This is an optimization exercise on Yosys and OpenROAD, whose aim is small area, not a production implementation. Where RTL was checked, it was by simulation tests only, not by an equivalence proof against the original. Some runs may be left out. An edit can pass the tests and still lose a function that they never use. The RTL of run 3 was laid out without a check of its function. No activity file was given, so power comes from the tool's default toggle rates.

Fig. 1: run 1, clock tree after CTS
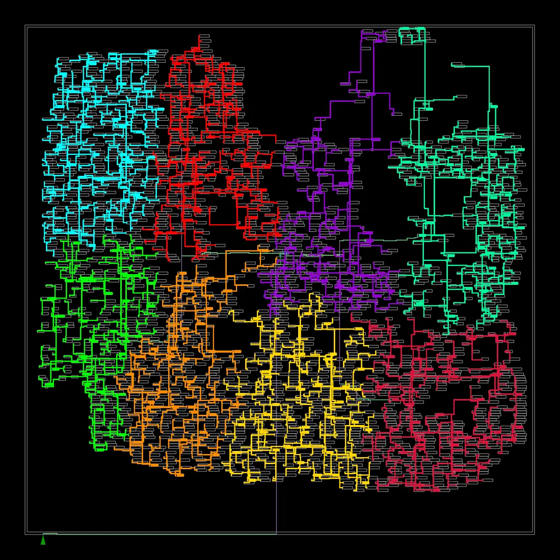
Fig. 2: run 1, metal layers overlaid
Bar = 200 um.
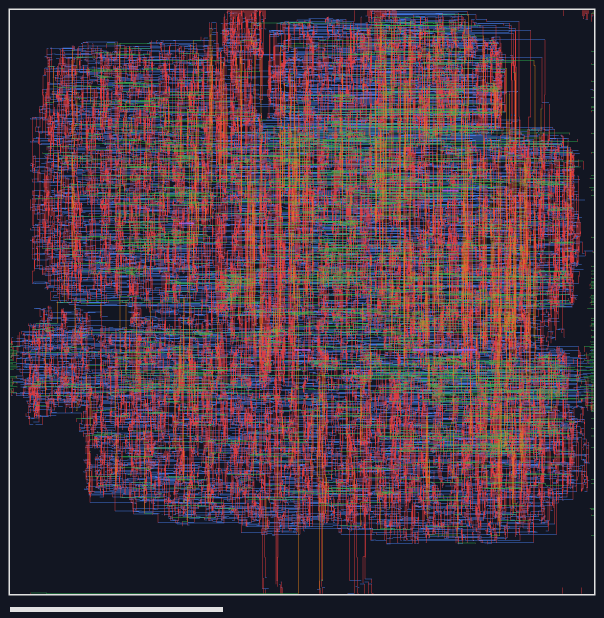
Fig. 3: run 1, I/O pins on the die edge
Bar = 200 um. Pins as bars across the die edge, other pins in gray.
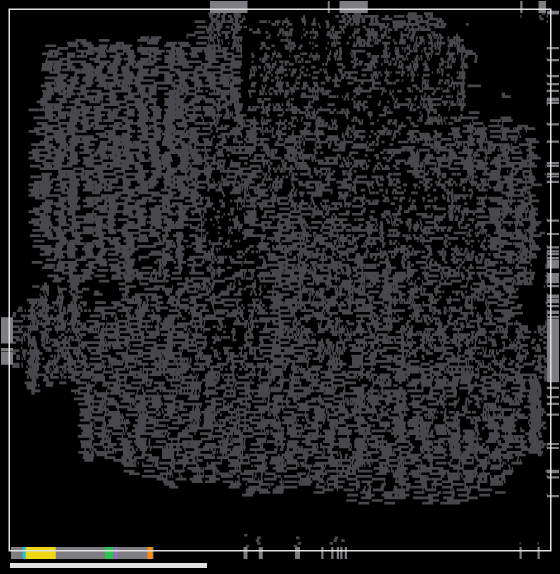
## flow/constraint.sdc

```tcl
create_clock -name core_clock -period 25.0 [get_ports {clock}]
set_input_delay 5.0000 -clock core_clock [delete_from_list [all_inputs] [get_ports {clock}]]
set_output_delay 5.0000 -clock core_clock [all_outputs]
set_load 0.01 [all_outputs]
```

## flow/config.mk

```make
export PLATFORM = sky130hd
export DESIGN_NAME = ysyx_23060336
export DESIGN_NICKNAME = ysyx_23060336
export VERILOG_FILES = /design/flow/design.v
export SDC_FILE = /design/flow/constraint.sdc
export NUM_CORES = 4
export LEC_CHECK = 0
export CAP_MARGIN = 20
export CORE_MARGIN = 2
export CORE_UTILIZATION = 40
export PLACE_DENSITY = 0.6
export SLEW_MARGIN = 20
```

## flow/design.v

```verilog
module ysyx_23060336_IFU(
  input         clock,
                reset,
                io_out_ready,
  output        io_out_valid,
  output [31:0] io_out_bits_pc,
                io_out_bits_inst,
  input         io_axi_arready,
  output        io_axi_arvalid,
  output [31:0] io_axi_araddr,
  output        io_axi_rready,
  input         io_axi_rvalid,
  input  [31:0] io_axi_rdata,
                io_dnpc,
  input         io_exu_valid,
                io_isRAW_control
);
  reg  [31:0] PC;
  reg  [31:0] finst;
  reg  [2:0]  state;
  wire        _PC_T_9 = state == 3'h2;
  wire        _io_axi_rready_T_5 = state == 3'h1;
  wire        _io_axi_arvalid_T_4 = state == 3'h4;
  wire        _PC_T_13 = state == 3'h3;
  wire        _io_axi_arvalid_T_6 = state == 3'h6;
  wire        _io_axi_arvalid_T_2 = state == 3'h5;
  wire [31:0] io_axi_araddr_0 =
    reset
      ? 32'h80000000
      : _io_axi_arvalid_T_2 | ~(_io_axi_arvalid_T_4 | _io_axi_arvalid_T_6 & io_exu_valid)
          ? PC
          : io_dnpc;
  wire        io_axi_arvalid_0 =
    ~reset
    & (~(|state) | _io_axi_arvalid_T_2 | _io_axi_arvalid_T_4 | _io_axi_arvalid_T_6
       & io_exu_valid);
  wire [31:0] _PC_T_16 = PC + 32'h4;
  wire [2:0]  _state_T_9 = io_out_ready ? 3'h0 : 3'h3;
  wire [2:0]  _state_T_10 = {1'h0, ~io_out_ready, 1'h0};
  always @(posedge clock) begin
    if (reset) begin
      PC <= 32'h80000000;
      finst <= 32'h0;
      state <= 3'h5;
    end
    else begin
      if (reset)
        PC <= 32'h80000000;
      else if (io_exu_valid & _io_axi_arvalid_T_6)
        PC <= io_dnpc;
      else if (_io_axi_arvalid_T_4 & io_axi_rvalid & io_out_ready)
        PC <= _PC_T_16;
      else if (_io_axi_arvalid_T_4)
        PC <= io_dnpc;
      else if ((_PC_T_9 | _io_axi_rready_T_5 & io_axi_rvalid | _PC_T_13) & io_out_ready)
        PC <= _PC_T_16;
      if (io_axi_rvalid)
        finst <= io_axi_rdata;
      if (state == 3'h2)
        state <= io_isRAW_control ? 3'h4 : _state_T_10;
      else if (state == 3'h3)
        state <= _state_T_9;
      else if (state == 3'h4)
        state <= io_axi_rvalid ? _state_T_9 : 3'h4;
      else if (state == 3'h1)
        state <= io_axi_rvalid ? (io_isRAW_control ? 3'h4 : _state_T_10) : 3'h1;
      else if (|state) begin
        if (state == 3'h6)
          state <= io_exu_valid ? 3'h1 : 3'h6;
        else if (state == 3'h5)
          state <= io_axi_arready ? 3'h6 : 3'h5;
        else
          state <= 3'h0;
      end
      else
        state <= io_axi_arready ? (io_axi_rvalid ? 3'h2 : 3'h1) : 3'h0;
    end
  end  
  assign io_out_valid =
    (_PC_T_9 | _io_axi_rready_T_5 & io_axi_rvalid & io_out_ready) & ~io_isRAW_control
    | _io_axi_arvalid_T_4 & io_axi_rvalid & io_out_ready | _PC_T_13 | _io_axi_arvalid_T_6
    & io_axi_rvalid;
  assign io_out_bits_pc = PC;
  assign io_out_bits_inst = io_axi_rvalid & io_out_ready ? io_axi_rdata : finst;
  assign io_axi_arvalid = io_axi_arvalid_0;
  assign io_axi_araddr = io_axi_araddr_0;
  assign io_axi_rready =
    ~(|state) | _io_axi_rready_T_5 | _io_axi_arvalid_T_6 | _io_axi_arvalid_T_4;
endmodule
module ysyx_23060336_IDU(
  input         clock,
                reset,
  output        io_in_ready,
  input         io_in_valid,
  input  [31:0] io_in_bits_pc,
                io_in_bits_inst,
  input         io_out_ready,
  output        io_out_valid,
  output [31:0] io_out_bits_pc,
                io_out_bits_src1,
                io_out_bits_rezimm,
                io_out_bits_rers1,
                io_out_bits_imm,
                io_out_bits_mtvec,
                io_out_bits_mepc,
  output [1:0]  io_out_bits_pcmux,
  output [3:0]  io_out_bits_AluSel,
                io_out_bits_AluMux,
  output        io_out_bits_branch,
                io_out_bits_mret,
                io_out_bits_lsu_MemWr,
                io_out_bits_lsu_MemtoReg,
  output [2:0]  io_out_bits_lsu_awsize,
                io_out_bits_lsu_arsize,
                io_out_bits_lsu_RegNum,
  output [3:0]  io_out_bits_lsu_wstrb,
  output [31:0] io_out_bits_lsu_src2,
                io_out_bits_lsu_csrdata,
  output        io_out_bits_lsu_wbu_ebreak,
                io_out_bits_lsu_wbu_ecall,
                io_out_bits_lsu_wbu_RegWr,
                io_out_bits_lsu_wbu_CsrWr,
                io_out_bits_lsu_wbu_isRAW_data,
  output [2:0]  io_out_bits_lsu_wbu_instType,
  output [4:0]  io_out_bits_lsu_wbu_rd,
  output [11:0] io_out_bits_lsu_wbu_csr,
  output [4:0]  io_reg_rs1,
                io_reg_rs2,
  input  [31:0] io_reg_src1,
                io_reg_src2,
                io_csr_mepc,
                io_csr_mtvec,
                io_csr_csrdata,
  output [11:0] io_csr_csr,
  input  [4:0]  io_exu_rd,
                io_lsu_rd,
                io_wbu_rd
);
  wire [2:0]  instType_plaOutput;
  reg         state;
  wire        _Imm_T = instType_plaOutput == 3'h0;
  wire        _Imm_T_1 = instType_plaOutput == 3'h1;
  wire        _Imm_T_2 = instType_plaOutput == 3'h2;
  wire        _isRAW_data_b_T_14 = instType_plaOutput == 3'h5;
  wire        isRAW_data =
    ((io_in_bits_inst[19:15] == io_exu_rd & (|(io_in_bits_inst[19:15]))
      | io_in_bits_inst[19:15] == io_lsu_rd & (|(io_in_bits_inst[19:15]))
      | io_in_bits_inst[19:15] == io_wbu_rd & (|(io_in_bits_inst[19:15])))
     & (_Imm_T | _Imm_T_1 | _Imm_T_2 | _isRAW_data_b_T_14)
     | (io_in_bits_inst[24:20] == io_exu_rd & (|(io_in_bits_inst[24:20]))
        | io_in_bits_inst[24:20] == io_lsu_rd & (|(io_in_bits_inst[24:20]))
        | io_in_bits_inst[24:20] == io_wbu_rd & (|(io_in_bits_inst[24:20])))
     & (_Imm_T_1 | _Imm_T_2 | _isRAW_data_b_T_14)) & state;
  wire [6:0]  immNum_invInputs = ~{io_in_bits_inst[13:12], io_in_bits_inst[6:2]};
  wire [4:0]  instType_invInputs = ~(io_in_bits_inst[6:2]);
  wire [5:0]  _instType_andMatrixOutputs_T_2 =
    {io_in_bits_inst[0],
     io_in_bits_inst[1],
     instType_invInputs[0],
     instType_invInputs[1],
     instType_invInputs[3],
     instType_invInputs[4]};
  wire [6:0]  _instType_andMatrixOutputs_T_3 =
    {io_in_bits_inst[0],
     io_in_bits_inst[1],
     io_in_bits_inst[2],
     io_in_bits_inst[3],
     instType_invInputs[2],
     instType_invInputs[3],
     instType_invInputs[4]};
  wire [5:0]  _instType_andMatrixOutputs_T_7 =
    {io_in_bits_inst[0],
     io_in_bits_inst[1],
     io_in_bits_inst[2],
     instType_invInputs[2],
     io_in_bits_inst[5],
     io_in_bits_inst[6]};
  wire        _instType_invMatrixOutputs_T_1 =
    {&_instType_andMatrixOutputs_T_2,
     &_instType_andMatrixOutputs_T_3,
     &{io_in_bits_inst[0],
       io_in_bits_inst[1],
       instType_invInputs[0],
       instType_invInputs[1],
       io_in_bits_inst[5],
       io_in_bits_inst[6]},
     &_instType_andMatrixOutputs_T_7} == 4'h0;
  wire        _instType_invMatrixOutputs_T_3 =
    {&{io_in_bits_inst[0],
       io_in_bits_inst[1],
       instType_invInputs[0],
       instType_invInputs[1],
       instType_invInputs[4]},
     &_instType_andMatrixOutputs_T_3,
     &_instType_andMatrixOutputs_T_7} == 3'h0;
  wire        _instType_invMatrixOutputs_T_5 =
    {&{io_in_bits_inst[0],
       io_in_bits_inst[1],
       instType_invInputs[0],
       instType_invInputs[1],
       instType_invInputs[2],
       instType_invInputs[4]},
     &_instType_andMatrixOutputs_T_2,
     &_instType_andMatrixOutputs_T_3,
     &{io_in_bits_inst[0],
       io_in_bits_inst[1],
       io_in_bits_inst[2],
       instType_invInputs[1],
       io_in_bits_inst[4],
       instType_invInputs[4]},
     &{io_in_bits_inst[0],
       io_in_bits_inst[1],
       instType_invInputs[1],
       instType_invInputs[2],
       io_in_bits_inst[5],
       io_in_bits_inst[6]}} == 5'h0;
  assign instType_plaOutput =
    {_instType_invMatrixOutputs_T_5,
     _instType_invMatrixOutputs_T_3,
     _instType_invMatrixOutputs_T_1};
  wire [4:0]  AluMuxa_invInputs = ~(io_in_bits_inst[6:2]);
  wire [5:0]  _AluMuxa_andMatrixOutputs_T_3 =
    {io_in_bits_inst[0],
     io_in_bits_inst[1],
     AluMuxa_invInputs[1],
     io_in_bits_inst[4],
     io_in_bits_inst[5],
     AluMuxa_invInputs[4]};
  wire [6:0]  _AluMuxa_andMatrixOutputs_T_5 =
    {io_in_bits_inst[0],
     io_in_bits_inst[1],
     AluMuxa_invInputs[0],
     AluMuxa_invInputs[1],
     AluMuxa_invInputs[2],
     io_in_bits_inst[5],
     io_in_bits_inst[6]};
  wire [7:0]  _GEN = {io_in_bits_inst[14:12], io_in_bits_inst[6:2]};
  wire [7:0]  AluMuxb_invInputs = ~_GEN;
  wire [8:0]  _AluMuxb_andMatrixOutputs_T_1 =
    {io_in_bits_inst[0],
     io_in_bits_inst[1],
     AluMuxb_invInputs[0],
     AluMuxb_invInputs[1],
     io_in_bits_inst[4],
     io_in_bits_inst[5],
     io_in_bits_inst[6],
     io_in_bits_inst[13],
     AluMuxb_invInputs[7]};
  wire [8:0]  _AluMuxb_andMatrixOutputs_T_3 =
    {io_in_bits_inst[0],
     io_in_bits_inst[1],
     AluMuxb_invInputs[0],
     AluMuxb_invInputs[1],
     io_in_bits_inst[4],
     io_in_bits_inst[5],
     io_in_bits_inst[6],
     io_in_bits_inst[13],
     io_in_bits_inst[14]};
  wire [14:0] AluSela_invInputs =
    ~{io_in_bits_inst[31:25], io_in_bits_inst[14:12], io_in_bits_inst[6:2]};
  wire [15:0] _AluSela_andMatrixOutputs_T =
    {io_in_bits_inst[0],
     io_in_bits_inst[1],
     AluSela_invInputs[0],
     AluSela_invInputs[1],
     io_in_bits_inst[4],
     AluSela_invInputs[4],
     io_in_bits_inst[12],
     AluSela_invInputs[6],
     AluSela_invInputs[7],
     AluSela_invInputs[8],
     AluSela_invInputs[9],
     AluSela_invInputs[10],
     AluSela_invInputs[11],
     AluSela_invInputs[12],
     AluSela_invInputs[13],
     AluSela_invInputs[14]};
  wire [16:0] _AluSela_andMatrixOutputs_T_1 =
    {io_in_bits_inst[0],
     io_in_bits_inst[1],
     AluSela_invInputs[0],
     AluSela_invInputs[1],
     io_in_bits_inst[4],
     io_in_bits_inst[5],
     AluSela_invInputs[4],
     AluSela_invInputs[5],
     io_in_bits_inst[13],
     AluSela_invInputs[7],
     AluSela_invInputs[8],
     AluSela_invInputs[9],
     AluSela_invInputs[10],
     AluSela_invInputs[11],
     AluSela_invInputs[12],
     AluSela_invInputs[13],
     AluSela_invInputs[14]};
  wire [16:0] _AluSela_andMatrixOutputs_T_2 =
    {io_in_bits_inst[0],
     io_in_bits_inst[1],
     AluSela_invInputs[0],
     AluSela_invInputs[1],
     io_in_bits_inst[4],
     io_in_bits_inst[5],
     AluSela_invInputs[4],
     io_in_bits_inst[12],
     io_in_bits_inst[13],
     AluSela_invInputs[7],
     AluSela_invInputs[8],
     AluSela_invInputs[9],
     AluSela_invInputs[10],
     AluSela_invInputs[11],
     AluSela_invInputs[12],
     AluSela_invInputs[13],
     AluSela_invInputs[14]};
  wire [16:0] _AluSela_andMatrixOutputs_T_6 =
    {io_in_bits_inst[0],
     io_in_bits_inst[1],
     AluSela_invInputs[0],
     AluSela_invInputs[1],
     io_in_bits_inst[4],
     io_in_bits_inst[5],
     AluSela_invInputs[4],
     io_in_bits_inst[12],
     io_in_bits_inst[13],
     io_in_bits_inst[14],
     AluSela_invInputs[8],
     AluSela_invInputs[9],
     AluSela_invInputs[10],
     AluSela_invInputs[11],
     AluSela_invInputs[12],
     AluSela_invInputs[13],
     AluSela_invInputs[14]};
  wire [15:0] _AluSela_andMatrixOutputs_T_8 =
    {io_in_bits_inst[0],
     io_in_bits_inst[1],
     AluSela_invInputs[0],
     AluSela_invInputs[1],
     io_in_bits_inst[4],
     AluSela_invInputs[4],
     io_in_bits_inst[12],
     AluSela_invInputs[6],
     io_in_bits_inst[14],
     AluSela_invInputs[8],
     AluSela_invInputs[9],
     AluSela_invInputs[10],
     AluSela_invInputs[11],
     AluSela_invInputs[12],
     io_in_bits_inst[30],
     AluSela_invInputs[14]};
  wire [7:0]  AluSelb_invInputs = ~_GEN;
  wire [8:0]  _AluSelb_andMatrixOutputs_T_1 =
    {io_in_bits_inst[0],
     io_in_bits_inst[1],
     AluSelb_invInputs[0],
     AluSelb_invInputs[1],
     AluSelb_invInputs[2],
     io_in_bits_inst[5],
     io_in_bits_inst[6],
     AluSelb_invInputs[6],
     AluSelb_invInputs[7]};
  wire [9:0]  _AluSelb_andMatrixOutputs_T_3 =
    {io_in_bits_inst[0],
     io_in_bits_inst[1],
     AluSelb_invInputs[0],
     AluSelb_invInputs[1],
     io_in_bits_inst[4],
     AluSelb_invInputs[3],
     AluSelb_invInputs[4],
     AluSelb_invInputs[5],
     io_in_bits_inst[13],
     AluSelb_invInputs[7]};
  wire [9:0]  _AluSelb_andMatrixOutputs_T_5 =
    {io_in_bits_inst[0],
     io_in_bits_inst[1],
     AluSelb_invInputs[0],
     AluSelb_invInputs[1],
     io_in_bits_inst[4],
     AluSelb_invInputs[3],
     AluSelb_invInputs[4],
     io_in_bits_inst[12],
     io_in_bits_inst[13],
     AluSelb_invInputs[7]};
  wire [8:0]  _AluSelb_andMatrixOutputs_T_6 =
    {io_in_bits_inst[0],
     io_in_bits_inst[1],
     AluSelb_invInputs[0],
     AluSelb_invInputs[1],
     io_in_bits_inst[4],
     io_in_bits_inst[5],
     io_in_bits_inst[6],
     io_in_bits_inst[12],
     io_in_bits_inst[13]};
  wire [8:0]  _AluSelb_andMatrixOutputs_T_9 =
    {io_in_bits_inst[0],
     io_in_bits_inst[1],
     AluSelb_invInputs[0],
     AluSelb_invInputs[1],
     AluSelb_invInputs[2],
     io_in_bits_inst[5],
     io_in_bits_inst[6],
     AluSelb_invInputs[6],
     io_in_bits_inst[14]};
  wire [9:0]  _AluSelb_andMatrixOutputs_T_10 =
    {io_in_bits_inst[0],
     io_in_bits_inst[1],
     AluSelb_invInputs[0],
     AluSelb_invInputs[1],
     AluSelb_invInputs[2],
     io_in_bits_inst[5],
     io_in_bits_inst[6],
     AluSelb_invInputs[5],
     io_in_bits_inst[13],
     io_in_bits_inst[14]};
  wire [9:0]  _AluSelb_andMatrixOutputs_T_11 =
    {io_in_bits_inst[0],
     io_in_bits_inst[1],
     AluSelb_invInputs[0],
     AluSelb_invInputs[1],
     io_in_bits_inst[4],
     AluSelb_invInputs[3],
     AluSelb_invInputs[4],
     io_in_bits_inst[12],
     io_in_bits_inst[13],
     io_in_bits_inst[14]};
  wire [9:0]  _AluSelb_andMatrixOutputs_T_12 =
    {io_in_bits_inst[0],
     io_in_bits_inst[1],
     AluSelb_invInputs[0],
     AluSelb_invInputs[1],
     AluSelb_invInputs[2],
     io_in_bits_inst[5],
     io_in_bits_inst[6],
     io_in_bits_inst[12],
     io_in_bits_inst[13],
     io_in_bits_inst[14]};
  wire [1:0]  recsr_invInputs = ~(io_in_bits_inst[3:2]);
  wire [8:0]  _recsr_andMatrixOutputs_T =
    {io_in_bits_inst[0],
     io_in_bits_inst[1],
     recsr_invInputs[0],
     recsr_invInputs[1],
     io_in_bits_inst[4],
     io_in_bits_inst[5],
     io_in_bits_inst[6],
     io_in_bits_inst[12],
     io_in_bits_inst[13]};
  wire [2:0]  branch_invInputs = ~(io_in_bits_inst[4:2]);
  wire [2:0]  pcmux_invInputs = ~(io_in_bits_inst[4:2]);
  wire [29:0] mret_invInputs = ~(io_in_bits_inst[31:2]);
  wire [2:0]  _GEN_0 =
    {_instType_invMatrixOutputs_T_5,
     _instType_invMatrixOutputs_T_3,
     _instType_invMatrixOutputs_T_1};
  wire [31:0] Imm =
    _Imm_T
      ? {{20{io_in_bits_inst[31]}}, io_in_bits_inst[31:20]}
      : _Imm_T_1
          ? {{20{io_in_bits_inst[31]}}, io_in_bits_inst[31:25], io_in_bits_inst[11:7]}
          : _Imm_T_2
              ? {{20{io_in_bits_inst[31]}},
                 io_in_bits_inst[7],
                 io_in_bits_inst[30:25],
                 io_in_bits_inst[11:8],
                 1'h0}
              : _GEN_0 == 3'h3
                  ? {io_in_bits_inst[31:12], 12'h0}
                  : _GEN_0 == 3'h4
                      ? {{12{io_in_bits_inst[31]}},
                         io_in_bits_inst[19:12],
                         io_in_bits_inst[20],
                         io_in_bits_inst[30:21],
                         1'h0}
                      : 32'h0;
  wire [4:0]  io_out_bits_lsu_MemWr_invInputs = ~(io_in_bits_inst[6:2]);
  wire [4:0]  io_out_bits_lsu_MemtoReg_invInputs = ~(io_in_bits_inst[6:2]);
  wire [7:0]  io_out_bits_lsu_wstrb_invInputs = ~_GEN;
  wire [8:0]  _io_out_bits_lsu_wstrb_andMatrixOutputs_T =
    {io_in_bits_inst[0],
     io_in_bits_inst[1],
     io_out_bits_lsu_wstrb_invInputs[0],
     io_out_bits_lsu_wstrb_invInputs[1],
     io_out_bits_lsu_wstrb_invInputs[2],
     io_in_bits_inst[5],
     io_out_bits_lsu_wstrb_invInputs[4],
     io_out_bits_lsu_wstrb_invInputs[6],
     io_out_bits_lsu_wstrb_invInputs[7]};
  wire [7:0]  io_out_bits_lsu_awsize_invInputs = ~_GEN;
  wire [8:0]  _io_out_bits_lsu_awsize_andMatrixOutputs_T =
    {io_in_bits_inst[0],
     io_in_bits_inst[1],
     io_out_bits_lsu_awsize_invInputs[0],
     io_out_bits_lsu_awsize_invInputs[1],
     io_out_bits_lsu_awsize_invInputs[2],
     io_in_bits_inst[5],
     io_out_bits_lsu_awsize_invInputs[4],
     io_out_bits_lsu_awsize_invInputs[5],
     io_out_bits_lsu_awsize_invInputs[7]};
  wire [8:0]  _io_out_bits_lsu_awsize_andMatrixOutputs_T_1 =
    {io_in_bits_inst[0],
     io_in_bits_inst[1],
     io_out_bits_lsu_awsize_invInputs[0],
     io_out_bits_lsu_awsize_invInputs[1],
     io_out_bits_lsu_awsize_invInputs[2],
     io_in_bits_inst[5],
     io_out_bits_lsu_awsize_invInputs[4],
     io_out_bits_lsu_awsize_invInputs[6],
     io_out_bits_lsu_awsize_invInputs[7]};
  wire [7:0]  io_out_bits_lsu_arsize_invInputs = ~_GEN;
  wire [7:0]  _io_out_bits_lsu_arsize_andMatrixOutputs_T =
    {io_in_bits_inst[0],
     io_in_bits_inst[1],
     io_out_bits_lsu_arsize_invInputs[0],
     io_out_bits_lsu_arsize_invInputs[1],
     io_out_bits_lsu_arsize_invInputs[2],
     io_out_bits_lsu_arsize_invInputs[3],
     io_out_bits_lsu_arsize_invInputs[4],
     io_out_bits_lsu_arsize_invInputs[6]};
  wire [8:0]  _io_out_bits_lsu_arsize_andMatrixOutputs_T_2 =
    {io_in_bits_inst[0],
     io_in_bits_inst[1],
     io_out_bits_lsu_arsize_invInputs[0],
     io_out_bits_lsu_arsize_invInputs[1],
     io_out_bits_lsu_arsize_invInputs[2],
     io_out_bits_lsu_arsize_invInputs[3],
     io_out_bits_lsu_arsize_invInputs[4],
     io_out_bits_lsu_arsize_invInputs[5],
     io_out_bits_lsu_arsize_invInputs[7]};
  wire [7:0]  io_out_bits_lsu_RegNum_invInputs = ~_GEN;
  wire [8:0]  _io_out_bits_lsu_RegNum_andMatrixOutputs_T_1 =
    {io_in_bits_inst[0],
     io_in_bits_inst[1],
     io_out_bits_lsu_RegNum_invInputs[0],
     io_out_bits_lsu_RegNum_invInputs[1],
     io_out_bits_lsu_RegNum_invInputs[2],
     io_out_bits_lsu_RegNum_invInputs[3],
     io_out_bits_lsu_RegNum_invInputs[4],
     io_out_bits_lsu_RegNum_invInputs[5],
     io_out_bits_lsu_RegNum_invInputs[7]};
  wire [8:0]  _io_out_bits_lsu_RegNum_andMatrixOutputs_T_2 =
    {io_in_bits_inst[0],
     io_in_bits_inst[1],
     io_out_bits_lsu_RegNum_invInputs[0],
     io_out_bits_lsu_RegNum_invInputs[1],
     io_out_bits_lsu_RegNum_invInputs[2],
     io_out_bits_lsu_RegNum_invInputs[3],
     io_out_bits_lsu_RegNum_invInputs[4],
     io_out_bits_lsu_RegNum_invInputs[6],
     io_out_bits_lsu_RegNum_invInputs[7]};
  wire [9:0]  _io_out_bits_lsu_RegNum_andMatrixOutputs_T_3 =
    {io_in_bits_inst[0],
     io_in_bits_inst[1],
     io_out_bits_lsu_RegNum_invInputs[0],
     io_out_bits_lsu_RegNum_invInputs[1],
     io_out_bits_lsu_RegNum_invInputs[2],
     io_out_bits_lsu_RegNum_invInputs[3],
     io_out_bits_lsu_RegNum_invInputs[4],
     io_in_bits_inst[12],
     io_out_bits_lsu_RegNum_invInputs[6],
     io_in_bits_inst[14]};
  wire [29:0] io_out_bits_lsu_wbu_ecall_invInputs = ~(io_in_bits_inst[31:2]);
  wire [29:0] io_out_bits_lsu_wbu_ebreak_invInputs = ~(io_in_bits_inst[31:2]);
  wire [4:0]  io_out_bits_lsu_wbu_RegWr_invInputs = ~(io_in_bits_inst[6:2]);
  wire [1:0]  io_out_bits_lsu_wbu_RegWr_invInputs_1 = ~(io_in_bits_inst[3:2]);
  wire [1:0]  io_out_bits_lsu_wbu_CsrWr_invInputs = ~(io_in_bits_inst[3:2]);
  always @(posedge clock) begin
    if (reset)
      state <= 1'h0;
    else if (state)
      state <= isRAW_data | ~io_out_ready;
    else
      state <= io_in_valid;
  end  
  assign io_in_ready = ~state;
  assign io_out_valid = state;
  assign io_out_bits_pc = io_in_bits_pc;
  assign io_out_bits_src1 = io_reg_src1;
  assign io_out_bits_rezimm =
    (&_recsr_andMatrixOutputs_T)
      ? {27'h7FFFFFF, ~(io_in_bits_inst[19:15])}
      : {27'h0, io_in_bits_inst[19:15]};
  assign io_out_bits_rers1 = {32{&_recsr_andMatrixOutputs_T}} ^ io_reg_src1;
  assign io_out_bits_imm =
    (&{io_in_bits_inst[0],
       io_in_bits_inst[1],
       immNum_invInputs[0],
       immNum_invInputs[1],
       io_in_bits_inst[4],
       immNum_invInputs[3],
       immNum_invInputs[4],
       io_in_bits_inst[12],
       immNum_invInputs[6]})
      ? {{27{Imm[4]}}, Imm[4:0]}
      : Imm;
  assign io_out_bits_mtvec = io_csr_mtvec;
  assign io_out_bits_mepc = io_csr_mepc;
  assign io_out_bits_pcmux =
    {&{io_in_bits_inst[0],
       io_in_bits_inst[1],
       io_in_bits_inst[2],
       pcmux_invInputs[1],
       pcmux_invInputs[2],
       io_in_bits_inst[5],
       io_in_bits_inst[6]},
     |{&{io_in_bits_inst[0],
         io_in_bits_inst[1],
         pcmux_invInputs[0],
         pcmux_invInputs[1],
         pcmux_invInputs[2],
         io_in_bits_inst[5],
         io_in_bits_inst[6]},
       &{io_in_bits_inst[0],
         io_in_bits_inst[1],
         io_in_bits_inst[2],
         io_in_bits_inst[3],
         pcmux_invInputs[2],
         io_in_bits_inst[5],
         io_in_bits_inst[6]}}};
  assign io_out_bits_AluSel =
    {|{&_AluSela_andMatrixOutputs_T_1,
       &_AluSela_andMatrixOutputs_T_2,
       &{io_in_bits_inst[0],
         io_in_bits_inst[1],
         AluSela_invInputs[0],
         AluSela_invInputs[1],
         io_in_bits_inst[4],
         AluSela_invInputs[4],
         io_in_bits_inst[12],
         AluSela_invInputs[6],
         io_in_bits_inst[14],
         AluSela_invInputs[8],
         AluSela_invInputs[9],
         AluSela_invInputs[10],
         AluSela_invInputs[11],
         AluSela_invInputs[12],
         AluSela_invInputs[13],
         AluSela_invInputs[14]}},
     |{&_AluSela_andMatrixOutputs_T,
       &{io_in_bits_inst[0],
         io_in_bits_inst[1],
         AluSela_invInputs[0],
         AluSela_invInputs[1],
         io_in_bits_inst[4],
         io_in_bits_inst[5],
         AluSela_invInputs[4],
         AluSela_invInputs[5],
         io_in_bits_inst[14],
         AluSela_invInputs[8],
         AluSela_invInputs[9],
         AluSela_invInputs[10],
         AluSela_invInputs[11],
         AluSela_invInputs[12],
         AluSela_invInputs[13],
         AluSela_invInputs[14]},
       &_AluSela_andMatrixOutputs_T_8},
     |{&_AluSela_andMatrixOutputs_T,
       &_AluSela_andMatrixOutputs_T_2,
       &_AluSela_andMatrixOutputs_T_6,
       &_AluSela_andMatrixOutputs_T_8},
     |{&_AluSela_andMatrixOutputs_T,
       &_AluSela_andMatrixOutputs_T_1,
       &{io_in_bits_inst[0],
         io_in_bits_inst[1],
         AluSela_invInputs[0],
         AluSela_invInputs[1],
         io_in_bits_inst[4],
         io_in_bits_inst[5],
         AluSela_invInputs[4],
         AluSela_invInputs[5],
         AluSela_invInputs[6],
         io_in_bits_inst[14],
         AluSela_invInputs[8],
         AluSela_invInputs[9],
         AluSela_invInputs[10],
         AluSela_invInputs[11],
         AluSela_invInputs[12],
         AluSela_invInputs[13],
         AluSela_invInputs[14]},
       &_AluSela_andMatrixOutputs_T_6,
       &{io_in_bits_inst[0],
         io_in_bits_inst[1],
         AluSela_invInputs[0],
         AluSela_invInputs[1],
         io_in_bits_inst[4],
         io_in_bits_inst[5],
         AluSela_invInputs[4],
         AluSela_invInputs[5],
         AluSela_invInputs[6],
         AluSela_invInputs[7],
         AluSela_invInputs[8],
         AluSela_invInputs[9],
         AluSela_invInputs[10],
         AluSela_invInputs[11],
         AluSela_invInputs[12],
         io_in_bits_inst[30],
         AluSela_invInputs[14]}}}
    | {|{&_AluSelb_andMatrixOutputs_T_1,
         &_AluSelb_andMatrixOutputs_T_3,
         &_AluSelb_andMatrixOutputs_T_5,
         &_AluSelb_andMatrixOutputs_T_9,
         &_AluSelb_andMatrixOutputs_T_10,
         &_AluSelb_andMatrixOutputs_T_12},
       |{&_AluSelb_andMatrixOutputs_T_1,
         &{io_in_bits_inst[0],
           io_in_bits_inst[1],
           AluSelb_invInputs[0],
           AluSelb_invInputs[1],
           io_in_bits_inst[4],
           io_in_bits_inst[5],
           io_in_bits_inst[6],
           AluSelb_invInputs[5],
           io_in_bits_inst[13]},
         &{io_in_bits_inst[0],
           io_in_bits_inst[1],
           AluSelb_invInputs[0],
           AluSelb_invInputs[1],
           io_in_bits_inst[4],
           AluSelb_invInputs[3],
           AluSelb_invInputs[4],
           AluSelb_invInputs[5],
           io_in_bits_inst[14]},
         &_AluSelb_andMatrixOutputs_T_12},
       |{&{io_in_bits_inst[0],
           io_in_bits_inst[1],
           AluSelb_invInputs[0],
           AluSelb_invInputs[1],
           AluSelb_invInputs[2],
           io_in_bits_inst[5],
           io_in_bits_inst[6],
           io_in_bits_inst[12],
           AluSelb_invInputs[6]},
         &_AluSelb_andMatrixOutputs_T_5,
         &_AluSelb_andMatrixOutputs_T_6,
         &_AluSelb_andMatrixOutputs_T_10,
         &_AluSelb_andMatrixOutputs_T_11},
       |{&{io_in_bits_inst[0],
           io_in_bits_inst[1],
           AluSelb_invInputs[0],
           AluSelb_invInputs[1],
           AluSelb_invInputs[2],
           io_in_bits_inst[5],
           io_in_bits_inst[6],
           AluSelb_invInputs[5],
           AluSelb_invInputs[6]},
         &_AluSelb_andMatrixOutputs_T_3,
         &_AluSelb_andMatrixOutputs_T_6,
         &{io_in_bits_inst[0],
           io_in_bits_inst[1],
           AluSelb_invInputs[0],
           AluSelb_invInputs[1],
           io_in_bits_inst[4],
           AluSelb_invInputs[3],
           AluSelb_invInputs[4],
           AluSelb_invInputs[5],
           AluSelb_invInputs[6],
           io_in_bits_inst[14]},
         &_AluSelb_andMatrixOutputs_T_9,
         &_AluSelb_andMatrixOutputs_T_11}};
  assign io_out_bits_AluMux =
    {&{io_in_bits_inst[0],
       io_in_bits_inst[1],
       AluMuxb_invInputs[0],
       AluMuxb_invInputs[1],
       io_in_bits_inst[4],
       io_in_bits_inst[5],
       io_in_bits_inst[6],
       io_in_bits_inst[12],
       AluMuxb_invInputs[6]},
     (|{&{io_in_bits_inst[0],
          io_in_bits_inst[1],
          io_in_bits_inst[2],
          AluMuxa_invInputs[1],
          io_in_bits_inst[4],
          AluMuxa_invInputs[3],
          AluMuxa_invInputs[4]},
        &{io_in_bits_inst[0],
          io_in_bits_inst[1],
          AluMuxa_invInputs[0],
          AluMuxa_invInputs[1],
          io_in_bits_inst[4],
          io_in_bits_inst[5],
          AluMuxa_invInputs[4]},
        &_AluMuxa_andMatrixOutputs_T_5})
       | (|{&_AluMuxb_andMatrixOutputs_T_1, &_AluMuxb_andMatrixOutputs_T_3}),
     (|{&_AluMuxa_andMatrixOutputs_T_3,
        &_AluMuxa_andMatrixOutputs_T_5,
        &{io_in_bits_inst[0],
          io_in_bits_inst[1],
          io_in_bits_inst[2],
          AluMuxa_invInputs[2],
          io_in_bits_inst[5],
          io_in_bits_inst[6]}}) | (&_AluMuxb_andMatrixOutputs_T_3),
     (|{&{io_in_bits_inst[0],
          io_in_bits_inst[1],
          AluMuxa_invInputs[0],
          AluMuxa_invInputs[1],
          AluMuxa_invInputs[4]},
        &{io_in_bits_inst[0],
          io_in_bits_inst[1],
          io_in_bits_inst[2],
          io_in_bits_inst[3],
          AluMuxa_invInputs[2],
          AluMuxa_invInputs[3],
          AluMuxa_invInputs[4]},
        &_AluMuxa_andMatrixOutputs_T_3,
        &_AluMuxa_andMatrixOutputs_T_5})
       | (|{&_AluMuxb_andMatrixOutputs_T_1,
            &{io_in_bits_inst[0],
              io_in_bits_inst[1],
              AluMuxb_invInputs[0],
              AluMuxb_invInputs[1],
              io_in_bits_inst[4],
              io_in_bits_inst[5],
              io_in_bits_inst[6],
              io_in_bits_inst[12],
              AluMuxb_invInputs[6],
              io_in_bits_inst[14]}})};
  assign io_out_bits_branch =
    &{io_in_bits_inst[0],
      io_in_bits_inst[1],
      branch_invInputs[0],
      branch_invInputs[1],
      branch_invInputs[2],
      io_in_bits_inst[5],
      io_in_bits_inst[6]};
  assign io_out_bits_mret =
    &{io_in_bits_inst[0],
      io_in_bits_inst[1],
      mret_invInputs[0],
      mret_invInputs[1],
      io_in_bits_inst[4],
      io_in_bits_inst[5],
      io_in_bits_inst[6],
      mret_invInputs[5],
      mret_invInputs[6],
      mret_invInputs[7],
      mret_invInputs[8],
      mret_invInputs[9],
      mret_invInputs[10],
      mret_invInputs[11],
      mret_invInputs[12],
      mret_invInputs[13],
      mret_invInputs[14],
      mret_invInputs[15],
      mret_invInputs[16],
      mret_invInputs[17],
      mret_invInputs[18],
      io_in_bits_inst[21],
      mret_invInputs[20],
      mret_invInputs[21],
      mret_invInputs[22],
      mret_invInputs[23],
      mret_invInputs[24],
      mret_invInputs[25],
      io_in_bits_inst[28],
      io_in_bits_inst[29],
      mret_invInputs[28],
      mret_invInputs[29]};
  assign io_out_bits_lsu_MemWr =
    ~isRAW_data
    & (&{io_in_bits_inst[0],
         io_in_bits_inst[1],
         io_out_bits_lsu_MemWr_invInputs[0],
         io_out_bits_lsu_MemWr_invInputs[1],
         io_out_bits_lsu_MemWr_invInputs[2],
         io_in_bits_inst[5],
         io_out_bits_lsu_MemWr_invInputs[4]});
  assign io_out_bits_lsu_MemtoReg =
    ~isRAW_data
    & (&{io_in_bits_inst[0],
         io_in_bits_inst[1],
         io_out_bits_lsu_MemtoReg_invInputs[0],
         io_out_bits_lsu_MemtoReg_invInputs[1],
         io_out_bits_lsu_MemtoReg_invInputs[2],
         io_out_bits_lsu_MemtoReg_invInputs[3],
         io_out_bits_lsu_MemtoReg_invInputs[4]});
  assign io_out_bits_lsu_awsize =
    {{&_io_out_bits_lsu_awsize_andMatrixOutputs_T,
      &_io_out_bits_lsu_awsize_andMatrixOutputs_T_1} == 2'h0,
     ~(&_io_out_bits_lsu_awsize_andMatrixOutputs_T_1),
     ~(&_io_out_bits_lsu_awsize_andMatrixOutputs_T)};
  assign io_out_bits_lsu_arsize =
    {{&_io_out_bits_lsu_arsize_andMatrixOutputs_T,
      &_io_out_bits_lsu_arsize_andMatrixOutputs_T_2} == 2'h0,
     ~(&_io_out_bits_lsu_arsize_andMatrixOutputs_T),
     {&{io_in_bits_inst[0],
        io_in_bits_inst[1],
        io_out_bits_lsu_arsize_invInputs[0],
        io_out_bits_lsu_arsize_invInputs[1],
        io_out_bits_lsu_arsize_invInputs[2],
        io_out_bits_lsu_arsize_invInputs[3],
        io_out_bits_lsu_arsize_invInputs[4],
        io_out_bits_lsu_arsize_invInputs[5],
        io_out_bits_lsu_arsize_invInputs[6]},
      &_io_out_bits_lsu_arsize_andMatrixOutputs_T_2} == 2'h0};
  assign io_out_bits_lsu_RegNum =
    {{&{io_in_bits_inst[0],
        io_in_bits_inst[1],
        io_out_bits_lsu_RegNum_invInputs[0],
        io_out_bits_lsu_RegNum_invInputs[1],
        io_out_bits_lsu_RegNum_invInputs[2],
        io_out_bits_lsu_RegNum_invInputs[3],
        io_out_bits_lsu_RegNum_invInputs[4],
        io_out_bits_lsu_RegNum_invInputs[5],
        io_out_bits_lsu_RegNum_invInputs[6]},
      &_io_out_bits_lsu_RegNum_andMatrixOutputs_T_1,
      &_io_out_bits_lsu_RegNum_andMatrixOutputs_T_2} == 3'h0,
     {&_io_out_bits_lsu_RegNum_andMatrixOutputs_T_2,
      &_io_out_bits_lsu_RegNum_andMatrixOutputs_T_3} == 2'h0,
     {&_io_out_bits_lsu_RegNum_andMatrixOutputs_T_1,
      &_io_out_bits_lsu_RegNum_andMatrixOutputs_T_3} == 2'h0};
  assign io_out_bits_lsu_wstrb =
    {~(&_io_out_bits_lsu_wstrb_andMatrixOutputs_T),
     ~(&_io_out_bits_lsu_wstrb_andMatrixOutputs_T),
     {io_in_bits_inst[0],
      io_in_bits_inst[1],
      io_out_bits_lsu_wstrb_invInputs[0],
      io_out_bits_lsu_wstrb_invInputs[1],
      io_out_bits_lsu_wstrb_invInputs[2],
      io_in_bits_inst[5],
      io_out_bits_lsu_wstrb_invInputs[4],
      io_out_bits_lsu_wstrb_invInputs[5],
      io_out_bits_lsu_wstrb_invInputs[6],
      io_out_bits_lsu_wstrb_invInputs[7]} != 10'h3FF,
     1'h1};
  assign io_out_bits_lsu_src2 = io_reg_src2;
  assign io_out_bits_lsu_csrdata = io_csr_csrdata;
  assign io_out_bits_lsu_wbu_ebreak =
    ~isRAW_data
    & (&{io_in_bits_inst[0],
         io_in_bits_inst[1],
         io_out_bits_lsu_wbu_ebreak_invInputs[0],
         io_out_bits_lsu_wbu_ebreak_invInputs[1],
         io_in_bits_inst[4],
         io_in_bits_inst[5],
         io_in_bits_inst[6],
         io_out_bits_lsu_wbu_ebreak_invInputs[5],
         io_out_bits_lsu_wbu_ebreak_invInputs[6],
         io_out_bits_lsu_wbu_ebreak_invInputs[7],
         io_out_bits_lsu_wbu_ebreak_invInputs[8],
         io_out_bits_lsu_wbu_ebreak_invInputs[9],
         io_out_bits_lsu_wbu_ebreak_invInputs[10],
         io_out_bits_lsu_wbu_ebreak_invInputs[11],
         io_out_bits_lsu_wbu_ebreak_invInputs[12],
         io_out_bits_lsu_wbu_ebreak_invInputs[13],
         io_out_bits_lsu_wbu_ebreak_invInputs[14],
         io_out_bits_lsu_wbu_ebreak_invInputs[15],
         io_out_bits_lsu_wbu_ebreak_invInputs[16],
         io_out_bits_lsu_wbu_ebreak_invInputs[17],
         io_in_bits_inst[20],
         io_out_bits_lsu_wbu_ebreak_invInputs[19],
         io_out_bits_lsu_wbu_ebreak_invInputs[20],
         io_out_bits_lsu_wbu_ebreak_invInputs[21],
         io_out_bits_lsu_wbu_ebreak_invInputs[22],
         io_out_bits_lsu_wbu_ebreak_invInputs[23],
         io_out_bits_lsu_wbu_ebreak_invInputs[24],
         io_out_bits_lsu_wbu_ebreak_invInputs[25],
         io_out_bits_lsu_wbu_ebreak_invInputs[26],
         io_out_bits_lsu_wbu_ebreak_invInputs[27],
         io_out_bits_lsu_wbu_ebreak_invInputs[28],
         io_out_bits_lsu_wbu_ebreak_invInputs[29]});
  assign io_out_bits_lsu_wbu_ecall =
    ~isRAW_data
    & (&{io_in_bits_inst[0],
         io_in_bits_inst[1],
         io_out_bits_lsu_wbu_ecall_invInputs[0],
         io_out_bits_lsu_wbu_ecall_invInputs[1],
         io_in_bits_inst[4],
         io_in_bits_inst[5],
         io_in_bits_inst[6],
         io_out_bits_lsu_wbu_ecall_invInputs[5],
         io_out_bits_lsu_wbu_ecall_invInputs[6],
         io_out_bits_lsu_wbu_ecall_invInputs[7],
         io_out_bits_lsu_wbu_ecall_invInputs[8],
         io_out_bits_lsu_wbu_ecall_invInputs[9],
         io_out_bits_lsu_wbu_ecall_invInputs[10],
         io_out_bits_lsu_wbu_ecall_invInputs[11],
         io_out_bits_lsu_wbu_ecall_invInputs[12],
         io_out_bits_lsu_wbu_ecall_invInputs[13],
         io_out_bits_lsu_wbu_ecall_invInputs[14],
         io_out_bits_lsu_wbu_ecall_invInputs[15],
         io_out_bits_lsu_wbu_ecall_invInputs[16],
         io_out_bits_lsu_wbu_ecall_invInputs[17],
         io_out_bits_lsu_wbu_ecall_invInputs[18],
         io_out_bits_lsu_wbu_ecall_invInputs[19],
         io_out_bits_lsu_wbu_ecall_invInputs[20],
         io_out_bits_lsu_wbu_ecall_invInputs[21],
         io_out_bits_lsu_wbu_ecall_invInputs[22],
         io_out_bits_lsu_wbu_ecall_invInputs[23],
         io_out_bits_lsu_wbu_ecall_invInputs[24],
         io_out_bits_lsu_wbu_ecall_invInputs[25],
         io_out_bits_lsu_wbu_ecall_invInputs[26],
         io_out_bits_lsu_wbu_ecall_invInputs[27],
         io_out_bits_lsu_wbu_ecall_invInputs[28],
         io_out_bits_lsu_wbu_ecall_invInputs[29]});
  assign io_out_bits_lsu_wbu_RegWr =
    ~isRAW_data
    & ((|{&{io_in_bits_inst[0],
            io_in_bits_inst[1],
            io_out_bits_lsu_wbu_RegWr_invInputs[0],
            io_out_bits_lsu_wbu_RegWr_invInputs[1],
            io_out_bits_lsu_wbu_RegWr_invInputs[3],
            io_out_bits_lsu_wbu_RegWr_invInputs[4]},
          &{io_in_bits_inst[0],
            io_in_bits_inst[1],
            io_out_bits_lsu_wbu_RegWr_invInputs[1],
            io_in_bits_inst[4],
            io_out_bits_lsu_wbu_RegWr_invInputs[4]},
          &{io_in_bits_inst[0],
            io_in_bits_inst[1],
            io_in_bits_inst[2],
            io_out_bits_lsu_wbu_RegWr_invInputs[2],
            io_in_bits_inst[5],
            io_in_bits_inst[6]}})
       | (|{&{io_in_bits_inst[0],
              io_in_bits_inst[1],
              io_out_bits_lsu_wbu_RegWr_invInputs_1[0],
              io_out_bits_lsu_wbu_RegWr_invInputs_1[1],
              io_in_bits_inst[4],
              io_in_bits_inst[5],
              io_in_bits_inst[6],
              io_in_bits_inst[12]},
            &{io_in_bits_inst[0],
              io_in_bits_inst[1],
              io_out_bits_lsu_wbu_RegWr_invInputs_1[0],
              io_out_bits_lsu_wbu_RegWr_invInputs_1[1],
              io_in_bits_inst[4],
              io_in_bits_inst[5],
              io_in_bits_inst[6],
              io_in_bits_inst[13]}}));
  assign io_out_bits_lsu_wbu_CsrWr =
    ~isRAW_data
    & (|{&{io_in_bits_inst[0],
           io_in_bits_inst[1],
           io_out_bits_lsu_wbu_CsrWr_invInputs[0],
           io_out_bits_lsu_wbu_CsrWr_invInputs[1],
           io_in_bits_inst[4],
           io_in_bits_inst[5],
           io_in_bits_inst[6],
           io_in_bits_inst[12]},
         &{io_in_bits_inst[0],
           io_in_bits_inst[1],
           io_out_bits_lsu_wbu_CsrWr_invInputs[0],
           io_out_bits_lsu_wbu_CsrWr_invInputs[1],
           io_in_bits_inst[4],
           io_in_bits_inst[5],
           io_in_bits_inst[6],
           io_in_bits_inst[13]}});
  assign io_out_bits_lsu_wbu_isRAW_data = isRAW_data;
  assign io_out_bits_lsu_wbu_instType =
    {_instType_invMatrixOutputs_T_5,
     _instType_invMatrixOutputs_T_3,
     _instType_invMatrixOutputs_T_1};
  assign io_out_bits_lsu_wbu_rd = isRAW_data ? 5'h0 : io_in_bits_inst[11:7];
  assign io_out_bits_lsu_wbu_csr = io_in_bits_inst[31:20];
  assign io_reg_rs1 = io_in_bits_inst[19:15];
  assign io_reg_rs2 = io_in_bits_inst[24:20];
  assign io_csr_csr = io_in_bits_inst[31:20];
endmodule
module ysyx_23060336_AddSub(
  input         io_cin,
  input  [31:0] io_ina,
                io_inb,
  output [31:0] io_result,
  output        io_zero,
                io_carry,
                io_overflow
);
  wire [31:0] t_no_cin = {32{io_cin}} ^ io_inb;
  wire [32:0] _sum_T_1 = {1'h0, io_ina} + {1'h0, t_no_cin} + {32'h0, io_cin};
  assign io_result = _sum_T_1[31:0];
  assign io_zero = _sum_T_1[31:0] == 32'h0;
  assign io_carry = _sum_T_1[32];
  assign io_overflow = io_ina[31] == t_no_cin[31] & _sum_T_1[31] != io_ina[31];
endmodule
module ysyx_23060336_SHIFT(
  input  [31:0] io_in,
  input  [4:0]  io_shamt,
  input         io_isLeft,
                io_izArith,
  output [31:0] io_out
);
  wire       leftIn = io_izArith & io_in[31];
  wire [1:0] io_out_sel = {io_isLeft, io_shamt[4]};
  wire [1:0] io_out_sel_1 = {io_isLeft, io_shamt[3]};
  reg        casez_tmp;
  always_comb begin
    casez (io_out_sel)
      2'b00:
        casez_tmp = io_in[0];
      2'b01:
        casez_tmp = io_in[16];
      2'b10:
        casez_tmp = io_in[0];
      default:
        casez_tmp = 1'h0;
    endcase
  end  
  reg        casez_tmp_0;
  always_comb begin
    casez (io_out_sel)
      2'b00:
        casez_tmp_0 = io_in[8];
      2'b01:
        casez_tmp_0 = io_in[24];
      2'b10:
        casez_tmp_0 = io_in[8];
      default:
        casez_tmp_0 = 1'h0;
    endcase
  end  
  reg        casez_tmp_1;
  always_comb begin
    casez (io_out_sel)
      2'b00:
        casez_tmp_1 = io_in[1];
      2'b01:
        casez_tmp_1 = io_in[17];
      2'b10:
        casez_tmp_1 = io_in[1];
      default:
        casez_tmp_1 = 1'h0;
    endcase
  end  
  reg        casez_tmp_2;
  always_comb begin
    casez (io_out_sel)
      2'b00:
        casez_tmp_2 = io_in[9];
      2'b01:
        casez_tmp_2 = io_in[25];
      2'b10:
        casez_tmp_2 = io_in[9];
      default:
        casez_tmp_2 = 1'h0;
    endcase
  end  
  reg        casez_tmp_3;
  always_comb begin
    casez (io_out_sel)
      2'b00:
        casez_tmp_3 = io_in[2];
      2'b01:
        casez_tmp_3 = io_in[18];
      2'b10:
        casez_tmp_3 = io_in[2];
      default:
        casez_tmp_3 = 1'h0;
    endcase
  end  
  reg        casez_tmp_4;
  always_comb begin
    casez (io_out_sel)
      2'b00:
        casez_tmp_4 = io_in[10];
      2'b01:
        casez_tmp_4 = io_in[26];
      2'b10:
        casez_tmp_4 = io_in[10];
      default:
        casez_tmp_4 = 1'h0;
    endcase
  end  
  reg        casez_tmp_5;
  always_comb begin
    casez (io_out_sel)
      2'b00:
        casez_tmp_5 = io_in[3];
      2'b01:
        casez_tmp_5 = io_in[19];
      2'b10:
        casez_tmp_5 = io_in[3];
      default:
        casez_tmp_5 = 1'h0;
    endcase
  end  
  reg        casez_tmp_6;
  always_comb begin
    casez (io_out_sel)
      2'b00:
        casez_tmp_6 = io_in[11];
      2'b01:
        casez_tmp_6 = io_in[27];
      2'b10:
        casez_tmp_6 = io_in[11];
      default:
        casez_tmp_6 = 1'h0;
    endcase
  end  
  reg        casez_tmp_7;
  always_comb begin
    casez (io_out_sel)
      2'b00:
        casez_tmp_7 = io_in[4];
      2'b01:
        casez_tmp_7 = io_in[20];
      2'b10:
        casez_tmp_7 = io_in[4];
      default:
        casez_tmp_7 = 1'h0;
    endcase
  end  
  reg        casez_tmp_8;
  always_comb begin
    casez (io_out_sel)
      2'b00:
        casez_tmp_8 = io_in[12];
      2'b01:
        casez_tmp_8 = io_in[28];
      2'b10:
        casez_tmp_8 = io_in[12];
      default:
        casez_tmp_8 = 1'h0;
    endcase
  end  
  reg        casez_tmp_9;
  always_comb begin
    casez (io_out_sel)
      2'b00:
        casez_tmp_9 = io_in[5];
      2'b01:
        casez_tmp_9 = io_in[21];
      2'b10:
        casez_tmp_9 = io_in[5];
      default:
        casez_tmp_9 = 1'h0;
    endcase
  end  
  reg        casez_tmp_10;
  always_comb begin
    casez (io_out_sel)
      2'b00:
        casez_tmp_10 = io_in[13];
      2'b01:
        casez_tmp_10 = io_in[29];
      2'b10:
        casez_tmp_10 = io_in[13];
      default:
        casez_tmp_10 = 1'h0;
    endcase
  end  
  reg        casez_tmp_11;
  always_comb begin
    casez (io_out_sel)
      2'b00:
        casez_tmp_11 = io_in[6];
      2'b01:
        casez_tmp_11 = io_in[22];
      2'b10:
        casez_tmp_11 = io_in[6];
      default:
        casez_tmp_11 = 1'h0;
    endcase
  end  
  reg        casez_tmp_12;
  always_comb begin
    casez (io_out_sel)
      2'b00:
        casez_tmp_12 = io_in[14];
      2'b01:
        casez_tmp_12 = io_in[30];
      2'b10:
        casez_tmp_12 = io_in[14];
      default:
        casez_tmp_12 = 1'h0;
    endcase
  end  
  reg        casez_tmp_13;
  always_comb begin
    casez (io_out_sel)
      2'b00:
        casez_tmp_13 = io_in[7];
      2'b01:
        casez_tmp_13 = io_in[23];
      2'b10:
        casez_tmp_13 = io_in[7];
      default:
        casez_tmp_13 = 1'h0;
    endcase
  end  
  reg        casez_tmp_14;
  always_comb begin
    casez (io_out_sel)
      2'b00:
        casez_tmp_14 = io_in[15];
      2'b01:
        casez_tmp_14 = io_in[31];
      2'b10:
        casez_tmp_14 = io_in[15];
      default:
        casez_tmp_14 = 1'h0;
    endcase
  end  
  reg        casez_tmp_15;
  always_comb begin
    casez (io_out_sel)
      2'b00:
        casez_tmp_15 = io_in[16];
      2'b01:
        casez_tmp_15 = leftIn;
      2'b10:
        casez_tmp_15 = io_in[16];
      default:
        casez_tmp_15 = io_in[0];
    endcase
  end  
  reg        casez_tmp_16;
  always_comb begin
    casez (io_out_sel)
      2'b00:
        casez_tmp_16 = io_in[17];
      2'b01:
        casez_tmp_16 = leftIn;
      2'b10:
        casez_tmp_16 = io_in[17];
      default:
        casez_tmp_16 = io_in[1];
    endcase
  end  
  reg        casez_tmp_17;
  always_comb begin
    casez (io_out_sel)
      2'b00:
        casez_tmp_17 = io_in[18];
      2'b01:
        casez_tmp_17 = leftIn;
      2'b10:
        casez_tmp_17 = io_in[18];
      default:
        casez_tmp_17 = io_in[2];
    endcase
  end  
  reg        casez_tmp_18;
  always_comb begin
    casez (io_out_sel)
      2'b00:
        casez_tmp_18 = io_in[19];
      2'b01:
        casez_tmp_18 = leftIn;
      2'b10:
        casez_tmp_18 = io_in[19];
      default:
        casez_tmp_18 = io_in[3];
    endcase
  end  
  reg        casez_tmp_19;
  always_comb begin
    casez (io_out_sel)
      2'b00:
        casez_tmp_19 = io_in[20];
      2'b01:
        casez_tmp_19 = leftIn;
      2'b10:
        casez_tmp_19 = io_in[20];
      default:
        casez_tmp_19 = io_in[4];
    endcase
  end  
  reg        casez_tmp_20;
  always_comb begin
    casez (io_out_sel)
      2'b00:
        casez_tmp_20 = io_in[21];
      2'b01:
        casez_tmp_20 = leftIn;
      2'b10:
        casez_tmp_20 = io_in[21];
      default:
        casez_tmp_20 = io_in[5];
    endcase
  end  
  reg        casez_tmp_21;
  always_comb begin
    casez (io_out_sel)
      2'b00:
        casez_tmp_21 = io_in[22];
      2'b01:
        casez_tmp_21 = leftIn;
      2'b10:
        casez_tmp_21 = io_in[22];
      default:
        casez_tmp_21 = io_in[6];
    endcase
  end  
  reg        casez_tmp_22;
  always_comb begin
    casez (io_out_sel)
      2'b00:
        casez_tmp_22 = io_in[23];
      2'b01:
        casez_tmp_22 = leftIn;
      2'b10:
        casez_tmp_22 = io_in[23];
      default:
        casez_tmp_22 = io_in[7];
    endcase
  end  
  reg        casez_tmp_23;
  always_comb begin
    casez (io_out_sel)
      2'b00:
        casez_tmp_23 = io_in[24];
      2'b01:
        casez_tmp_23 = leftIn;
      2'b10:
        casez_tmp_23 = io_in[24];
      default:
        casez_tmp_23 = io_in[8];
    endcase
  end  
  reg        casez_tmp_24;
  always_comb begin
    casez (io_out_sel)
      2'b00:
        casez_tmp_24 = io_in[25];
      2'b01:
        casez_tmp_24 = leftIn;
      2'b10:
        casez_tmp_24 = io_in[25];
      default:
        casez_tmp_24 = io_in[9];
    endcase
  end  
  reg        casez_tmp_25;
  always_comb begin
    casez (io_out_sel)
      2'b00:
        casez_tmp_25 = io_in[26];
      2'b01:
        casez_tmp_25 = leftIn;
      2'b10:
        casez_tmp_25 = io_in[26];
      default:
        casez_tmp_25 = io_in[10];
    endcase
  end  
  reg        casez_tmp_26;
  always_comb begin
    casez (io_out_sel)
      2'b00:
        casez_tmp_26 = io_in[27];
      2'b01:
        casez_tmp_26 = leftIn;
      2'b10:
        casez_tmp_26 = io_in[27];
      default:
        casez_tmp_26 = io_in[11];
    endcase
  end  
  reg        casez_tmp_27;
  always_comb begin
    casez (io_out_sel)
      2'b00:
        casez_tmp_27 = io_in[28];
      2'b01:
        casez_tmp_27 = leftIn;
      2'b10:
        casez_tmp_27 = io_in[28];
      default:
        casez_tmp_27 = io_in[12];
    endcase
  end  
  reg        casez_tmp_28;
  always_comb begin
    casez (io_out_sel)
      2'b00:
        casez_tmp_28 = io_in[29];
      2'b01:
        casez_tmp_28 = leftIn;
      2'b10:
        casez_tmp_28 = io_in[29];
      default:
        casez_tmp_28 = io_in[13];
    endcase
  end  
  reg        casez_tmp_29;
  always_comb begin
    casez (io_out_sel)
      2'b00:
        casez_tmp_29 = io_in[30];
      2'b01:
        casez_tmp_29 = leftIn;
      2'b10:
        casez_tmp_29 = io_in[30];
      default:
        casez_tmp_29 = io_in[14];
    endcase
  end  
  reg        casez_tmp_30;
  always_comb begin
    casez (io_out_sel)
      2'b00:
        casez_tmp_30 = io_in[31];
      2'b01:
        casez_tmp_30 = leftIn;
      2'b10:
        casez_tmp_30 = io_in[31];
      default:
        casez_tmp_30 = io_in[15];
    endcase
  end  
  wire [1:0] io_out_sel_2 = {io_isLeft, io_shamt[2]};
  reg        casez_tmp_31;
  always_comb begin
    casez (io_out_sel_1)
      2'b00:
        casez_tmp_31 = casez_tmp;
      2'b01:
        casez_tmp_31 = casez_tmp_0;
      2'b10:
        casez_tmp_31 = casez_tmp;
      default:
        casez_tmp_31 = 1'h0;
    endcase
  end  
  reg        casez_tmp_32;
  always_comb begin
    casez (io_out_sel_1)
      2'b00:
        casez_tmp_32 = casez_tmp_7;
      2'b01:
        casez_tmp_32 = casez_tmp_8;
      2'b10:
        casez_tmp_32 = casez_tmp_7;
      default:
        casez_tmp_32 = 1'h0;
    endcase
  end  
  reg        casez_tmp_33;
  always_comb begin
    casez (io_out_sel_1)
      2'b00:
        casez_tmp_33 = casez_tmp_1;
      2'b01:
        casez_tmp_33 = casez_tmp_2;
      2'b10:
        casez_tmp_33 = casez_tmp_1;
      default:
        casez_tmp_33 = 1'h0;
    endcase
  end  
  reg        casez_tmp_34;
  always_comb begin
    casez (io_out_sel_1)
      2'b00:
        casez_tmp_34 = casez_tmp_9;
      2'b01:
        casez_tmp_34 = casez_tmp_10;
      2'b10:
        casez_tmp_34 = casez_tmp_9;
      default:
        casez_tmp_34 = 1'h0;
    endcase
  end  
  reg        casez_tmp_35;
  always_comb begin
    casez (io_out_sel_1)
      2'b00:
        casez_tmp_35 = casez_tmp_3;
      2'b01:
        casez_tmp_35 = casez_tmp_4;
      2'b10:
        casez_tmp_35 = casez_tmp_3;
      default:
        casez_tmp_35 = 1'h0;
    endcase
  end  
  reg        casez_tmp_36;
  always_comb begin
    casez (io_out_sel_1)
      2'b00:
        casez_tmp_36 = casez_tmp_11;
      2'b01:
        casez_tmp_36 = casez_tmp_12;
      2'b10:
        casez_tmp_36 = casez_tmp_11;
      default:
        casez_tmp_36 = 1'h0;
    endcase
  end  
  reg        casez_tmp_37;
  always_comb begin
    casez (io_out_sel_1)
      2'b00:
        casez_tmp_37 = casez_tmp_5;
      2'b01:
        casez_tmp_37 = casez_tmp_6;
      2'b10:
        casez_tmp_37 = casez_tmp_5;
      default:
        casez_tmp_37 = 1'h0;
    endcase
  end  
  reg        casez_tmp_38;
  always_comb begin
    casez (io_out_sel_1)
      2'b00:
        casez_tmp_38 = casez_tmp_13;
      2'b01:
        casez_tmp_38 = casez_tmp_14;
      2'b10:
        casez_tmp_38 = casez_tmp_13;
      default:
        casez_tmp_38 = 1'h0;
    endcase
  end  
  reg        casez_tmp_39;
  always_comb begin
    casez (io_out_sel_1)
      2'b00:
        casez_tmp_39 = casez_tmp_0;
      2'b01:
        casez_tmp_39 = casez_tmp_15;
      2'b10:
        casez_tmp_39 = casez_tmp_0;
      default:
        casez_tmp_39 = casez_tmp;
    endcase
  end  
  reg        casez_tmp_40;
  always_comb begin
    casez (io_out_sel_1)
      2'b00:
        casez_tmp_40 = casez_tmp_2;
      2'b01:
        casez_tmp_40 = casez_tmp_16;
      2'b10:
        casez_tmp_40 = casez_tmp_2;
      default:
        casez_tmp_40 = casez_tmp_1;
    endcase
  end  
  reg        casez_tmp_41;
  always_comb begin
    casez (io_out_sel_1)
      2'b00:
        casez_tmp_41 = casez_tmp_4;
      2'b01:
        casez_tmp_41 = casez_tmp_17;
      2'b10:
        casez_tmp_41 = casez_tmp_4;
      default:
        casez_tmp_41 = casez_tmp_3;
    endcase
  end  
  reg        casez_tmp_42;
  always_comb begin
    casez (io_out_sel_1)
      2'b00:
        casez_tmp_42 = casez_tmp_6;
      2'b01:
        casez_tmp_42 = casez_tmp_18;
      2'b10:
        casez_tmp_42 = casez_tmp_6;
      default:
        casez_tmp_42 = casez_tmp_5;
    endcase
  end  
  reg        casez_tmp_43;
  always_comb begin
    casez (io_out_sel_1)
      2'b00:
        casez_tmp_43 = casez_tmp_8;
      2'b01:
        casez_tmp_43 = casez_tmp_19;
      2'b10:
        casez_tmp_43 = casez_tmp_8;
      default:
        casez_tmp_43 = casez_tmp_7;
    endcase
  end  
  reg        casez_tmp_44;
  always_comb begin
    casez (io_out_sel_1)
      2'b00:
        casez_tmp_44 = casez_tmp_10;
      2'b01:
        casez_tmp_44 = casez_tmp_20;
      2'b10:
        casez_tmp_44 = casez_tmp_10;
      default:
        casez_tmp_44 = casez_tmp_9;
    endcase
  end  
  reg        casez_tmp_45;
  always_comb begin
    casez (io_out_sel_1)
      2'b00:
        casez_tmp_45 = casez_tmp_12;
      2'b01:
        casez_tmp_45 = casez_tmp_21;
      2'b10:
        casez_tmp_45 = casez_tmp_12;
      default:
        casez_tmp_45 = casez_tmp_11;
    endcase
  end  
  reg        casez_tmp_46;
  always_comb begin
    casez (io_out_sel_1)
      2'b00:
        casez_tmp_46 = casez_tmp_14;
      2'b01:
        casez_tmp_46 = casez_tmp_22;
      2'b10:
        casez_tmp_46 = casez_tmp_14;
      default:
        casez_tmp_46 = casez_tmp_13;
    endcase
  end  
  reg        casez_tmp_47;
  always_comb begin
    casez (io_out_sel_1)
      2'b00:
        casez_tmp_47 = casez_tmp_15;
      2'b01:
        casez_tmp_47 = casez_tmp_23;
      2'b10:
        casez_tmp_47 = casez_tmp_15;
      default:
        casez_tmp_47 = casez_tmp_0;
    endcase
  end  
  reg        casez_tmp_48;
  always_comb begin
    casez (io_out_sel_1)
      2'b00:
        casez_tmp_48 = casez_tmp_16;
      2'b01:
        casez_tmp_48 = casez_tmp_24;
      2'b10:
        casez_tmp_48 = casez_tmp_16;
      default:
        casez_tmp_48 = casez_tmp_2;
    endcase
  end  
  reg        casez_tmp_49;
  always_comb begin
    casez (io_out_sel_1)
      2'b00:
        casez_tmp_49 = casez_tmp_17;
      2'b01:
        casez_tmp_49 = casez_tmp_25;
      2'b10:
        casez_tmp_49 = casez_tmp_17;
      default:
        casez_tmp_49 = casez_tmp_4;
    endcase
  end  
  reg        casez_tmp_50;
  always_comb begin
    casez (io_out_sel_1)
      2'b00:
        casez_tmp_50 = casez_tmp_18;
      2'b01:
        casez_tmp_50 = casez_tmp_26;
      2'b10:
        casez_tmp_50 = casez_tmp_18;
      default:
        casez_tmp_50 = casez_tmp_6;
    endcase
  end  
  reg        casez_tmp_51;
  always_comb begin
    casez (io_out_sel_1)
      2'b00:
        casez_tmp_51 = casez_tmp_19;
      2'b01:
        casez_tmp_51 = casez_tmp_27;
      2'b10:
        casez_tmp_51 = casez_tmp_19;
      default:
        casez_tmp_51 = casez_tmp_8;
    endcase
  end  
  reg        casez_tmp_52;
  always_comb begin
    casez (io_out_sel_1)
      2'b00:
        casez_tmp_52 = casez_tmp_20;
      2'b01:
        casez_tmp_52 = casez_tmp_28;
      2'b10:
        casez_tmp_52 = casez_tmp_20;
      default:
        casez_tmp_52 = casez_tmp_10;
    endcase
  end  
  reg        casez_tmp_53;
  always_comb begin
    casez (io_out_sel_1)
      2'b00:
        casez_tmp_53 = casez_tmp_21;
      2'b01:
        casez_tmp_53 = casez_tmp_29;
      2'b10:
        casez_tmp_53 = casez_tmp_21;
      default:
        casez_tmp_53 = casez_tmp_12;
    endcase
  end  
  reg        casez_tmp_54;
  always_comb begin
    casez (io_out_sel_1)
      2'b00:
        casez_tmp_54 = casez_tmp_22;
      2'b01:
        casez_tmp_54 = casez_tmp_30;
      2'b10:
        casez_tmp_54 = casez_tmp_22;
      default:
        casez_tmp_54 = casez_tmp_14;
    endcase
  end  
  reg        casez_tmp_55;
  always_comb begin
    casez (io_out_sel_1)
      2'b00:
        casez_tmp_55 = casez_tmp_23;
      2'b01:
        casez_tmp_55 = leftIn;
      2'b10:
        casez_tmp_55 = casez_tmp_23;
      default:
        casez_tmp_55 = casez_tmp_15;
    endcase
  end  
  reg        casez_tmp_56;
  always_comb begin
    casez (io_out_sel_1)
      2'b00:
        casez_tmp_56 = casez_tmp_24;
      2'b01:
        casez_tmp_56 = leftIn;
      2'b10:
        casez_tmp_56 = casez_tmp_24;
      default:
        casez_tmp_56 = casez_tmp_16;
    endcase
  end  
  reg        casez_tmp_57;
  always_comb begin
    casez (io_out_sel_1)
      2'b00:
        casez_tmp_57 = casez_tmp_25;
      2'b01:
        casez_tmp_57 = leftIn;
      2'b10:
        casez_tmp_57 = casez_tmp_25;
      default:
        casez_tmp_57 = casez_tmp_17;
    endcase
  end  
  reg        casez_tmp_58;
  always_comb begin
    casez (io_out_sel_1)
      2'b00:
        casez_tmp_58 = casez_tmp_26;
      2'b01:
        casez_tmp_58 = leftIn;
      2'b10:
        casez_tmp_58 = casez_tmp_26;
      default:
        casez_tmp_58 = casez_tmp_18;
    endcase
  end  
  reg        casez_tmp_59;
  always_comb begin
    casez (io_out_sel_1)
      2'b00:
        casez_tmp_59 = casez_tmp_27;
      2'b01:
        casez_tmp_59 = leftIn;
      2'b10:
        casez_tmp_59 = casez_tmp_27;
      default:
        casez_tmp_59 = casez_tmp_19;
    endcase
  end  
  reg        casez_tmp_60;
  always_comb begin
    casez (io_out_sel_1)
      2'b00:
        casez_tmp_60 = casez_tmp_28;
      2'b01:
        casez_tmp_60 = leftIn;
      2'b10:
        casez_tmp_60 = casez_tmp_28;
      default:
        casez_tmp_60 = casez_tmp_20;
    endcase
  end  
  reg        casez_tmp_61;
  always_comb begin
    casez (io_out_sel_1)
      2'b00:
        casez_tmp_61 = casez_tmp_29;
      2'b01:
        casez_tmp_61 = leftIn;
      2'b10:
        casez_tmp_61 = casez_tmp_29;
      default:
        casez_tmp_61 = casez_tmp_21;
    endcase
  end  
  reg        casez_tmp_62;
  always_comb begin
    casez (io_out_sel_1)
      2'b00:
        casez_tmp_62 = casez_tmp_30;
      2'b01:
        casez_tmp_62 = leftIn;
      2'b10:
        casez_tmp_62 = casez_tmp_30;
      default:
        casez_tmp_62 = casez_tmp_22;
    endcase
  end  
  wire [1:0] io_out_sel_3 = {io_isLeft, io_shamt[1]};
  reg        casez_tmp_63;
  always_comb begin
    casez (io_out_sel_2)
      2'b00:
        casez_tmp_63 = casez_tmp_31;
      2'b01:
        casez_tmp_63 = casez_tmp_32;
      2'b10:
        casez_tmp_63 = casez_tmp_31;
      default:
        casez_tmp_63 = 1'h0;
    endcase
  end  
  reg        casez_tmp_64;
  always_comb begin
    casez (io_out_sel_2)
      2'b00:
        casez_tmp_64 = casez_tmp_35;
      2'b01:
        casez_tmp_64 = casez_tmp_36;
      2'b10:
        casez_tmp_64 = casez_tmp_35;
      default:
        casez_tmp_64 = 1'h0;
    endcase
  end  
  reg        casez_tmp_65;
  always_comb begin
    casez (io_out_sel_2)
      2'b00:
        casez_tmp_65 = casez_tmp_33;
      2'b01:
        casez_tmp_65 = casez_tmp_34;
      2'b10:
        casez_tmp_65 = casez_tmp_33;
      default:
        casez_tmp_65 = 1'h0;
    endcase
  end  
  reg        casez_tmp_66;
  always_comb begin
    casez (io_out_sel_2)
      2'b00:
        casez_tmp_66 = casez_tmp_37;
      2'b01:
        casez_tmp_66 = casez_tmp_38;
      2'b10:
        casez_tmp_66 = casez_tmp_37;
      default:
        casez_tmp_66 = 1'h0;
    endcase
  end  
  reg        casez_tmp_67;
  always_comb begin
    casez (io_out_sel_2)
      2'b00:
        casez_tmp_67 = casez_tmp_32;
      2'b01:
        casez_tmp_67 = casez_tmp_39;
      2'b10:
        casez_tmp_67 = casez_tmp_32;
      default:
        casez_tmp_67 = casez_tmp_31;
    endcase
  end  
  reg        casez_tmp_68;
  always_comb begin
    casez (io_out_sel_2)
      2'b00:
        casez_tmp_68 = casez_tmp_34;
      2'b01:
        casez_tmp_68 = casez_tmp_40;
      2'b10:
        casez_tmp_68 = casez_tmp_34;
      default:
        casez_tmp_68 = casez_tmp_33;
    endcase
  end  
  reg        casez_tmp_69;
  always_comb begin
    casez (io_out_sel_2)
      2'b00:
        casez_tmp_69 = casez_tmp_36;
      2'b01:
        casez_tmp_69 = casez_tmp_41;
      2'b10:
        casez_tmp_69 = casez_tmp_36;
      default:
        casez_tmp_69 = casez_tmp_35;
    endcase
  end  
  reg        casez_tmp_70;
  always_comb begin
    casez (io_out_sel_2)
      2'b00:
        casez_tmp_70 = casez_tmp_38;
      2'b01:
        casez_tmp_70 = casez_tmp_42;
      2'b10:
        casez_tmp_70 = casez_tmp_38;
      default:
        casez_tmp_70 = casez_tmp_37;
    endcase
  end  
  reg        casez_tmp_71;
  always_comb begin
    casez (io_out_sel_2)
      2'b00:
        casez_tmp_71 = casez_tmp_39;
      2'b01:
        casez_tmp_71 = casez_tmp_43;
      2'b10:
        casez_tmp_71 = casez_tmp_39;
      default:
        casez_tmp_71 = casez_tmp_32;
    endcase
  end  
  reg        casez_tmp_72;
  always_comb begin
    casez (io_out_sel_2)
      2'b00:
        casez_tmp_72 = casez_tmp_40;
      2'b01:
        casez_tmp_72 = casez_tmp_44;
      2'b10:
        casez_tmp_72 = casez_tmp_40;
      default:
        casez_tmp_72 = casez_tmp_34;
    endcase
  end  
  reg        casez_tmp_73;
  always_comb begin
    casez (io_out_sel_2)
      2'b00:
        casez_tmp_73 = casez_tmp_41;
      2'b01:
        casez_tmp_73 = casez_tmp_45;
      2'b10:
        casez_tmp_73 = casez_tmp_41;
      default:
        casez_tmp_73 = casez_tmp_36;
    endcase
  end  
  reg        casez_tmp_74;
  always_comb begin
    casez (io_out_sel_2)
      2'b00:
        casez_tmp_74 = casez_tmp_42;
      2'b01:
        casez_tmp_74 = casez_tmp_46;
      2'b10:
        casez_tmp_74 = casez_tmp_42;
      default:
        casez_tmp_74 = casez_tmp_38;
    endcase
  end  
  reg        casez_tmp_75;
  always_comb begin
    casez (io_out_sel_2)
      2'b00:
        casez_tmp_75 = casez_tmp_43;
      2'b01:
        casez_tmp_75 = casez_tmp_47;
      2'b10:
        casez_tmp_75 = casez_tmp_43;
      default:
        casez_tmp_75 = casez_tmp_39;
    endcase
  end  
  reg        casez_tmp_76;
  always_comb begin
    casez (io_out_sel_2)
      2'b00:
        casez_tmp_76 = casez_tmp_44;
      2'b01:
        casez_tmp_76 = casez_tmp_48;
      2'b10:
        casez_tmp_76 = casez_tmp_44;
      default:
        casez_tmp_76 = casez_tmp_40;
    endcase
  end  
  reg        casez_tmp_77;
  always_comb begin
    casez (io_out_sel_2)
      2'b00:
        casez_tmp_77 = casez_tmp_45;
      2'b01:
        casez_tmp_77 = casez_tmp_49;
      2'b10:
        casez_tmp_77 = casez_tmp_45;
      default:
        casez_tmp_77 = casez_tmp_41;
    endcase
  end  
  reg        casez_tmp_78;
  always_comb begin
    casez (io_out_sel_2)
      2'b00:
        casez_tmp_78 = casez_tmp_46;
      2'b01:
        casez_tmp_78 = casez_tmp_50;
      2'b10:
        casez_tmp_78 = casez_tmp_46;
      default:
        casez_tmp_78 = casez_tmp_42;
    endcase
  end  
  reg        casez_tmp_79;
  always_comb begin
    casez (io_out_sel_2)
      2'b00:
        casez_tmp_79 = casez_tmp_47;
      2'b01:
        casez_tmp_79 = casez_tmp_51;
      2'b10:
        casez_tmp_79 = casez_tmp_47;
      default:
        casez_tmp_79 = casez_tmp_43;
    endcase
  end  
  reg        casez_tmp_80;
  always_comb begin
    casez (io_out_sel_2)
      2'b00:
        casez_tmp_80 = casez_tmp_48;
      2'b01:
        casez_tmp_80 = casez_tmp_52;
      2'b10:
        casez_tmp_80 = casez_tmp_48;
      default:
        casez_tmp_80 = casez_tmp_44;
    endcase
  end  
  reg        casez_tmp_81;
  always_comb begin
    casez (io_out_sel_2)
      2'b00:
        casez_tmp_81 = casez_tmp_49;
      2'b01:
        casez_tmp_81 = casez_tmp_53;
      2'b10:
        casez_tmp_81 = casez_tmp_49;
      default:
        casez_tmp_81 = casez_tmp_45;
    endcase
  end  
  reg        casez_tmp_82;
  always_comb begin
    casez (io_out_sel_2)
      2'b00:
        casez_tmp_82 = casez_tmp_50;
      2'b01:
        casez_tmp_82 = casez_tmp_54;
      2'b10:
        casez_tmp_82 = casez_tmp_50;
      default:
        casez_tmp_82 = casez_tmp_46;
    endcase
  end  
  reg        casez_tmp_83;
  always_comb begin
    casez (io_out_sel_2)
      2'b00:
        casez_tmp_83 = casez_tmp_51;
      2'b01:
        casez_tmp_83 = casez_tmp_55;
      2'b10:
        casez_tmp_83 = casez_tmp_51;
      default:
        casez_tmp_83 = casez_tmp_47;
    endcase
  end  
  reg        casez_tmp_84;
  always_comb begin
    casez (io_out_sel_2)
      2'b00:
        casez_tmp_84 = casez_tmp_52;
      2'b01:
        casez_tmp_84 = casez_tmp_56;
      2'b10:
        casez_tmp_84 = casez_tmp_52;
      default:
        casez_tmp_84 = casez_tmp_48;
    endcase
  end  
  reg        casez_tmp_85;
  always_comb begin
    casez (io_out_sel_2)
      2'b00:
        casez_tmp_85 = casez_tmp_53;
      2'b01:
        casez_tmp_85 = casez_tmp_57;
      2'b10:
        casez_tmp_85 = casez_tmp_53;
      default:
        casez_tmp_85 = casez_tmp_49;
    endcase
  end  
  reg        casez_tmp_86;
  always_comb begin
    casez (io_out_sel_2)
      2'b00:
        casez_tmp_86 = casez_tmp_54;
      2'b01:
        casez_tmp_86 = casez_tmp_58;
      2'b10:
        casez_tmp_86 = casez_tmp_54;
      default:
        casez_tmp_86 = casez_tmp_50;
    endcase
  end  
  reg        casez_tmp_87;
  always_comb begin
    casez (io_out_sel_2)
      2'b00:
        casez_tmp_87 = casez_tmp_55;
      2'b01:
        casez_tmp_87 = casez_tmp_59;
      2'b10:
        casez_tmp_87 = casez_tmp_55;
      default:
        casez_tmp_87 = casez_tmp_51;
    endcase
  end  
  reg        casez_tmp_88;
  always_comb begin
    casez (io_out_sel_2)
      2'b00:
        casez_tmp_88 = casez_tmp_56;
      2'b01:
        casez_tmp_88 = casez_tmp_60;
      2'b10:
        casez_tmp_88 = casez_tmp_56;
      default:
        casez_tmp_88 = casez_tmp_52;
    endcase
  end  
  reg        casez_tmp_89;
  always_comb begin
    casez (io_out_sel_2)
      2'b00:
        casez_tmp_89 = casez_tmp_57;
      2'b01:
        casez_tmp_89 = casez_tmp_61;
      2'b10:
        casez_tmp_89 = casez_tmp_57;
      default:
        casez_tmp_89 = casez_tmp_53;
    endcase
  end  
  reg        casez_tmp_90;
  always_comb begin
    casez (io_out_sel_2)
      2'b00:
        casez_tmp_90 = casez_tmp_58;
      2'b01:
        casez_tmp_90 = casez_tmp_62;
      2'b10:
        casez_tmp_90 = casez_tmp_58;
      default:
        casez_tmp_90 = casez_tmp_54;
    endcase
  end  
  reg        casez_tmp_91;
  always_comb begin
    casez (io_out_sel_2)
      2'b00:
        casez_tmp_91 = casez_tmp_59;
      2'b01:
        casez_tmp_91 = leftIn;
      2'b10:
        casez_tmp_91 = casez_tmp_59;
      default:
        casez_tmp_91 = casez_tmp_55;
    endcase
  end  
  reg        casez_tmp_92;
  always_comb begin
    casez (io_out_sel_2)
      2'b00:
        casez_tmp_92 = casez_tmp_60;
      2'b01:
        casez_tmp_92 = leftIn;
      2'b10:
        casez_tmp_92 = casez_tmp_60;
      default:
        casez_tmp_92 = casez_tmp_56;
    endcase
  end  
  reg        casez_tmp_93;
  always_comb begin
    casez (io_out_sel_2)
      2'b00:
        casez_tmp_93 = casez_tmp_61;
      2'b01:
        casez_tmp_93 = leftIn;
      2'b10:
        casez_tmp_93 = casez_tmp_61;
      default:
        casez_tmp_93 = casez_tmp_57;
    endcase
  end  
  reg        casez_tmp_94;
  always_comb begin
    casez (io_out_sel_2)
      2'b00:
        casez_tmp_94 = casez_tmp_62;
      2'b01:
        casez_tmp_94 = leftIn;
      2'b10:
        casez_tmp_94 = casez_tmp_62;
      default:
        casez_tmp_94 = casez_tmp_58;
    endcase
  end  
  wire [1:0] io_out_sel_4 = {io_isLeft, io_shamt[0]};
  reg        casez_tmp_95;
  always_comb begin
    casez (io_out_sel_3)
      2'b00:
        casez_tmp_95 = casez_tmp_63;
      2'b01:
        casez_tmp_95 = casez_tmp_64;
      2'b10:
        casez_tmp_95 = casez_tmp_63;
      default:
        casez_tmp_95 = 1'h0;
    endcase
  end  
  reg        casez_tmp_96;
  always_comb begin
    casez (io_out_sel_3)
      2'b00:
        casez_tmp_96 = casez_tmp_65;
      2'b01:
        casez_tmp_96 = casez_tmp_66;
      2'b10:
        casez_tmp_96 = casez_tmp_65;
      default:
        casez_tmp_96 = 1'h0;
    endcase
  end  
  reg        casez_tmp_97;
  always_comb begin
    casez (io_out_sel_3)
      2'b00:
        casez_tmp_97 = casez_tmp_64;
      2'b01:
        casez_tmp_97 = casez_tmp_67;
      2'b10:
        casez_tmp_97 = casez_tmp_64;
      default:
        casez_tmp_97 = casez_tmp_63;
    endcase
  end  
  reg        casez_tmp_98;
  always_comb begin
    casez (io_out_sel_3)
      2'b00:
        casez_tmp_98 = casez_tmp_66;
      2'b01:
        casez_tmp_98 = casez_tmp_68;
      2'b10:
        casez_tmp_98 = casez_tmp_66;
      default:
        casez_tmp_98 = casez_tmp_65;
    endcase
  end  
  reg        casez_tmp_99;
  always_comb begin
    casez (io_out_sel_3)
      2'b00:
        casez_tmp_99 = casez_tmp_67;
      2'b01:
        casez_tmp_99 = casez_tmp_69;
      2'b10:
        casez_tmp_99 = casez_tmp_67;
      default:
        casez_tmp_99 = casez_tmp_64;
    endcase
  end  
  reg        casez_tmp_100;
  always_comb begin
    casez (io_out_sel_3)
      2'b00:
        casez_tmp_100 = casez_tmp_68;
      2'b01:
        casez_tmp_100 = casez_tmp_70;
      2'b10:
        casez_tmp_100 = casez_tmp_68;
      default:
        casez_tmp_100 = casez_tmp_66;
    endcase
  end  
  reg        casez_tmp_101;
  always_comb begin
    casez (io_out_sel_3)
      2'b00:
        casez_tmp_101 = casez_tmp_69;
      2'b01:
        casez_tmp_101 = casez_tmp_71;
      2'b10:
        casez_tmp_101 = casez_tmp_69;
      default:
        casez_tmp_101 = casez_tmp_67;
    endcase
  end  
  reg        casez_tmp_102;
  always_comb begin
    casez (io_out_sel_3)
      2'b00:
        casez_tmp_102 = casez_tmp_70;
      2'b01:
        casez_tmp_102 = casez_tmp_72;
      2'b10:
        casez_tmp_102 = casez_tmp_70;
      default:
        casez_tmp_102 = casez_tmp_68;
    endcase
  end  
  reg        casez_tmp_103;
  always_comb begin
    casez (io_out_sel_3)
      2'b00:
        casez_tmp_103 = casez_tmp_71;
      2'b01:
        casez_tmp_103 = casez_tmp_73;
      2'b10:
        casez_tmp_103 = casez_tmp_71;
      default:
        casez_tmp_103 = casez_tmp_69;
    endcase
  end  
  reg        casez_tmp_104;
  always_comb begin
    casez (io_out_sel_3)
      2'b00:
        casez_tmp_104 = casez_tmp_72;
      2'b01:
        casez_tmp_104 = casez_tmp_74;
      2'b10:
        casez_tmp_104 = casez_tmp_72;
      default:
        casez_tmp_104 = casez_tmp_70;
    endcase
  end  
  reg        casez_tmp_105;
  always_comb begin
    casez (io_out_sel_3)
      2'b00:
        casez_tmp_105 = casez_tmp_73;
      2'b01:
        casez_tmp_105 = casez_tmp_75;
      2'b10:
        casez_tmp_105 = casez_tmp_73;
      default:
        casez_tmp_105 = casez_tmp_71;
    endcase
  end  
  reg        casez_tmp_106;
  always_comb begin
    casez (io_out_sel_3)
      2'b00:
        casez_tmp_106 = casez_tmp_74;
      2'b01:
        casez_tmp_106 = casez_tmp_76;
      2'b10:
        casez_tmp_106 = casez_tmp_74;
      default:
        casez_tmp_106 = casez_tmp_72;
    endcase
  end  
  reg        casez_tmp_107;
  always_comb begin
    casez (io_out_sel_3)
      2'b00:
        casez_tmp_107 = casez_tmp_75;
      2'b01:
        casez_tmp_107 = casez_tmp_77;
      2'b10:
        casez_tmp_107 = casez_tmp_75;
      default:
        casez_tmp_107 = casez_tmp_73;
    endcase
  end  
  reg        casez_tmp_108;
  always_comb begin
    casez (io_out_sel_3)
      2'b00:
        casez_tmp_108 = casez_tmp_76;
      2'b01:
        casez_tmp_108 = casez_tmp_78;
      2'b10:
        casez_tmp_108 = casez_tmp_76;
      default:
        casez_tmp_108 = casez_tmp_74;
    endcase
  end  
  reg        casez_tmp_109;
  always_comb begin
    casez (io_out_sel_3)
      2'b00:
        casez_tmp_109 = casez_tmp_77;
      2'b01:
        casez_tmp_109 = casez_tmp_79;
      2'b10:
        casez_tmp_109 = casez_tmp_77;
      default:
        casez_tmp_109 = casez_tmp_75;
    endcase
  end  
  reg        casez_tmp_110;
  always_comb begin
    casez (io_out_sel_3)
      2'b00:
        casez_tmp_110 = casez_tmp_78;
      2'b01:
        casez_tmp_110 = casez_tmp_80;
      2'b10:
        casez_tmp_110 = casez_tmp_78;
      default:
        casez_tmp_110 = casez_tmp_76;
    endcase
  end  
  reg        casez_tmp_111;
  always_comb begin
    casez (io_out_sel_3)
      2'b00:
        casez_tmp_111 = casez_tmp_79;
      2'b01:
        casez_tmp_111 = casez_tmp_81;
      2'b10:
        casez_tmp_111 = casez_tmp_79;
      default:
        casez_tmp_111 = casez_tmp_77;
    endcase
  end  
  reg        casez_tmp_112;
  always_comb begin
    casez (io_out_sel_3)
      2'b00:
        casez_tmp_112 = casez_tmp_80;
      2'b01:
        casez_tmp_112 = casez_tmp_82;
      2'b10:
        casez_tmp_112 = casez_tmp_80;
      default:
        casez_tmp_112 = casez_tmp_78;
    endcase
  end  
  reg        casez_tmp_113;
  always_comb begin
    casez (io_out_sel_3)
      2'b00:
        casez_tmp_113 = casez_tmp_81;
      2'b01:
        casez_tmp_113 = casez_tmp_83;
      2'b10:
        casez_tmp_113 = casez_tmp_81;
      default:
        casez_tmp_113 = casez_tmp_79;
    endcase
  end  
  reg        casez_tmp_114;
  always_comb begin
    casez (io_out_sel_3)
      2'b00:
        casez_tmp_114 = casez_tmp_82;
      2'b01:
        casez_tmp_114 = casez_tmp_84;
      2'b10:
        casez_tmp_114 = casez_tmp_82;
      default:
        casez_tmp_114 = casez_tmp_80;
    endcase
  end  
  reg        casez_tmp_115;
  always_comb begin
    casez (io_out_sel_3)
      2'b00:
        casez_tmp_115 = casez_tmp_83;
      2'b01:
        casez_tmp_115 = casez_tmp_85;
      2'b10:
        casez_tmp_115 = casez_tmp_83;
      default:
        casez_tmp_115 = casez_tmp_81;
    endcase
  end  
  reg        casez_tmp_116;
  always_comb begin
    casez (io_out_sel_3)
      2'b00:
        casez_tmp_116 = casez_tmp_84;
      2'b01:
        casez_tmp_116 = casez_tmp_86;
      2'b10:
        casez_tmp_116 = casez_tmp_84;
      default:
        casez_tmp_116 = casez_tmp_82;
    endcase
  end  
  reg        casez_tmp_117;
  always_comb begin
    casez (io_out_sel_3)
      2'b00:
        casez_tmp_117 = casez_tmp_85;
      2'b01:
        casez_tmp_117 = casez_tmp_87;
      2'b10:
        casez_tmp_117 = casez_tmp_85;
      default:
        casez_tmp_117 = casez_tmp_83;
    endcase
  end  
  reg        casez_tmp_118;
  always_comb begin
    casez (io_out_sel_3)
      2'b00:
        casez_tmp_118 = casez_tmp_86;
      2'b01:
        casez_tmp_118 = casez_tmp_88;
      2'b10:
        casez_tmp_118 = casez_tmp_86;
      default:
        casez_tmp_118 = casez_tmp_84;
    endcase
  end  
  reg        casez_tmp_119;
  always_comb begin
    casez (io_out_sel_3)
      2'b00:
        casez_tmp_119 = casez_tmp_87;
      2'b01:
        casez_tmp_119 = casez_tmp_89;
      2'b10:
        casez_tmp_119 = casez_tmp_87;
      default:
        casez_tmp_119 = casez_tmp_85;
    endcase
  end  
  reg        casez_tmp_120;
  always_comb begin
    casez (io_out_sel_3)
      2'b00:
        casez_tmp_120 = casez_tmp_88;
      2'b01:
        casez_tmp_120 = casez_tmp_90;
      2'b10:
        casez_tmp_120 = casez_tmp_88;
      default:
        casez_tmp_120 = casez_tmp_86;
    endcase
  end  
  reg        casez_tmp_121;
  always_comb begin
    casez (io_out_sel_3)
      2'b00:
        casez_tmp_121 = casez_tmp_89;
      2'b01:
        casez_tmp_121 = casez_tmp_91;
      2'b10:
        casez_tmp_121 = casez_tmp_89;
      default:
        casez_tmp_121 = casez_tmp_87;
    endcase
  end  
  reg        casez_tmp_122;
  always_comb begin
    casez (io_out_sel_3)
      2'b00:
        casez_tmp_122 = casez_tmp_90;
      2'b01:
        casez_tmp_122 = casez_tmp_92;
      2'b10:
        casez_tmp_122 = casez_tmp_90;
      default:
        casez_tmp_122 = casez_tmp_88;
    endcase
  end  
  reg        casez_tmp_123;
  always_comb begin
    casez (io_out_sel_3)
      2'b00:
        casez_tmp_123 = casez_tmp_91;
      2'b01:
        casez_tmp_123 = casez_tmp_93;
      2'b10:
        casez_tmp_123 = casez_tmp_91;
      default:
        casez_tmp_123 = casez_tmp_89;
    endcase
  end  
  reg        casez_tmp_124;
  always_comb begin
    casez (io_out_sel_3)
      2'b00:
        casez_tmp_124 = casez_tmp_92;
      2'b01:
        casez_tmp_124 = casez_tmp_94;
      2'b10:
        casez_tmp_124 = casez_tmp_92;
      default:
        casez_tmp_124 = casez_tmp_90;
    endcase
  end  
  reg        casez_tmp_125;
  always_comb begin
    casez (io_out_sel_3)
      2'b00:
        casez_tmp_125 = casez_tmp_93;
      2'b01:
        casez_tmp_125 = leftIn;
      2'b10:
        casez_tmp_125 = casez_tmp_93;
      default:
        casez_tmp_125 = casez_tmp_91;
    endcase
  end  
  reg        casez_tmp_126;
  always_comb begin
    casez (io_out_sel_3)
      2'b00:
        casez_tmp_126 = casez_tmp_94;
      2'b01:
        casez_tmp_126 = leftIn;
      2'b10:
        casez_tmp_126 = casez_tmp_94;
      default:
        casez_tmp_126 = casez_tmp_92;
    endcase
  end  
  reg        casez_tmp_127;
  always_comb begin
    casez (io_out_sel_4)
      2'b00:
        casez_tmp_127 = casez_tmp_96;
      2'b01:
        casez_tmp_127 = casez_tmp_97;
      2'b10:
        casez_tmp_127 = casez_tmp_96;
      default:
        casez_tmp_127 = casez_tmp_95;
    endcase
  end  
  reg        casez_tmp_128;
  always_comb begin
    casez (io_out_sel_4)
      2'b00:
        casez_tmp_128 = casez_tmp_95;
      2'b01:
        casez_tmp_128 = casez_tmp_96;
      2'b10:
        casez_tmp_128 = casez_tmp_95;
      default:
        casez_tmp_128 = 1'h0;
    endcase
  end  
  reg        casez_tmp_129;
  always_comb begin
    casez (io_out_sel_4)
      2'b00:
        casez_tmp_129 = casez_tmp_98;
      2'b01:
        casez_tmp_129 = casez_tmp_99;
      2'b10:
        casez_tmp_129 = casez_tmp_98;
      default:
        casez_tmp_129 = casez_tmp_97;
    endcase
  end  
  reg        casez_tmp_130;
  always_comb begin
    casez (io_out_sel_4)
      2'b00:
        casez_tmp_130 = casez_tmp_97;
      2'b01:
        casez_tmp_130 = casez_tmp_98;
      2'b10:
        casez_tmp_130 = casez_tmp_97;
      default:
        casez_tmp_130 = casez_tmp_96;
    endcase
  end  
  reg        casez_tmp_131;
  always_comb begin
    casez (io_out_sel_4)
      2'b00:
        casez_tmp_131 = casez_tmp_100;
      2'b01:
        casez_tmp_131 = casez_tmp_101;
      2'b10:
        casez_tmp_131 = casez_tmp_100;
      default:
        casez_tmp_131 = casez_tmp_99;
    endcase
  end  
  reg        casez_tmp_132;
  always_comb begin
    casez (io_out_sel_4)
      2'b00:
        casez_tmp_132 = casez_tmp_99;
      2'b01:
        casez_tmp_132 = casez_tmp_100;
      2'b10:
        casez_tmp_132 = casez_tmp_99;
      default:
        casez_tmp_132 = casez_tmp_98;
    endcase
  end  
  reg        casez_tmp_133;
  always_comb begin
    casez (io_out_sel_4)
      2'b00:
        casez_tmp_133 = casez_tmp_102;
      2'b01:
        casez_tmp_133 = casez_tmp_103;
      2'b10:
        casez_tmp_133 = casez_tmp_102;
      default:
        casez_tmp_133 = casez_tmp_101;
    endcase
  end  
  reg        casez_tmp_134;
  always_comb begin
    casez (io_out_sel_4)
      2'b00:
        casez_tmp_134 = casez_tmp_101;
      2'b01:
        casez_tmp_134 = casez_tmp_102;
      2'b10:
        casez_tmp_134 = casez_tmp_101;
      default:
        casez_tmp_134 = casez_tmp_100;
    endcase
  end  
  reg        casez_tmp_135;
  always_comb begin
    casez (io_out_sel_4)
      2'b00:
        casez_tmp_135 = casez_tmp_104;
      2'b01:
        casez_tmp_135 = casez_tmp_105;
      2'b10:
        casez_tmp_135 = casez_tmp_104;
      default:
        casez_tmp_135 = casez_tmp_103;
    endcase
  end  
  reg        casez_tmp_136;
  always_comb begin
    casez (io_out_sel_4)
      2'b00:
        casez_tmp_136 = casez_tmp_103;
      2'b01:
        casez_tmp_136 = casez_tmp_104;
      2'b10:
        casez_tmp_136 = casez_tmp_103;
      default:
        casez_tmp_136 = casez_tmp_102;
    endcase
  end  
  reg        casez_tmp_137;
  always_comb begin
    casez (io_out_sel_4)
      2'b00:
        casez_tmp_137 = casez_tmp_106;
      2'b01:
        casez_tmp_137 = casez_tmp_107;
      2'b10:
        casez_tmp_137 = casez_tmp_106;
      default:
        casez_tmp_137 = casez_tmp_105;
    endcase
  end  
  reg        casez_tmp_138;
  always_comb begin
    casez (io_out_sel_4)
      2'b00:
        casez_tmp_138 = casez_tmp_105;
      2'b01:
        casez_tmp_138 = casez_tmp_106;
      2'b10:
        casez_tmp_138 = casez_tmp_105;
      default:
        casez_tmp_138 = casez_tmp_104;
    endcase
  end  
  reg        casez_tmp_139;
  always_comb begin
    casez (io_out_sel_4)
      2'b00:
        casez_tmp_139 = casez_tmp_108;
      2'b01:
        casez_tmp_139 = casez_tmp_109;
      2'b10:
        casez_tmp_139 = casez_tmp_108;
      default:
        casez_tmp_139 = casez_tmp_107;
    endcase
  end  
  reg        casez_tmp_140;
  always_comb begin
    casez (io_out_sel_4)
      2'b00:
        casez_tmp_140 = casez_tmp_107;
      2'b01:
        casez_tmp_140 = casez_tmp_108;
      2'b10:
        casez_tmp_140 = casez_tmp_107;
      default:
        casez_tmp_140 = casez_tmp_106;
    endcase
  end  
  reg        casez_tmp_141;
  always_comb begin
    casez (io_out_sel_4)
      2'b00:
        casez_tmp_141 = casez_tmp_110;
      2'b01:
        casez_tmp_141 = casez_tmp_111;
      2'b10:
        casez_tmp_141 = casez_tmp_110;
      default:
        casez_tmp_141 = casez_tmp_109;
    endcase
  end  
  reg        casez_tmp_142;
  always_comb begin
    casez (io_out_sel_4)
      2'b00:
        casez_tmp_142 = casez_tmp_109;
      2'b01:
        casez_tmp_142 = casez_tmp_110;
      2'b10:
        casez_tmp_142 = casez_tmp_109;
      default:
        casez_tmp_142 = casez_tmp_108;
    endcase
  end  
  reg        casez_tmp_143;
  always_comb begin
    casez (io_out_sel_4)
      2'b00:
        casez_tmp_143 = casez_tmp_112;
      2'b01:
        casez_tmp_143 = casez_tmp_113;
      2'b10:
        casez_tmp_143 = casez_tmp_112;
      default:
        casez_tmp_143 = casez_tmp_111;
    endcase
  end  
  reg        casez_tmp_144;
  always_comb begin
    casez (io_out_sel_4)
      2'b00:
        casez_tmp_144 = casez_tmp_111;
      2'b01:
        casez_tmp_144 = casez_tmp_112;
      2'b10:
        casez_tmp_144 = casez_tmp_111;
      default:
        casez_tmp_144 = casez_tmp_110;
    endcase
  end  
  reg        casez_tmp_145;
  always_comb begin
    casez (io_out_sel_4)
      2'b00:
        casez_tmp_145 = casez_tmp_114;
      2'b01:
        casez_tmp_145 = casez_tmp_115;
      2'b10:
        casez_tmp_145 = casez_tmp_114;
      default:
        casez_tmp_145 = casez_tmp_113;
    endcase
  end  
  reg        casez_tmp_146;
  always_comb begin
    casez (io_out_sel_4)
      2'b00:
        casez_tmp_146 = casez_tmp_113;
      2'b01:
        casez_tmp_146 = casez_tmp_114;
      2'b10:
        casez_tmp_146 = casez_tmp_113;
      default:
        casez_tmp_146 = casez_tmp_112;
    endcase
  end  
  reg        casez_tmp_147;
  always_comb begin
    casez (io_out_sel_4)
      2'b00:
        casez_tmp_147 = casez_tmp_116;
      2'b01:
        casez_tmp_147 = casez_tmp_117;
      2'b10:
        casez_tmp_147 = casez_tmp_116;
      default:
        casez_tmp_147 = casez_tmp_115;
    endcase
  end  
  reg        casez_tmp_148;
  always_comb begin
    casez (io_out_sel_4)
      2'b00:
        casez_tmp_148 = casez_tmp_115;
      2'b01:
        casez_tmp_148 = casez_tmp_116;
      2'b10:
        casez_tmp_148 = casez_tmp_115;
      default:
        casez_tmp_148 = casez_tmp_114;
    endcase
  end  
  reg        casez_tmp_149;
  always_comb begin
    casez (io_out_sel_4)
      2'b00:
        casez_tmp_149 = casez_tmp_118;
      2'b01:
        casez_tmp_149 = casez_tmp_119;
      2'b10:
        casez_tmp_149 = casez_tmp_118;
      default:
        casez_tmp_149 = casez_tmp_117;
    endcase
  end  
  reg        casez_tmp_150;
  always_comb begin
    casez (io_out_sel_4)
      2'b00:
        casez_tmp_150 = casez_tmp_117;
      2'b01:
        casez_tmp_150 = casez_tmp_118;
      2'b10:
        casez_tmp_150 = casez_tmp_117;
      default:
        casez_tmp_150 = casez_tmp_116;
    endcase
  end  
  reg        casez_tmp_151;
  always_comb begin
    casez (io_out_sel_4)
      2'b00:
        casez_tmp_151 = casez_tmp_120;
      2'b01:
        casez_tmp_151 = casez_tmp_121;
      2'b10:
        casez_tmp_151 = casez_tmp_120;
      default:
        casez_tmp_151 = casez_tmp_119;
    endcase
  end  
  reg        casez_tmp_152;
  always_comb begin
    casez (io_out_sel_4)
      2'b00:
        casez_tmp_152 = casez_tmp_119;
      2'b01:
        casez_tmp_152 = casez_tmp_120;
      2'b10:
        casez_tmp_152 = casez_tmp_119;
      default:
        casez_tmp_152 = casez_tmp_118;
    endcase
  end  
  reg        casez_tmp_153;
  always_comb begin
    casez (io_out_sel_4)
      2'b00:
        casez_tmp_153 = casez_tmp_122;
      2'b01:
        casez_tmp_153 = casez_tmp_123;
      2'b10:
        casez_tmp_153 = casez_tmp_122;
      default:
        casez_tmp_153 = casez_tmp_121;
    endcase
  end  
  reg        casez_tmp_154;
  always_comb begin
    casez (io_out_sel_4)
      2'b00:
        casez_tmp_154 = casez_tmp_121;
      2'b01:
        casez_tmp_154 = casez_tmp_122;
      2'b10:
        casez_tmp_154 = casez_tmp_121;
      default:
        casez_tmp_154 = casez_tmp_120;
    endcase
  end  
  reg        casez_tmp_155;
  always_comb begin
    casez (io_out_sel_4)
      2'b00:
        casez_tmp_155 = casez_tmp_124;
      2'b01:
        casez_tmp_155 = casez_tmp_125;
      2'b10:
        casez_tmp_155 = casez_tmp_124;
      default:
        casez_tmp_155 = casez_tmp_123;
    endcase
  end  
  reg        casez_tmp_156;
  always_comb begin
    casez (io_out_sel_4)
      2'b00:
        casez_tmp_156 = casez_tmp_123;
      2'b01:
        casez_tmp_156 = casez_tmp_124;
      2'b10:
        casez_tmp_156 = casez_tmp_123;
      default:
        casez_tmp_156 = casez_tmp_122;
    endcase
  end  
  reg        casez_tmp_157;
  always_comb begin
    casez (io_out_sel_4)
      2'b00:
        casez_tmp_157 = casez_tmp_126;
      2'b01:
        casez_tmp_157 = leftIn;
      2'b10:
        casez_tmp_157 = casez_tmp_126;
      default:
        casez_tmp_157 = casez_tmp_125;
    endcase
  end  
  reg        casez_tmp_158;
  always_comb begin
    casez (io_out_sel_4)
      2'b00:
        casez_tmp_158 = casez_tmp_125;
      2'b01:
        casez_tmp_158 = casez_tmp_126;
      2'b10:
        casez_tmp_158 = casez_tmp_125;
      default:
        casez_tmp_158 = casez_tmp_124;
    endcase
  end  
  assign io_out =
    {casez_tmp_157,
     casez_tmp_158,
     casez_tmp_155,
     casez_tmp_156,
     casez_tmp_153,
     casez_tmp_154,
     casez_tmp_151,
     casez_tmp_152,
     casez_tmp_149,
     casez_tmp_150,
     casez_tmp_147,
     casez_tmp_148,
     casez_tmp_145,
     casez_tmp_146,
     casez_tmp_143,
     casez_tmp_144,
     casez_tmp_141,
     casez_tmp_142,
     casez_tmp_139,
     casez_tmp_140,
     casez_tmp_137,
     casez_tmp_138,
     casez_tmp_135,
     casez_tmp_136,
     casez_tmp_133,
     casez_tmp_134,
     casez_tmp_131,
     casez_tmp_132,
     casez_tmp_129,
     casez_tmp_130,
     casez_tmp_127,
     casez_tmp_128};
endmodule
module ysyx_23060336_ALU(
  input  [3:0]  io_sel,
  input  [31:0] io_ina,
                io_inb,
  output [31:0] io_result
);
  wire [31:0] _shift_io_out;
  wire [31:0] _addsub_io_result;
  wire        _addsub_io_zero;
  wire        _addsub_io_carry;
  wire        _addsub_io_overflow;
  wire        cin = io_sel[0] | io_sel[3];
  wire        _out13_T_1 = cin ^ _addsub_io_carry;
  ysyx_23060336_AddSub addsub (
    .io_cin      (cin),
    .io_ina      (io_ina),
    .io_inb      (io_inb),
    .io_result   (_addsub_io_result),
    .io_zero     (_addsub_io_zero),
    .io_carry    (_addsub_io_carry),
    .io_overflow (_addsub_io_overflow)
  );
  ysyx_23060336_SHIFT shift (
    .io_in      (io_ina),
    .io_shamt   (io_inb[4:0]),
    .io_isLeft  (io_sel[0]),
    .io_izArith (io_sel[1]),
    .io_out     (_shift_io_out)
  );
  assign io_result =
    io_sel == 4'h0 | io_sel == 4'h1
      ? _addsub_io_result
      : io_sel == 4'h2
          ? ~io_ina
          : io_sel == 4'h3
              ? io_ina & io_inb
              : io_sel == 4'h4
                  ? io_ina | io_inb
                  : io_sel == 4'h5
                      ? io_ina ^ io_inb
                      : io_sel == 4'h6 | io_sel == 4'h7 | io_sel == 4'h8
                          ? _shift_io_out
                          : {31'h0,
                             io_sel == 4'h9
                               ? _addsub_io_result[31] ^ _addsub_io_overflow
                               : io_sel == 4'hA
                                   ? _out13_T_1
                                   : io_sel == 4'hB
                                       ? _addsub_io_result[31] ^ ~_addsub_io_overflow
                                         | _addsub_io_zero
                                       : io_sel == 4'hC
                                           ? ~_out13_T_1
                                           : _addsub_io_zero ^ io_sel != 4'hD};
endmodule
module ysyx_23060336_EXU(
  input         clock,
                reset,
  output        io_in_ready,
  input         io_in_valid,
  input  [31:0] io_in_bits_pc,
                io_in_bits_src1,
                io_in_bits_rezimm,
                io_in_bits_rers1,
                io_in_bits_imm,
                io_in_bits_mtvec,
                io_in_bits_mepc,
  input  [1:0]  io_in_bits_pcmux,
  input  [3:0]  io_in_bits_AluSel,
                io_in_bits_AluMux,
  input         io_in_bits_branch,
                io_in_bits_mret,
                io_in_bits_lsu_MemWr,
                io_in_bits_lsu_MemtoReg,
  input  [2:0]  io_in_bits_lsu_awsize,
                io_in_bits_lsu_arsize,
                io_in_bits_lsu_RegNum,
  input  [3:0]  io_in_bits_lsu_wstrb,
  input  [31:0] io_in_bits_lsu_src2,
                io_in_bits_lsu_csrdata,
  input         io_in_bits_lsu_wbu_ebreak,
                io_in_bits_lsu_wbu_ecall,
                io_in_bits_lsu_wbu_RegWr,
                io_in_bits_lsu_wbu_CsrWr,
                io_in_bits_lsu_wbu_isRAW_data,
  input  [2:0]  io_in_bits_lsu_wbu_instType,
  input  [4:0]  io_in_bits_lsu_wbu_rd,
  input  [11:0] io_in_bits_lsu_wbu_csr,
  input         io_out_ready,
  output        io_out_valid,
  output [31:0] io_out_bits_result,
  output        io_out_bits_lsu_MemWr,
                io_out_bits_lsu_MemtoReg,
  output [2:0]  io_out_bits_lsu_awsize,
                io_out_bits_lsu_arsize,
                io_out_bits_lsu_RegNum,
  output [3:0]  io_out_bits_lsu_wstrb,
  output [31:0] io_out_bits_lsu_src2,
                io_out_bits_lsu_csrdata,
  output        io_out_bits_lsu_wbu_ebreak,
                io_out_bits_lsu_wbu_ecall,
                io_out_bits_lsu_wbu_RegWr,
                io_out_bits_lsu_wbu_CsrWr,
                io_out_bits_lsu_wbu_isRAW_data,
  output [2:0]  io_out_bits_lsu_wbu_instType,
  output [4:0]  io_out_bits_lsu_wbu_rd,
  output [11:0] io_out_bits_lsu_wbu_csr,
  output [31:0] io_out_bits_exu_pc,
                io_out_bits_exu_dnpc,
                io_dnpc,
  output [4:0]  io_exu_rd,
  output        io_exu_valid,
                io_isRAW_control
);
  wire [31:0] _alu_io_result;
  reg         state;
  wire        _inb_T = io_in_bits_AluMux == 4'h7;
  wire        _inb_T_1 = io_in_bits_AluMux == 4'h1;
  wire        _inb_T_2 = io_in_bits_AluMux == 4'h2;
  wire        _inb_T_3 = io_in_bits_AluMux == 4'h3;
  wire        _inb_T_6 = io_in_bits_AluMux == 4'h4;
  wire        _inb_T_4 = io_in_bits_AluMux == 4'h5;
  wire        _inb_T_5 = io_in_bits_AluMux == 4'h6;
  wire [3:0]  PCMux = {io_in_bits_branch, _alu_io_result[0], io_in_bits_pcmux};
  wire        _pcb_T = PCMux == 4'h2;
  wire        _pcb_T_1 = PCMux == 4'h6;
  wire [31:0] io_dnpc_0 =
    reset
      ? 32'h80000000
      : io_in_bits_lsu_wbu_ecall
          ? io_in_bits_mtvec
          : io_in_bits_mret
              ? io_in_bits_mepc
              : (_pcb_T | _pcb_T_1 ? io_in_bits_src1 : io_in_bits_pc)
                + (_pcb_T | _pcb_T_1 | PCMux == 4'h1 | PCMux == 4'h5 | PCMux == 4'hD
                     ? io_in_bits_imm
                     : 32'h4);
  always @(posedge clock) begin
    if (reset)
      state <= 1'h0;
    else if (state)
      state <= ~io_out_ready;
    else
      state <= io_in_valid;
  end  
  ysyx_23060336_ALU alu (
    .io_sel    (io_in_bits_AluSel),
    .io_ina
      (_inb_T | _inb_T_1
         ? io_in_bits_src1
         : _inb_T_2
             ? io_in_bits_pc
             : _inb_T_3
                 ? 32'h0
                 : _inb_T_6
                     ? io_in_bits_pc
                     : _inb_T_4 | io_in_bits_AluMux == 4'h8
                         ? io_in_bits_rers1
                         : io_in_bits_AluMux == 4'h9 | _inb_T_5
                             ? io_in_bits_rezimm
                             : 32'h0),
    .io_inb
      (_inb_T
         ? io_in_bits_lsu_src2
         : _inb_T_1
             ? io_in_bits_imm
             : _inb_T_2
                 ? 32'h4
                 : _inb_T_3
                     ? io_in_bits_imm
                     : _inb_T_4 | _inb_T_5
                         ? io_in_bits_lsu_csrdata
                         : _inb_T_6 ? io_in_bits_imm : 32'h0),
    .io_result (_alu_io_result)
  );
  assign io_in_ready = ~state;
  assign io_out_valid = state;
  assign io_out_bits_result = _alu_io_result;
  assign io_out_bits_lsu_MemWr = io_in_bits_lsu_MemWr;
  assign io_out_bits_lsu_MemtoReg = io_in_bits_lsu_MemtoReg;
  assign io_out_bits_lsu_awsize = io_in_bits_lsu_awsize;
  assign io_out_bits_lsu_arsize = io_in_bits_lsu_arsize;
  assign io_out_bits_lsu_RegNum = io_in_bits_lsu_RegNum;
  assign io_out_bits_lsu_wstrb = io_in_bits_lsu_wstrb;
  assign io_out_bits_lsu_src2 = io_in_bits_lsu_src2;
  assign io_out_bits_lsu_csrdata = io_in_bits_lsu_csrdata;
  assign io_out_bits_lsu_wbu_ebreak = io_in_bits_lsu_wbu_ebreak;
  assign io_out_bits_lsu_wbu_ecall = io_in_bits_lsu_wbu_ecall;
  assign io_out_bits_lsu_wbu_RegWr = io_in_bits_lsu_wbu_RegWr;
  assign io_out_bits_lsu_wbu_CsrWr = io_in_bits_lsu_wbu_CsrWr;
  assign io_out_bits_lsu_wbu_isRAW_data = io_in_bits_lsu_wbu_isRAW_data;
  assign io_out_bits_lsu_wbu_instType = io_in_bits_lsu_wbu_instType;
  assign io_out_bits_lsu_wbu_rd = io_in_bits_lsu_wbu_rd;
  assign io_out_bits_lsu_wbu_csr = io_in_bits_lsu_wbu_csr;
  assign io_out_bits_exu_pc = io_in_bits_pc;
  assign io_out_bits_exu_dnpc = io_dnpc_0;
  assign io_dnpc = io_dnpc_0;
  assign io_exu_rd = io_in_bits_lsu_wbu_rd;
  assign io_exu_valid = state;
  assign io_isRAW_control = io_in_bits_pc + 32'h4 != io_dnpc_0;
endmodule
module ysyx_23060336_LSU(
  input         clock,
                reset,
                io_axi_awready,
  output        io_axi_awvalid,
  output [31:0] io_axi_awaddr,
  output [2:0]  io_axi_awsize,
  input         io_axi_wready,
  output        io_axi_wvalid,
  output [31:0] io_axi_wdata,
  output [3:0]  io_axi_wstrb,
  output        io_axi_wlast,
  input         io_axi_bvalid,
                io_axi_arready,
  output        io_axi_arvalid,
  output [31:0] io_axi_araddr,
  output [2:0]  io_axi_arsize,
  output        io_axi_rready,
  input         io_axi_rvalid,
  input  [31:0] io_axi_rdata,
  output        io_in_ready,
  input         io_in_valid,
  input  [31:0] io_in_bits_result,
  input         io_in_bits_lsu_MemWr,
                io_in_bits_lsu_MemtoReg,
  input  [2:0]  io_in_bits_lsu_awsize,
                io_in_bits_lsu_arsize,
                io_in_bits_lsu_RegNum,
  input  [3:0]  io_in_bits_lsu_wstrb,
  input  [31:0] io_in_bits_lsu_src2,
                io_in_bits_lsu_csrdata,
  input         io_in_bits_lsu_wbu_ebreak,
                io_in_bits_lsu_wbu_ecall,
                io_in_bits_lsu_wbu_RegWr,
                io_in_bits_lsu_wbu_CsrWr,
                io_in_bits_lsu_wbu_isRAW_data,
  input  [2:0]  io_in_bits_lsu_wbu_instType,
  input  [4:0]  io_in_bits_lsu_wbu_rd,
  input  [11:0] io_in_bits_lsu_wbu_csr,
  input  [31:0] io_in_bits_exu_pc,
                io_in_bits_exu_dnpc,
  input         io_out_ready,
  output        io_out_valid,
  output [31:0] io_out_bits_regdata,
                io_out_bits_csrdata,
  output        io_out_bits_wbu_ebreak,
                io_out_bits_wbu_ecall,
                io_out_bits_wbu_RegWr,
                io_out_bits_wbu_CsrWr,
                io_out_bits_wbu_isRAW_data,
  output [2:0]  io_out_bits_wbu_instType,
  output [4:0]  io_out_bits_wbu_rd,
  output [11:0] io_out_bits_wbu_csr,
  output [31:0] io_out_bits_exu_pc,
                io_out_bits_exu_dnpc,
  output [4:0]  io_lsu_rd
);
  wire [31:0] rdata;
  wire        prepare;
  reg  [31:0] regdata;
  reg  [2:0]  state;
  reg  [2:0]  casez_tmp;
  wire [2:0]  _state_T_8 = io_out_ready ? 3'h0 : 3'h3;
  wire [2:0]  _state_T_10 = ~(|state) & io_in_valid ? 3'h5 : 3'h0;
  always_comb begin
    casez (state)
      3'b000:
        casez_tmp = _state_T_10;
      3'b001:
        casez_tmp = io_axi_arready ? (io_axi_rvalid ? 3'h3 : 3'h4) : 3'h1;
      3'b010:
        casez_tmp = io_axi_wready ? 3'h4 : 3'h2;
      3'b011:
        casez_tmp = _state_T_8;
      3'b100:
        casez_tmp = prepare ? _state_T_8 : 3'h4;
      3'b101:
        casez_tmp = io_in_bits_lsu_MemtoReg ? 3'h1 : {2'h1, ~io_in_bits_lsu_MemWr};
      3'b110:
        casez_tmp = _state_T_10;
      default:
        casez_tmp = _state_T_10;
    endcase
  end  
  wire        _io_axi_rready_T_3 = state == 3'h4;
  wire [31:0] _GEN = {16'h0, io_axi_rdata[31:16]};
  reg  [31:0] casez_tmp_0;
  always_comb begin
    casez (io_in_bits_result[1:0])
      2'b00:
        casez_tmp_0 = io_axi_rdata;
      2'b01:
        casez_tmp_0 = {8'h0, io_axi_rdata[31:8]};
      2'b10:
        casez_tmp_0 = _GEN;
      default:
        casez_tmp_0 = {24'h0, io_axi_rdata[31:24]};
    endcase
  end  
  reg  [31:0] casez_tmp_1;
  always_comb begin
    casez (io_in_bits_result[1:0])
      2'b00:
        casez_tmp_1 = {24'h0, io_in_bits_lsu_src2[7:0]};
      2'b01:
        casez_tmp_1 = {16'h0, io_in_bits_lsu_src2[7:0], 8'h0};
      2'b10:
        casez_tmp_1 = {8'h0, io_in_bits_lsu_src2[7:0], 16'h0};
      default:
        casez_tmp_1 = {io_in_bits_lsu_src2[7:0], 24'h0};
    endcase
  end  
  wire [3:0]  _GEN_0 = {io_in_bits_lsu_wstrb[1:0], 2'h0};
  reg  [3:0]  casez_tmp_2;
  always_comb begin
    casez (io_in_bits_result[1:0])
      2'b00:
        casez_tmp_2 = io_in_bits_lsu_wstrb;
      2'b01:
        casez_tmp_2 = {io_in_bits_lsu_wstrb[2:0], 1'h0};
      2'b10:
        casez_tmp_2 = _GEN_0;
      default:
        casez_tmp_2 = {io_in_bits_lsu_wstrb[0], 3'h0};
    endcase
  end  
  assign prepare =
    io_in_bits_lsu_MemtoReg & io_axi_rvalid | io_in_bits_lsu_MemWr & io_axi_bvalid;
  wire [31:0] DataOut =
    io_in_bits_lsu_MemtoReg
      ? (io_in_bits_lsu_arsize == 3'h0
           ? casez_tmp_0
           : io_in_bits_lsu_arsize == 3'h1
               ? (io_in_bits_result[1:0] == 2'h2
                    ? _GEN
                    : (|(io_in_bits_result[1:0])) ? 32'h0 : io_axi_rdata)
               : io_axi_rdata)
      : io_in_bits_result;
  wire        _io_axi_rready_T_1 = state == 3'h1;
  assign rdata =
    io_in_bits_lsu_wbu_CsrWr
      ? io_in_bits_lsu_csrdata
      : io_in_bits_lsu_RegNum == 3'h2 | io_in_bits_lsu_RegNum == 3'h5
          ? DataOut
          : io_in_bits_lsu_RegNum == 3'h3
              ? {24'h0, DataOut[7:0]}
              : io_in_bits_lsu_RegNum == 3'h4
                  ? {16'h0, DataOut[15:0]}
                  : io_in_bits_lsu_RegNum == 3'h0
                      ? {{24{DataOut[7]}}, DataOut[7:0]}
                      : io_in_bits_lsu_RegNum == 3'h1
                          ? {{16{DataOut[15]}}, DataOut[15:0]}
                          : DataOut;
  wire        _io_axi_wlast_T = state == 3'h2;
  wire        io_axi_awvalid_0 = ~reset & io_in_bits_lsu_MemWr & _io_axi_wlast_T;
  wire        _io_axi_wstrb_T = io_in_bits_lsu_awsize == 3'h0;
  wire        _io_axi_wstrb_T_1 = io_in_bits_lsu_awsize == 3'h1;
  wire [31:0] io_axi_wdata_0 =
    _io_axi_wstrb_T
      ? casez_tmp_1
      : _io_axi_wstrb_T_1
          ? (io_in_bits_result[1:0] == 2'h2
               ? {io_in_bits_lsu_src2[15:0], 16'h0}
               : (|(io_in_bits_result[1:0])) ? 32'h0 : io_in_bits_lsu_src2)
          : io_in_bits_lsu_src2;
  wire        io_axi_arvalid_0 = ~reset & _io_axi_rready_T_1 & io_in_bits_lsu_MemtoReg;
  wire        io_axi_rready_0 = ~(|state) | _io_axi_rready_T_1 | _io_axi_rready_T_3;
  always @(posedge clock) begin
    if (reset) begin
      regdata <= 32'h0;
      state <= 3'h0;
    end
    else begin
      if (io_axi_rvalid & io_axi_rready_0)
        regdata <= rdata;
      state <= casez_tmp;
    end
  end  
  assign io_axi_awvalid = io_axi_awvalid_0;
  assign io_axi_awaddr = io_in_bits_result;
  assign io_axi_awsize = io_in_bits_lsu_awsize;
  assign io_axi_wvalid = ~reset & io_in_bits_lsu_MemWr & _io_axi_wlast_T;
  assign io_axi_wdata = io_axi_wdata_0;
  assign io_axi_wstrb =
    _io_axi_wstrb_T
      ? casez_tmp_2
      : _io_axi_wstrb_T_1
          ? (io_in_bits_result[1:0] == 2'h2
               ? _GEN_0
               : (|(io_in_bits_result[1:0])) ? 4'h0 : io_in_bits_lsu_wstrb)
          : io_in_bits_lsu_wstrb;
  assign io_axi_wlast = io_in_bits_lsu_MemWr & _io_axi_wlast_T;
  assign io_axi_arvalid = io_axi_arvalid_0;
  assign io_axi_araddr = io_in_bits_result;
  assign io_axi_arsize = io_in_bits_lsu_arsize;
  assign io_axi_rready = io_axi_rready_0;
  assign io_in_ready = ~(|state);
  assign io_out_valid = state == 3'h3 | _io_axi_rready_T_3 & prepare & io_out_ready;
  assign io_out_bits_regdata =
    _io_axi_rready_T_1 | ~io_in_bits_lsu_MemtoReg & ~io_in_bits_lsu_MemWr
      ? rdata
      : regdata;
  assign io_out_bits_csrdata = io_in_bits_result;
  assign io_out_bits_wbu_ebreak = io_in_bits_lsu_wbu_ebreak;
  assign io_out_bits_wbu_ecall = io_in_bits_lsu_wbu_ecall;
  assign io_out_bits_wbu_RegWr = io_in_bits_lsu_wbu_RegWr;
  assign io_out_bits_wbu_CsrWr = io_in_bits_lsu_wbu_CsrWr;
  assign io_out_bits_wbu_isRAW_data = io_in_bits_lsu_wbu_isRAW_data;
  assign io_out_bits_wbu_instType = io_in_bits_lsu_wbu_instType;
  assign io_out_bits_wbu_rd = io_in_bits_lsu_wbu_rd;
  assign io_out_bits_wbu_csr = io_in_bits_lsu_wbu_csr;
  assign io_out_bits_exu_pc = io_in_bits_exu_pc;
  assign io_out_bits_exu_dnpc = io_in_bits_exu_dnpc;
  assign io_lsu_rd = io_in_bits_lsu_wbu_rd;
endmodule
module ysyx_23060336_WBU(
  input         clock,
                io_in_next_CsrWr,
                reset,
  output        io_in_ready,
  input         io_in_valid,
  input  [31:0] io_in_bits_regdata,
                io_in_bits_csrdata,
  input         io_in_bits_wbu_ebreak,
                io_in_bits_wbu_ecall,
                io_in_bits_wbu_RegWr,
                io_in_bits_wbu_CsrWr,
                io_in_bits_wbu_isRAW_data,
  input  [2:0]  io_in_bits_wbu_instType,
  input  [4:0]  io_in_bits_wbu_rd,
  input  [11:0] io_in_bits_wbu_csr,
  input  [31:0] io_in_bits_exu_pc,
                io_in_bits_exu_dnpc,
  output        io_reg_wen,
  output [4:0]  io_reg_waddr,
  output [31:0] io_reg_wdata,
  output        io_csr_wen,
                io_csr_ecall,
  output [31:0] io_csr_waddr,
                io_csr_wdata,
                io_csr_mepc,
  output [4:0]  io_wbu_rd
);
  reg  [1:0] state;
  wire       _io_reg_wen_T = state == 2'h2;
  always @(posedge clock) begin
    if (reset)
      state <= 2'h0;
    else if (state == 2'h2)
      state <= 2'h0;
    else if (state == 2'h1)
      state <= 2'h2;
    else if (~(|state) & io_in_valid)
      state <= io_in_next_CsrWr ? 2'h1 : 2'h2;
    else
      state <= 2'h0;
  end  
  assign io_in_ready = ~(|state);
  assign io_reg_wen = io_in_bits_wbu_RegWr & _io_reg_wen_T;
  assign io_reg_waddr = io_in_bits_wbu_rd;
  assign io_reg_wdata = io_in_bits_regdata;
  assign io_csr_wen = io_in_bits_wbu_CsrWr & state == 2'h1;
  assign io_csr_ecall = io_in_bits_wbu_ecall & _io_reg_wen_T;
  assign io_csr_waddr = {20'h0, io_in_bits_wbu_csr};
  assign io_csr_wdata = io_in_bits_csrdata;
  assign io_csr_mepc = io_in_bits_exu_pc;
  assign io_wbu_rd = io_in_bits_wbu_rd;
endmodule
module ysyx_23060336_regs_16x32(
  input  [3:0]  R0_addr,
  input         R0_en,
                R0_clk,
  output [31:0] R0_data,
  input  [3:0]  R1_addr,
  input         R1_en,
                R1_clk,
  output [31:0] R1_data,
  input  [3:0]  W0_addr,
  input         W0_en,
                W0_clk,
  input  [31:0] W0_data
);
  reg [31:0] Memory[0:15];
  always @(posedge W0_clk) begin
    if (W0_en & 1'h1)
      Memory[W0_addr] <= W0_data;
  end  
  assign R0_data = R0_en ? Memory[R0_addr] : 32'bx;
  assign R1_data = R1_en ? Memory[R1_addr] : 32'bx;
endmodule
module ysyx_23060336_REG(
  input         clock,
  input  [4:0]  io_reg_idu_data_rs1,
                io_reg_idu_data_rs2,
  output [31:0] io_reg_idu_data_src1,
                io_reg_idu_data_src2,
  input         io_reg_wbu_data_wen,
  input  [4:0]  io_reg_wbu_data_waddr,
  input  [31:0] io_reg_wbu_data_wdata
);
  wire [31:0] _ysyx_23060336_regs_ext_R0_data;
  wire [31:0] _ysyx_23060336_regs_ext_R1_data;
  ysyx_23060336_regs_16x32 ysyx_23060336_regs_ext (
    .R0_addr (io_reg_idu_data_rs2[3:0]),
    .R0_en   (1'h1),
    .R0_clk  (clock),
    .R0_data (_ysyx_23060336_regs_ext_R0_data),
    .R1_addr (io_reg_idu_data_rs1[3:0]),
    .R1_en   (1'h1),
    .R1_clk  (clock),
    .R1_data (_ysyx_23060336_regs_ext_R1_data),
    .W0_addr (io_reg_wbu_data_waddr[3:0]),
    .W0_en   (io_reg_wbu_data_wen & (|io_reg_wbu_data_waddr)),
    .W0_clk  (clock),
    .W0_data (io_reg_wbu_data_wdata)
  );
  assign io_reg_idu_data_src1 =
    (|io_reg_idu_data_rs1) ? _ysyx_23060336_regs_ext_R1_data : 32'h0;
  assign io_reg_idu_data_src2 =
    (|io_reg_idu_data_rs2) ? _ysyx_23060336_regs_ext_R0_data : 32'h0;
endmodule
module ysyx_23060336_CSR(
  input         clock,
                reset,
  output [31:0] io_csr_idu_data_mepc,
                io_csr_idu_data_mtvec,
                io_csr_idu_data_csrdata,
  input  [11:0] io_csr_idu_data_csr,
  input         io_csr_wbu_data_wen,
                io_csr_wbu_data_ecall,
  input  [31:0] io_csr_wbu_data_waddr,
                io_csr_wbu_data_wdata,
                io_csr_wbu_data_mepc
);
  reg  [31:0] mstatus;
  reg  [31:0] mtvec;
  reg  [31:0] mepc;
  reg  [31:0] mcause;
  wire        _GEN = io_csr_wbu_data_waddr == 32'h305;
  wire        _GEN_0 = io_csr_wbu_data_waddr == 32'h300;
  wire        _GEN_1 = io_csr_wbu_data_waddr == 32'h341;
  always @(posedge clock) begin
    if (reset) begin
      mstatus <= 32'h1800;
      mtvec <= 32'h0;
      mepc <= 32'h0;
      mcause <= 32'h0;
    end
    else begin
      if (~io_csr_wbu_data_wen | _GEN | ~_GEN_0) begin
      end
      else
        mstatus <= io_csr_wbu_data_wdata;
      if (io_csr_wbu_data_wen & _GEN)
        mtvec <= io_csr_wbu_data_wdata;
      if (~io_csr_wbu_data_wen | _GEN | _GEN_0 | ~_GEN_1) begin
        if (io_csr_wbu_data_ecall)
          mepc <= io_csr_wbu_data_mepc;
      end
      else
        mepc <= io_csr_wbu_data_wdata;
      if (~io_csr_wbu_data_wen | _GEN | _GEN_0 | _GEN_1
          | io_csr_wbu_data_waddr != 32'h342) begin
        if (io_csr_wbu_data_ecall)
          mcause <= 32'hB;
      end
      else
        mcause <= io_csr_wbu_data_wdata;
    end
  end  
  assign io_csr_idu_data_mepc = mepc;
  assign io_csr_idu_data_mtvec = mtvec;
  assign io_csr_idu_data_csrdata =
    io_csr_idu_data_csr == 12'h341
      ? mepc
      : io_csr_idu_data_csr == 12'h342
          ? mcause
          : io_csr_idu_data_csr == 12'h300
              ? mstatus
              : {22'h0, {20'h0, io_csr_idu_data_csr} == mtvec ? 10'h305 : 10'h0};
endmodule
module ysyx_23060336_ARBITER(
  input         clock,
                reset,
  output        io_ifu_arready,
  input         io_ifu_arvalid,
  input  [31:0] io_ifu_araddr,
  input         io_ifu_rready,
  output        io_ifu_rvalid,
  output [31:0] io_ifu_rdata,
  output        io_lsu_awready,
  input         io_lsu_awvalid,
  input  [31:0] io_lsu_awaddr,
  input  [2:0]  io_lsu_awsize,
  output        io_lsu_wready,
  input         io_lsu_wvalid,
  input  [31:0] io_lsu_wdata,
  input  [3:0]  io_lsu_wstrb,
  input         io_lsu_wlast,
  output        io_lsu_bvalid,
                io_lsu_arready,
  input         io_lsu_arvalid,
  input  [31:0] io_lsu_araddr,
  input  [2:0]  io_lsu_arsize,
  input         io_lsu_rready,
  output        io_lsu_rvalid,
  output [31:0] io_lsu_rdata,
  input         io_axi_awready,
  output        io_axi_awvalid,
  output [31:0] io_axi_awaddr,
  output [2:0]  io_axi_awsize,
  input         io_axi_wready,
  output        io_axi_wvalid,
  output [31:0] io_axi_wdata,
  output [3:0]  io_axi_wstrb,
  output        io_axi_wlast,
  input         io_axi_bvalid,
                io_axi_arready,
  output        io_axi_arvalid,
  output [31:0] io_axi_araddr,
  output [3:0]  io_axi_arid,
  output [2:0]  io_axi_arsize,
  output        io_axi_rready,
  input         io_axi_rvalid,
  input  [31:0] io_axi_rdata
);
  reg  [1:0] state;
  wire       _GEN = ~(|state) | state == 2'h2 & io_lsu_arvalid;
  always @(posedge clock) begin
    if (reset)
      state <= 2'h1;
    else if (state == 2'h1)
      state <= io_axi_rvalid ? 2'h2 : 2'h1;
    else if (|state) begin
      if (state == 2'h2)
        state <= io_lsu_arvalid ? 2'h0 : io_ifu_arvalid ? 2'h1 : 2'h2;
      else
        state <= 2'h2;
    end
    else
      state <= {io_axi_rvalid, 1'h0};
  end  
  assign io_ifu_arready = io_axi_arready & state == 2'h1;
  assign io_ifu_rvalid = ~_GEN & io_axi_rvalid;
  assign io_ifu_rdata = io_axi_rdata;
  assign io_lsu_awready = io_axi_awready;
  assign io_lsu_wready = io_axi_wready;
  assign io_lsu_bvalid = io_axi_bvalid;
  assign io_lsu_arready = io_axi_arready & ~(|state);
  assign io_lsu_rvalid = _GEN & io_axi_rvalid;
  assign io_lsu_rdata = io_axi_rdata;
  assign io_axi_awvalid = io_lsu_awvalid;
  assign io_axi_awaddr = io_lsu_awaddr;
  assign io_axi_awsize = io_lsu_awsize;
  assign io_axi_wvalid = io_lsu_wvalid;
  assign io_axi_wdata = io_lsu_wdata;
  assign io_axi_wstrb = io_lsu_wstrb;
  assign io_axi_wlast = io_lsu_wlast;
  assign io_axi_arvalid = ~(|state) & io_lsu_arvalid | state == 2'h1 & io_ifu_arvalid;
  assign io_axi_araddr = _GEN ? io_lsu_araddr : io_ifu_araddr;
  assign io_axi_arid = _GEN ? 4'h2 : 4'h1;
  assign io_axi_arsize = _GEN ? io_lsu_arsize : 3'h2;
  assign io_axi_rready = _GEN ? io_lsu_rready : io_ifu_rready;
endmodule
module ysyx_23060336_XBAR(
  output        io_slave_awready,
  input         io_slave_awvalid,
  input  [31:0] io_slave_awaddr,
  input  [2:0]  io_slave_awsize,
  output        io_slave_wready,
  input         io_slave_wvalid,
  input  [31:0] io_slave_wdata,
  input  [3:0]  io_slave_wstrb,
  input         io_slave_wlast,
  output        io_slave_bvalid,
                io_slave_arready,
  input         io_slave_arvalid,
  input  [31:0] io_slave_araddr,
  input  [3:0]  io_slave_arid,
  input  [2:0]  io_slave_arsize,
  input         io_slave_rready,
  output        io_slave_rvalid,
  output [31:0] io_slave_rdata,
  input         io_master_awready,
  output        io_master_awvalid,
  output [31:0] io_master_awaddr,
  output [2:0]  io_master_awsize,
  input         io_master_wready,
  output        io_master_wvalid,
  output [31:0] io_master_wdata,
  output [3:0]  io_master_wstrb,
  output        io_master_wlast,
  input         io_master_bvalid,
                io_master_arready,
  output        io_master_arvalid,
  output [31:0] io_master_araddr,
  output [3:0]  io_master_arid,
  output [2:0]  io_master_arsize,
  output        io_master_rready,
  input         io_master_rvalid,
  input  [31:0] io_master_rdata,
  input         io_clint_arready,
  output        io_clint_arvalid,
  output [31:0] io_clint_araddr,
  input         io_clint_rvalid,
  input  [31:0] io_clint_rdata
);
  wire _GEN = (|(io_slave_araddr[31:25])) & io_slave_araddr < 32'h2010000;
  assign io_slave_awready = io_master_awready;
  assign io_slave_wready = io_master_wready;
  assign io_slave_bvalid = io_master_bvalid;
  assign io_slave_arready = _GEN ? io_clint_arready : io_master_arready;
  assign io_slave_rvalid = _GEN ? io_clint_rvalid : io_master_rvalid;
  assign io_slave_rdata = _GEN ? io_clint_rdata : io_master_rdata;
  assign io_master_awvalid = io_slave_awvalid;
  assign io_master_awaddr = io_slave_awaddr;
  assign io_master_awsize = io_slave_awsize;
  assign io_master_wvalid = io_slave_wvalid;
  assign io_master_wdata = io_slave_wdata;
  assign io_master_wstrb = io_slave_wstrb;
  assign io_master_wlast = io_slave_wlast;
  assign io_master_arvalid = ~_GEN & io_slave_arvalid;
  assign io_master_araddr = io_slave_araddr;
  assign io_master_arid = io_slave_arid;
  assign io_master_arsize = io_slave_arsize;
  assign io_master_rready = io_slave_rready;
  assign io_clint_arvalid = _GEN & io_slave_arvalid;
  assign io_clint_araddr = io_slave_araddr;
endmodule
module ysyx_23060336_CLINT(
  input         clock,
                reset,
  output        io_axi_arready,
  input         io_axi_arvalid,
  input  [31:0] io_axi_araddr,
  output        io_axi_rvalid,
  output [31:0] io_axi_rdata
);
  reg [31:0] mtimel;
  reg [31:0] mtimeh;
  always @(posedge clock) begin
    if (reset) begin
      mtimel <= 32'h0;
      mtimeh <= 32'h0;
    end
    else begin
      mtimel <= mtimel + 32'h1;
      if (&mtimel)
        mtimeh <= mtimeh + 32'h1;
    end
  end  
  assign io_axi_arready = ~reset;
  assign io_axi_rvalid = io_axi_arvalid;
  assign io_axi_rdata = io_axi_araddr == 32'h2000000 ? mtimel : mtimeh;
endmodule
module ysyx_23060336_tag_16x26(
  input  [3:0]  R0_addr,
  input         R0_en,
                R0_clk,
  output [25:0] R0_data,
  input  [3:0]  W0_addr,
  input         W0_en,
                W0_clk,
  input  [25:0] W0_data
);
  reg [25:0] Memory[0:15];
  always @(posedge W0_clk) begin
    if (W0_en & 1'h1)
      Memory[W0_addr] <= W0_data;
  end  
  assign R0_data = R0_en ? Memory[R0_addr] : 26'bx;
endmodule
module ysyx_23060336_data_16x32(
  input  [3:0]  R0_addr,
  input         R0_en,
                R0_clk,
  output [31:0] R0_data,
  input  [3:0]  W0_addr,
  input         W0_en,
                W0_clk,
  input  [31:0] W0_data
);
  reg [31:0] Memory[0:15];
  always @(posedge W0_clk) begin
    if (W0_en & 1'h1)
      Memory[W0_addr] <= W0_data;
  end  
  assign R0_data = R0_en ? Memory[R0_addr] : 32'bx;
endmodule
module ysyx_23060336_valid_16x1(
  input  [3:0] R0_addr,
  input        R0_en,
               R0_clk,
  output       R0_data,
  input  [3:0] W0_addr,
  input        W0_en,
               W0_clk,
               W0_data,
  input        reset
);
  reg [15:0] Memory;
  always @(posedge W0_clk) begin
    if (reset)
      Memory <= 16'h0;
    else if (W0_en & 1'h1)
      Memory[W0_addr] <= W0_data;
  end  
  assign R0_data = Memory[R0_addr];
endmodule
module ysyx_23060336_ICACHE_METADATA(
  input         clock,
                reset,
                io_wen,
  input  [15:0] io_in_index,
  input  [31:0] io_in_data,
  input  [25:0] io_in_tag,
  input         io_in_valid,
  output [31:0] io_out_data,
  output [25:0] io_out_tag,
  output        io_out_valid
);
  ysyx_23060336_tag_16x26 ysyx_23060336_tag_ext (
    .R0_addr (io_in_index[3:0]),
    .R0_en   (1'h1),
    .R0_clk  (clock),
    .R0_data (io_out_tag),
    .W0_addr (io_in_index[3:0]),
    .W0_en   (io_wen),
    .W0_clk  (clock),
    .W0_data (io_in_tag)
  );
  ysyx_23060336_data_16x32 ysyx_23060336_data_ext (
    .R0_addr (io_in_index[3:0]),
    .R0_en   (1'h1),
    .R0_clk  (clock),
    .R0_data (io_out_data),
    .W0_addr (io_in_index[3:0]),
    .W0_en   (io_wen),
    .W0_clk  (clock),
    .W0_data (io_in_data)
  );
  ysyx_23060336_valid_16x1 ysyx_23060336_valid_ext (
    .R0_addr (io_in_index[3:0]),
    .R0_en   (1'h1),
    .R0_clk  (clock),
    .R0_data (io_out_valid),
    .W0_addr (io_in_index[3:0]),
    .W0_en   (io_wen),
    .W0_clk  (clock),
    .W0_data (io_in_valid),
    .reset   (reset)
  );
endmodule
module ysyx_23060336_ICACHE(
  input         clock,
                reset,
                io_master_arready,
  output        io_master_arvalid,
  output [31:0] io_master_araddr,
  output        io_master_rready,
  input         io_master_rvalid,
  input  [31:0] io_master_rdata,
  output        io_slave_arready,
  input         io_slave_arvalid,
  input  [31:0] io_slave_araddr,
  input         io_slave_rready,
  output        io_slave_rvalid,
  output [31:0] io_slave_rdata,
  input         io_awvalid,
  input  [31:0] io_awaddr
);
  wire [25:0] slave_tag;
  wire [31:0] _icache_io_out_data;
  wire [25:0] _icache_io_out_tag;
  wire        _icache_io_out_valid;
  reg  [31:0] araddr;
  wire        skip_addr = io_slave_araddr > 32'hEFFFFFF & io_slave_araddr < 32'h10000001;
  reg  [2:0]  state;
  reg  [2:0]  casez_tmp;
  wire [2:0]  _state_T_9 = {~io_slave_rready, 2'h0};
  wire [2:0]  _state_T_11 = ~(|state) & io_slave_arvalid ? {skip_addr, 2'h1} : 3'h0;
  always_comb begin
    casez (state)
      3'b000:
        casez_tmp = _state_T_11;
      3'b001:
        casez_tmp = slave_tag == _icache_io_out_tag & _icache_io_out_valid ? 3'h4 : 3'h2;
      3'b010:
        casez_tmp = io_master_arready ? (io_master_rvalid ? _state_T_9 : 3'h3) : 3'h2;
      3'b011:
        casez_tmp = io_master_rvalid ? _state_T_9 : 3'h3;
      3'b100:
        casez_tmp = _state_T_9;
      3'b101:
        casez_tmp = io_master_rvalid ? 3'h0 : 3'h5;
      3'b110:
        casez_tmp = _state_T_11;
      default:
        casez_tmp = _state_T_11;
    endcase
  end  
  wire        _io_master_rready_T = state == 3'h2;
  wire        _io_master_rready_T_3 = io_slave_arvalid & skip_addr;
  wire        io_master_arvalid_0 = _io_master_rready_T | _io_master_rready_T_3;
  wire        _io_master_rready_T_1 = state == 3'h3;
  wire        _io_master_rready_T_5 = state == 3'h5;
  wire        _io_slave_rdata_T = state == 3'h4;
  assign slave_tag = araddr[31:6];
  wire        _GEN = _io_master_rready_T_1 & io_master_rvalid;
  wire        io_slave_rvalid_0 =
    _io_slave_rdata_T
    | (_io_master_rready_T_5 | _io_master_rready_T_1 | _io_master_rready_T)
    & io_master_rvalid & io_slave_rready;
  always @(posedge clock) begin
    if (reset) begin
      araddr <= 32'h0;
      state <= 3'h0;
    end
    else begin
      if (io_slave_arvalid)
        araddr <= io_slave_araddr;
      state <= casez_tmp;
    end
  end  
  ysyx_23060336_ICACHE_METADATA icache (
    .clock        (clock),
    .reset        (reset),
    .io_wen       (_GEN | io_awvalid),
    .io_in_index  ({12'h0, io_awvalid & ~_GEN ? io_awaddr[5:2] : araddr[5:2]}),
    .io_in_data   (io_master_rdata),
    .io_in_tag    (_GEN | ~io_awvalid ? slave_tag : io_awaddr[31:6]),
    .io_in_valid  (_GEN | ~io_awvalid),
    .io_out_data  (_icache_io_out_data),
    .io_out_tag   (_icache_io_out_tag),
    .io_out_valid (_icache_io_out_valid)
  );
  assign io_master_arvalid = io_master_arvalid_0;
  assign io_master_araddr = araddr;
  assign io_master_rready =
    _io_master_rready_T | _io_master_rready_T_1 | _io_master_rready_T_3
    | _io_master_rready_T_5;
  assign io_slave_arready = ~(|state);
  assign io_slave_rvalid = io_slave_rvalid_0;
  assign io_slave_rdata = _io_slave_rdata_T ? _icache_io_out_data : io_master_rdata;
endmodule
module ysyx_23060336(
  input         clock,
                reset,
                io_interrupt,
                io_master_awready,
  output        io_master_awvalid,
  output [31:0] io_master_awaddr,
  output [3:0]  io_master_awid,
  output [7:0]  io_master_awlen,
  output [2:0]  io_master_awsize,
  output [1:0]  io_master_awburst,
  input         io_master_wready,
  output        io_master_wvalid,
  output [31:0] io_master_wdata,
  output [3:0]  io_master_wstrb,
  output        io_master_wlast,
                io_master_bready,
  input         io_master_bvalid,
  input  [1:0]  io_master_bresp,
  input  [3:0]  io_master_bid,
  input         io_master_arready,
  output        io_master_arvalid,
  output [31:0] io_master_araddr,
  output [3:0]  io_master_arid,
  output [7:0]  io_master_arlen,
  output [2:0]  io_master_arsize,
  output [1:0]  io_master_arburst,
  output        io_master_rready,
  input         io_master_rvalid,
  input  [1:0]  io_master_rresp,
  input  [31:0] io_master_rdata,
  input         io_master_rlast,
  input  [3:0]  io_master_rid,
  output        io_slave_awready,
  input         io_slave_awvalid,
  input  [31:0] io_slave_awaddr,
  input  [3:0]  io_slave_awid,
  input  [7:0]  io_slave_awlen,
  input  [2:0]  io_slave_awsize,
  input  [1:0]  io_slave_awburst,
  output        io_slave_wready,
  input         io_slave_wvalid,
  input  [31:0] io_slave_wdata,
  input  [3:0]  io_slave_wstrb,
  input         io_slave_wlast,
                io_slave_bready,
  output        io_slave_bvalid,
  output [1:0]  io_slave_bresp,
  output [3:0]  io_slave_bid,
  output        io_slave_arready,
  input         io_slave_arvalid,
  input  [31:0] io_slave_araddr,
  input  [3:0]  io_slave_arid,
  input  [7:0]  io_slave_arlen,
  input  [2:0]  io_slave_arsize,
  input  [1:0]  io_slave_arburst,
  input         io_slave_rready,
  output        io_slave_rvalid,
  output [1:0]  io_slave_rresp,
  output [31:0] io_slave_rdata,
  output [3:0]  io_slave_rid,
  output        io_slave_rlast
);
  wire        _icache_io_master_arvalid;
  wire [31:0] _icache_io_master_araddr;
  wire        _icache_io_master_rready;
  wire        _icache_io_slave_arready;
  wire        _icache_io_slave_rvalid;
  wire [31:0] _icache_io_slave_rdata;
  wire        _clint_io_axi_arready;
  wire        _clint_io_axi_rvalid;
  wire [31:0] _clint_io_axi_rdata;
  wire        _xbar_io_slave_awready;
  wire        _xbar_io_slave_wready;
  wire        _xbar_io_slave_bvalid;
  wire        _xbar_io_slave_arready;
  wire        _xbar_io_slave_rvalid;
  wire [31:0] _xbar_io_slave_rdata;
  wire        _xbar_io_master_awvalid;
  wire [31:0] _xbar_io_master_awaddr;
  wire [2:0]  _xbar_io_master_awsize;
  wire        _xbar_io_master_wvalid;
  wire [31:0] _xbar_io_master_wdata;
  wire [3:0]  _xbar_io_master_wstrb;
  wire        _xbar_io_master_wlast;
  wire        _xbar_io_master_arvalid;
  wire [31:0] _xbar_io_master_araddr;
  wire [3:0]  _xbar_io_master_arid;
  wire [2:0]  _xbar_io_master_arsize;
  wire        _xbar_io_master_rready;
  wire        _xbar_io_clint_arvalid;
  wire [31:0] _xbar_io_clint_araddr;
  wire        _arbiter_io_ifu_arready;
  wire        _arbiter_io_ifu_rvalid;
  wire [31:0] _arbiter_io_ifu_rdata;
  wire        _arbiter_io_lsu_awready;
  wire        _arbiter_io_lsu_wready;
  wire        _arbiter_io_lsu_bvalid;
  wire        _arbiter_io_lsu_arready;
  wire        _arbiter_io_lsu_rvalid;
  wire [31:0] _arbiter_io_lsu_rdata;
  wire        _arbiter_io_axi_awvalid;
  wire [31:0] _arbiter_io_axi_awaddr;
  wire [2:0]  _arbiter_io_axi_awsize;
  wire        _arbiter_io_axi_wvalid;
  wire [31:0] _arbiter_io_axi_wdata;
  wire [3:0]  _arbiter_io_axi_wstrb;
  wire        _arbiter_io_axi_wlast;
  wire        _arbiter_io_axi_arvalid;
  wire [31:0] _arbiter_io_axi_araddr;
  wire [3:0]  _arbiter_io_axi_arid;
  wire [2:0]  _arbiter_io_axi_arsize;
  wire        _arbiter_io_axi_rready;
  wire [31:0] _csr_io_csr_idu_data_mepc;
  wire [31:0] _csr_io_csr_idu_data_mtvec;
  wire [31:0] _csr_io_csr_idu_data_csrdata;
  wire [31:0] _reg_io_reg_idu_data_src1;
  wire [31:0] _reg_io_reg_idu_data_src2;
  wire        _wbu_io_in_ready;
  wire        _wbu_io_reg_wen;
  wire [4:0]  _wbu_io_reg_waddr;
  wire [31:0] _wbu_io_reg_wdata;
  wire        _wbu_io_csr_wen;
  wire        _wbu_io_csr_ecall;
  wire [31:0] _wbu_io_csr_waddr;
  wire [31:0] _wbu_io_csr_wdata;
  wire [31:0] _wbu_io_csr_mepc;
  wire [4:0]  _wbu_io_wbu_rd;
  wire        _lsu_io_axi_awvalid;
  wire [31:0] _lsu_io_axi_awaddr;
  wire [2:0]  _lsu_io_axi_awsize;
  wire        _lsu_io_axi_wvalid;
  wire [31:0] _lsu_io_axi_wdata;
  wire [3:0]  _lsu_io_axi_wstrb;
  wire        _lsu_io_axi_wlast;
  wire        _lsu_io_axi_arvalid;
  wire [31:0] _lsu_io_axi_araddr;
  wire [2:0]  _lsu_io_axi_arsize;
  wire        _lsu_io_axi_rready;
  wire        _lsu_io_in_ready;
  wire        _lsu_io_out_valid;
  wire [31:0] _lsu_io_out_bits_regdata;
  wire [31:0] _lsu_io_out_bits_csrdata;
  wire        _lsu_io_out_bits_wbu_ebreak;
  wire        _lsu_io_out_bits_wbu_ecall;
  wire        _lsu_io_out_bits_wbu_RegWr;
  wire        _lsu_io_out_bits_wbu_CsrWr;
  wire        _lsu_io_out_bits_wbu_isRAW_data;
  wire [2:0]  _lsu_io_out_bits_wbu_instType;
  wire [4:0]  _lsu_io_out_bits_wbu_rd;
  wire [11:0] _lsu_io_out_bits_wbu_csr;
  wire [31:0] _lsu_io_out_bits_exu_pc;
  wire [31:0] _lsu_io_out_bits_exu_dnpc;
  wire [4:0]  _lsu_io_lsu_rd;
  wire        _exu_io_in_ready;
  wire        _exu_io_out_valid;
  wire [31:0] _exu_io_out_bits_result;
  wire        _exu_io_out_bits_lsu_MemWr;
  wire        _exu_io_out_bits_lsu_MemtoReg;
  wire [2:0]  _exu_io_out_bits_lsu_awsize;
  wire [2:0]  _exu_io_out_bits_lsu_arsize;
  wire [2:0]  _exu_io_out_bits_lsu_RegNum;
  wire [3:0]  _exu_io_out_bits_lsu_wstrb;
  wire [31:0] _exu_io_out_bits_lsu_src2;
  wire [31:0] _exu_io_out_bits_lsu_csrdata;
  wire        _exu_io_out_bits_lsu_wbu_ebreak;
  wire        _exu_io_out_bits_lsu_wbu_ecall;
  wire        _exu_io_out_bits_lsu_wbu_RegWr;
  wire        _exu_io_out_bits_lsu_wbu_CsrWr;
  wire        _exu_io_out_bits_lsu_wbu_isRAW_data;
  wire [2:0]  _exu_io_out_bits_lsu_wbu_instType;
  wire [4:0]  _exu_io_out_bits_lsu_wbu_rd;
  wire [11:0] _exu_io_out_bits_lsu_wbu_csr;
  wire [31:0] _exu_io_out_bits_exu_pc;
  wire [31:0] _exu_io_out_bits_exu_dnpc;
  wire [31:0] _exu_io_dnpc;
  wire [4:0]  _exu_io_exu_rd;
  wire        _exu_io_exu_valid;
  wire        _exu_io_isRAW_control;
  wire        _idu_io_in_ready;
  wire        _idu_io_out_valid;
  wire [31:0] _idu_io_out_bits_pc;
  wire [31:0] _idu_io_out_bits_src1;
  wire [31:0] _idu_io_out_bits_rezimm;
  wire [31:0] _idu_io_out_bits_rers1;
  wire [31:0] _idu_io_out_bits_imm;
  wire [31:0] _idu_io_out_bits_mtvec;
  wire [31:0] _idu_io_out_bits_mepc;
  wire [1:0]  _idu_io_out_bits_pcmux;
  wire [3:0]  _idu_io_out_bits_AluSel;
  wire [3:0]  _idu_io_out_bits_AluMux;
  wire        _idu_io_out_bits_branch;
  wire        _idu_io_out_bits_mret;
  wire        _idu_io_out_bits_lsu_MemWr;
  wire        _idu_io_out_bits_lsu_MemtoReg;
  wire [2:0]  _idu_io_out_bits_lsu_awsize;
  wire [2:0]  _idu_io_out_bits_lsu_arsize;
  wire [2:0]  _idu_io_out_bits_lsu_RegNum;
  wire [3:0]  _idu_io_out_bits_lsu_wstrb;
  wire [31:0] _idu_io_out_bits_lsu_src2;
  wire [31:0] _idu_io_out_bits_lsu_csrdata;
  wire        _idu_io_out_bits_lsu_wbu_ebreak;
  wire        _idu_io_out_bits_lsu_wbu_ecall;
  wire        _idu_io_out_bits_lsu_wbu_RegWr;
  wire        _idu_io_out_bits_lsu_wbu_CsrWr;
  wire        _idu_io_out_bits_lsu_wbu_isRAW_data;
  wire [2:0]  _idu_io_out_bits_lsu_wbu_instType;
  wire [4:0]  _idu_io_out_bits_lsu_wbu_rd;
  wire [11:0] _idu_io_out_bits_lsu_wbu_csr;
  wire [4:0]  _idu_io_reg_rs1;
  wire [4:0]  _idu_io_reg_rs2;
  wire [11:0] _idu_io_csr_csr;
  wire        _ifu_io_out_valid;
  wire [31:0] _ifu_io_out_bits_pc;
  wire [31:0] _ifu_io_out_bits_inst;
  wire        _ifu_io_axi_arvalid;
  wire [31:0] _ifu_io_axi_araddr;
  wire        _ifu_io_axi_rready;
  reg  [31:0] idu_io_in_bits_r_pc;
  reg  [31:0] idu_io_in_bits_r_inst;
  reg  [31:0] exu_io_in_bits_r_pc;
  reg  [31:0] exu_io_in_bits_r_src1;
  reg  [31:0] exu_io_in_bits_r_rezimm;
  reg  [31:0] exu_io_in_bits_r_rers1;
  reg  [31:0] exu_io_in_bits_r_imm;
  reg  [31:0] exu_io_in_bits_r_mtvec;
  reg  [31:0] exu_io_in_bits_r_mepc;
  reg  [1:0]  exu_io_in_bits_r_pcmux;
  reg  [3:0]  exu_io_in_bits_r_AluSel;
  reg  [3:0]  exu_io_in_bits_r_AluMux;
  reg         exu_io_in_bits_r_branch;
  reg         exu_io_in_bits_r_mret;
  reg         exu_io_in_bits_r_lsu_MemWr;
  reg         exu_io_in_bits_r_lsu_MemtoReg;
  reg  [2:0]  exu_io_in_bits_r_lsu_awsize;
  reg  [2:0]  exu_io_in_bits_r_lsu_arsize;
  reg  [2:0]  exu_io_in_bits_r_lsu_RegNum;
  reg  [3:0]  exu_io_in_bits_r_lsu_wstrb;
  reg  [31:0] exu_io_in_bits_r_lsu_src2;
  reg  [31:0] exu_io_in_bits_r_lsu_csrdata;
  reg         exu_io_in_bits_r_lsu_wbu_ebreak;
  reg         exu_io_in_bits_r_lsu_wbu_ecall;
  reg         exu_io_in_bits_r_lsu_wbu_RegWr;
  reg         exu_io_in_bits_r_lsu_wbu_CsrWr;
  reg         exu_io_in_bits_r_lsu_wbu_isRAW_data;
  reg  [2:0]  exu_io_in_bits_r_lsu_wbu_instType;
  reg  [4:0]  exu_io_in_bits_r_lsu_wbu_rd;
  reg  [11:0] exu_io_in_bits_r_lsu_wbu_csr;
  reg  [31:0] lsu_io_in_bits_r_result;
  reg         lsu_io_in_bits_r_lsu_MemWr;
  reg         lsu_io_in_bits_r_lsu_MemtoReg;
  reg  [2:0]  lsu_io_in_bits_r_lsu_awsize;
  reg  [2:0]  lsu_io_in_bits_r_lsu_arsize;
  reg  [2:0]  lsu_io_in_bits_r_lsu_RegNum;
  reg  [3:0]  lsu_io_in_bits_r_lsu_wstrb;
  reg  [31:0] lsu_io_in_bits_r_lsu_src2;
  reg  [31:0] lsu_io_in_bits_r_lsu_csrdata;
  reg         lsu_io_in_bits_r_lsu_wbu_ebreak;
  reg         lsu_io_in_bits_r_lsu_wbu_ecall;
  reg         lsu_io_in_bits_r_lsu_wbu_RegWr;
  reg         lsu_io_in_bits_r_lsu_wbu_CsrWr;
  reg         lsu_io_in_bits_r_lsu_wbu_isRAW_data;
  reg  [2:0]  lsu_io_in_bits_r_lsu_wbu_instType;
  reg  [4:0]  lsu_io_in_bits_r_lsu_wbu_rd;
  reg  [11:0] lsu_io_in_bits_r_lsu_wbu_csr;
  reg  [31:0] lsu_io_in_bits_r_exu_pc;
  reg  [31:0] lsu_io_in_bits_r_exu_dnpc;
  reg  [31:0] wbu_io_in_bits_r_regdata;
  reg  [31:0] wbu_io_in_bits_r_csrdata;
  reg         wbu_io_in_bits_r_wbu_ebreak;
  reg         wbu_io_in_bits_r_wbu_ecall;
  reg         wbu_io_in_bits_r_wbu_RegWr;
  reg         wbu_io_in_bits_r_wbu_CsrWr;
  reg         wbu_io_in_bits_r_wbu_isRAW_data;
  reg  [2:0]  wbu_io_in_bits_r_wbu_instType;
  reg  [4:0]  wbu_io_in_bits_r_wbu_rd;
  reg  [11:0] wbu_io_in_bits_r_wbu_csr;
  reg  [31:0] wbu_io_in_bits_r_exu_pc;
  reg  [31:0] wbu_io_in_bits_r_exu_dnpc;
  always @(posedge clock) begin
    if (_ifu_io_out_valid & _idu_io_in_ready) begin
      idu_io_in_bits_r_pc <= _ifu_io_out_bits_pc;
      idu_io_in_bits_r_inst <= _ifu_io_out_bits_inst;
    end
    if (_idu_io_out_valid & _exu_io_in_ready) begin
      exu_io_in_bits_r_pc <= _idu_io_out_bits_pc;
      exu_io_in_bits_r_src1 <= _idu_io_out_bits_src1;
      exu_io_in_bits_r_rezimm <= _idu_io_out_bits_rezimm;
      exu_io_in_bits_r_rers1 <= _idu_io_out_bits_rers1;
      exu_io_in_bits_r_imm <= _idu_io_out_bits_imm;
      exu_io_in_bits_r_mtvec <= _idu_io_out_bits_mtvec;
      exu_io_in_bits_r_mepc <= _idu_io_out_bits_mepc;
      exu_io_in_bits_r_pcmux <= _idu_io_out_bits_pcmux;
      exu_io_in_bits_r_AluSel <= _idu_io_out_bits_AluSel;
      exu_io_in_bits_r_AluMux <= _idu_io_out_bits_AluMux;
      exu_io_in_bits_r_branch <= _idu_io_out_bits_branch;
      exu_io_in_bits_r_mret <= _idu_io_out_bits_mret;
      exu_io_in_bits_r_lsu_MemWr <= _idu_io_out_bits_lsu_MemWr;
      exu_io_in_bits_r_lsu_MemtoReg <= _idu_io_out_bits_lsu_MemtoReg;
      exu_io_in_bits_r_lsu_awsize <= _idu_io_out_bits_lsu_awsize;
      exu_io_in_bits_r_lsu_arsize <= _idu_io_out_bits_lsu_arsize;
      exu_io_in_bits_r_lsu_RegNum <= _idu_io_out_bits_lsu_RegNum;
      exu_io_in_bits_r_lsu_wstrb <= _idu_io_out_bits_lsu_wstrb;
      exu_io_in_bits_r_lsu_src2 <= _idu_io_out_bits_lsu_src2;
      exu_io_in_bits_r_lsu_csrdata <= _idu_io_out_bits_lsu_csrdata;
      exu_io_in_bits_r_lsu_wbu_ebreak <= _idu_io_out_bits_lsu_wbu_ebreak;
      exu_io_in_bits_r_lsu_wbu_ecall <= _idu_io_out_bits_lsu_wbu_ecall;
      exu_io_in_bits_r_lsu_wbu_RegWr <= _idu_io_out_bits_lsu_wbu_RegWr;
      exu_io_in_bits_r_lsu_wbu_CsrWr <= _idu_io_out_bits_lsu_wbu_CsrWr;
      exu_io_in_bits_r_lsu_wbu_isRAW_data <= _idu_io_out_bits_lsu_wbu_isRAW_data;
      exu_io_in_bits_r_lsu_wbu_instType <= _idu_io_out_bits_lsu_wbu_instType;
      exu_io_in_bits_r_lsu_wbu_rd <= _idu_io_out_bits_lsu_wbu_rd;
      exu_io_in_bits_r_lsu_wbu_csr <= _idu_io_out_bits_lsu_wbu_csr;
    end
    if (_exu_io_out_valid & _lsu_io_in_ready) begin
      lsu_io_in_bits_r_result <= _exu_io_out_bits_result;
      lsu_io_in_bits_r_lsu_MemWr <= _exu_io_out_bits_lsu_MemWr;
      lsu_io_in_bits_r_lsu_MemtoReg <= _exu_io_out_bits_lsu_MemtoReg;
      lsu_io_in_bits_r_lsu_awsize <= _exu_io_out_bits_lsu_awsize;
      lsu_io_in_bits_r_lsu_arsize <= _exu_io_out_bits_lsu_arsize;
      lsu_io_in_bits_r_lsu_RegNum <= _exu_io_out_bits_lsu_RegNum;
      lsu_io_in_bits_r_lsu_wstrb <= _exu_io_out_bits_lsu_wstrb;
      lsu_io_in_bits_r_lsu_src2 <= _exu_io_out_bits_lsu_src2;
      lsu_io_in_bits_r_lsu_csrdata <= _exu_io_out_bits_lsu_csrdata;
      lsu_io_in_bits_r_lsu_wbu_ebreak <= _exu_io_out_bits_lsu_wbu_ebreak;
      lsu_io_in_bits_r_lsu_wbu_ecall <= _exu_io_out_bits_lsu_wbu_ecall;
      lsu_io_in_bits_r_lsu_wbu_RegWr <= _exu_io_out_bits_lsu_wbu_RegWr;
      lsu_io_in_bits_r_lsu_wbu_CsrWr <= _exu_io_out_bits_lsu_wbu_CsrWr;
      lsu_io_in_bits_r_lsu_wbu_isRAW_data <= _exu_io_out_bits_lsu_wbu_isRAW_data;
      lsu_io_in_bits_r_lsu_wbu_instType <= _exu_io_out_bits_lsu_wbu_instType;
      lsu_io_in_bits_r_lsu_wbu_rd <= _exu_io_out_bits_lsu_wbu_rd;
      lsu_io_in_bits_r_lsu_wbu_csr <= _exu_io_out_bits_lsu_wbu_csr;
      lsu_io_in_bits_r_exu_pc <= _exu_io_out_bits_exu_pc;
      lsu_io_in_bits_r_exu_dnpc <= _exu_io_out_bits_exu_dnpc;
    end
    if (_lsu_io_out_valid & _wbu_io_in_ready) begin
      wbu_io_in_bits_r_regdata <= _lsu_io_out_bits_regdata;
      wbu_io_in_bits_r_csrdata <= _lsu_io_out_bits_csrdata;
      wbu_io_in_bits_r_wbu_ebreak <= _lsu_io_out_bits_wbu_ebreak;
      wbu_io_in_bits_r_wbu_ecall <= _lsu_io_out_bits_wbu_ecall;
      wbu_io_in_bits_r_wbu_RegWr <= _lsu_io_out_bits_wbu_RegWr;
      wbu_io_in_bits_r_wbu_CsrWr <= _lsu_io_out_bits_wbu_CsrWr;
      wbu_io_in_bits_r_wbu_isRAW_data <= _lsu_io_out_bits_wbu_isRAW_data;
      wbu_io_in_bits_r_wbu_instType <= _lsu_io_out_bits_wbu_instType;
      wbu_io_in_bits_r_wbu_rd <= _lsu_io_out_bits_wbu_rd;
      wbu_io_in_bits_r_wbu_csr <= _lsu_io_out_bits_wbu_csr;
      wbu_io_in_bits_r_exu_pc <= _lsu_io_out_bits_exu_pc;
      wbu_io_in_bits_r_exu_dnpc <= _lsu_io_out_bits_exu_dnpc;
    end
  end  
  ysyx_23060336_IFU ifu (
    .clock            (clock),
    .reset            (reset),
    .io_out_ready     (_idu_io_in_ready),
    .io_out_valid     (_ifu_io_out_valid),
    .io_out_bits_pc   (_ifu_io_out_bits_pc),
    .io_out_bits_inst (_ifu_io_out_bits_inst),
    .io_axi_arready   (_icache_io_slave_arready),
    .io_axi_arvalid   (_ifu_io_axi_arvalid),
    .io_axi_araddr    (_ifu_io_axi_araddr),
    .io_axi_rready    (_ifu_io_axi_rready),
    .io_axi_rvalid    (_icache_io_slave_rvalid),
    .io_axi_rdata     (_icache_io_slave_rdata),
    .io_dnpc          (_exu_io_dnpc),
    .io_exu_valid     (_exu_io_exu_valid),
    .io_isRAW_control (_exu_io_isRAW_control)
  );
  ysyx_23060336_IDU idu (
    .clock                          (clock),
    .reset                          (reset),
    .io_in_ready                    (_idu_io_in_ready),
    .io_in_valid                    (_ifu_io_out_valid),
    .io_in_bits_pc                  (idu_io_in_bits_r_pc),
    .io_in_bits_inst                (idu_io_in_bits_r_inst),
    .io_out_ready                   (_exu_io_in_ready),
    .io_out_valid                   (_idu_io_out_valid),
    .io_out_bits_pc                 (_idu_io_out_bits_pc),
    .io_out_bits_src1               (_idu_io_out_bits_src1),
    .io_out_bits_rezimm             (_idu_io_out_bits_rezimm),
    .io_out_bits_rers1              (_idu_io_out_bits_rers1),
    .io_out_bits_imm                (_idu_io_out_bits_imm),
    .io_out_bits_mtvec              (_idu_io_out_bits_mtvec),
    .io_out_bits_mepc               (_idu_io_out_bits_mepc),
    .io_out_bits_pcmux              (_idu_io_out_bits_pcmux),
    .io_out_bits_AluSel             (_idu_io_out_bits_AluSel),
    .io_out_bits_AluMux             (_idu_io_out_bits_AluMux),
    .io_out_bits_branch             (_idu_io_out_bits_branch),
    .io_out_bits_mret               (_idu_io_out_bits_mret),
    .io_out_bits_lsu_MemWr          (_idu_io_out_bits_lsu_MemWr),
    .io_out_bits_lsu_MemtoReg       (_idu_io_out_bits_lsu_MemtoReg),
    .io_out_bits_lsu_awsize         (_idu_io_out_bits_lsu_awsize),
    .io_out_bits_lsu_arsize         (_idu_io_out_bits_lsu_arsize),
    .io_out_bits_lsu_RegNum         (_idu_io_out_bits_lsu_RegNum),
    .io_out_bits_lsu_wstrb          (_idu_io_out_bits_lsu_wstrb),
    .io_out_bits_lsu_src2           (_idu_io_out_bits_lsu_src2),
    .io_out_bits_lsu_csrdata        (_idu_io_out_bits_lsu_csrdata),
    .io_out_bits_lsu_wbu_ebreak     (_idu_io_out_bits_lsu_wbu_ebreak),
    .io_out_bits_lsu_wbu_ecall      (_idu_io_out_bits_lsu_wbu_ecall),
    .io_out_bits_lsu_wbu_RegWr      (_idu_io_out_bits_lsu_wbu_RegWr),
    .io_out_bits_lsu_wbu_CsrWr      (_idu_io_out_bits_lsu_wbu_CsrWr),
    .io_out_bits_lsu_wbu_isRAW_data (_idu_io_out_bits_lsu_wbu_isRAW_data),
    .io_out_bits_lsu_wbu_instType   (_idu_io_out_bits_lsu_wbu_instType),
    .io_out_bits_lsu_wbu_rd         (_idu_io_out_bits_lsu_wbu_rd),
    .io_out_bits_lsu_wbu_csr        (_idu_io_out_bits_lsu_wbu_csr),
    .io_reg_rs1                     (_idu_io_reg_rs1),
    .io_reg_rs2                     (_idu_io_reg_rs2),
    .io_reg_src1                    (_reg_io_reg_idu_data_src1),
    .io_reg_src2                    (_reg_io_reg_idu_data_src2),
    .io_csr_mepc                    (_csr_io_csr_idu_data_mepc),
    .io_csr_mtvec                   (_csr_io_csr_idu_data_mtvec),
    .io_csr_csrdata                 (_csr_io_csr_idu_data_csrdata),
    .io_csr_csr                     (_idu_io_csr_csr),
    .io_exu_rd                      (_exu_io_exu_rd),
    .io_lsu_rd                      (_lsu_io_lsu_rd),
    .io_wbu_rd                      (_wbu_io_wbu_rd)
  );
  ysyx_23060336_EXU exu (
    .clock                          (clock),
    .reset                          (reset),
    .io_in_ready                    (_exu_io_in_ready),
    .io_in_valid                    (_idu_io_out_valid),
    .io_in_bits_pc                  (exu_io_in_bits_r_pc),
    .io_in_bits_src1                (exu_io_in_bits_r_src1),
    .io_in_bits_rezimm              (exu_io_in_bits_r_rezimm),
    .io_in_bits_rers1               (exu_io_in_bits_r_rers1),
    .io_in_bits_imm                 (exu_io_in_bits_r_imm),
    .io_in_bits_mtvec               (exu_io_in_bits_r_mtvec),
    .io_in_bits_mepc                (exu_io_in_bits_r_mepc),
    .io_in_bits_pcmux               (exu_io_in_bits_r_pcmux),
    .io_in_bits_AluSel              (exu_io_in_bits_r_AluSel),
    .io_in_bits_AluMux              (exu_io_in_bits_r_AluMux),
    .io_in_bits_branch              (exu_io_in_bits_r_branch),
    .io_in_bits_mret                (exu_io_in_bits_r_mret),
    .io_in_bits_lsu_MemWr           (exu_io_in_bits_r_lsu_MemWr),
    .io_in_bits_lsu_MemtoReg        (exu_io_in_bits_r_lsu_MemtoReg),
    .io_in_bits_lsu_awsize          (exu_io_in_bits_r_lsu_awsize),
    .io_in_bits_lsu_arsize          (exu_io_in_bits_r_lsu_arsize),
    .io_in_bits_lsu_RegNum          (exu_io_in_bits_r_lsu_RegNum),
    .io_in_bits_lsu_wstrb           (exu_io_in_bits_r_lsu_wstrb),
    .io_in_bits_lsu_src2            (exu_io_in_bits_r_lsu_src2),
    .io_in_bits_lsu_csrdata         (exu_io_in_bits_r_lsu_csrdata),
    .io_in_bits_lsu_wbu_ebreak      (exu_io_in_bits_r_lsu_wbu_ebreak),
    .io_in_bits_lsu_wbu_ecall       (exu_io_in_bits_r_lsu_wbu_ecall),
    .io_in_bits_lsu_wbu_RegWr       (exu_io_in_bits_r_lsu_wbu_RegWr),
    .io_in_bits_lsu_wbu_CsrWr       (exu_io_in_bits_r_lsu_wbu_CsrWr),
    .io_in_bits_lsu_wbu_isRAW_data  (exu_io_in_bits_r_lsu_wbu_isRAW_data),
    .io_in_bits_lsu_wbu_instType    (exu_io_in_bits_r_lsu_wbu_instType),
    .io_in_bits_lsu_wbu_rd          (exu_io_in_bits_r_lsu_wbu_rd),
    .io_in_bits_lsu_wbu_csr         (exu_io_in_bits_r_lsu_wbu_csr),
    .io_out_ready                   (_lsu_io_in_ready),
    .io_out_valid                   (_exu_io_out_valid),
    .io_out_bits_result             (_exu_io_out_bits_result),
    .io_out_bits_lsu_MemWr          (_exu_io_out_bits_lsu_MemWr),
    .io_out_bits_lsu_MemtoReg       (_exu_io_out_bits_lsu_MemtoReg),
    .io_out_bits_lsu_awsize         (_exu_io_out_bits_lsu_awsize),
    .io_out_bits_lsu_arsize         (_exu_io_out_bits_lsu_arsize),
    .io_out_bits_lsu_RegNum         (_exu_io_out_bits_lsu_RegNum),
    .io_out_bits_lsu_wstrb          (_exu_io_out_bits_lsu_wstrb),
    .io_out_bits_lsu_src2           (_exu_io_out_bits_lsu_src2),
    .io_out_bits_lsu_csrdata        (_exu_io_out_bits_lsu_csrdata),
    .io_out_bits_lsu_wbu_ebreak     (_exu_io_out_bits_lsu_wbu_ebreak),
    .io_out_bits_lsu_wbu_ecall      (_exu_io_out_bits_lsu_wbu_ecall),
    .io_out_bits_lsu_wbu_RegWr      (_exu_io_out_bits_lsu_wbu_RegWr),
    .io_out_bits_lsu_wbu_CsrWr      (_exu_io_out_bits_lsu_wbu_CsrWr),
    .io_out_bits_lsu_wbu_isRAW_data (_exu_io_out_bits_lsu_wbu_isRAW_data),
    .io_out_bits_lsu_wbu_instType   (_exu_io_out_bits_lsu_wbu_instType),
    .io_out_bits_lsu_wbu_rd         (_exu_io_out_bits_lsu_wbu_rd),
    .io_out_bits_lsu_wbu_csr        (_exu_io_out_bits_lsu_wbu_csr),
    .io_out_bits_exu_pc             (_exu_io_out_bits_exu_pc),
    .io_out_bits_exu_dnpc           (_exu_io_out_bits_exu_dnpc),
    .io_dnpc                        (_exu_io_dnpc),
    .io_exu_rd                      (_exu_io_exu_rd),
    .io_exu_valid                   (_exu_io_exu_valid),
    .io_isRAW_control               (_exu_io_isRAW_control)
  );
  ysyx_23060336_LSU lsu (
    .clock                         (clock),
    .reset                         (reset),
    .io_axi_awready                (_arbiter_io_lsu_awready),
    .io_axi_awvalid                (_lsu_io_axi_awvalid),
    .io_axi_awaddr                 (_lsu_io_axi_awaddr),
    .io_axi_awsize                 (_lsu_io_axi_awsize),
    .io_axi_wready                 (_arbiter_io_lsu_wready),
    .io_axi_wvalid                 (_lsu_io_axi_wvalid),
    .io_axi_wdata                  (_lsu_io_axi_wdata),
    .io_axi_wstrb                  (_lsu_io_axi_wstrb),
    .io_axi_wlast                  (_lsu_io_axi_wlast),
    .io_axi_bvalid                 (_arbiter_io_lsu_bvalid),
    .io_axi_arready                (_arbiter_io_lsu_arready),
    .io_axi_arvalid                (_lsu_io_axi_arvalid),
    .io_axi_araddr                 (_lsu_io_axi_araddr),
    .io_axi_arsize                 (_lsu_io_axi_arsize),
    .io_axi_rready                 (_lsu_io_axi_rready),
    .io_axi_rvalid                 (_arbiter_io_lsu_rvalid),
    .io_axi_rdata                  (_arbiter_io_lsu_rdata),
    .io_in_ready                   (_lsu_io_in_ready),
    .io_in_valid                   (_exu_io_out_valid),
    .io_in_bits_result             (lsu_io_in_bits_r_result),
    .io_in_bits_lsu_MemWr          (lsu_io_in_bits_r_lsu_MemWr),
    .io_in_bits_lsu_MemtoReg       (lsu_io_in_bits_r_lsu_MemtoReg),
    .io_in_bits_lsu_awsize         (lsu_io_in_bits_r_lsu_awsize),
    .io_in_bits_lsu_arsize         (lsu_io_in_bits_r_lsu_arsize),
    .io_in_bits_lsu_RegNum         (lsu_io_in_bits_r_lsu_RegNum),
    .io_in_bits_lsu_wstrb          (lsu_io_in_bits_r_lsu_wstrb),
    .io_in_bits_lsu_src2           (lsu_io_in_bits_r_lsu_src2),
    .io_in_bits_lsu_csrdata        (lsu_io_in_bits_r_lsu_csrdata),
    .io_in_bits_lsu_wbu_ebreak     (lsu_io_in_bits_r_lsu_wbu_ebreak),
    .io_in_bits_lsu_wbu_ecall      (lsu_io_in_bits_r_lsu_wbu_ecall),
    .io_in_bits_lsu_wbu_RegWr      (lsu_io_in_bits_r_lsu_wbu_RegWr),
    .io_in_bits_lsu_wbu_CsrWr      (lsu_io_in_bits_r_lsu_wbu_CsrWr),
    .io_in_bits_lsu_wbu_isRAW_data (lsu_io_in_bits_r_lsu_wbu_isRAW_data),
    .io_in_bits_lsu_wbu_instType   (lsu_io_in_bits_r_lsu_wbu_instType),
    .io_in_bits_lsu_wbu_rd         (lsu_io_in_bits_r_lsu_wbu_rd),
    .io_in_bits_lsu_wbu_csr        (lsu_io_in_bits_r_lsu_wbu_csr),
    .io_in_bits_exu_pc             (lsu_io_in_bits_r_exu_pc),
    .io_in_bits_exu_dnpc           (lsu_io_in_bits_r_exu_dnpc),
    .io_out_ready                  (_wbu_io_in_ready),
    .io_out_valid                  (_lsu_io_out_valid),
    .io_out_bits_regdata           (_lsu_io_out_bits_regdata),
    .io_out_bits_csrdata           (_lsu_io_out_bits_csrdata),
    .io_out_bits_wbu_ebreak        (_lsu_io_out_bits_wbu_ebreak),
    .io_out_bits_wbu_ecall         (_lsu_io_out_bits_wbu_ecall),
    .io_out_bits_wbu_RegWr         (_lsu_io_out_bits_wbu_RegWr),
    .io_out_bits_wbu_CsrWr         (_lsu_io_out_bits_wbu_CsrWr),
    .io_out_bits_wbu_isRAW_data    (_lsu_io_out_bits_wbu_isRAW_data),
    .io_out_bits_wbu_instType      (_lsu_io_out_bits_wbu_instType),
    .io_out_bits_wbu_rd            (_lsu_io_out_bits_wbu_rd),
    .io_out_bits_wbu_csr           (_lsu_io_out_bits_wbu_csr),
    .io_out_bits_exu_pc            (_lsu_io_out_bits_exu_pc),
    .io_out_bits_exu_dnpc          (_lsu_io_out_bits_exu_dnpc),
    .io_lsu_rd                     (_lsu_io_lsu_rd)
  );
  ysyx_23060336_WBU wbu (
    .clock                     (clock),
    .io_in_next_CsrWr (_lsu_io_out_bits_wbu_CsrWr),
    .reset                     (reset),
    .io_in_ready               (_wbu_io_in_ready),
    .io_in_valid               (_lsu_io_out_valid),
    .io_in_bits_regdata        (wbu_io_in_bits_r_regdata),
    .io_in_bits_csrdata        (wbu_io_in_bits_r_csrdata),
    .io_in_bits_wbu_ebreak     (wbu_io_in_bits_r_wbu_ebreak),
    .io_in_bits_wbu_ecall      (wbu_io_in_bits_r_wbu_ecall),
    .io_in_bits_wbu_RegWr      (wbu_io_in_bits_r_wbu_RegWr),
    .io_in_bits_wbu_CsrWr      (wbu_io_in_bits_r_wbu_CsrWr),
    .io_in_bits_wbu_isRAW_data (wbu_io_in_bits_r_wbu_isRAW_data),
    .io_in_bits_wbu_instType   (wbu_io_in_bits_r_wbu_instType),
    .io_in_bits_wbu_rd         (wbu_io_in_bits_r_wbu_rd),
    .io_in_bits_wbu_csr        (wbu_io_in_bits_r_wbu_csr),
    .io_in_bits_exu_pc         (wbu_io_in_bits_r_exu_pc),
    .io_in_bits_exu_dnpc       (wbu_io_in_bits_r_exu_dnpc),
    .io_reg_wen                (_wbu_io_reg_wen),
    .io_reg_waddr              (_wbu_io_reg_waddr),
    .io_reg_wdata              (_wbu_io_reg_wdata),
    .io_csr_wen                (_wbu_io_csr_wen),
    .io_csr_ecall              (_wbu_io_csr_ecall),
    .io_csr_waddr              (_wbu_io_csr_waddr),
    .io_csr_wdata              (_wbu_io_csr_wdata),
    .io_csr_mepc               (_wbu_io_csr_mepc),
    .io_wbu_rd                 (_wbu_io_wbu_rd)
  );
  ysyx_23060336_REG reg_0 (
    .clock                 (clock),
    .io_reg_idu_data_rs1   (_idu_io_reg_rs1),
    .io_reg_idu_data_rs2   (_idu_io_reg_rs2),
    .io_reg_idu_data_src1  (_reg_io_reg_idu_data_src1),
    .io_reg_idu_data_src2  (_reg_io_reg_idu_data_src2),
    .io_reg_wbu_data_wen   (_wbu_io_reg_wen),
    .io_reg_wbu_data_waddr (_wbu_io_reg_waddr),
    .io_reg_wbu_data_wdata (_wbu_io_reg_wdata)
  );
  ysyx_23060336_CSR csr (
    .clock                   (clock),
    .reset                   (reset),
    .io_csr_idu_data_mepc    (_csr_io_csr_idu_data_mepc),
    .io_csr_idu_data_mtvec   (_csr_io_csr_idu_data_mtvec),
    .io_csr_idu_data_csrdata (_csr_io_csr_idu_data_csrdata),
    .io_csr_idu_data_csr     (_idu_io_csr_csr),
    .io_csr_wbu_data_wen     (_wbu_io_csr_wen),
    .io_csr_wbu_data_ecall   (_wbu_io_csr_ecall),
    .io_csr_wbu_data_waddr   (_wbu_io_csr_waddr),
    .io_csr_wbu_data_wdata   (_wbu_io_csr_wdata),
    .io_csr_wbu_data_mepc    (_wbu_io_csr_mepc)
  );
  ysyx_23060336_ARBITER arbiter (
    .clock          (clock),
    .reset          (reset),
    .io_ifu_arready (_arbiter_io_ifu_arready),
    .io_ifu_arvalid (_icache_io_master_arvalid),
    .io_ifu_araddr  (_icache_io_master_araddr),
    .io_ifu_rready  (_icache_io_master_rready),
    .io_ifu_rvalid  (_arbiter_io_ifu_rvalid),
    .io_ifu_rdata   (_arbiter_io_ifu_rdata),
    .io_lsu_awready (_arbiter_io_lsu_awready),
    .io_lsu_awvalid (_lsu_io_axi_awvalid),
    .io_lsu_awaddr  (_lsu_io_axi_awaddr),
    .io_lsu_awsize  (_lsu_io_axi_awsize),
    .io_lsu_wready  (_arbiter_io_lsu_wready),
    .io_lsu_wvalid  (_lsu_io_axi_wvalid),
    .io_lsu_wdata   (_lsu_io_axi_wdata),
    .io_lsu_wstrb   (_lsu_io_axi_wstrb),
    .io_lsu_wlast   (_lsu_io_axi_wlast),
    .io_lsu_bvalid  (_arbiter_io_lsu_bvalid),
    .io_lsu_arready (_arbiter_io_lsu_arready),
    .io_lsu_arvalid (_lsu_io_axi_arvalid),
    .io_lsu_araddr  (_lsu_io_axi_araddr),
    .io_lsu_arsize  (_lsu_io_axi_arsize),
    .io_lsu_rready  (_lsu_io_axi_rready),
    .io_lsu_rvalid  (_arbiter_io_lsu_rvalid),
    .io_lsu_rdata   (_arbiter_io_lsu_rdata),
    .io_axi_awready (_xbar_io_slave_awready),
    .io_axi_awvalid (_arbiter_io_axi_awvalid),
    .io_axi_awaddr  (_arbiter_io_axi_awaddr),
    .io_axi_awsize  (_arbiter_io_axi_awsize),
    .io_axi_wready  (_xbar_io_slave_wready),
    .io_axi_wvalid  (_arbiter_io_axi_wvalid),
    .io_axi_wdata   (_arbiter_io_axi_wdata),
    .io_axi_wstrb   (_arbiter_io_axi_wstrb),
    .io_axi_wlast   (_arbiter_io_axi_wlast),
    .io_axi_bvalid  (_xbar_io_slave_bvalid),
    .io_axi_arready (_xbar_io_slave_arready),
    .io_axi_arvalid (_arbiter_io_axi_arvalid),
    .io_axi_araddr  (_arbiter_io_axi_araddr),
    .io_axi_arid    (_arbiter_io_axi_arid),
    .io_axi_arsize  (_arbiter_io_axi_arsize),
    .io_axi_rready  (_arbiter_io_axi_rready),
    .io_axi_rvalid  (_xbar_io_slave_rvalid),
    .io_axi_rdata   (_xbar_io_slave_rdata)
  );
  ysyx_23060336_XBAR xbar (
    .io_slave_awready  (_xbar_io_slave_awready),
    .io_slave_awvalid  (_arbiter_io_axi_awvalid),
    .io_slave_awaddr   (_arbiter_io_axi_awaddr),
    .io_slave_awsize   (_arbiter_io_axi_awsize),
    .io_slave_wready   (_xbar_io_slave_wready),
    .io_slave_wvalid   (_arbiter_io_axi_wvalid),
    .io_slave_wdata    (_arbiter_io_axi_wdata),
    .io_slave_wstrb    (_arbiter_io_axi_wstrb),
    .io_slave_wlast    (_arbiter_io_axi_wlast),
    .io_slave_bvalid   (_xbar_io_slave_bvalid),
    .io_slave_arready  (_xbar_io_slave_arready),
    .io_slave_arvalid  (_arbiter_io_axi_arvalid),
    .io_slave_araddr   (_arbiter_io_axi_araddr),
    .io_slave_arid     (_arbiter_io_axi_arid),
    .io_slave_arsize   (_arbiter_io_axi_arsize),
    .io_slave_rready   (_arbiter_io_axi_rready),
    .io_slave_rvalid   (_xbar_io_slave_rvalid),
    .io_slave_rdata    (_xbar_io_slave_rdata),
    .io_master_awready (io_master_awready),
    .io_master_awvalid (_xbar_io_master_awvalid),
    .io_master_awaddr  (_xbar_io_master_awaddr),
    .io_master_awsize  (_xbar_io_master_awsize),
    .io_master_wready  (io_master_wready),
    .io_master_wvalid  (_xbar_io_master_wvalid),
    .io_master_wdata   (_xbar_io_master_wdata),
    .io_master_wstrb   (_xbar_io_master_wstrb),
    .io_master_wlast   (_xbar_io_master_wlast),
    .io_master_bvalid  (io_master_bvalid),
    .io_master_arready (io_master_arready),
    .io_master_arvalid (_xbar_io_master_arvalid),
    .io_master_araddr  (_xbar_io_master_araddr),
    .io_master_arid    (_xbar_io_master_arid),
    .io_master_arsize  (_xbar_io_master_arsize),
    .io_master_rready  (_xbar_io_master_rready),
    .io_master_rvalid  (io_master_rvalid),
    .io_master_rdata   (io_master_rdata),
    .io_clint_arready  (_clint_io_axi_arready),
    .io_clint_arvalid  (_xbar_io_clint_arvalid),
    .io_clint_araddr   (_xbar_io_clint_araddr),
    .io_clint_rvalid   (_clint_io_axi_rvalid),
    .io_clint_rdata    (_clint_io_axi_rdata)
  );
  ysyx_23060336_CLINT clint (
    .clock          (clock),
    .reset          (reset),
    .io_axi_arready (_clint_io_axi_arready),
    .io_axi_arvalid (_xbar_io_clint_arvalid),
    .io_axi_araddr  (_xbar_io_clint_araddr),
    .io_axi_rvalid  (_clint_io_axi_rvalid),
    .io_axi_rdata   (_clint_io_axi_rdata)
  );
  ysyx_23060336_ICACHE icache (
    .clock             (clock),
    .reset             (reset),
    .io_master_arready (_arbiter_io_ifu_arready),
    .io_master_arvalid (_icache_io_master_arvalid),
    .io_master_araddr  (_icache_io_master_araddr),
    .io_master_rready  (_icache_io_master_rready),
    .io_master_rvalid  (_arbiter_io_ifu_rvalid),
    .io_master_rdata   (_arbiter_io_ifu_rdata),
    .io_slave_arready  (_icache_io_slave_arready),
    .io_slave_arvalid  (_ifu_io_axi_arvalid),
    .io_slave_araddr   (_ifu_io_axi_araddr),
    .io_slave_rready   (_ifu_io_axi_rready),
    .io_slave_rvalid   (_icache_io_slave_rvalid),
    .io_slave_rdata    (_icache_io_slave_rdata),
    .io_awvalid        (_lsu_io_axi_awvalid),
    .io_awaddr         (_lsu_io_axi_awaddr)
  );
  assign io_master_awvalid = _xbar_io_master_awvalid;
  assign io_master_awaddr = _xbar_io_master_awaddr;
  assign io_master_awid = 4'h2;
  assign io_master_awlen = 8'h0;
  assign io_master_awsize = _xbar_io_master_awsize;
  assign io_master_awburst = 2'h1;
  assign io_master_wvalid = _xbar_io_master_wvalid;
  assign io_master_wdata = _xbar_io_master_wdata;
  assign io_master_wstrb = _xbar_io_master_wstrb;
  assign io_master_wlast = _xbar_io_master_wlast;
  assign io_master_bready = 1'h1;
  assign io_master_arvalid = _xbar_io_master_arvalid;
  assign io_master_araddr = _xbar_io_master_araddr;
  assign io_master_arid = _xbar_io_master_arid;
  assign io_master_arlen = 8'h0;
  assign io_master_arsize = _xbar_io_master_arsize;
  assign io_master_arburst = 2'h1;
  assign io_master_rready = _xbar_io_master_rready;
  assign io_slave_awready = 1'h0;
  assign io_slave_wready = 1'h0;
  assign io_slave_bvalid = 1'h0;
  assign io_slave_bresp = 2'h0;
  assign io_slave_bid = 4'h0;
  assign io_slave_arready = 1'h0;
  assign io_slave_rvalid = 1'h0;
  assign io_slave_rresp = 2'h0;
  assign io_slave_rdata = 32'h0;
  assign io_slave_rid = 4'h0;
  assign io_slave_rlast = 1'h0;
endmodule
```

## flow/run.sh

```bash
#!/bin/bash
# synth_recipe.tcl (not shown) runs the flow's synth.tcl, then flattens the netlist and writes it again
# the make line also repeats each setting of config.mk as NAME=value (left out here)
make -C /OpenROAD-flow-scripts/flow DESIGN_CONFIG=/design/flow/config.mk WORK_HOME=/design/flow/orfs CLKGATE_MAP_FILE= SYNTH_SCRIPT=/design/flow/synth_recipe.tcl finish
```

==> results.ini, run 1 <==
[routing]
drc=0
vias_per_cell=6.17
initialDrtViolationCount=12000
firstDrtPassIters=7
final_antenna_net_count=0

[logic_synthesis]
syn-cell-area_mm2=0.119
synthSimpleGateAreaFrac=0.129
synthCells=10100
yosys_warnings=15
synth_top_cell_by_area=edfxtp_1
yosys-top-cells-area=edfxtp_1, mux4_2, dfxtp_1
synthAdderAreaFrac=0.0153
synth_mux_area_frac=0.0922
yosys.cell_count.top_type=edfxtp_1
synth_top_area_share=0.527
synth_seq_area_share=0.587
synth_top_family_by_area=simple AND/OR/NAND/NOR gates
synth_edf_count=2086
synth_compound_area_frac=0.120
ys_seq_elements=2441
synthFlopType=edfxtp_1
synth_xor_area_frac=0.0200
avgSynthCellArea_um2=11.7
synth_common_cells=edfxtp_1, nand2_1, nor2_1, a21oi_1, nand3_1
async_flop_share=0
synth.distinct_cells=126

[setup_path]
ff2ff_setup_slack_ns=6.91
worst_r2r_path_depth=42
cpLargestDelayFamily=compound AO/OA/AOI/OAI gates
crit_fanout=82
crit_slowest_cell=a211oi_1
path_class=reg2out
r2r_start=exu_io_in_bits_r_AluMux[0]
cp.arrival_ns=15.13
path_buf_inv=5
cp.required_ns=20.00
startpoint_type=register
crit_path_max_incr_delay_ns=0.91
end_kind=output port

[cts]
cts_tree=done
cts_resized=0
cts_buffer_depth=4
postCtsSetupBuffers=0
cts-hold-fix-buffers=0
clkTransAtPathRegs_ns=0.06
cts_sinks=2441
clock_latency_ns=0.87

[layout]
layout-drive-gt1-share=0.124
signal_buffers=440
nonClkBufAreaFrac=0.0281
antennaDiodeCount=24
num-nonclk-inverters=207
area_growth_pct=12.6
clock_area_frac=0.0670
multi_input_area_mm2=0.0456
sh_seq_area=0.521
clockBufferCount=356
multi_input_gates=6751
fillers=26800
nets=10500
seqCellArea_mm2=0.0698
multi_input_area_share=0.340
largest_cell_class=flip-flops and latches

[global_route]
antenna_found_initial=50
grt_start_max_net_pins=182
first_global_vias=81700
overflow=0
grt_pass1_wl_um=605000

[sta]
worst_pin_slew_ns=1.22
period_share=0.805
fin_crit_ns=20.13
rsz0062_at_grt=false
skew_ns=0.0502
finalSetupViolations=0
timing.fmax_mhz=49.7
whs_ns=0.389
relSlewSlack=0.177
worst_slack_ns=4.87
hold_violations=0
tns_ns=0
slew_violations=0

[job]
drv_cap=0

[worst_hold_path]
hp-start=lsu_io_in_bits_r_lsu_wbu_csr[2]
hold_end=wbu_io_in_bits_r_wbu_csr[2]
min_path_cells=0
holdCritPathClass=reg2reg

[floorplan]
tapCellCount=3939
dieArea_mm2=0.301
row_count=200
coreArea_mm2=0.296
num_io_pins=383
initial_core_util=0.401

[power]
cellPowerDensity_mw_per_mm2=86.2
cellLeakagePower_nw=45.4
vdd_drop_max_mv=0.0544

[outcome]
status=finished clean

[placement]
place_hpwl_um=283000
gp_congestion=0.987
dp_slack_ns=5.78

Notes on Fig. 1 above:
CTS buffer count: 277
seq_cells: 2441
depth of the CTS H-tree: 5
Root Buffer: clkbuf_16

Notes on Fig. 2 above:
met2: in red, wire length 188 mm. met4: in orange, wire length 19300 um. met3: in green, wire length 46.3 mm. met5: in purple, wire length 95.7 um. met1: in blue, wire length 177 mm.
final wirelength: 430000 um
Total GRT Usage: 0.277
DR vias: 88.1k
DR WL/cell: 30.1 um

Notes on Fig. 3 above:
io_slave_awlen: in green, pins 8, direction input, edge bottom. io_slave_wstrb: in orange, pins 4, direction input, edge bottom. io_slave_araddr: in yellow, pins 32, direction input, edge bottom. io_slave_awvalid: in purple, pins 1, direction input, edge bottom. io_master_rresp: in cyan, pins 2, direction input, edge bottom.
All pins by edge: 171 bottom, 103 right, 79 top, 30 left.
Port Buffers: 150
width of the die: 549 um
Die Height: 549 um

-- run 1: through the flow --
step	power (W)	utilization	instances	area, um^2
2_1_floorplan	0.00653	-	10200	119000
3_3_place_gp	0.00744	0.421	13800	125000
3_5_place_dp	0.00746	0.421	13800	125000
4_1_cts	0.0115	0.451	14300	134000
5_1_grt	0.0119	0.452	14300	134000
6_report	0.0115	0.452	14300	134000
-- run 1: routing by layer --
metal,track usage,part of all wire,up-vias
met5,0,0.00022,-
met3,0.0592,0.11,818
met1,0.391,0.41,44400
li1,-,-,37900
met2,0.411,0.44,5013
met4,0.120,0.045,10
-- run 1: power breakdown --
| group | internal, W | leakage (nW) | switching, W |
|---|---|---|---|
| Clock | 0.00239 | 4.36 | 0.00169 |
| Combinational | 0.000849 | 19.3 | 0.00177 |
| Sequential | 0.00464 | 21.7 | 0.000183 |
| Total | 0.00789 | 45.4 | 0.00365 |
-- run 1: worst max path at each step --
stage                                           from  slack (ns)  cells past startpoint                    endpoint
final                     exu_io_in_bits_r_AluMux[0]        4.87                     40           io_master_arvalid
after global routing      exu_io_in_bits_r_AluMux[0]        4.49                     36            io_master_rready
after CTS                 exu_io_in_bits_r_AluMux[0]        4.82                     36            io_master_rready
after detailed placement  exu_io_in_bits_r_AluMux[0]        5.78                     37            io_master_rready
after global placement    exu_io_in_bits_r_AluMux[0]        5.91                     38           io_master_arvalid
after floorplan                            idu.state        9.97                      2  exu_io_in_bits_r_AluMux[0]
-- run 1: placed cells by master (no fill, tap or decap), types with 81 or more instances in the layout --
master	n
edfxtp_1	2086
a211oi_1	196
dfxtp_1	351
o211ai_1	100
nor2b_1	112
a21oi_1	567
inv_1	197
nor2_1	680
mux2i_1	271
o21ai_0	487
clkbuf_16	289
and2_1	81
nand2_1	1446
nand3_1	507
xnor2_1	164
ha_1	138
mux2_2	87
nor3_1	147
xor2_1	107
mux4_2	321
a22oi_1	91
clkdlybuf4s50_1	149
buf_4	284
-- run 1: logic make-up (layout without fill, tap and decap cells) --
logic type | count (synthesis) | in the layout
fa+ha+maj | 145 | 145
flops | 2441 | 2441
buf+inv | 998 | 1135
mux | 682 | 682
other cells | 2 | 101
xor+xnor | 271 | 271
compound gates | 2169 | 2169
simple gates | 3407 | 3407
--- run 2: outline of the changes from run 1 ---
flow/design.v: 4873 -> 4341 lines; modules unchanged: 8
  ysyx_23060336_EXU: edited, 146 -> 82 lines
  ysyx_23060336_LSU: edited, 215 -> 119 lines
  ysyx_23060336_WBU: edited, 53 -> 32 lines
  ysyx_23060336_REG: edited, 31 -> 18 lines
  ysyx_23060336_CSR: edited, 60 -> 48 lines
  ysyx_23060336_ICACHE: edited, 92 -> 89 lines
  ysyx_23060336: edited, 728 -> 525 lines
  removed: ysyx_23060336_regs_16x32, ysyx_23060336_tag_16x26, ysyx_23060336_data_16x32, ysyx_23060336_valid_16x1, ysyx_23060336_ICACHE_METADATA
==> module ysyx_23060336_REG as of run 2 <==
module ysyx_23060336_REG(
  input         clock,
  input  [4:0]  io_rs1,
                io_rs2,
  output [31:0] io_src1,
                io_src2,
  input         io_wen,
  input  [3:0]  io_waddr,
  input  [31:0] io_wdata
);
  reg [31:0] rf [1:15];
  always @(posedge clock) begin
    if (io_wen & (|io_waddr))
      rf[io_waddr] <= io_wdata;
  end
  assign io_src1 = (|io_rs1) ? rf[io_rs1[3:0]] : 32'h0;
  assign io_src2 = (|io_rs2) ? rf[io_rs2[3:0]] : 32'h0;
endmodule
==> module ysyx_23060336_CSR as of run 2 <==
module ysyx_23060336_CSR(
  input         clock,
                reset,
  output [31:0] io_mepc,
                io_mtvec,
                io_csrdata,
  input  [11:0] io_csr,
  input         io_wen,
                io_ecall,
  input  [2:0]  io_wsel,
  input  [31:0] io_wdata
);
  reg  [31:0] mstatus;
  reg  [31:0] mtvec;
  reg  [31:0] mepc;
  reg  [31:0] mcause;
  wire        w = io_wen & io_wsel[2];
  always @(posedge clock) begin
    if (reset) begin
      mstatus <= 32'h1800;
      mtvec <= 32'h0;
      mepc <= 32'h0;
      mcause <= 32'h0;
    end
    else begin
      if (w & io_wsel[1:0] == 2'h1)
        mstatus <= io_wdata;
      if (w & io_wsel[1:0] == 2'h0)
        mtvec <= io_wdata;
      if (w & io_wsel[1:0] == 2'h2 | io_ecall)
        mepc <= io_wdata;
      if (w & io_wsel[1:0] == 2'h3)
        mcause <= io_wdata;
      else if (io_ecall)
        mcause <= 32'hB;
    end
  end
  assign io_mepc = mepc;
  assign io_mtvec = mtvec;
  assign io_csrdata =
    io_csr == 12'h341
      ? mepc
      : io_csr == 12'h342
          ? mcause
          : io_csr == 12'h300
              ? mstatus
              : {22'h0, {20'h0, io_csr} == mtvec ? 10'h305 : 10'h0};
endmodule
==> module ysyx_23060336_WBU as of run 2 <==
module ysyx_23060336_WBU(
  input         clock,
                io_in_next_CsrWr,
                reset,
  output        io_in_ready,
  input         io_in_valid,
  input         io_in_bits_ecall,
                io_in_bits_RegWr,
                io_in_bits_CsrWr,
  output        io_reg_wen,
                io_csr_wen,
                io_csr_ecall
);
  reg  [1:0] state;
  wire       _io_reg_wen_T = state == 2'h2;
  always @(posedge clock) begin
    if (reset)
      state <= 2'h0;
    else if (state == 2'h2)
      state <= 2'h0;
    else if (state == 2'h1)
      state <= 2'h2;
    else if (~(|state) & io_in_valid)
      state <= io_in_next_CsrWr ? 2'h1 : 2'h2;
    else
      state <= 2'h0;
  end
  assign io_in_ready = ~(|state);
  assign io_reg_wen = io_in_bits_RegWr & _io_reg_wen_T;
  assign io_csr_wen = io_in_bits_CsrWr & state == 2'h1;
  assign io_csr_ecall = io_in_bits_ecall & _io_reg_wen_T;
endmodule
==> module ysyx_23060336_LSU as of run 2 <==
module ysyx_23060336_LSU(
  input         clock,
                reset,
  output        io_axi_awvalid,
  output [31:0] io_axi_awaddr,
  output [2:0]  io_axi_awsize,
  input         io_axi_wready,
  output        io_axi_wvalid,
  output [31:0] io_axi_wdata,
  output [3:0]  io_axi_wstrb,
  output        io_axi_wlast,
  input         io_axi_bvalid,
                io_axi_arready,
  output        io_axi_arvalid,
  output [31:0] io_axi_araddr,
  output [2:0]  io_axi_arsize,
  output        io_axi_rready,
  input         io_axi_rvalid,
  input  [31:0] io_axi_rdata,
  output        io_in_ready,
  input         io_in_valid,
  input  [31:0] io_in_bits_result,
  input         io_in_bits_MemWr,
                io_in_bits_MemtoReg,
  input  [2:0]  io_in_bits_fn,
  input  [31:0] io_in_bits_data,
  input         io_in_bits_CsrWr,
  input         io_out_ready,
  output        io_out_valid,
  output [31:0] io_out_bits_regdata
);
  wire        prepare;
  reg  [31:0] regdata;
  reg  [2:0]  state;
  reg  [2:0]  casez_tmp;
  wire [1:0]  a = io_in_bits_result[1:0];
  wire [1:0]  size = io_in_bits_fn[1:0];
  wire [2:0]  _state_T_8 = io_out_ready ? 3'h0 : 3'h3;
  wire [2:0]  _state_T_10 = ~(|state) & io_in_valid ? 3'h5 : 3'h0;
  always_comb begin
    casez (state)
      3'b000:
        casez_tmp = _state_T_10;
      3'b001:
        casez_tmp = io_axi_arready ? (io_axi_rvalid ? 3'h3 : 3'h4) : 3'h1;
      3'b010:
        casez_tmp = io_axi_wready ? 3'h4 : 3'h2;
      3'b011:
        casez_tmp = _state_T_8;
      3'b100:
        casez_tmp = prepare ? _state_T_8 : 3'h4;
      3'b101:
        casez_tmp = io_in_bits_MemtoReg ? 3'h1 : {2'h1, ~io_in_bits_MemWr};
      default:
        casez_tmp = _state_T_10;
    endcase
  end
  wire        _io_axi_rready_T_3 = state == 3'h4;
  wire        _io_axi_rready_T_1 = state == 3'h1;
  wire        _io_axi_wlast_T = state == 3'h2;
  assign prepare =
    io_in_bits_MemtoReg & io_axi_rvalid | io_in_bits_MemWr & io_axi_bvalid;
  wire [31:0] sh = io_axi_rdata >> {a, 3'b000};
  wire [31:0] DataOut =
    size == 2'h0 ? sh
    : size == 2'h1 ? (a == 2'h2 ? sh : (|a) ? 32'h0 : io_axi_rdata)
    : io_axi_rdata;
  wire        sext = ~io_in_bits_fn[2];
  wire [31:0] ldata =
    size == 2'h0 ? {{24{sext & DataOut[7]}}, DataOut[7:0]}
    : size == 2'h1 ? {{16{sext & DataOut[15]}}, DataOut[15:0]}
    : DataOut;
  wire [31:0] rdata =
    io_in_bits_CsrWr
      ? io_in_bits_data
      : io_in_bits_MemtoReg ? ldata : io_in_bits_result;
  wire [31:0] src2 = io_in_bits_data;
  wire [31:0] io_axi_wdata_0 =
    size == 2'h0
      ? {24'h0, src2[7:0]} << {a, 3'b000}
      : size == 2'h1
          ? (a == 2'h2 ? {src2[15:0], 16'h0} : (|a) ? 32'h0 : src2)
          : src2;
  wire [3:0]  wstrb = size == 2'h0 ? 4'h1 : size == 2'h1 ? 4'h3 : 4'hF;
  wire        io_axi_rready_0 = ~(|state) | _io_axi_rready_T_1 | _io_axi_rready_T_3;
  always @(posedge clock) begin
    if (reset) begin
      regdata <= 32'h0;
      state <= 3'h0;
    end
    else begin
      if (io_axi_rvalid & io_axi_rready_0)
        regdata <= rdata;
      state <= casez_tmp;
    end
  end
  assign io_axi_awvalid = ~reset & io_in_bits_MemWr & _io_axi_wlast_T;
  assign io_axi_awaddr = io_in_bits_result;
  assign io_axi_awsize = {1'b0, size};
  assign io_axi_wvalid = ~reset & io_in_bits_MemWr & _io_axi_wlast_T;
  assign io_axi_wdata = io_axi_wdata_0;
  assign io_axi_wstrb =
    size == 2'h0
      ? wstrb << a
      : size == 2'h1
          ? (a == 2'h2 ? 4'hC : (|a) ? 4'h0 : 4'h3)
          : 4'hF;
  assign io_axi_wlast = io_in_bits_MemWr & _io_axi_wlast_T;
  assign io_axi_arvalid = ~reset & _io_axi_rready_T_1 & io_in_bits_MemtoReg;
  assign io_axi_araddr = io_in_bits_result;
  assign io_axi_arsize = {1'b0, size};
  assign io_axi_rready = io_axi_rready_0;
  assign io_in_ready = ~(|state);
  assign io_out_valid = state == 3'h3 | _io_axi_rready_T_3 & prepare & io_out_ready;
  assign io_out_bits_regdata =
    _io_axi_rready_T_1 | ~io_in_bits_MemtoReg & ~io_in_bits_MemWr
      ? rdata
      : regdata;
endmodule
==> module ysyx_23060336_EXU as of run 2 <==
module ysyx_23060336_EXU(
  input         clock,
                reset,
  output        io_in_ready,
  input         io_in_valid,
  input  [31:0] io_in_bits_pc,
                io_in_bits_src1,
                io_in_bits_imm,
                io_in_bits_d2,
  input  [1:0]  io_in_bits_pcmux,
  input  [3:0]  io_in_bits_AluSel,
                io_in_bits_AluMux,
  input         io_in_bits_branch,
                io_in_bits_mret,
                io_in_bits_ecall,
  input         io_out_ready,
  output        io_out_valid,
  output [31:0] io_out_bits_result,
                io_dnpc,
  output        io_exu_valid,
                io_isRAW_control
);
  wire [31:0] _alu_io_result;
  reg         state;
  wire        recsr = (io_in_bits_AluMux == 4'h5 | io_in_bits_AluMux == 4'h6)
                      & io_in_bits_AluSel == 4'h3;
  wire [31:0] rers1 = {32{recsr}} ^ io_in_bits_src1;
  wire [31:0] rezimm = {32{recsr}} ^ io_in_bits_imm;
  wire        _inb_T = io_in_bits_AluMux == 4'h7;
  wire        _inb_T_1 = io_in_bits_AluMux == 4'h1;
  wire        _inb_T_2 = io_in_bits_AluMux == 4'h2;
  wire        _inb_T_3 = io_in_bits_AluMux == 4'h3;
  wire        _inb_T_6 = io_in_bits_AluMux == 4'h4;
  wire        _inb_T_4 = io_in_bits_AluMux == 4'h5;
  wire        _inb_T_5 = io_in_bits_AluMux == 4'h6;
  wire [3:0]  PCMux = {io_in_bits_branch, _alu_io_result[0], io_in_bits_pcmux};
  wire        _pcb_T = PCMux == 4'h2;
  wire        _pcb_T_1 = PCMux == 4'h6;
  wire [31:0] io_dnpc_0 =
    io_in_bits_ecall | io_in_bits_mret
      ? io_in_bits_d2
      : (_pcb_T | _pcb_T_1 ? io_in_bits_src1 : io_in_bits_pc)
        + (_pcb_T | _pcb_T_1 | PCMux == 4'h1 | PCMux == 4'h5 | PCMux == 4'hD
             ? io_in_bits_imm
             : 32'h4);
  always @(posedge clock) begin
    if (reset)
      state <= 1'h0;
    else if (state)
      state <= ~io_out_ready;
    else
      state <= io_in_valid;
  end
  ysyx_23060336_ALU alu (
    .io_sel    (io_in_bits_AluSel),
    .io_ina
      (_inb_T | _inb_T_1
         ? io_in_bits_src1
         : _inb_T_2 | _inb_T_6
             ? io_in_bits_pc
             : _inb_T_4 | io_in_bits_AluMux == 4'h8
                 ? rers1
                 : io_in_bits_AluMux == 4'h9 | _inb_T_5
                     ? rezimm
                     : 32'h0),
    .io_inb
      (_inb_T | _inb_T_4 | _inb_T_5
         ? io_in_bits_d2
         : _inb_T_1 | _inb_T_3 | _inb_T_6
             ? io_in_bits_imm
             : _inb_T_2
                 ? 32'h4
                 : 32'h0),
    .io_result (_alu_io_result)
  );
  assign io_in_ready = ~state;
  assign io_out_valid = state;
  assign io_out_bits_result = _alu_io_result;
  assign io_dnpc = io_dnpc_0;
  assign io_exu_valid = state;
  assign io_isRAW_control = io_in_bits_pc + 32'h4 != io_dnpc_0;
endmodule
==> module ysyx_23060336_ICACHE as of run 2 <==
module ysyx_23060336_ICACHE(
  input         clock,
                reset,
                io_master_arready,
  output        io_master_arvalid,
  output [31:0] io_master_araddr,
  output        io_master_rready,
  input         io_master_rvalid,
  input  [31:0] io_master_rdata,
  output        io_slave_arready,
  input         io_slave_arvalid,
  input  [31:0] io_slave_araddr,
  input         io_slave_rready,
  output        io_slave_rvalid,
  output [31:0] io_slave_rdata,
  input         io_awvalid,
  input  [31:0] io_awaddr
);
  reg  [25:0] tags [0:15];
  reg  [31:0] datas [0:15];
  reg  [15:0] valids;
  reg  [31:0] araddr;
  wire [25:0] slave_tag = araddr[31:6];
  wire        skip_addr = io_slave_araddr > 32'hEFFFFFF & io_slave_araddr < 32'h10000001;
  reg  [2:0]  state;
  reg  [2:0]  casez_tmp;
  wire        refill = state == 3'h3 & io_master_rvalid;
  wire        inval = io_awvalid & ~refill;
  wire [3:0]  idx = inval ? io_awaddr[5:2] : araddr[5:2];
  wire [25:0] out_tag = tags[idx];
  wire [31:0] out_data = datas[idx];
  wire        out_valid = valids[idx];
  wire [2:0]  _state_T_9 = {~io_slave_rready, 2'h0};
  wire [2:0]  _state_T_11 = ~(|state) & io_slave_arvalid ? {skip_addr, 2'h1} : 3'h0;
  always_comb begin
    casez (state)
      3'b000:
        casez_tmp = _state_T_11;
      3'b001:
        casez_tmp = slave_tag == out_tag & out_valid ? 3'h4 : 3'h2;
      3'b010:
        casez_tmp = io_master_arready ? (io_master_rvalid ? _state_T_9 : 3'h3) : 3'h2;
      3'b011:
        casez_tmp = io_master_rvalid ? _state_T_9 : 3'h3;
      3'b100:
        casez_tmp = _state_T_9;
      3'b101:
        casez_tmp = io_master_rvalid ? 3'h0 : 3'h5;
      default:
        casez_tmp = _state_T_11;
    endcase
  end
  wire        _io_master_rready_T = state == 3'h2;
  wire        _io_master_rready_T_3 = io_slave_arvalid & skip_addr;
  wire        _io_master_rready_T_1 = state == 3'h3;
  wire        _io_master_rready_T_5 = state == 3'h5;
  wire        _io_slave_rdata_T = state == 3'h4;
  always @(posedge clock) begin
    if (reset) begin
      araddr <= 32'h0;
      state <= 3'h0;
      valids <= 16'h0;
    end
    else begin
      if (io_slave_arvalid)
        araddr <= io_slave_araddr;
      state <= casez_tmp;
      if (refill | io_awvalid)
        valids[idx] <= ~inval;
    end
  end
  always @(posedge clock) begin
    if (refill)
      tags[araddr[5:2]] <= slave_tag;
    if (refill | io_awvalid)
      datas[idx] <= io_master_rdata;
  end
  assign io_master_arvalid = _io_master_rready_T | _io_master_rready_T_3;
  assign io_master_araddr = araddr;
  assign io_master_rready =
    _io_master_rready_T | _io_master_rready_T_1 | _io_master_rready_T_3
    | _io_master_rready_T_5;
  assign io_slave_arready = ~(|state);
  assign io_slave_rvalid =
    _io_slave_rdata_T
    | (_io_master_rready_T_5 | _io_master_rready_T_1 | _io_master_rready_T)
    & io_master_rvalid & io_slave_rready;
  assign io_slave_rdata = _io_slave_rdata_T ? out_data : io_master_rdata;
endmodule
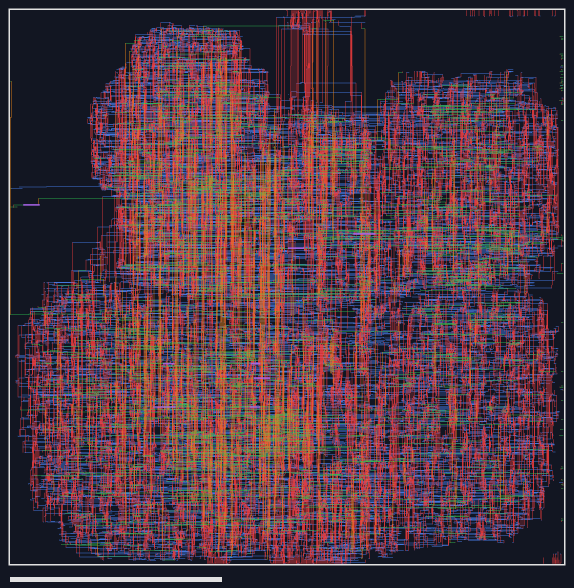
Fig. 4. Metal layers overlaid (run 2).
Bar = 200 um.
met4: in orange, wire length 27.3 mm. met1: in blue, wire length 162 mm. met2: in red, wire length 179 mm. met3: in green, wire length 34.3 mm. met5: in purple, wire length 105 um.
DR vias: 82.4k
Total GRT Usage: 0.288
DR WL/cell: 30.6 um
final wirelength: 403000 um

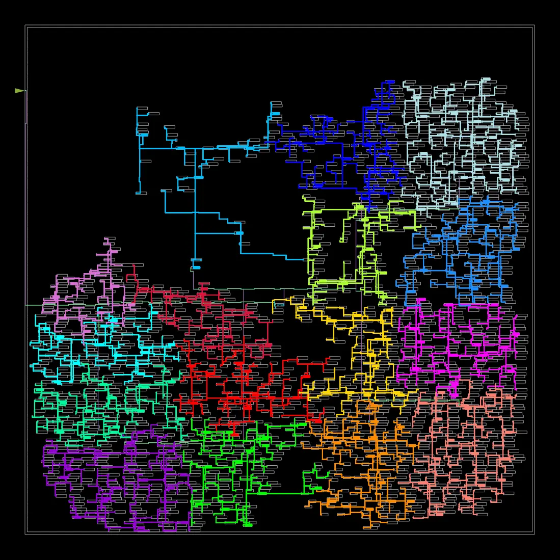
Fig. 5. Clock tree after CTS (run 2).
CTS buffer count: 218
seq_cells: 2135
depth of the CTS H-tree: 4

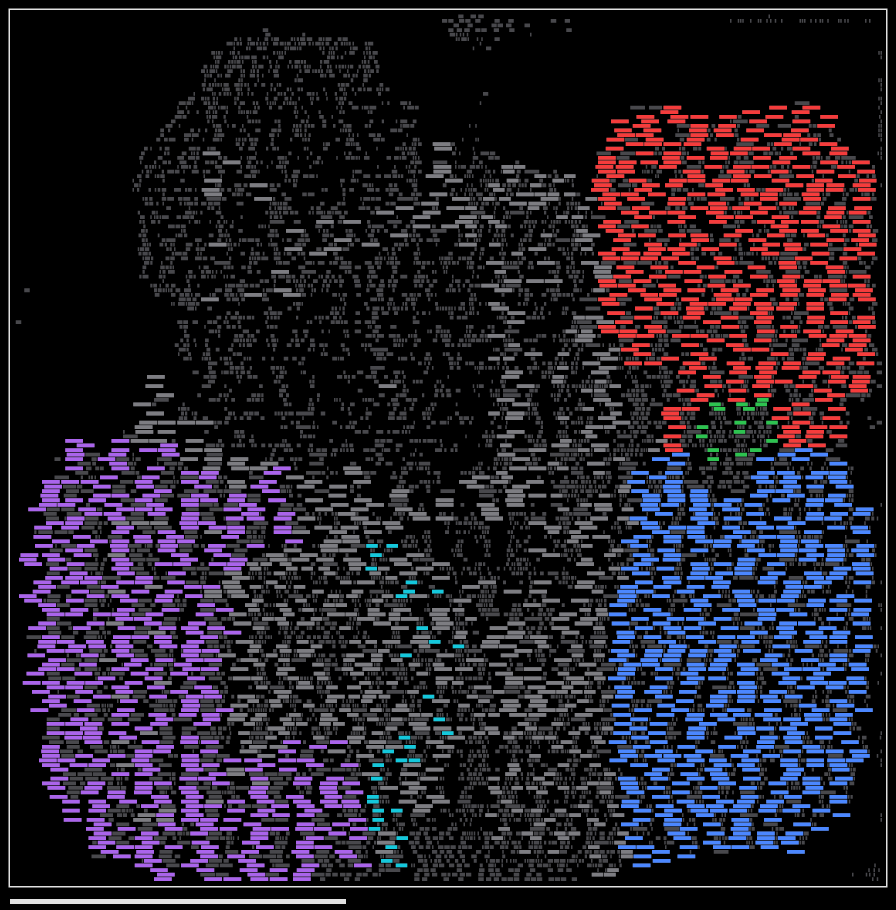
Fig. 6. Where the registers sit (run 2).
Bar = 200 um. Other sequential cells in the stronger gray, the rest of the logic in the fainter gray.
icache.valids: in green, placed flops 16, where right middle. lsu.regdata: in cyan, placed flops 32, where bottom middle. icache.tags: in red, placed flops 416. reg_0.rf: in purple, placed flops 480. icache.datas: in blue, placed flops 512.
sequential cell power: 0.00419 W
Sequential Area: 0.0606 mm^2
Post-Route Utilization: 0.451
fraction of area in registers: 0.502

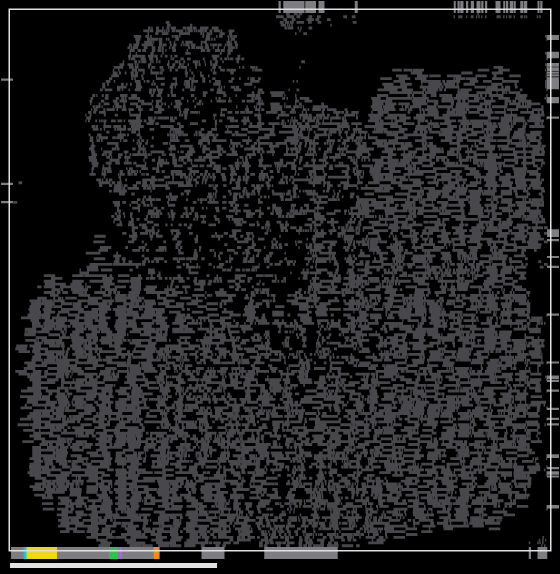
Fig. 7. I/O pins on the die edge (run 2).
Bar = 200 um. Pins as bars across the die edge, other pins in gray.
io_slave_awlen: in green, pins 8, direction input, edge bottom. io_slave_wstrb: in orange, pins 4, direction input, edge bottom. io_master_rresp: in cyan, pins 2, direction input, edge bottom. io_slave_awvalid: in purple, pins 1, direction input, edge bottom. io_slave_araddr: in yellow, pins 32, direction input, edge bottom.
All pins by edge: 264 bottom, 65 top, 51 right, 3 left.
Port Buffers: 148
Die Height: 522 um
width of the die: 522 um

==> results.ini, run 2 <==
[cts]
cts-hold-fix-buffers=0  ; unchanged
cts_buffer_depth=3  ; was 4
cts_sinks=2135  ; was 2441
clkTransAtPathRegs_ns=0.06  ; about the same
cts_tree=done  ; unchanged
clock_latency_ns=0.94  ; was 0.87 ns
postCtsSetupBuffers=0  ; unchanged
root_buffer=clkbuf_16  ; unchanged

[logic_synthesis]
synthAdderAreaFrac=0.0165  ; was 0.0153
synth_top_cell_by_area=edfxtp_1  ; unchanged
async_flop_share=0  ; unchanged
synthSimpleGateAreaFrac=0.131  ; was 0.129
synth_common_cells=edfxtp_1, nand2_1, nor2_1, a21oi_1, clkbuf_1  ; was edfxtp_1, nand2_1, nor2_1, a21oi_1, nand3_1
synth_seq_area_share=0.564  ; was 0.587
synth.distinct_cells=120  ; was 126
synthFlopType=edfxtp_1  ; unchanged
yosys_warnings=12  ; was 15
synth_xor_area_frac=0.0197  ; was 0.0200
synthCells=9503  ; was 10.1k
syn-cell-area_mm2=0.107  ; was 0.119 mm^2
yosys-top-cells-area=edfxtp_1, dfxtp_1, mux4_2  ; was edfxtp_1, mux4_2, dfxtp_1
synth_compound_area_frac=0.146  ; was 0.120
synth_edf_count=1780  ; was 2086
yosys.cell_count.top_type=edfxtp_1  ; unchanged
synth_mux_area_frac=0.0823  ; was 0.0922
avgSynthCellArea_um2=11.3  ; was 11.7 um^2

[sta]
tns_ns=0  ; unchanged
relSlewSlack=0.169  ; was 0.177
finalSetupViolations=0  ; unchanged
hold_violations=0  ; unchanged
skew_ns=0.119  ; was 0.0502 ns
period_share=0.813  ; was 0.805
fin_crit_ns=20.32  ; was 20.13 ns
slew_violations=0  ; unchanged
worst_pin_slew_ns=1.24  ; was 1.22 ns
timing.fmax_mhz=49.2  ; was 49.7 MHz
worst_slack_ns=4.68  ; was 4.87 ns

[global_route]
grt_pass1_wl_um=569000  ; was 605000 um
grt_start_max_net_pins=170  ; was 182
antenna_found_initial=27  ; was 50
overflow=0  ; unchanged

[power]
vdd_drop_max_mv=0.0831  ; was 0.0544 mV
cellPowerDensity_mw_per_mm2=85.7  ; was 86.2 mW/mm^2
cellLeakagePower_nw=40.8  ; was 45.4 nW

[layout]
layout_common_cells=edfxtp_1, nand2_1, nor2_1  ; unchanged
final_common_cell=edfxtp_1  ; unchanged
nets=9754  ; was 10.5k
fillers=24100  ; was 26.8k
multi_input_area_mm2=0.0435  ; was 0.0456 mm^2
largest_register_ffs=512

[job]
drv_cap=0  ; unchanged

[setup_path]
crit_slowest_cell=a21oi_1  ; was a211oi_1
critPathLaunch=exu_AluMux[2]  ; was exu_io_in_bits_r_AluMux[0]
end_kind=output port  ; unchanged
cp.arrival_ns=15.32  ; was 15.13 ns
cp.required_ns=20.00  ; about the same
startpoint_type=register  ; unchanged
path_class=reg2out  ; unchanged
worst_r2r_path_depth=47  ; was 42
crit_fanout=41  ; was 82
r2r_start=exu_AluMux[2]  ; was exu_io_in_bits_r_AluMux[0]
crit_path_max_incr_delay_ns=0.85  ; was 0.91 ns

[floorplan]
initial_core_util=0.401  ; about the same
coreArea_mm2=0.267  ; was 0.296 mm^2
num_io_pins=383  ; unchanged
dieArea_mm2=0.272  ; was 0.301 mm^2
row_count=190  ; was 200

[outcome]
status=finished clean  ; unchanged

[routing]
initialDrtViolationCount=11000  ; was 12.0k
firstDrtPassIters=8  ; was 7
drc=0  ; unchanged
final_antenna_net_count=0  ; unchanged
vias_per_cell=6.24  ; was 6.17

[worst_hold_path]
hp-start=idu_pc[17]  ; was lsu_io_in_bits_r_lsu_wbu_csr[2]
holdCritPathClass=reg2reg  ; unchanged

[placement]
dpl_cell_area_mm2=0.113  ; was 0.125 mm^2
gp_congestion=0.993  ; was 0.987
dp_slack_ns=6.00  ; was 5.78 ns

run 2: cell type report:
cell class                 count  area share
sequential                  2135       0.502
clock buffer                 271      0.0488
antenna                       29    0.000602
clock inverter               138      0.0155
inverter                     184     0.00583
tap                         3552      0.0368
multi-input combinational   6467       0.361
timing repair buffer         415      0.0297
run 2: metrics by stage:
| step | hold WS (ns) | instances | power (W) | utilization |
|---|---|---|---|---|
| final | 0.392 | 13200 | 0.0103 | 0.451 |
| after CTS | 0.381 | 13200 | 0.0103 | 0.451 |
| after global routing | 0.397 | 13200 | 0.0107 | 0.451 |
| after detailed placement | 0.405 | 12800 | 0.00688 | 0.422 |
| after floorplan | 0.400 | 9580 | 0.00592 | - |
| after global placement | 0.401 | 12800 | 0.00685 | 0.421 |
run 2: worst paths after layout:
check                       to  slack (ns)
max reg2reg       idu_inst[19]        6.42
min reg2reg         exu_pc[17]        0.39
min                 exu_pc[17]        0.39
max          io_master_arvalid        4.68
run 2: logic make-up (layout without fill, tap and decap cells):
logic type | count (synthesis) | count (layout)
fa+ha+maj | 140 | 140
flops | 2135 | 2135
simple gates | 3092 | 3092
buf+inv | 978 | 1008
xor+xnor | 240 | 240
compound gates | 2347 | 2347
other cells | 2 | 108
mux | 569 | 569
run 2: worst max-delay path: cells and delay by family (launching register included):
kind            cells  cell delay (ns)
flops               1             0.67
simple gates       11             3.07
xor+xnor            1             0.19
buf+inv             4             1.92
compound gates     19             7.31
mux                 1             0.30
fa+ha+maj           2             0.91
run 2: where the power goes:
group | total, W | internal, W | switching (W)
Clock | 0.00349 | 0.00202 | 0.00147
Sequential | 0.00419 | 0.00405 | 0.000142
Combinational | 0.00265 | 0.000845 | 0.00181
run 2: layer usage:
metal / wire, um / GRT usage / vias to the layer above
li1: - / - / 35600
met1: 162000 / 0.388 / 41400
met2: 179000 / 0.438 / 4477
met3: 34300 / 0.0453 / 854
met4: 27300 / 0.176 / 16
met5: 104 / 0 / -
==> run 3: changes to the inputs <==
--- a/flow/design.v
+++ b/flow/design.v
@@ -34,7 +34,14 @@
     ~reset
     & (~(|state) | _io_axi_arvalid_T_2 | _io_axi_arvalid_T_4 | _io_axi_arvalid_T_6
        & io_exu_valid);
-  wire [31:0] _PC_T_16 = PC + 32'h4;
+  wire [31:0] _PC_T_16;
+  assign _PC_T_16[1:0] = PC[1:0];
+  ysyx_23060336_INC #(30) pcinc (
+    .a  (PC[31:2]),
+    .ci (1'h1),
+    .s  (_PC_T_16[31:2]),
+    .co ()
+  );
   wire [2:0]  _state_T_9 = io_out_ready ? 3'h0 : 3'h3;
   wire [2:0]  _state_T_10 = {1'h0, ~io_out_ready, 1'h0};
   always @(posedge clock) begin
@@ -1055,6 +1062,41 @@
   assign io_reg_rs2 = io_in_bits_inst[24:20];
   assign io_csr_csr = io_in_bits_inst[31:20];
 endmodule
+module ysyx_23060336_RCA #(parameter W = 32) (
+  input  [W-1:0] a,
+                 b,
+  input          ci,
+  output [W-1:0] s,
+  output         co
+);
+  wire [W:0] c;
+  assign c[0] = ci;
+  genvar i;
+  generate
+    for (i = 0; i < W; i = i + 1) begin : g
+      assign s[i] = a[i] ^ b[i] ^ c[i];
+      assign c[i+1] = a[i] & b[i] | c[i] & (a[i] ^ b[i]);
+    end
+  endgenerate
+  assign co = c[W];
+endmodule
+module ysyx_23060336_INC #(parameter W = 30) (
+  input  [W-1:0] a,
+  input          ci,
+  output [W-1:0] s,
+  output         co
+);
+  wire [W:0] c;
+  assign c[0] = ci;
+  genvar i;
+  generate
+    for (i = 0; i < W; i = i + 1) begin : g
+      assign s[i] = a[i] ^ c[i];
+      assign c[i+1] = a[i] & c[i];
+    end
+  endgenerate
+  assign co = c[W];
+endmodule
 module ysyx_23060336_AddSub(
   input         io_cin,
   input  [31:0] io_ina,
@@ -1065,7 +1107,14 @@
                 io_overflow
 );
   wire [31:0] t_no_cin = {32{io_cin}} ^ io_inb;
-  wire [32:0] _sum_T_1 = {1'h0, io_ina} + {1'h0, t_no_cin} + {32'h0, io_cin};
+  wire [32:0] _sum_T_1;
+  ysyx_23060336_RCA #(32) rca (
+    .a  (io_ina),
+    .b  (t_no_cin),
+    .ci (io_cin),
+    .s  (_sum_T_1[31:0]),
+    .co (_sum_T_1[32])
+  );
   assign io_result = _sum_T_1[31:0];
   assign io_zero = _sum_T_1[31:0] == 32'h0;
   assign io_carry = _sum_T_1[32];
@@ -3378,7 +3427,7 @@
   input         io_clint_rvalid,
   input  [31:0] io_clint_rdata
 );
-  wire _GEN = (|(io_slave_araddr[31:25])) & io_slave_araddr < 32'h2010000;
+  wire _GEN = io_slave_araddr[31:16] == 16'h0200;
   assign io_slave_awready = io_master_awready;
   assign io_slave_wready = io_master_wready;
   assign io_slave_bvalid = io_master_bvalid;
@@ -3411,15 +3460,21 @@
 );
   reg [31:0] mtimel;
   reg [31:0] mtimeh;
+  wire [63:0] mtime_inc;
+  ysyx_23060336_INC #(64) inc (
+    .a  ({mtimeh, mtimel}),
+    .ci (1'h1),
+    .s  (mtime_inc),
+    .co ()
+  );
   always @(posedge clock) begin
     if (reset) begin
       mtimel <= 32'h0;
       mtimeh <= 32'h0;
     end
     else begin
-      mtimel <= mtimel + 32'h1;
-      if (&mtimel)
-        mtimeh <= mtimeh + 32'h1;
+      mtimel <= mtime_inc[31:0];
+      mtimeh <= mtime_inc[63:32];
     end
   end  
   assign io_axi_arready = ~reset;
@@ -3461,16 +3516,28 @@
   wire        _inb_T_6 = io_in_bits_AluMux == 4'h4;
   wire        _inb_T_4 = io_in_bits_AluMux == 4'h5;
   wire        _inb_T_5 = io_in_bits_AluMux == 4'h6;
-  wire [3:0]  PCMux = {io_in_bits_branch, _alu_io_result[0], io_in_bits_pcmux};
-  wire        _pcb_T = PCMux == 4'h2;
-  wire        _pcb_T_1 = PCMux == 4'h6;
+  wire [31:0] pc4;
+  assign pc4[1:0] = io_in_bits_pc[1:0];
+  ysyx_23060336_INC #(30) pcinc (
+    .a  (io_in_bits_pc[31:2]),
+    .ci (1'h1),
+    .s  (pc4[31:2]),
+    .co ()
+  );
+  wire [31:0] target;
+  ysyx_23060336_RCA #(32) tadd (
+    .a  (io_in_bits_pcmux[1] ? io_in_bits_src1 : io_in_bits_pc),
+    .b  (io_in_bits_imm),
+    .ci (1'h0),
+    .s  (target),
+    .co ()
+  );
+  wire        useimm =
+    io_in_bits_pcmux[1] | io_in_bits_pcmux[0] & (~io_in_bits_branch | _alu_io_result[0]);
   wire [31:0] io_dnpc_0 =
     io_in_bits_ecall | io_in_bits_mret
       ? io_in_bits_d2
-      : (_pcb_T | _pcb_T_1 ? io_in_bits_src1 : io_in_bits_pc)
-        + (_pcb_T | _pcb_T_1 | PCMux == 4'h1 | PCMux == 4'h5 | PCMux == 4'hD
-             ? io_in_bits_imm
-             : 32'h4);
+      : useimm ? target : pc4;
   always @(posedge clock) begin
     if (reset)
       state <= 1'h0;
@@ -3506,7 +3573,7 @@
   assign io_out_bits_result = _alu_io_result;
   assign io_dnpc = io_dnpc_0;
   assign io_exu_valid = state;
-  assign io_isRAW_control = io_in_bits_pc + 32'h4 != io_dnpc_0;
+  assign io_isRAW_control = pc4 != io_dnpc_0;
 endmodule
 module ysyx_23060336_LSU(
   input         clock,
@@ -3674,8 +3741,18 @@
     if (io_wen & (|io_waddr))
       rf[io_waddr] <= io_wdata;
   end
-  assign io_src1 = (|io_rs1) ? rf[io_rs1[3:0]] : 32'h0;
-  assign io_src2 = (|io_rs2) ? rf[io_rs2[3:0]] : 32'h0;
+  reg [31:0] r1, r2;
+  integer i;
+  always @(*) begin
+    r1 = 32'h0;
+    r2 = 32'h0;
+    for (i = 1; i < 16; i = i + 1) begin
+      r1 = r1 | {32{io_rs1 == i}} & rf[i];
+      r2 = r2 | {32{io_rs2 == i}} & rf[i];
+    end
+  end
+  assign io_src1 = r1;
+  assign io_src2 = r2;
 endmodule
 module ysyx_23060336_CSR(
   input         clock,
@@ -3748,14 +3825,23 @@
   reg  [15:0] valids;
   reg  [31:0] araddr;
   wire [25:0] slave_tag = araddr[31:6];
-  wire        skip_addr = io_slave_araddr > 32'hEFFFFFF & io_slave_araddr < 32'h10000001;
+  wire        skip_addr = io_slave_araddr[31:24] == 8'h0F | io_slave_araddr == 32'h10000000;
   reg  [2:0]  state;
   reg  [2:0]  casez_tmp;
   wire        refill = state == 3'h3 & io_master_rvalid;
   wire        inval = io_awvalid & ~refill;
   wire [3:0]  idx = inval ? io_awaddr[5:2] : araddr[5:2];
-  wire [25:0] out_tag = tags[idx];
-  wire [31:0] out_data = datas[idx];
+  reg  [25:0] out_tag;
+  reg  [31:0] out_data;
+  integer i;
+  always @(*) begin
+    out_tag = 26'h0;
+    out_data = 32'h0;
+    for (i = 0; i < 16; i = i + 1) begin
+      out_tag = out_tag | {26{idx == i}} & tags[i];
+      out_data = out_data | {32{idx == i}} & datas[i];
+    end
+  end
   wire        out_valid = valids[idx];
   wire [2:0]  _state_T_9 = {~io_slave_rready, 2'h0};
   wire [2:0]  _state_T_11 = ~(|state) & io_slave_arvalid ? {skip_addr, 2'h1} : 3'h0;
==> flow/flow/run.sh (new file) <==
#!/bin/bash
# Standard ORFS layout, except: synthesis maps the logic with an area-oriented
# abc script (flow/abc_area.script, via flow/mysynth.tcl), and CTS uses
# smaller clock buffers and no dummy loads.  Each step's output goes to a log
# file in this folder.
set -euo pipefail
W=$(pwd)
export MY_ABC_SCRIPT=$W/flow/abc_area.script
CTS="-sink_clustering_enable -repair_clock_nets -dont_use_dummy_load -buf_list sky130_fd_sc_hd__clkbuf_8 -sink_clustering_size 15 -sink_clustering_max_diameter 50"
M=(make -C "$FLOW_HOME" DESIGN_CONFIG=$W/config.mk WORK_HOME=$W/orfs CLKGATE_MAP_FILE= SYNTH_SCRIPT=$W/flow/mysynth.tcl)
"${M[@]}" synth > $W/synth.log 2>&1
CTS_ARGS="$CTS" "${M[@]}" CTS_ARGS="$CTS" finish > $W/layout.log 2>&1
R=$W/orfs/results/$FLOW_PLATFORM/ysyx_23060336/base
: # left out here: write the final layout as DEF
==> flow/flow/abc_area.script (new file) <==
strash
&get -n
&fraig -x
&put
scorr
dc2
dc2
strash
&get -n
&dch -f
&nf
&put
==> flow/flow/mysynth.tcl (new file) <==
proc synth {args} { yosys synth -nofsm -noshare {*}$args }
# technology mapping with an area-oriented abc script and no delay target
proc abc {args} {
  set out {}
  set i 0
  while {$i < [llength $args]} {
    set a [lindex $args $i]
    if {$a eq "-script"} {
      lappend out -script $::env(MY_ABC_SCRIPT)
      incr i 2
    } elseif {$a eq "-D" || $a eq "-constr"} {
      incr i 2
    } else {
      lappend out $a
      incr i
    }
  }
  yosys abc {*}$out
}
source $::env(SCRIPTS_DIR)/synth.tcl
# left out here: clear keep_hierarchy, flatten, clean up, hide names made inside functions, write 1_2_yosys.v
==> flow/standard.sh (new file) <==
#!/bin/bash
# synth_recipe.tcl (not shown) runs the flow's synth.tcl, then flattens the netlist and writes it again
# the make line also repeats each setting of config.mk as NAME=value (left out here)
make -C /OpenROAD-flow-scripts/flow DESIGN_CONFIG=/design/flow/config.mk WORK_HOME=/design/flow/orfs CLKGATE_MAP_FILE= SYNTH_SCRIPT=/design/flow/synth_recipe.tcl "${@:-finish}"
removed: flow/run.sh
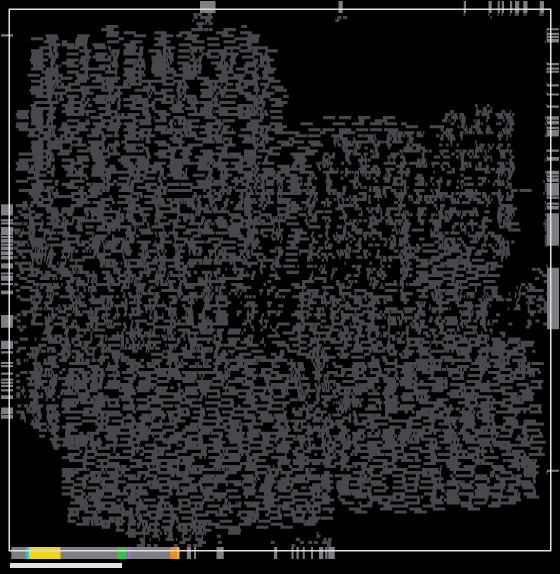
Fig. 8. I/O pins on the die edge (run 3).
Bar = 100 um. Pins as bars across the die edge, other pins in gray.
io_slave_awlen: in green, pins 8, direction input, edge bottom. io_slave_awvalid: in purple, pins 1, direction input, edge bottom. io_master_rresp: in cyan, pins 2, direction input, edge bottom. io_slave_araddr: in yellow, pins 32, direction input, edge bottom. io_slave_wstrb: in orange, pins 4, direction input, edge bottom.
All pins by edge: 186 bottom, 102 right, 64 left, 31 top.
width of the die: 484 um
Die Height: 484 um

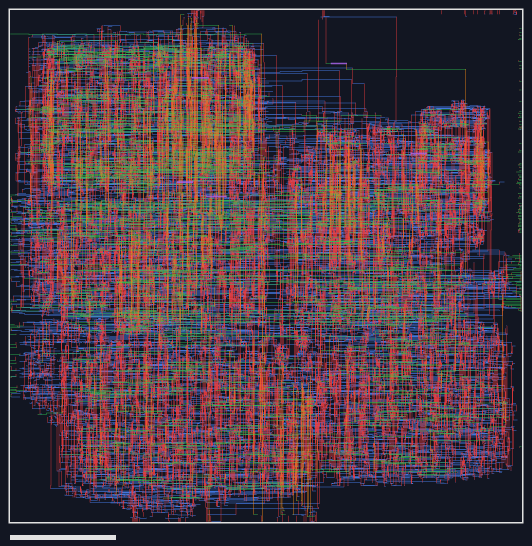
Fig. 9. Metal layers overlaid (run 3).
Bar = 100 um.
met3: in green, wire length 46.6 mm. met1: in blue, wire length 144 mm. met5: in purple, wire length 73.6 um. met2: in red, wire length 153 mm. met4: in orange, wire length 17900 um.
final wirelength: 362000 um
DR vias: 70.6k
DR WL/cell: 34.1 um

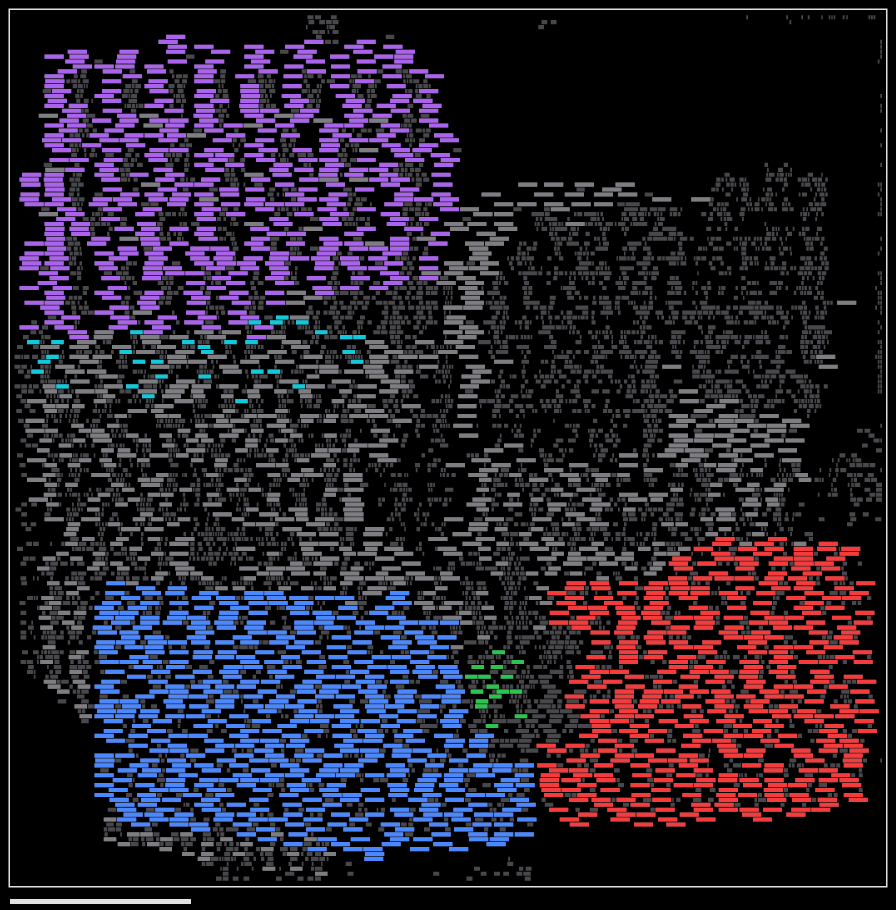
Fig. 10. Where the registers sit (run 3).
Bar = 100 um. Other sequential cells in the stronger gray, the rest of the logic in the fainter gray.
icache.tags: in red, placed flops 416, where bottom right. reg_0.rf: in purple, placed flops 480. lsu.regdata: in cyan, placed flops 32, where left middle. icache.datas: in blue, placed flops 512. icache.valids: in green, placed flops 16, where bottom middle.
Post-Route Utilization: 0.452
sequential cell power: 0.00413 W
Sequential Area: 0.0605 mm^2
fraction of area in registers: 0.582

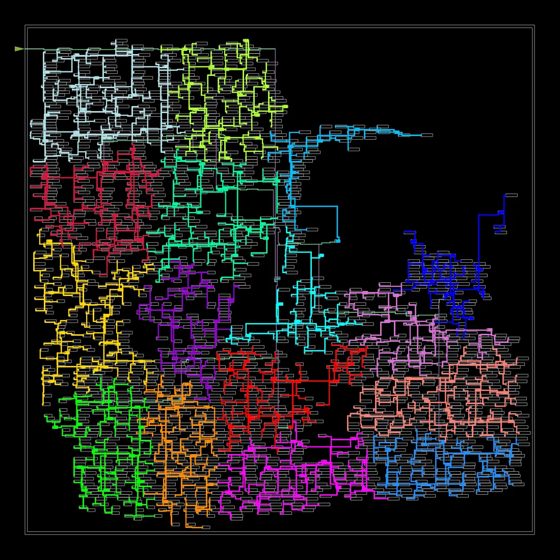
Fig. 11. Clock tree after CTS (run 3).
CTS Sinks: 2131
Root Buffer: clkbuf_8
seq_cells: 2131
CTS buffer count: 203

==> results.ini, run 3 <==
[global_route]
track_usage=0.299  ; was 0.288
first_global_vias=66000  ; was 76.7k
antenna_found_initial=27  ; unchanged
grt_start_max_net_pins=156  ; was 170
grt_pass1_wl_um=502000  ; was 569000 um
overflow=0  ; unchanged

[floorplan]
initial_core_util=0.401  ; about the same
num_io_pins=383  ; unchanged
coreArea_mm2=0.230  ; was 0.267 mm^2
row_count=176  ; was 190
dieArea_mm2=0.234  ; was 0.272 mm^2

[logic_synthesis]
synth_top_cell_by_area=edfxtp_1  ; unchanged
avgSynthCellArea_um2=13.3  ; was 11.3 um^2
synth_edf_count=1780  ; unchanged
yosys_warnings=12  ; unchanged
async_flop_share=0  ; unchanged
synth_common_cells=edfxtp_1, nand2_1, nor2_1, a22oi_1, a21oi_1  ; was edfxtp_1, nand2_1, nor2_1, a21oi_1, clkbuf_1
synthFlopType=edfxtp_1  ; unchanged
syn-cell-area_mm2=0.0922  ; was 0.107 mm^2
yosys.cell_count.top_type=edfxtp_1  ; unchanged
yosys-top-cells-area=edfxtp_1, dfxtp_1, a22oi_1  ; was edfxtp_1, dfxtp_1, mux4_2
synth_seq_area_share=0.656  ; was 0.564
synthCells=6939  ; was 9503
synth_top_area_share=0.580  ; was 0.498
ys_seq_elements=2131  ; was 2135
synth.distinct_cells=70  ; was 120

[layout]
layout-drive-gt1-share=0.0957  ; was 0.118
final_common_cell=edfxtp_1  ; unchanged
area_growth_pct=12.6  ; was 12.4%
nets=8040  ; was 9754
largest_register_ffs=512  ; unchanged
fillers=20600  ; was 24.1k
layout_common_cells=edfxtp_1, nand2_1, nor2_1  ; unchanged
postLayoutCellArea_mm2=0.104  ; was 0.121 mm^2
multi_input_area_mm2=0.0320  ; was 0.0435 mm^2
largest_register=icache.datas  ; unchanged

[placement]
dp_slack_ns=0.552  ; was 6.00 ns
dpl_cell_area_mm2=0.101  ; was 0.113 mm^2
gp_congestion=0.965  ; was 0.993
place_hpwl_um=226000  ; was 263000 um
io_buffers=148  ; unchanged

[cts]
cts-hold-fix-buffers=0  ; unchanged
cts_max_level=4  ; unchanged
cts_tree=done  ; unchanged
clock_latency_ns=1.08  ; was 0.94 ns
clkTransAtPathRegs_ns=0.09  ; was 0.06 ns
cts_buffer_depth=3  ; unchanged

[setup_path]
startpoint_type=register  ; unchanged
path_class=reg2out  ; unchanged
crit_path_max_incr_delay_ns=0.64  ; was 0.85 ns
crit_slowest_cell=nor4bb_4  ; was a21oi_1
cp.required_ns=20.00  ; about the same
crit_fanout=12  ; was 41
cp.arrival_ns=19.47  ; was 15.32 ns
cp_common_cell=fa_2  ; was nor2b_1
end_kind=output port  ; unchanged

[sta]
slew_violations=0  ; unchanged
relSlewSlack=0.191  ; was 0.169
finalSetupViolations=0  ; unchanged
worst_pin_slew_ns=1.21  ; was 1.24 ns
skew_ns=0.203  ; was 0.119 ns
timing.fmax_mhz=40.9  ; was 49.2 MHz
period_share=0.979  ; was 0.813
hold_violations=0  ; unchanged
worst_slack_ns=0.532  ; was 4.68 ns
fin_crit_ns=24.47  ; was 20.32 ns

[power]
cellLeakagePower_nw=33.7  ; was 40.8 nW
vdd_drop_max_mv=0.0501  ; was 0.0831 mV
cellPowerDensity_mw_per_mm2=73.0  ; was 85.7 mW/mm^2
power_w=0.00758  ; was 0.0103 W

[routing]
firstDrtPassIters=12  ; was 8
drc=0  ; unchanged
final_antenna_net_count=0  ; unchanged
initialDrtViolationCount=12500  ; was 11.0k
vias_per_cell=6.64  ; was 6.24

[worst_hold_path]
holdCritPathClass=reg2reg  ; unchanged

[job]
drv_cap=0  ; unchanged

[outcome]
status=finished clean  ; unchanged

## run 3: repair_timing
action / 4_1_cts / 5_1_grt
gates resized for setup: 9 / 20
pin swaps: 1 / 14
buffers inserted: 4 / 6
setup endpoints to repair: 2 / 2
## run 3: logic make-up after synthesis
family          Yosys count  synth area share
mux                     103            0.0119
other cells               2         0.0000815
fa+ha+maj               248            0.0386
xor+xnor                117            0.0111
buf+inv                 248            0.0135
compound gates         2196             0.173
flops                  2131             0.656
simple gates           1894            0.0955
## run 3: through the flow
| step | setup TNS, ns | util | std cells | hold slack (ns) |
|---|---|---|---|---|
| after floorplan | -520.35 | - | 7016 | 0.400 |
| after global placement | 0 | 0.439 | 10400 | 0.402 |
| after detailed placement | 0 | 0.439 | 10400 | 0.406 |
| after CTS | 0 | 0.451 | 10600 | 0.336 |
| after global routing | -0.0154 | 0.452 | 10600 | 0.357 |
| final | 0 | 0.452 | 10600 | 0.330 |
## run 3: area by class of cell
| class | count | area share |
|---|---|---|
| antenna | 12 | 0.000289 |
| tap | 3026 | 0.0365 |
| multi-input combinational | 4637 | 0.308 |
| sequential | 2131 | 0.582 |
| clock buffer | 203 | 0.0269 |
| inverter | 165 | 0.00607 |
| timing repair buffer | 461 | 0.0398 |
## run 3: worst paths after layout
kind                            end  depth (start not counted)          start  slack [ns]
setup / recovery  io_master_arvalid                         68  exu_AluSel[2]        0.53
hold / removal            lsu_RegWr                          0      exu_RegWr        0.33
setup reg to reg    icache.state[2]                         80  exu_AluSel[2]        2.13
hold reg to reg           lsu_RegWr                          0      exu_RegWr        0.33
## run 3: per-layer routing
metal	part of all wire	vias to the layer above	global-route usage
met2	0.42	5169	0.432
met4	0.049	10	0.129
met3	0.13	850	0.0784
met1	0.40	35200	0.421
met5	0.00020	-	0.00102
li1	-	29300	-
## run 3: power breakdown
| group | switching [W] | internal, W | total [W] |
|---|---|---|---|
| Combinational | 0.00107 | 0.000529 | 0.00160 |
| Sequential | 0.000145 | 0.00399 | 0.00413 |
| Clock | 0.00113 | 0.000716 | 0.00185 |
## run 3: worst max-delay path: cells and delay by family, from the launching register on
family / cells / cell delay, ns
buffers and inverters: 9 / 1.14
adders and majority gates: 30 / 10.40
AOI/OAI and AO/OA: 18 / 3.33
xor gates and xnor gates: 1 / 0.09
muxes: 1 / 0.32
and+or+nand+nor: 9 / 2.76
DFF: 1 / 0.43
==> run 4: changes to the inputs <==
--- a/flow/design.v
+++ b/flow/design.v
@@ -25,11 +25,9 @@
   wire        _io_axi_arvalid_T_6 = state == 3'h6;
   wire        _io_axi_arvalid_T_2 = state == 3'h5;
   wire [31:0] io_axi_araddr_0 =
-    reset
-      ? 32'h80000000
-      : _io_axi_arvalid_T_2 | ~(_io_axi_arvalid_T_4 | _io_axi_arvalid_T_6 & io_exu_valid)
-          ? PC
-          : io_dnpc;
+    _io_axi_arvalid_T_2 | ~(_io_axi_arvalid_T_4 | _io_axi_arvalid_T_6 & io_exu_valid)
+      ? PC
+      : io_dnpc;
   wire        io_axi_arvalid_0 =
     ~reset
     & (~(|state) | _io_axi_arvalid_T_2 | _io_axi_arvalid_T_4 | _io_axi_arvalid_T_6
@@ -45,9 +43,12 @@
   wire [2:0]  _state_T_9 = io_out_ready ? 3'h0 : 3'h3;
   wire [2:0]  _state_T_10 = {1'h0, ~io_out_ready, 1'h0};
   always @(posedge clock) begin
+    if (io_axi_rvalid)
+      finst <= io_axi_rdata;
+  end
+  always @(posedge clock) begin
     if (reset) begin
       PC <= 32'h80000000;
-      finst <= 32'h0;
       state <= 3'h5;
     end
     else begin
@@ -61,8 +62,6 @@
         PC <= io_dnpc;
       else if ((_PC_T_9 | _io_axi_rready_T_5 & io_axi_rvalid | _PC_T_13) & io_out_ready)
         PC <= _PC_T_16;
-      if (io_axi_rvalid)
-        finst <= io_axi_rdata;
       if (state == 3'h2)
         state <= io_isRAW_control ? 3'h4 : _state_T_10;
       else if (state == 3'h3)
@@ -3638,10 +3637,7 @@
   assign prepare =
     io_in_bits_MemtoReg & io_axi_rvalid | io_in_bits_MemWr & io_axi_bvalid;
   wire [31:0] sh = io_axi_rdata >> {a, 3'b000};
-  wire [31:0] DataOut =
-    size == 2'h0 ? sh
-    : size == 2'h1 ? (a == 2'h2 ? sh : (|a) ? 32'h0 : io_axi_rdata)
-    : io_axi_rdata;
+  wire [31:0] DataOut = size[1] ? io_axi_rdata : sh;
   wire        sext = ~io_in_bits_fn[2];
   wire [31:0] ldata =
     size == 2'h0 ? {{24{sext & DataOut[7]}}, DataOut[7:0]}
@@ -3653,12 +3649,10 @@
       : io_in_bits_MemtoReg ? ldata : io_in_bits_result;
   wire [31:0] src2 = io_in_bits_data;
   wire [31:0] io_axi_wdata_0 =
-    size == 2'h0
-      ? {24'h0, src2[7:0]} << {a, 3'b000}
-      : size == 2'h1
-          ? (a == 2'h2 ? {src2[15:0], 16'h0} : (|a) ? 32'h0 : src2)
-          : src2;
-  wire [3:0]  wstrb = size == 2'h0 ? 4'h1 : size == 2'h1 ? 4'h3 : 4'hF;
+    {size[1] ? src2[31:24] : size[0] ? src2[15:8] : src2[7:0],
+     size[1] ? src2[23:16] : src2[7:0],
+     size[0] | size[1] ? src2[15:8] : src2[7:0],
+     src2[7:0]};
   wire        io_axi_rready_0 = ~(|state) | _io_axi_rready_T_1 | _io_axi_rready_T_3;
   always @(posedge clock) begin
     if (reset) begin
@@ -3677,11 +3671,9 @@
   assign io_axi_wvalid = ~reset & io_in_bits_MemWr & _io_axi_wlast_T;
   assign io_axi_wdata = io_axi_wdata_0;
   assign io_axi_wstrb =
-    size == 2'h0
-      ? wstrb << a
-      : size == 2'h1
-          ? (a == 2'h2 ? 4'hC : (|a) ? 4'h0 : 4'h3)
-          : 4'hF;
+    size[1] ? 4'hF
+    : size[0] ? {a[1], a[1], ~a[1], ~a[1]}
+    : {a == 2'h3, a == 2'h2, a == 2'h1, a == 2'h0};
   assign io_axi_wlast = io_in_bits_MemWr & _io_axi_wlast_T;
   assign io_axi_arvalid = ~reset & _io_axi_rready_T_1 & io_in_bits_MemtoReg;
   assign io_axi_araddr = io_in_bits_result;
@@ -3728,7 +3720,10 @@
 endmodule
 module ysyx_23060336_REG(
   input         clock,
-  input  [4:0]  io_rs1,
+  input         io_load,
+                io_busy,
+  input  [4:0]  io_rs1_in,
+                io_rs1,
                 io_rs2,
   output [31:0] io_src1,
                 io_src2,
@@ -3737,22 +3732,28 @@
   input  [31:0] io_wdata
 );
   reg [31:0] rf [1:15];
+  reg [31:0] shadow;
+  wire       wr = io_wen & (|io_waddr);
   always @(posedge clock) begin
-    if (io_wen & (|io_waddr))
+    if (wr)
       rf[io_waddr] <= io_wdata;
   end
-  reg [31:0] r1, r2;
+  wire [4:0] raddr = io_busy ? io_rs2 : io_rs1_in;
+  reg [31:0] rd;
   integer i;
   always @(*) begin
-    r1 = 32'h0;
-    r2 = 32'h0;
-    for (i = 1; i < 16; i = i + 1) begin
-      r1 = r1 | {32{io_rs1 == i}} & rf[i];
-      r2 = r2 | {32{io_rs2 == i}} & rf[i];
-    end
+    rd = 32'h0;
+    for (i = 1; i < 16; i = i + 1)
+      rd = rd | {32{raddr == i}} & rf[i];
   end
-  assign io_src1 = r1;
-  assign io_src2 = r2;
+  always @(posedge clock) begin
+    if (io_load)
+      shadow <= wr & {1'b0, io_waddr} == io_rs1_in ? io_wdata : rd;
+    else if (wr & {1'b0, io_waddr} == io_rs1)
+      shadow <= io_wdata;
+  end
+  assign io_src1 = shadow;
+  assign io_src2 = rd;
 endmodule
 module ysyx_23060336_CSR(
   input         clock,
@@ -3870,19 +3871,20 @@
   wire        _io_slave_rdata_T = state == 3'h4;
   always @(posedge clock) begin
     if (reset) begin
-      araddr <= 32'h0;
       state <= 3'h0;
       valids <= 16'h0;
     end
     else begin
-      if (io_slave_arvalid)
-        araddr <= io_slave_araddr;
       state <= casez_tmp;
       if (refill | io_awvalid)
         valids[idx] <= ~inval;
     end
   end
   always @(posedge clock) begin
+    if (io_slave_arvalid)
+      araddr <= io_slave_araddr;
+  end
+  always @(posedge clock) begin
     if (refill)
       tags[araddr[5:2]] <= slave_tag;
     if (refill | io_awvalid)
@@ -4265,6 +4267,9 @@
   );
   ysyx_23060336_REG reg_0 (
     .clock    (clock),
+    .io_load  (_ifu_io_out_valid & _idu_io_in_ready),
+    .io_busy  (~_idu_io_in_ready),
+    .io_rs1_in(_ifu_io_out_bits_inst[19:15]),
     .io_rs1   (idu_inst[19:15]),
     .io_rs2   (idu_inst[24:20]),
     .io_src1  (_reg_src1),
==> flow/run.sh (new file) <==
#!/bin/bash
# synth_recipe.tcl (not shown) runs the flow's synth.tcl, then flattens the netlist and writes it again
# the make line also repeats each setting of config.mk as NAME=value (left out here)
make -C /OpenROAD-flow-scripts/flow DESIGN_CONFIG=/design/flow/config.mk WORK_HOME=/design/flow/orfs CLKGATE_MAP_FILE= SYNTH_SCRIPT=/design/flow/synth_recipe.tcl finish
--- a/flow/config.mk
+++ b/flow/config.mk
@@ -5,8 +5,12 @@
 export SDC_FILE = /design/flow/constraint.sdc
 export NUM_CORES = 4
 export LEC_CHECK = 0
+export ABC_AREA = 1
 export CAP_MARGIN = 20
 export CORE_MARGIN = 2
 export CORE_UTILIZATION = 40
+export CTS_BUF_LIST = sky130_fd_sc_hd__clkbuf_8
+export CTS_CLUSTER_DIAMETER = 50
+export CTS_CLUSTER_SIZE = 15
 export PLACE_DENSITY = 0.6
 export SLEW_MARGIN = 20
removed: flow/flow/run.sh
removed: flow/flow/abc_area.script
removed: flow/flow/mysynth.tcl
removed: flow/standard.sh
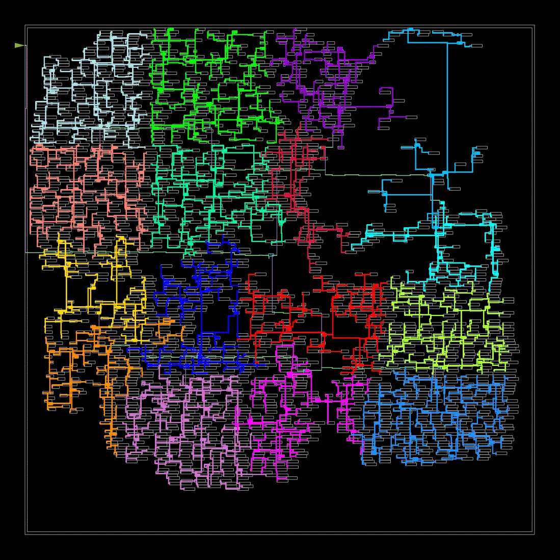
Fig. 12. Clock tree after CTS (run 4).
CTS Sinks: 2163
CTS buffer count: 209
seq_cells: 2163

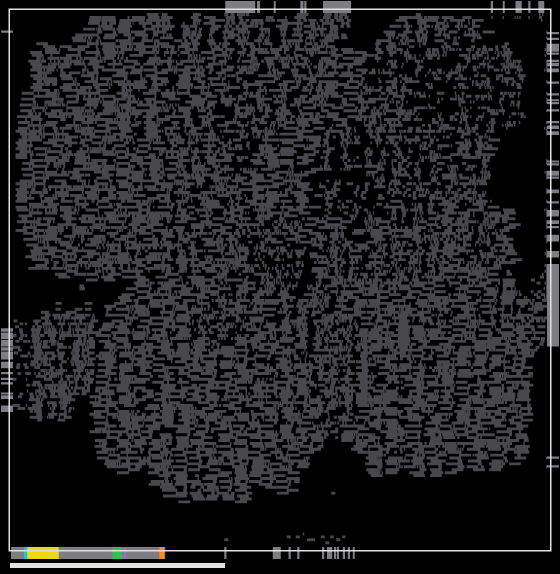
Fig. 13. I/O pins on the die edge (run 4).
Bar = 200 um. Pins as bars across the die edge, other pins in gray.
io_slave_awvalid: in purple, pins 1, direction input, edge bottom. io_master_rresp: in cyan, pins 2, direction input, edge bottom. io_slave_awlen: in green, pins 8, direction input, edge bottom. io_slave_wstrb: in orange, pins 4, direction input, edge bottom. io_slave_araddr: in yellow, pins 32, direction input, edge bottom.
All pins by edge: 173 bottom, 105 right, 73 top, 32 left.
width of the die: 503 um
Die Height: 503 um

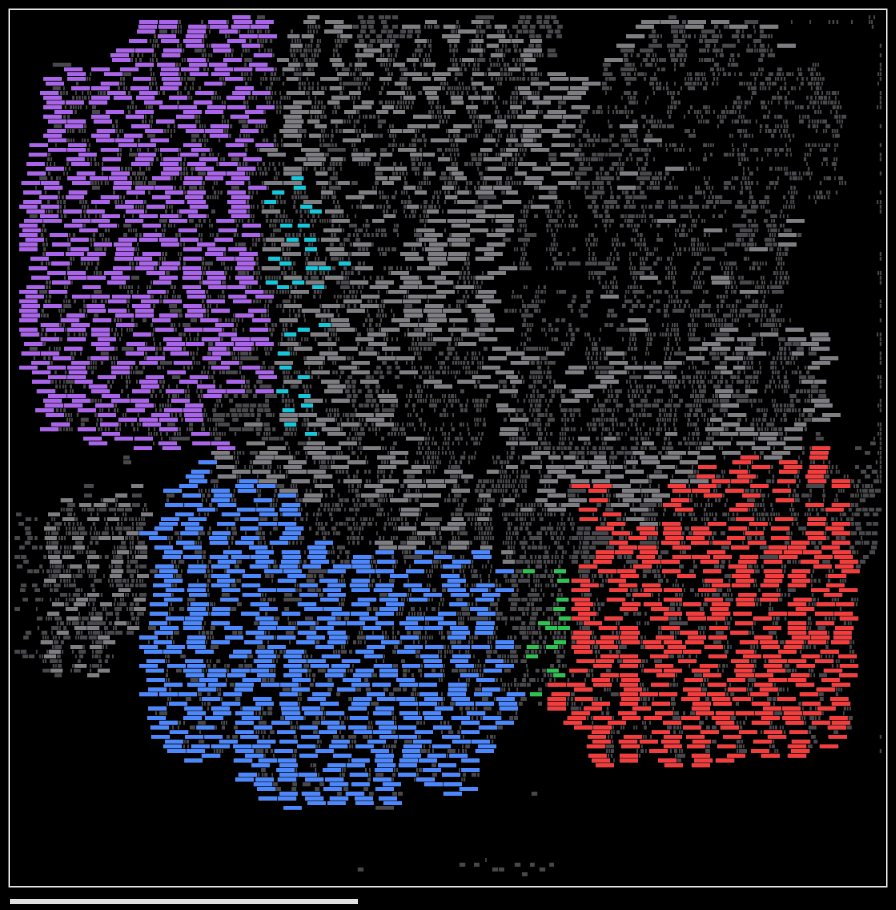
Fig. 14. Where the registers sit (run 4).
Bar = 200 um. Other sequential cells in the stronger gray, the rest of the logic in the fainter gray.
lsu.regdata: in cyan, placed flops 32. icache.tags: in red, placed flops 416. icache.datas: in blue, placed flops 512. icache.valids: in green, placed flops 16. reg_0.rf: in purple, placed flops 480.
Another 707 sequential cells are not colored.
Sequential Area: 0.0621 mm^2
fraction of area in registers: 0.561
Post-Route Utilization: 0.446

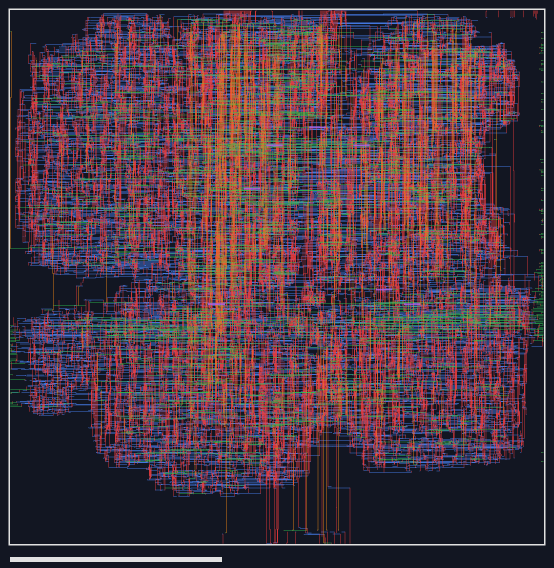
Fig. 15. Metal layers overlaid (run 4).
Bar = 200 um.
final wirelength: 356000 um
DR vias: 75.2k
Total GRT Usage: 0.275
DR WL/cell: 26.6 um

==> results.ini, run 4 <==
[setup_path]
crit_slowest_cell=fa_2  ; was nor4bb_4
worst_r2r_path_depth=102  ; was 80
cp.arrival_ns=19.21  ; was 19.47 ns
cpLargestDelayFamily=adder cells  ; unchanged
path_buf_inv=11  ; was 9
crit_fanout=9  ; was 12
r2r-end=exu_d2[25]  ; was icache.state[2]
ff2ff_setup_slack_ns=2.55  ; was 2.13 ns
crit_path_max_incr_delay_ns=0.50  ; was 0.64 ns
startpoint_type=register  ; unchanged
r2r_start=exu_AluMux[1]  ; was exu_AluSel[2]
path_class=reg2out  ; unchanged
cp.required_ns=20.00  ; about the same
end_kind=output port  ; unchanged

[sta]
slew_violations=0  ; unchanged
worst_pin_slew_ns=1.23  ; was 1.21 ns
timing.fmax_mhz=41.3  ; was 40.9 MHz
skew_ns=0.109  ; was 0.203 ns
fin_crit_ns=24.21  ; was 24.47 ns
period_share=0.968  ; was 0.979
rsz0062_at_grt=false

[global_route]
grt_start_max_net_pins=115  ; was 156
antenna_found_initial=29  ; was 27
first_global_vias=69500  ; was 66.0k

[layout]
final_common_cell=nand2_1  ; was edfxtp_1
multi_input_area_mm2=0.0327  ; was 0.0320 mm^2
postLayoutCellArea_mm2=0.111  ; was 0.104 mm^2
fillers=23300  ; was 20.6k
layout_common_cells=nand2_1, edfxtp_1, nand3_1  ; was edfxtp_1, nand2_1, nor2_1
area_growth_pct=11.0  ; was 12.6%
largest_register=icache.datas  ; unchanged
nets=10300  ; was 8040
largest_register_ffs=512  ; unchanged
fin_cells=13400  ; was 10.6k
layout-drive-gt1-share=0.0925  ; was 0.0957

[routing]
initialDrtViolationCount=9525  ; was 12.5k
drc=0  ; unchanged
firstDrtPassIters=6  ; was 12
final_antenna_net_count=0  ; unchanged
vias_per_cell=5.63  ; was 6.64

[logic_synthesis]
syn-cell-area_mm2=0.0997  ; was 0.0922 mm^2
synth_edf_count=1876  ; was 1780
synth_top_area_share=0.565  ; was 0.580
synth_seq_area_share=0.622  ; was 0.656
synth_top_cell_by_area=edfxtp_1  ; unchanged
yosys-top-cells-area=edfxtp_1, nand2_1, dfxtp_1  ; was edfxtp_1, dfxtp_1, a22oi_1
synth_common_cells=nand2_1, edfxtp_1, nand3_1, inv_1, nor2_1  ; was edfxtp_1, nand2_1, nor2_1, a22oi_1, a21oi_1
yosys_warnings=12  ; unchanged
synthFlopType=edfxtp_1  ; unchanged
yosys.cell_count.top_type=nand2_1  ; was edfxtp_1
async_flop_share=0  ; unchanged
avgSynthCellArea_um2=10.3  ; was 13.3 um^2
synthCells=9703  ; was 6939
synth.distinct_cells=71  ; was 70

[placement]
dp_cells=13000  ; was 10.4k
place_hpwl_um=238000  ; was 226000 um
io_buffers=148  ; unchanged

[job]
drv_cap=0  ; unchanged

[outcome]
status=finished clean  ; unchanged

[power]
cellLeakagePower_nw=41.7  ; was 33.7 nW
vdd_drop_max_mv=0.0472  ; was 0.0501 mV

[floorplan]
num_io_pins=383  ; unchanged
coreArea_mm2=0.248  ; was 0.230 mm^2
row_count=183  ; was 176
initial_core_util=0.402  ; was 0.401

[cts]
cts_max_level=4  ; unchanged
clkTransAtPathRegs_ns=0.09  ; about the same
root_buffer=clkbuf_8  ; unchanged
cts_tree=done  ; unchanged
clock_latency_ns=1.09  ; was 1.08 ns

[worst_hold_path]
min_path_cells=0  ; unchanged
holdCritPathClass=reg2reg  ; unchanged
hp-start=idu_pc[4]  ; was exu_RegWr
hold_end=exu_pc[4]  ; was lsu_RegWr

run 4: cell types whose count changed in the layout (fill, tap and decap cells not counted), sizes merged, moves of 196 or more:
cell    before   now
nand2      602  2537
inv          2   872
nand3      114   833
a22oi      495    23
a222oi     337     0
o21ai      275   485
nor2       557   753
run 4: worst max-delay path by stage:
stage	to	slack (ns)	start	cells after the start
floorplan	io_master_arvalid	2.06	exu_AluSel[0]	74
global placement	io_master_arvalid	-0.11	exu_AluMux[0]	79
detailed placement	io_master_arvalid	-0.15	exu_AluMux[0]	79
CTS	io_master_arvalid	0.03	exu_AluMux[1]	79
global route	io_master_arvalid	0.03	exu_AluMux[1]	80
finish	io_master_arvalid	0.79	exu_AluMux[1]	79
run 4: cell families after synthesis:
logic type | Yosys count | synth area share
DFF | 2163 | 0.622
AOI/OAI and AO/OA | 1276 | 0.0795
xor gates and xnor gates | 98 | 0.00861
and+or+nand+nor | 4524 | 0.194
other | 2 | 0.0000753
buffers and inverters | 1392 | 0.0592
adders and majority gates | 248 | 0.0357
run 4: power breakdown:
group	internal [W]	switching, W	total [W]
combinational	0.000704	0.00159	0.00229
sequential	0.00416	0.000228	0.00439
clock	0.00106	0.00136	0.00242
run 4: area by class of cell:
cell class	instances	share of cell area
diodes	18	0.000407
clock buffers	214	0.0266
clock inverters	153	0.0146
inverters	812	0.0276
multi-input cells	6225	0.295
flip-flops and latches	2163	0.561
well taps	3330	0.0376
repair buffers	443	0.0369
run 4: per-stage QoR:
stage	worst slack, ns	total power (W)	setup TNS (ns)	hold slack [ns]
after CTS	0.0254	0.00907	0	0.382
after global placement	-0.111	0.00666	-0.111	0.402
after floorplan	2.06	0.00566	0	0.397
after detailed placement	-0.149	0.00669	-0.149	0.405
after global routing	0.0318	0.00945	0	0.382
final	0.794	0.00910	0	0.386
run 4: routing by layer:
layer | GRT usage | vias to the layer above | wire, um
li1 | - | 33700 | -
met1 | 0.380 | 36900 | 147000
met2 | 0.404 | 3868 | 152000
met3 | 0.0589 | 767 | 34300
met4 | 0.150 | 14 | 21900
met5 | 0 | - | 97
run 4: timing repair:
| action | in CTS | in global routing |
|---|---|---|
| buffers inserted | 1 | 1 |
| resized for setup | 25 | 20 |
| setup endpoints to repair | 2 | 2 |
| hold buffers | 0 | 0 |
| pin swaps | 6 | 9 |
## Run 5: large edit since run 4, in outline
flow/design.v: 4432 -> 4467 lines; modules unchanged: 12
  ysyx_23060336_IFU: edited, 95 -> 98 lines
  ysyx_23060336_AddSub: edited, 23 -> 41 lines
  ysyx_23060336_EXU: edited, 94 -> 101 lines
  ysyx_23060336_ICACHE: edited, 99 -> 100 lines
  ysyx_23060336: edited, 528 -> 534 lines
==> module ysyx_23060336_AddSub as of run 5 <==
module ysyx_23060336_AddSub(
  input         io_cin,
  input  [31:0] io_ina,
                io_inb,
  output [31:0] io_result,
  output        io_zero,
                io_carry,
                io_overflow
);
  wire [31:0] t_no_cin = {32{io_cin}} ^ io_inb;
  wire [32:0] _sum_T_1;
  wire        c16;
  wire [16:0] hi0;
  wire [16:0] hi1;
  ysyx_23060336_RCA #(16) rca_lo (
    .a  (io_ina[15:0]),
    .b  (t_no_cin[15:0]),
    .ci (io_cin),
    .s  (_sum_T_1[15:0]),
    .co (c16)
  );
  ysyx_23060336_RCA #(16) rca_hi0 (
    .a  (io_ina[31:16]),
    .b  (t_no_cin[31:16]),
    .ci (1'h0),
    .s  (hi0[15:0]),
    .co (hi0[16])
  );
  ysyx_23060336_RCA #(16) rca_hi1 (
    .a  (io_ina[31:16]),
    .b  (t_no_cin[31:16]),
    .ci (1'h1),
    .s  (hi1[15:0]),
    .co (hi1[16])
  );
  assign _sum_T_1[32:16] = c16 ? hi1 : hi0;
  assign io_result = _sum_T_1[31:0];
  assign io_zero = io_ina == io_inb;
  assign io_carry = _sum_T_1[32];
  assign io_overflow = io_ina[31] == t_no_cin[31] & _sum_T_1[31] != io_ina[31];
endmodule
==> flow/flow/run.sh (new file) <==
#!/bin/bash
# Standard ORFS layout, except: synthesis maps the logic with an area-oriented
# abc script (flow/abc_area.script, via flow/mysynth.tcl), and CTS uses
# clkbuf_8 clock buffers, small clusters and no dummy loads.  Each step's
# output goes to a log file in this folder.
set -euo pipefail
W=$(pwd)
export MY_ABC_SCRIPT=$W/flow/abc_area.script
CTS="-sink_clustering_enable -repair_clock_nets -dont_use_dummy_load -buf_list sky130_fd_sc_hd__clkbuf_8 -root_buf sky130_fd_sc_hd__clkbuf_16 -sink_clustering_size 15 -sink_clustering_max_diameter 50"
M=(make -C "$FLOW_HOME" DESIGN_CONFIG=$W/config.mk WORK_HOME=$W/orfs CLKGATE_MAP_FILE= SYNTH_SCRIPT=$W/flow/mysynth.tcl)
"${M[@]}" synth > $W/synth.log 2>&1
CTS_ARGS="$CTS" "${M[@]}" CTS_ARGS="$CTS" finish > $W/layout.log 2>&1
R=$W/orfs/results/$FLOW_PLATFORM/ysyx_23060336/base
: # left out here: write the final layout as DEF
==> flow/flow/abc_area.script (new file) <==
strash
&get -n
&fraig -x
&put
scorr
dc2
dc2
strash
&get -n
&dch -f
&nf
&put
==> flow/flow/mysynth.tcl (new file) <==
proc synth {args} { yosys synth -nofsm -noshare {*}$args }
# technology mapping with an area-oriented abc script and no delay target
proc abc {args} {
  set out {}
  set i 0
  while {$i < [llength $args]} {
    set a [lindex $args $i]
    if {$a eq "-script"} {
      lappend out -script $::env(MY_ABC_SCRIPT)
      incr i 2
    } elseif {$a eq "-D" || $a eq "-constr"} {
      incr i 2
    } else {
      lappend out $a
      incr i
    }
  }
  yosys abc {*}$out
}
source $::env(SCRIPTS_DIR)/synth.tcl
# left out here: clear keep_hierarchy, flatten, clean up, hide names made inside functions, write 1_2_yosys.v
==> flow/standard.sh (new file) <==
#!/bin/bash
# synth_recipe.tcl (not shown) runs the flow's synth.tcl, then flattens the netlist and writes it again
# the make line also repeats each setting of config.mk as NAME=value (left out here)
make -C /OpenROAD-flow-scripts/flow DESIGN_CONFIG=/design/flow/config.mk WORK_HOME=/design/flow/orfs CLKGATE_MAP_FILE= SYNTH_SCRIPT=/design/flow/synth_recipe.tcl "${@:-finish}"
==> flow/config.mk (replaced) <==
export PLATFORM = sky130hd
export DESIGN_NAME = ysyx_23060336
export DESIGN_NICKNAME = ysyx_23060336
export VERILOG_FILES = /design/flow/design.v
export SDC_FILE = /design/flow/constraint.sdc
export NUM_CORES = 4
export LEC_CHECK = 0
export CAP_MARGIN = 5
export CORE_MARGIN = 2
export CORE_UTILIZATION = 40
export PLACE_DENSITY = 0.6
export SLEW_MARGIN = 5
removed: flow/run.sh
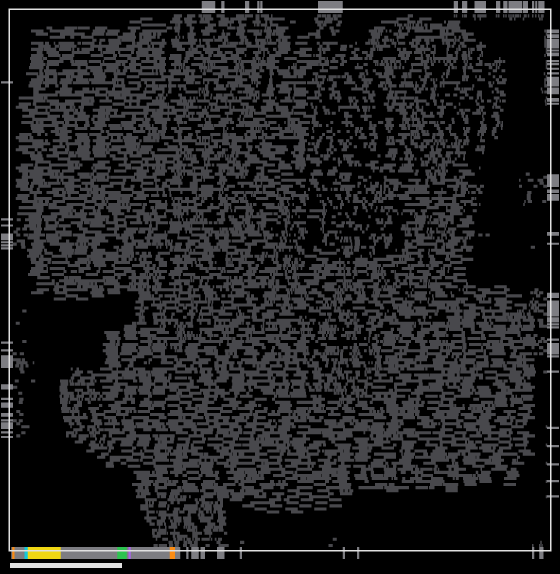
Fig. 16. I/O pins on the die edge (run 5).
Bar = 100 um. Pins as bars across the die edge, other pins in gray.
width of the die: 483 um
Die Height: 483 um

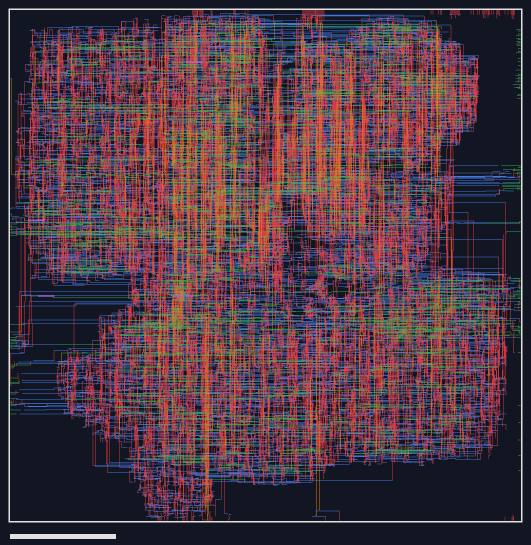
Fig. 17. Metal layers overlaid (run 5).
Bar = 100 um.
Total GRT Usage: 0.288
DR WL/cell: 33.0 um
final wirelength: 343000 um

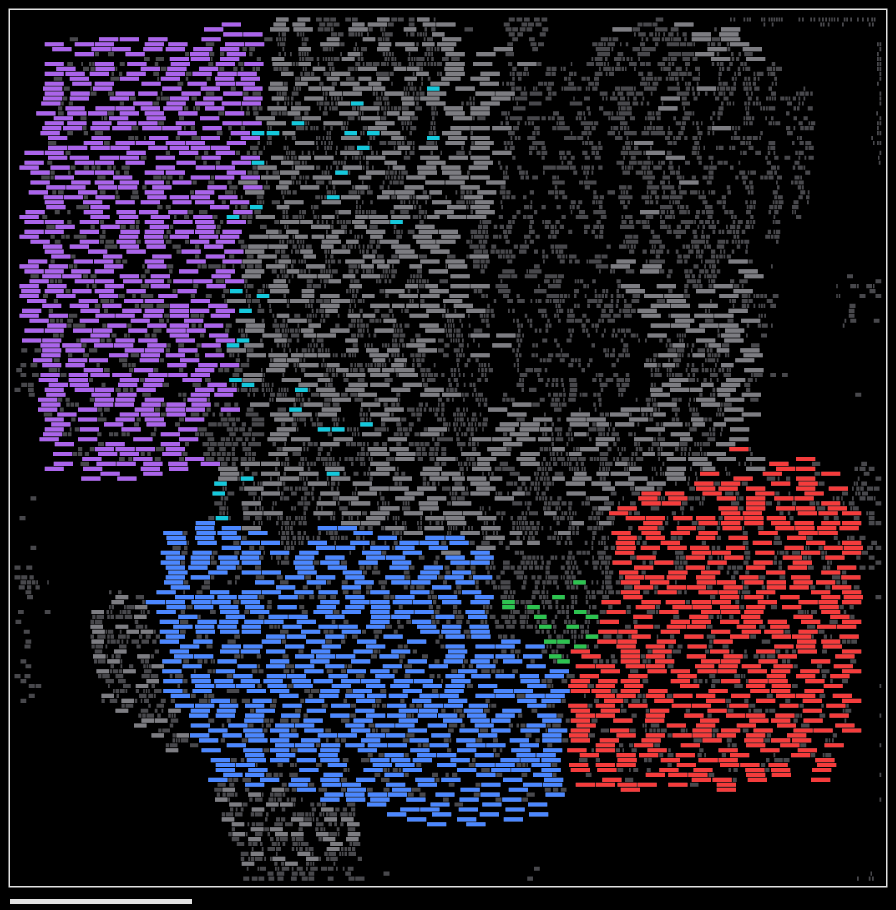
Fig. 18. Where the registers sit (run 5).
Bar = 100 um. Other sequential cells in the stronger gray, the rest of the logic in the fainter gray.
icache.datas: in blue, placed flops 512. icache.tags: in red, placed flops 416. reg_0.rf: in purple, placed flops 480. lsu.regdata: in cyan, placed flops 32. icache.valids: in green, placed flops 16.
Post-Route Utilization: 0.451
fraction of area in registers: 0.605
sequential cell power: 0.00446 W

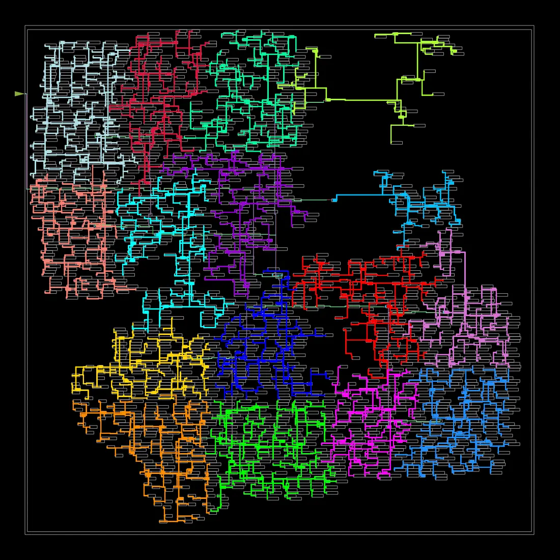
Fig. 19. Clock tree after CTS (run 5).
Root Buffer: clkbuf_16
CTS buffer count: 201

==> results.ini, run 5 <==
[logic_synthesis]
synth_edf_count=1876  ; unchanged
synth_xor_area_frac=0.00927  ; was 0.00861
yosys_warnings=12  ; unchanged
synthSimpleGateAreaFrac=0.0934  ; was 0.194
ys_seq_elements=2163  ; unchanged

[setup_path]
path_class=reg2out  ; unchanged
end_kind=output port  ; unchanged
crit_fanout=8  ; was 9
crit_slowest_cell=clkdlybuf4s50_1  ; was fa_2

[routing]
vias=66800  ; was 75.2k
drt-met1-wl_um=137000  ; was 147000 um
final_antenna_net_count=0  ; unchanged

[layout]
fillers=20300  ; was 23.3k
layout_common_cells=edfxtp_1, nand2_1, nor2_1  ; was nand2_1, edfxtp_1, nand3_1

[global_route]
first_global_vias=63300  ; was 69.5k
grt_pass1_wl_um=479000  ; was 502000 um
grt_use_met3=0.0598  ; was 0.0589

[power]
power_w=0.00843  ; was 0.00910 W
p_int_w=0.00561  ; was 0.00593 W
power.share.sequential=0.530  ; was 0.482
p_comb_w=0.00211  ; was 0.00229 W

[sta]
worst_pin_slew_ns=1.20  ; was 1.23 ns
finalSetupViolations=0  ; unchanged

[floorplan]
num_io_pins=383  ; unchanged

[outcome]
status=finished clean  ; unchanged

run 5: cell types whose count changed after synthesis, sizes merged, moves of 218 or more:
cell / previous run / this run
clkbuf: 324 / 0
nand2: 2537 / 644
a222oi: 0 / 280
a22oi: 23 / 324
o21ai: 485 / 267
inv: 801 / 0
nand3: 833 / 116
run 5: final cells by class:
type | count | area [um^2] | share of cell area
tap | 3009 | 3760 | 0.0367
sequential | 2163 | 62100 | 0.605
timing repair buffer | 443 | 3910 | 0.0382
antenna | 15 | 37.5 | 0.000366
inverter | 191 | 718 | 0.00700
clock buffer | 201 | 2780 | 0.0271
multi-input combinational | 4375 | 29300 | 0.285
run 5: repair_timing:
item / 4_1_cts / 5_1_grt
hold buffers: 0 / 0
buffers inserted: 1 / 7
gates resized for setup: 7 / 23
gates cloned: 0 / 0
hold endpoints to repair: 0 / 0
pin swaps: 1 / 6
endpoints found under the setup margin: 2 / 63

static timing again, ports no longer ideal:
No port has a modelled driver above. Below, the same layouts with a new extraction and two added sets of constraints.
Step 1 sets driving cells, clkbuf_16 on the clock port and buf_2 on the other inputs (assumed; they add their load-dependent delay and slew).
Step 2 also shifts input and output timing later by t, the mid clock arrival at the registers, as if the neighbouring blocks saw the same clock.
Slacks: no drivers / after step 1 / after step 2; pairs: no drivers / after step 1.
run	t (ns)	setup WS [ns]	worst hold slack (ns)	worst slew at a driven data input, ns
run 1	0.940	4.872 / 4.778 / 5.718	0.389 / 0.389 / 0.389	0.05
run 2	0.970	4.676 / 4.583 / 5.552	0.392 / 0.392 / 0.392	0.11
run 3	1.076	0.532 / 0.437 / 1.513	0.330 / 0.330 / 0.330	0.05
run 4	1.117	0.794 / 0.709 / 1.826	0.386 / 0.386 / 0.386	0.06
run 5	0.885	0.828 / 0.735 / 1.522	0.311 / 0.311 / 0.311	0.05
After both steps setup and hold are still met in every run listed.
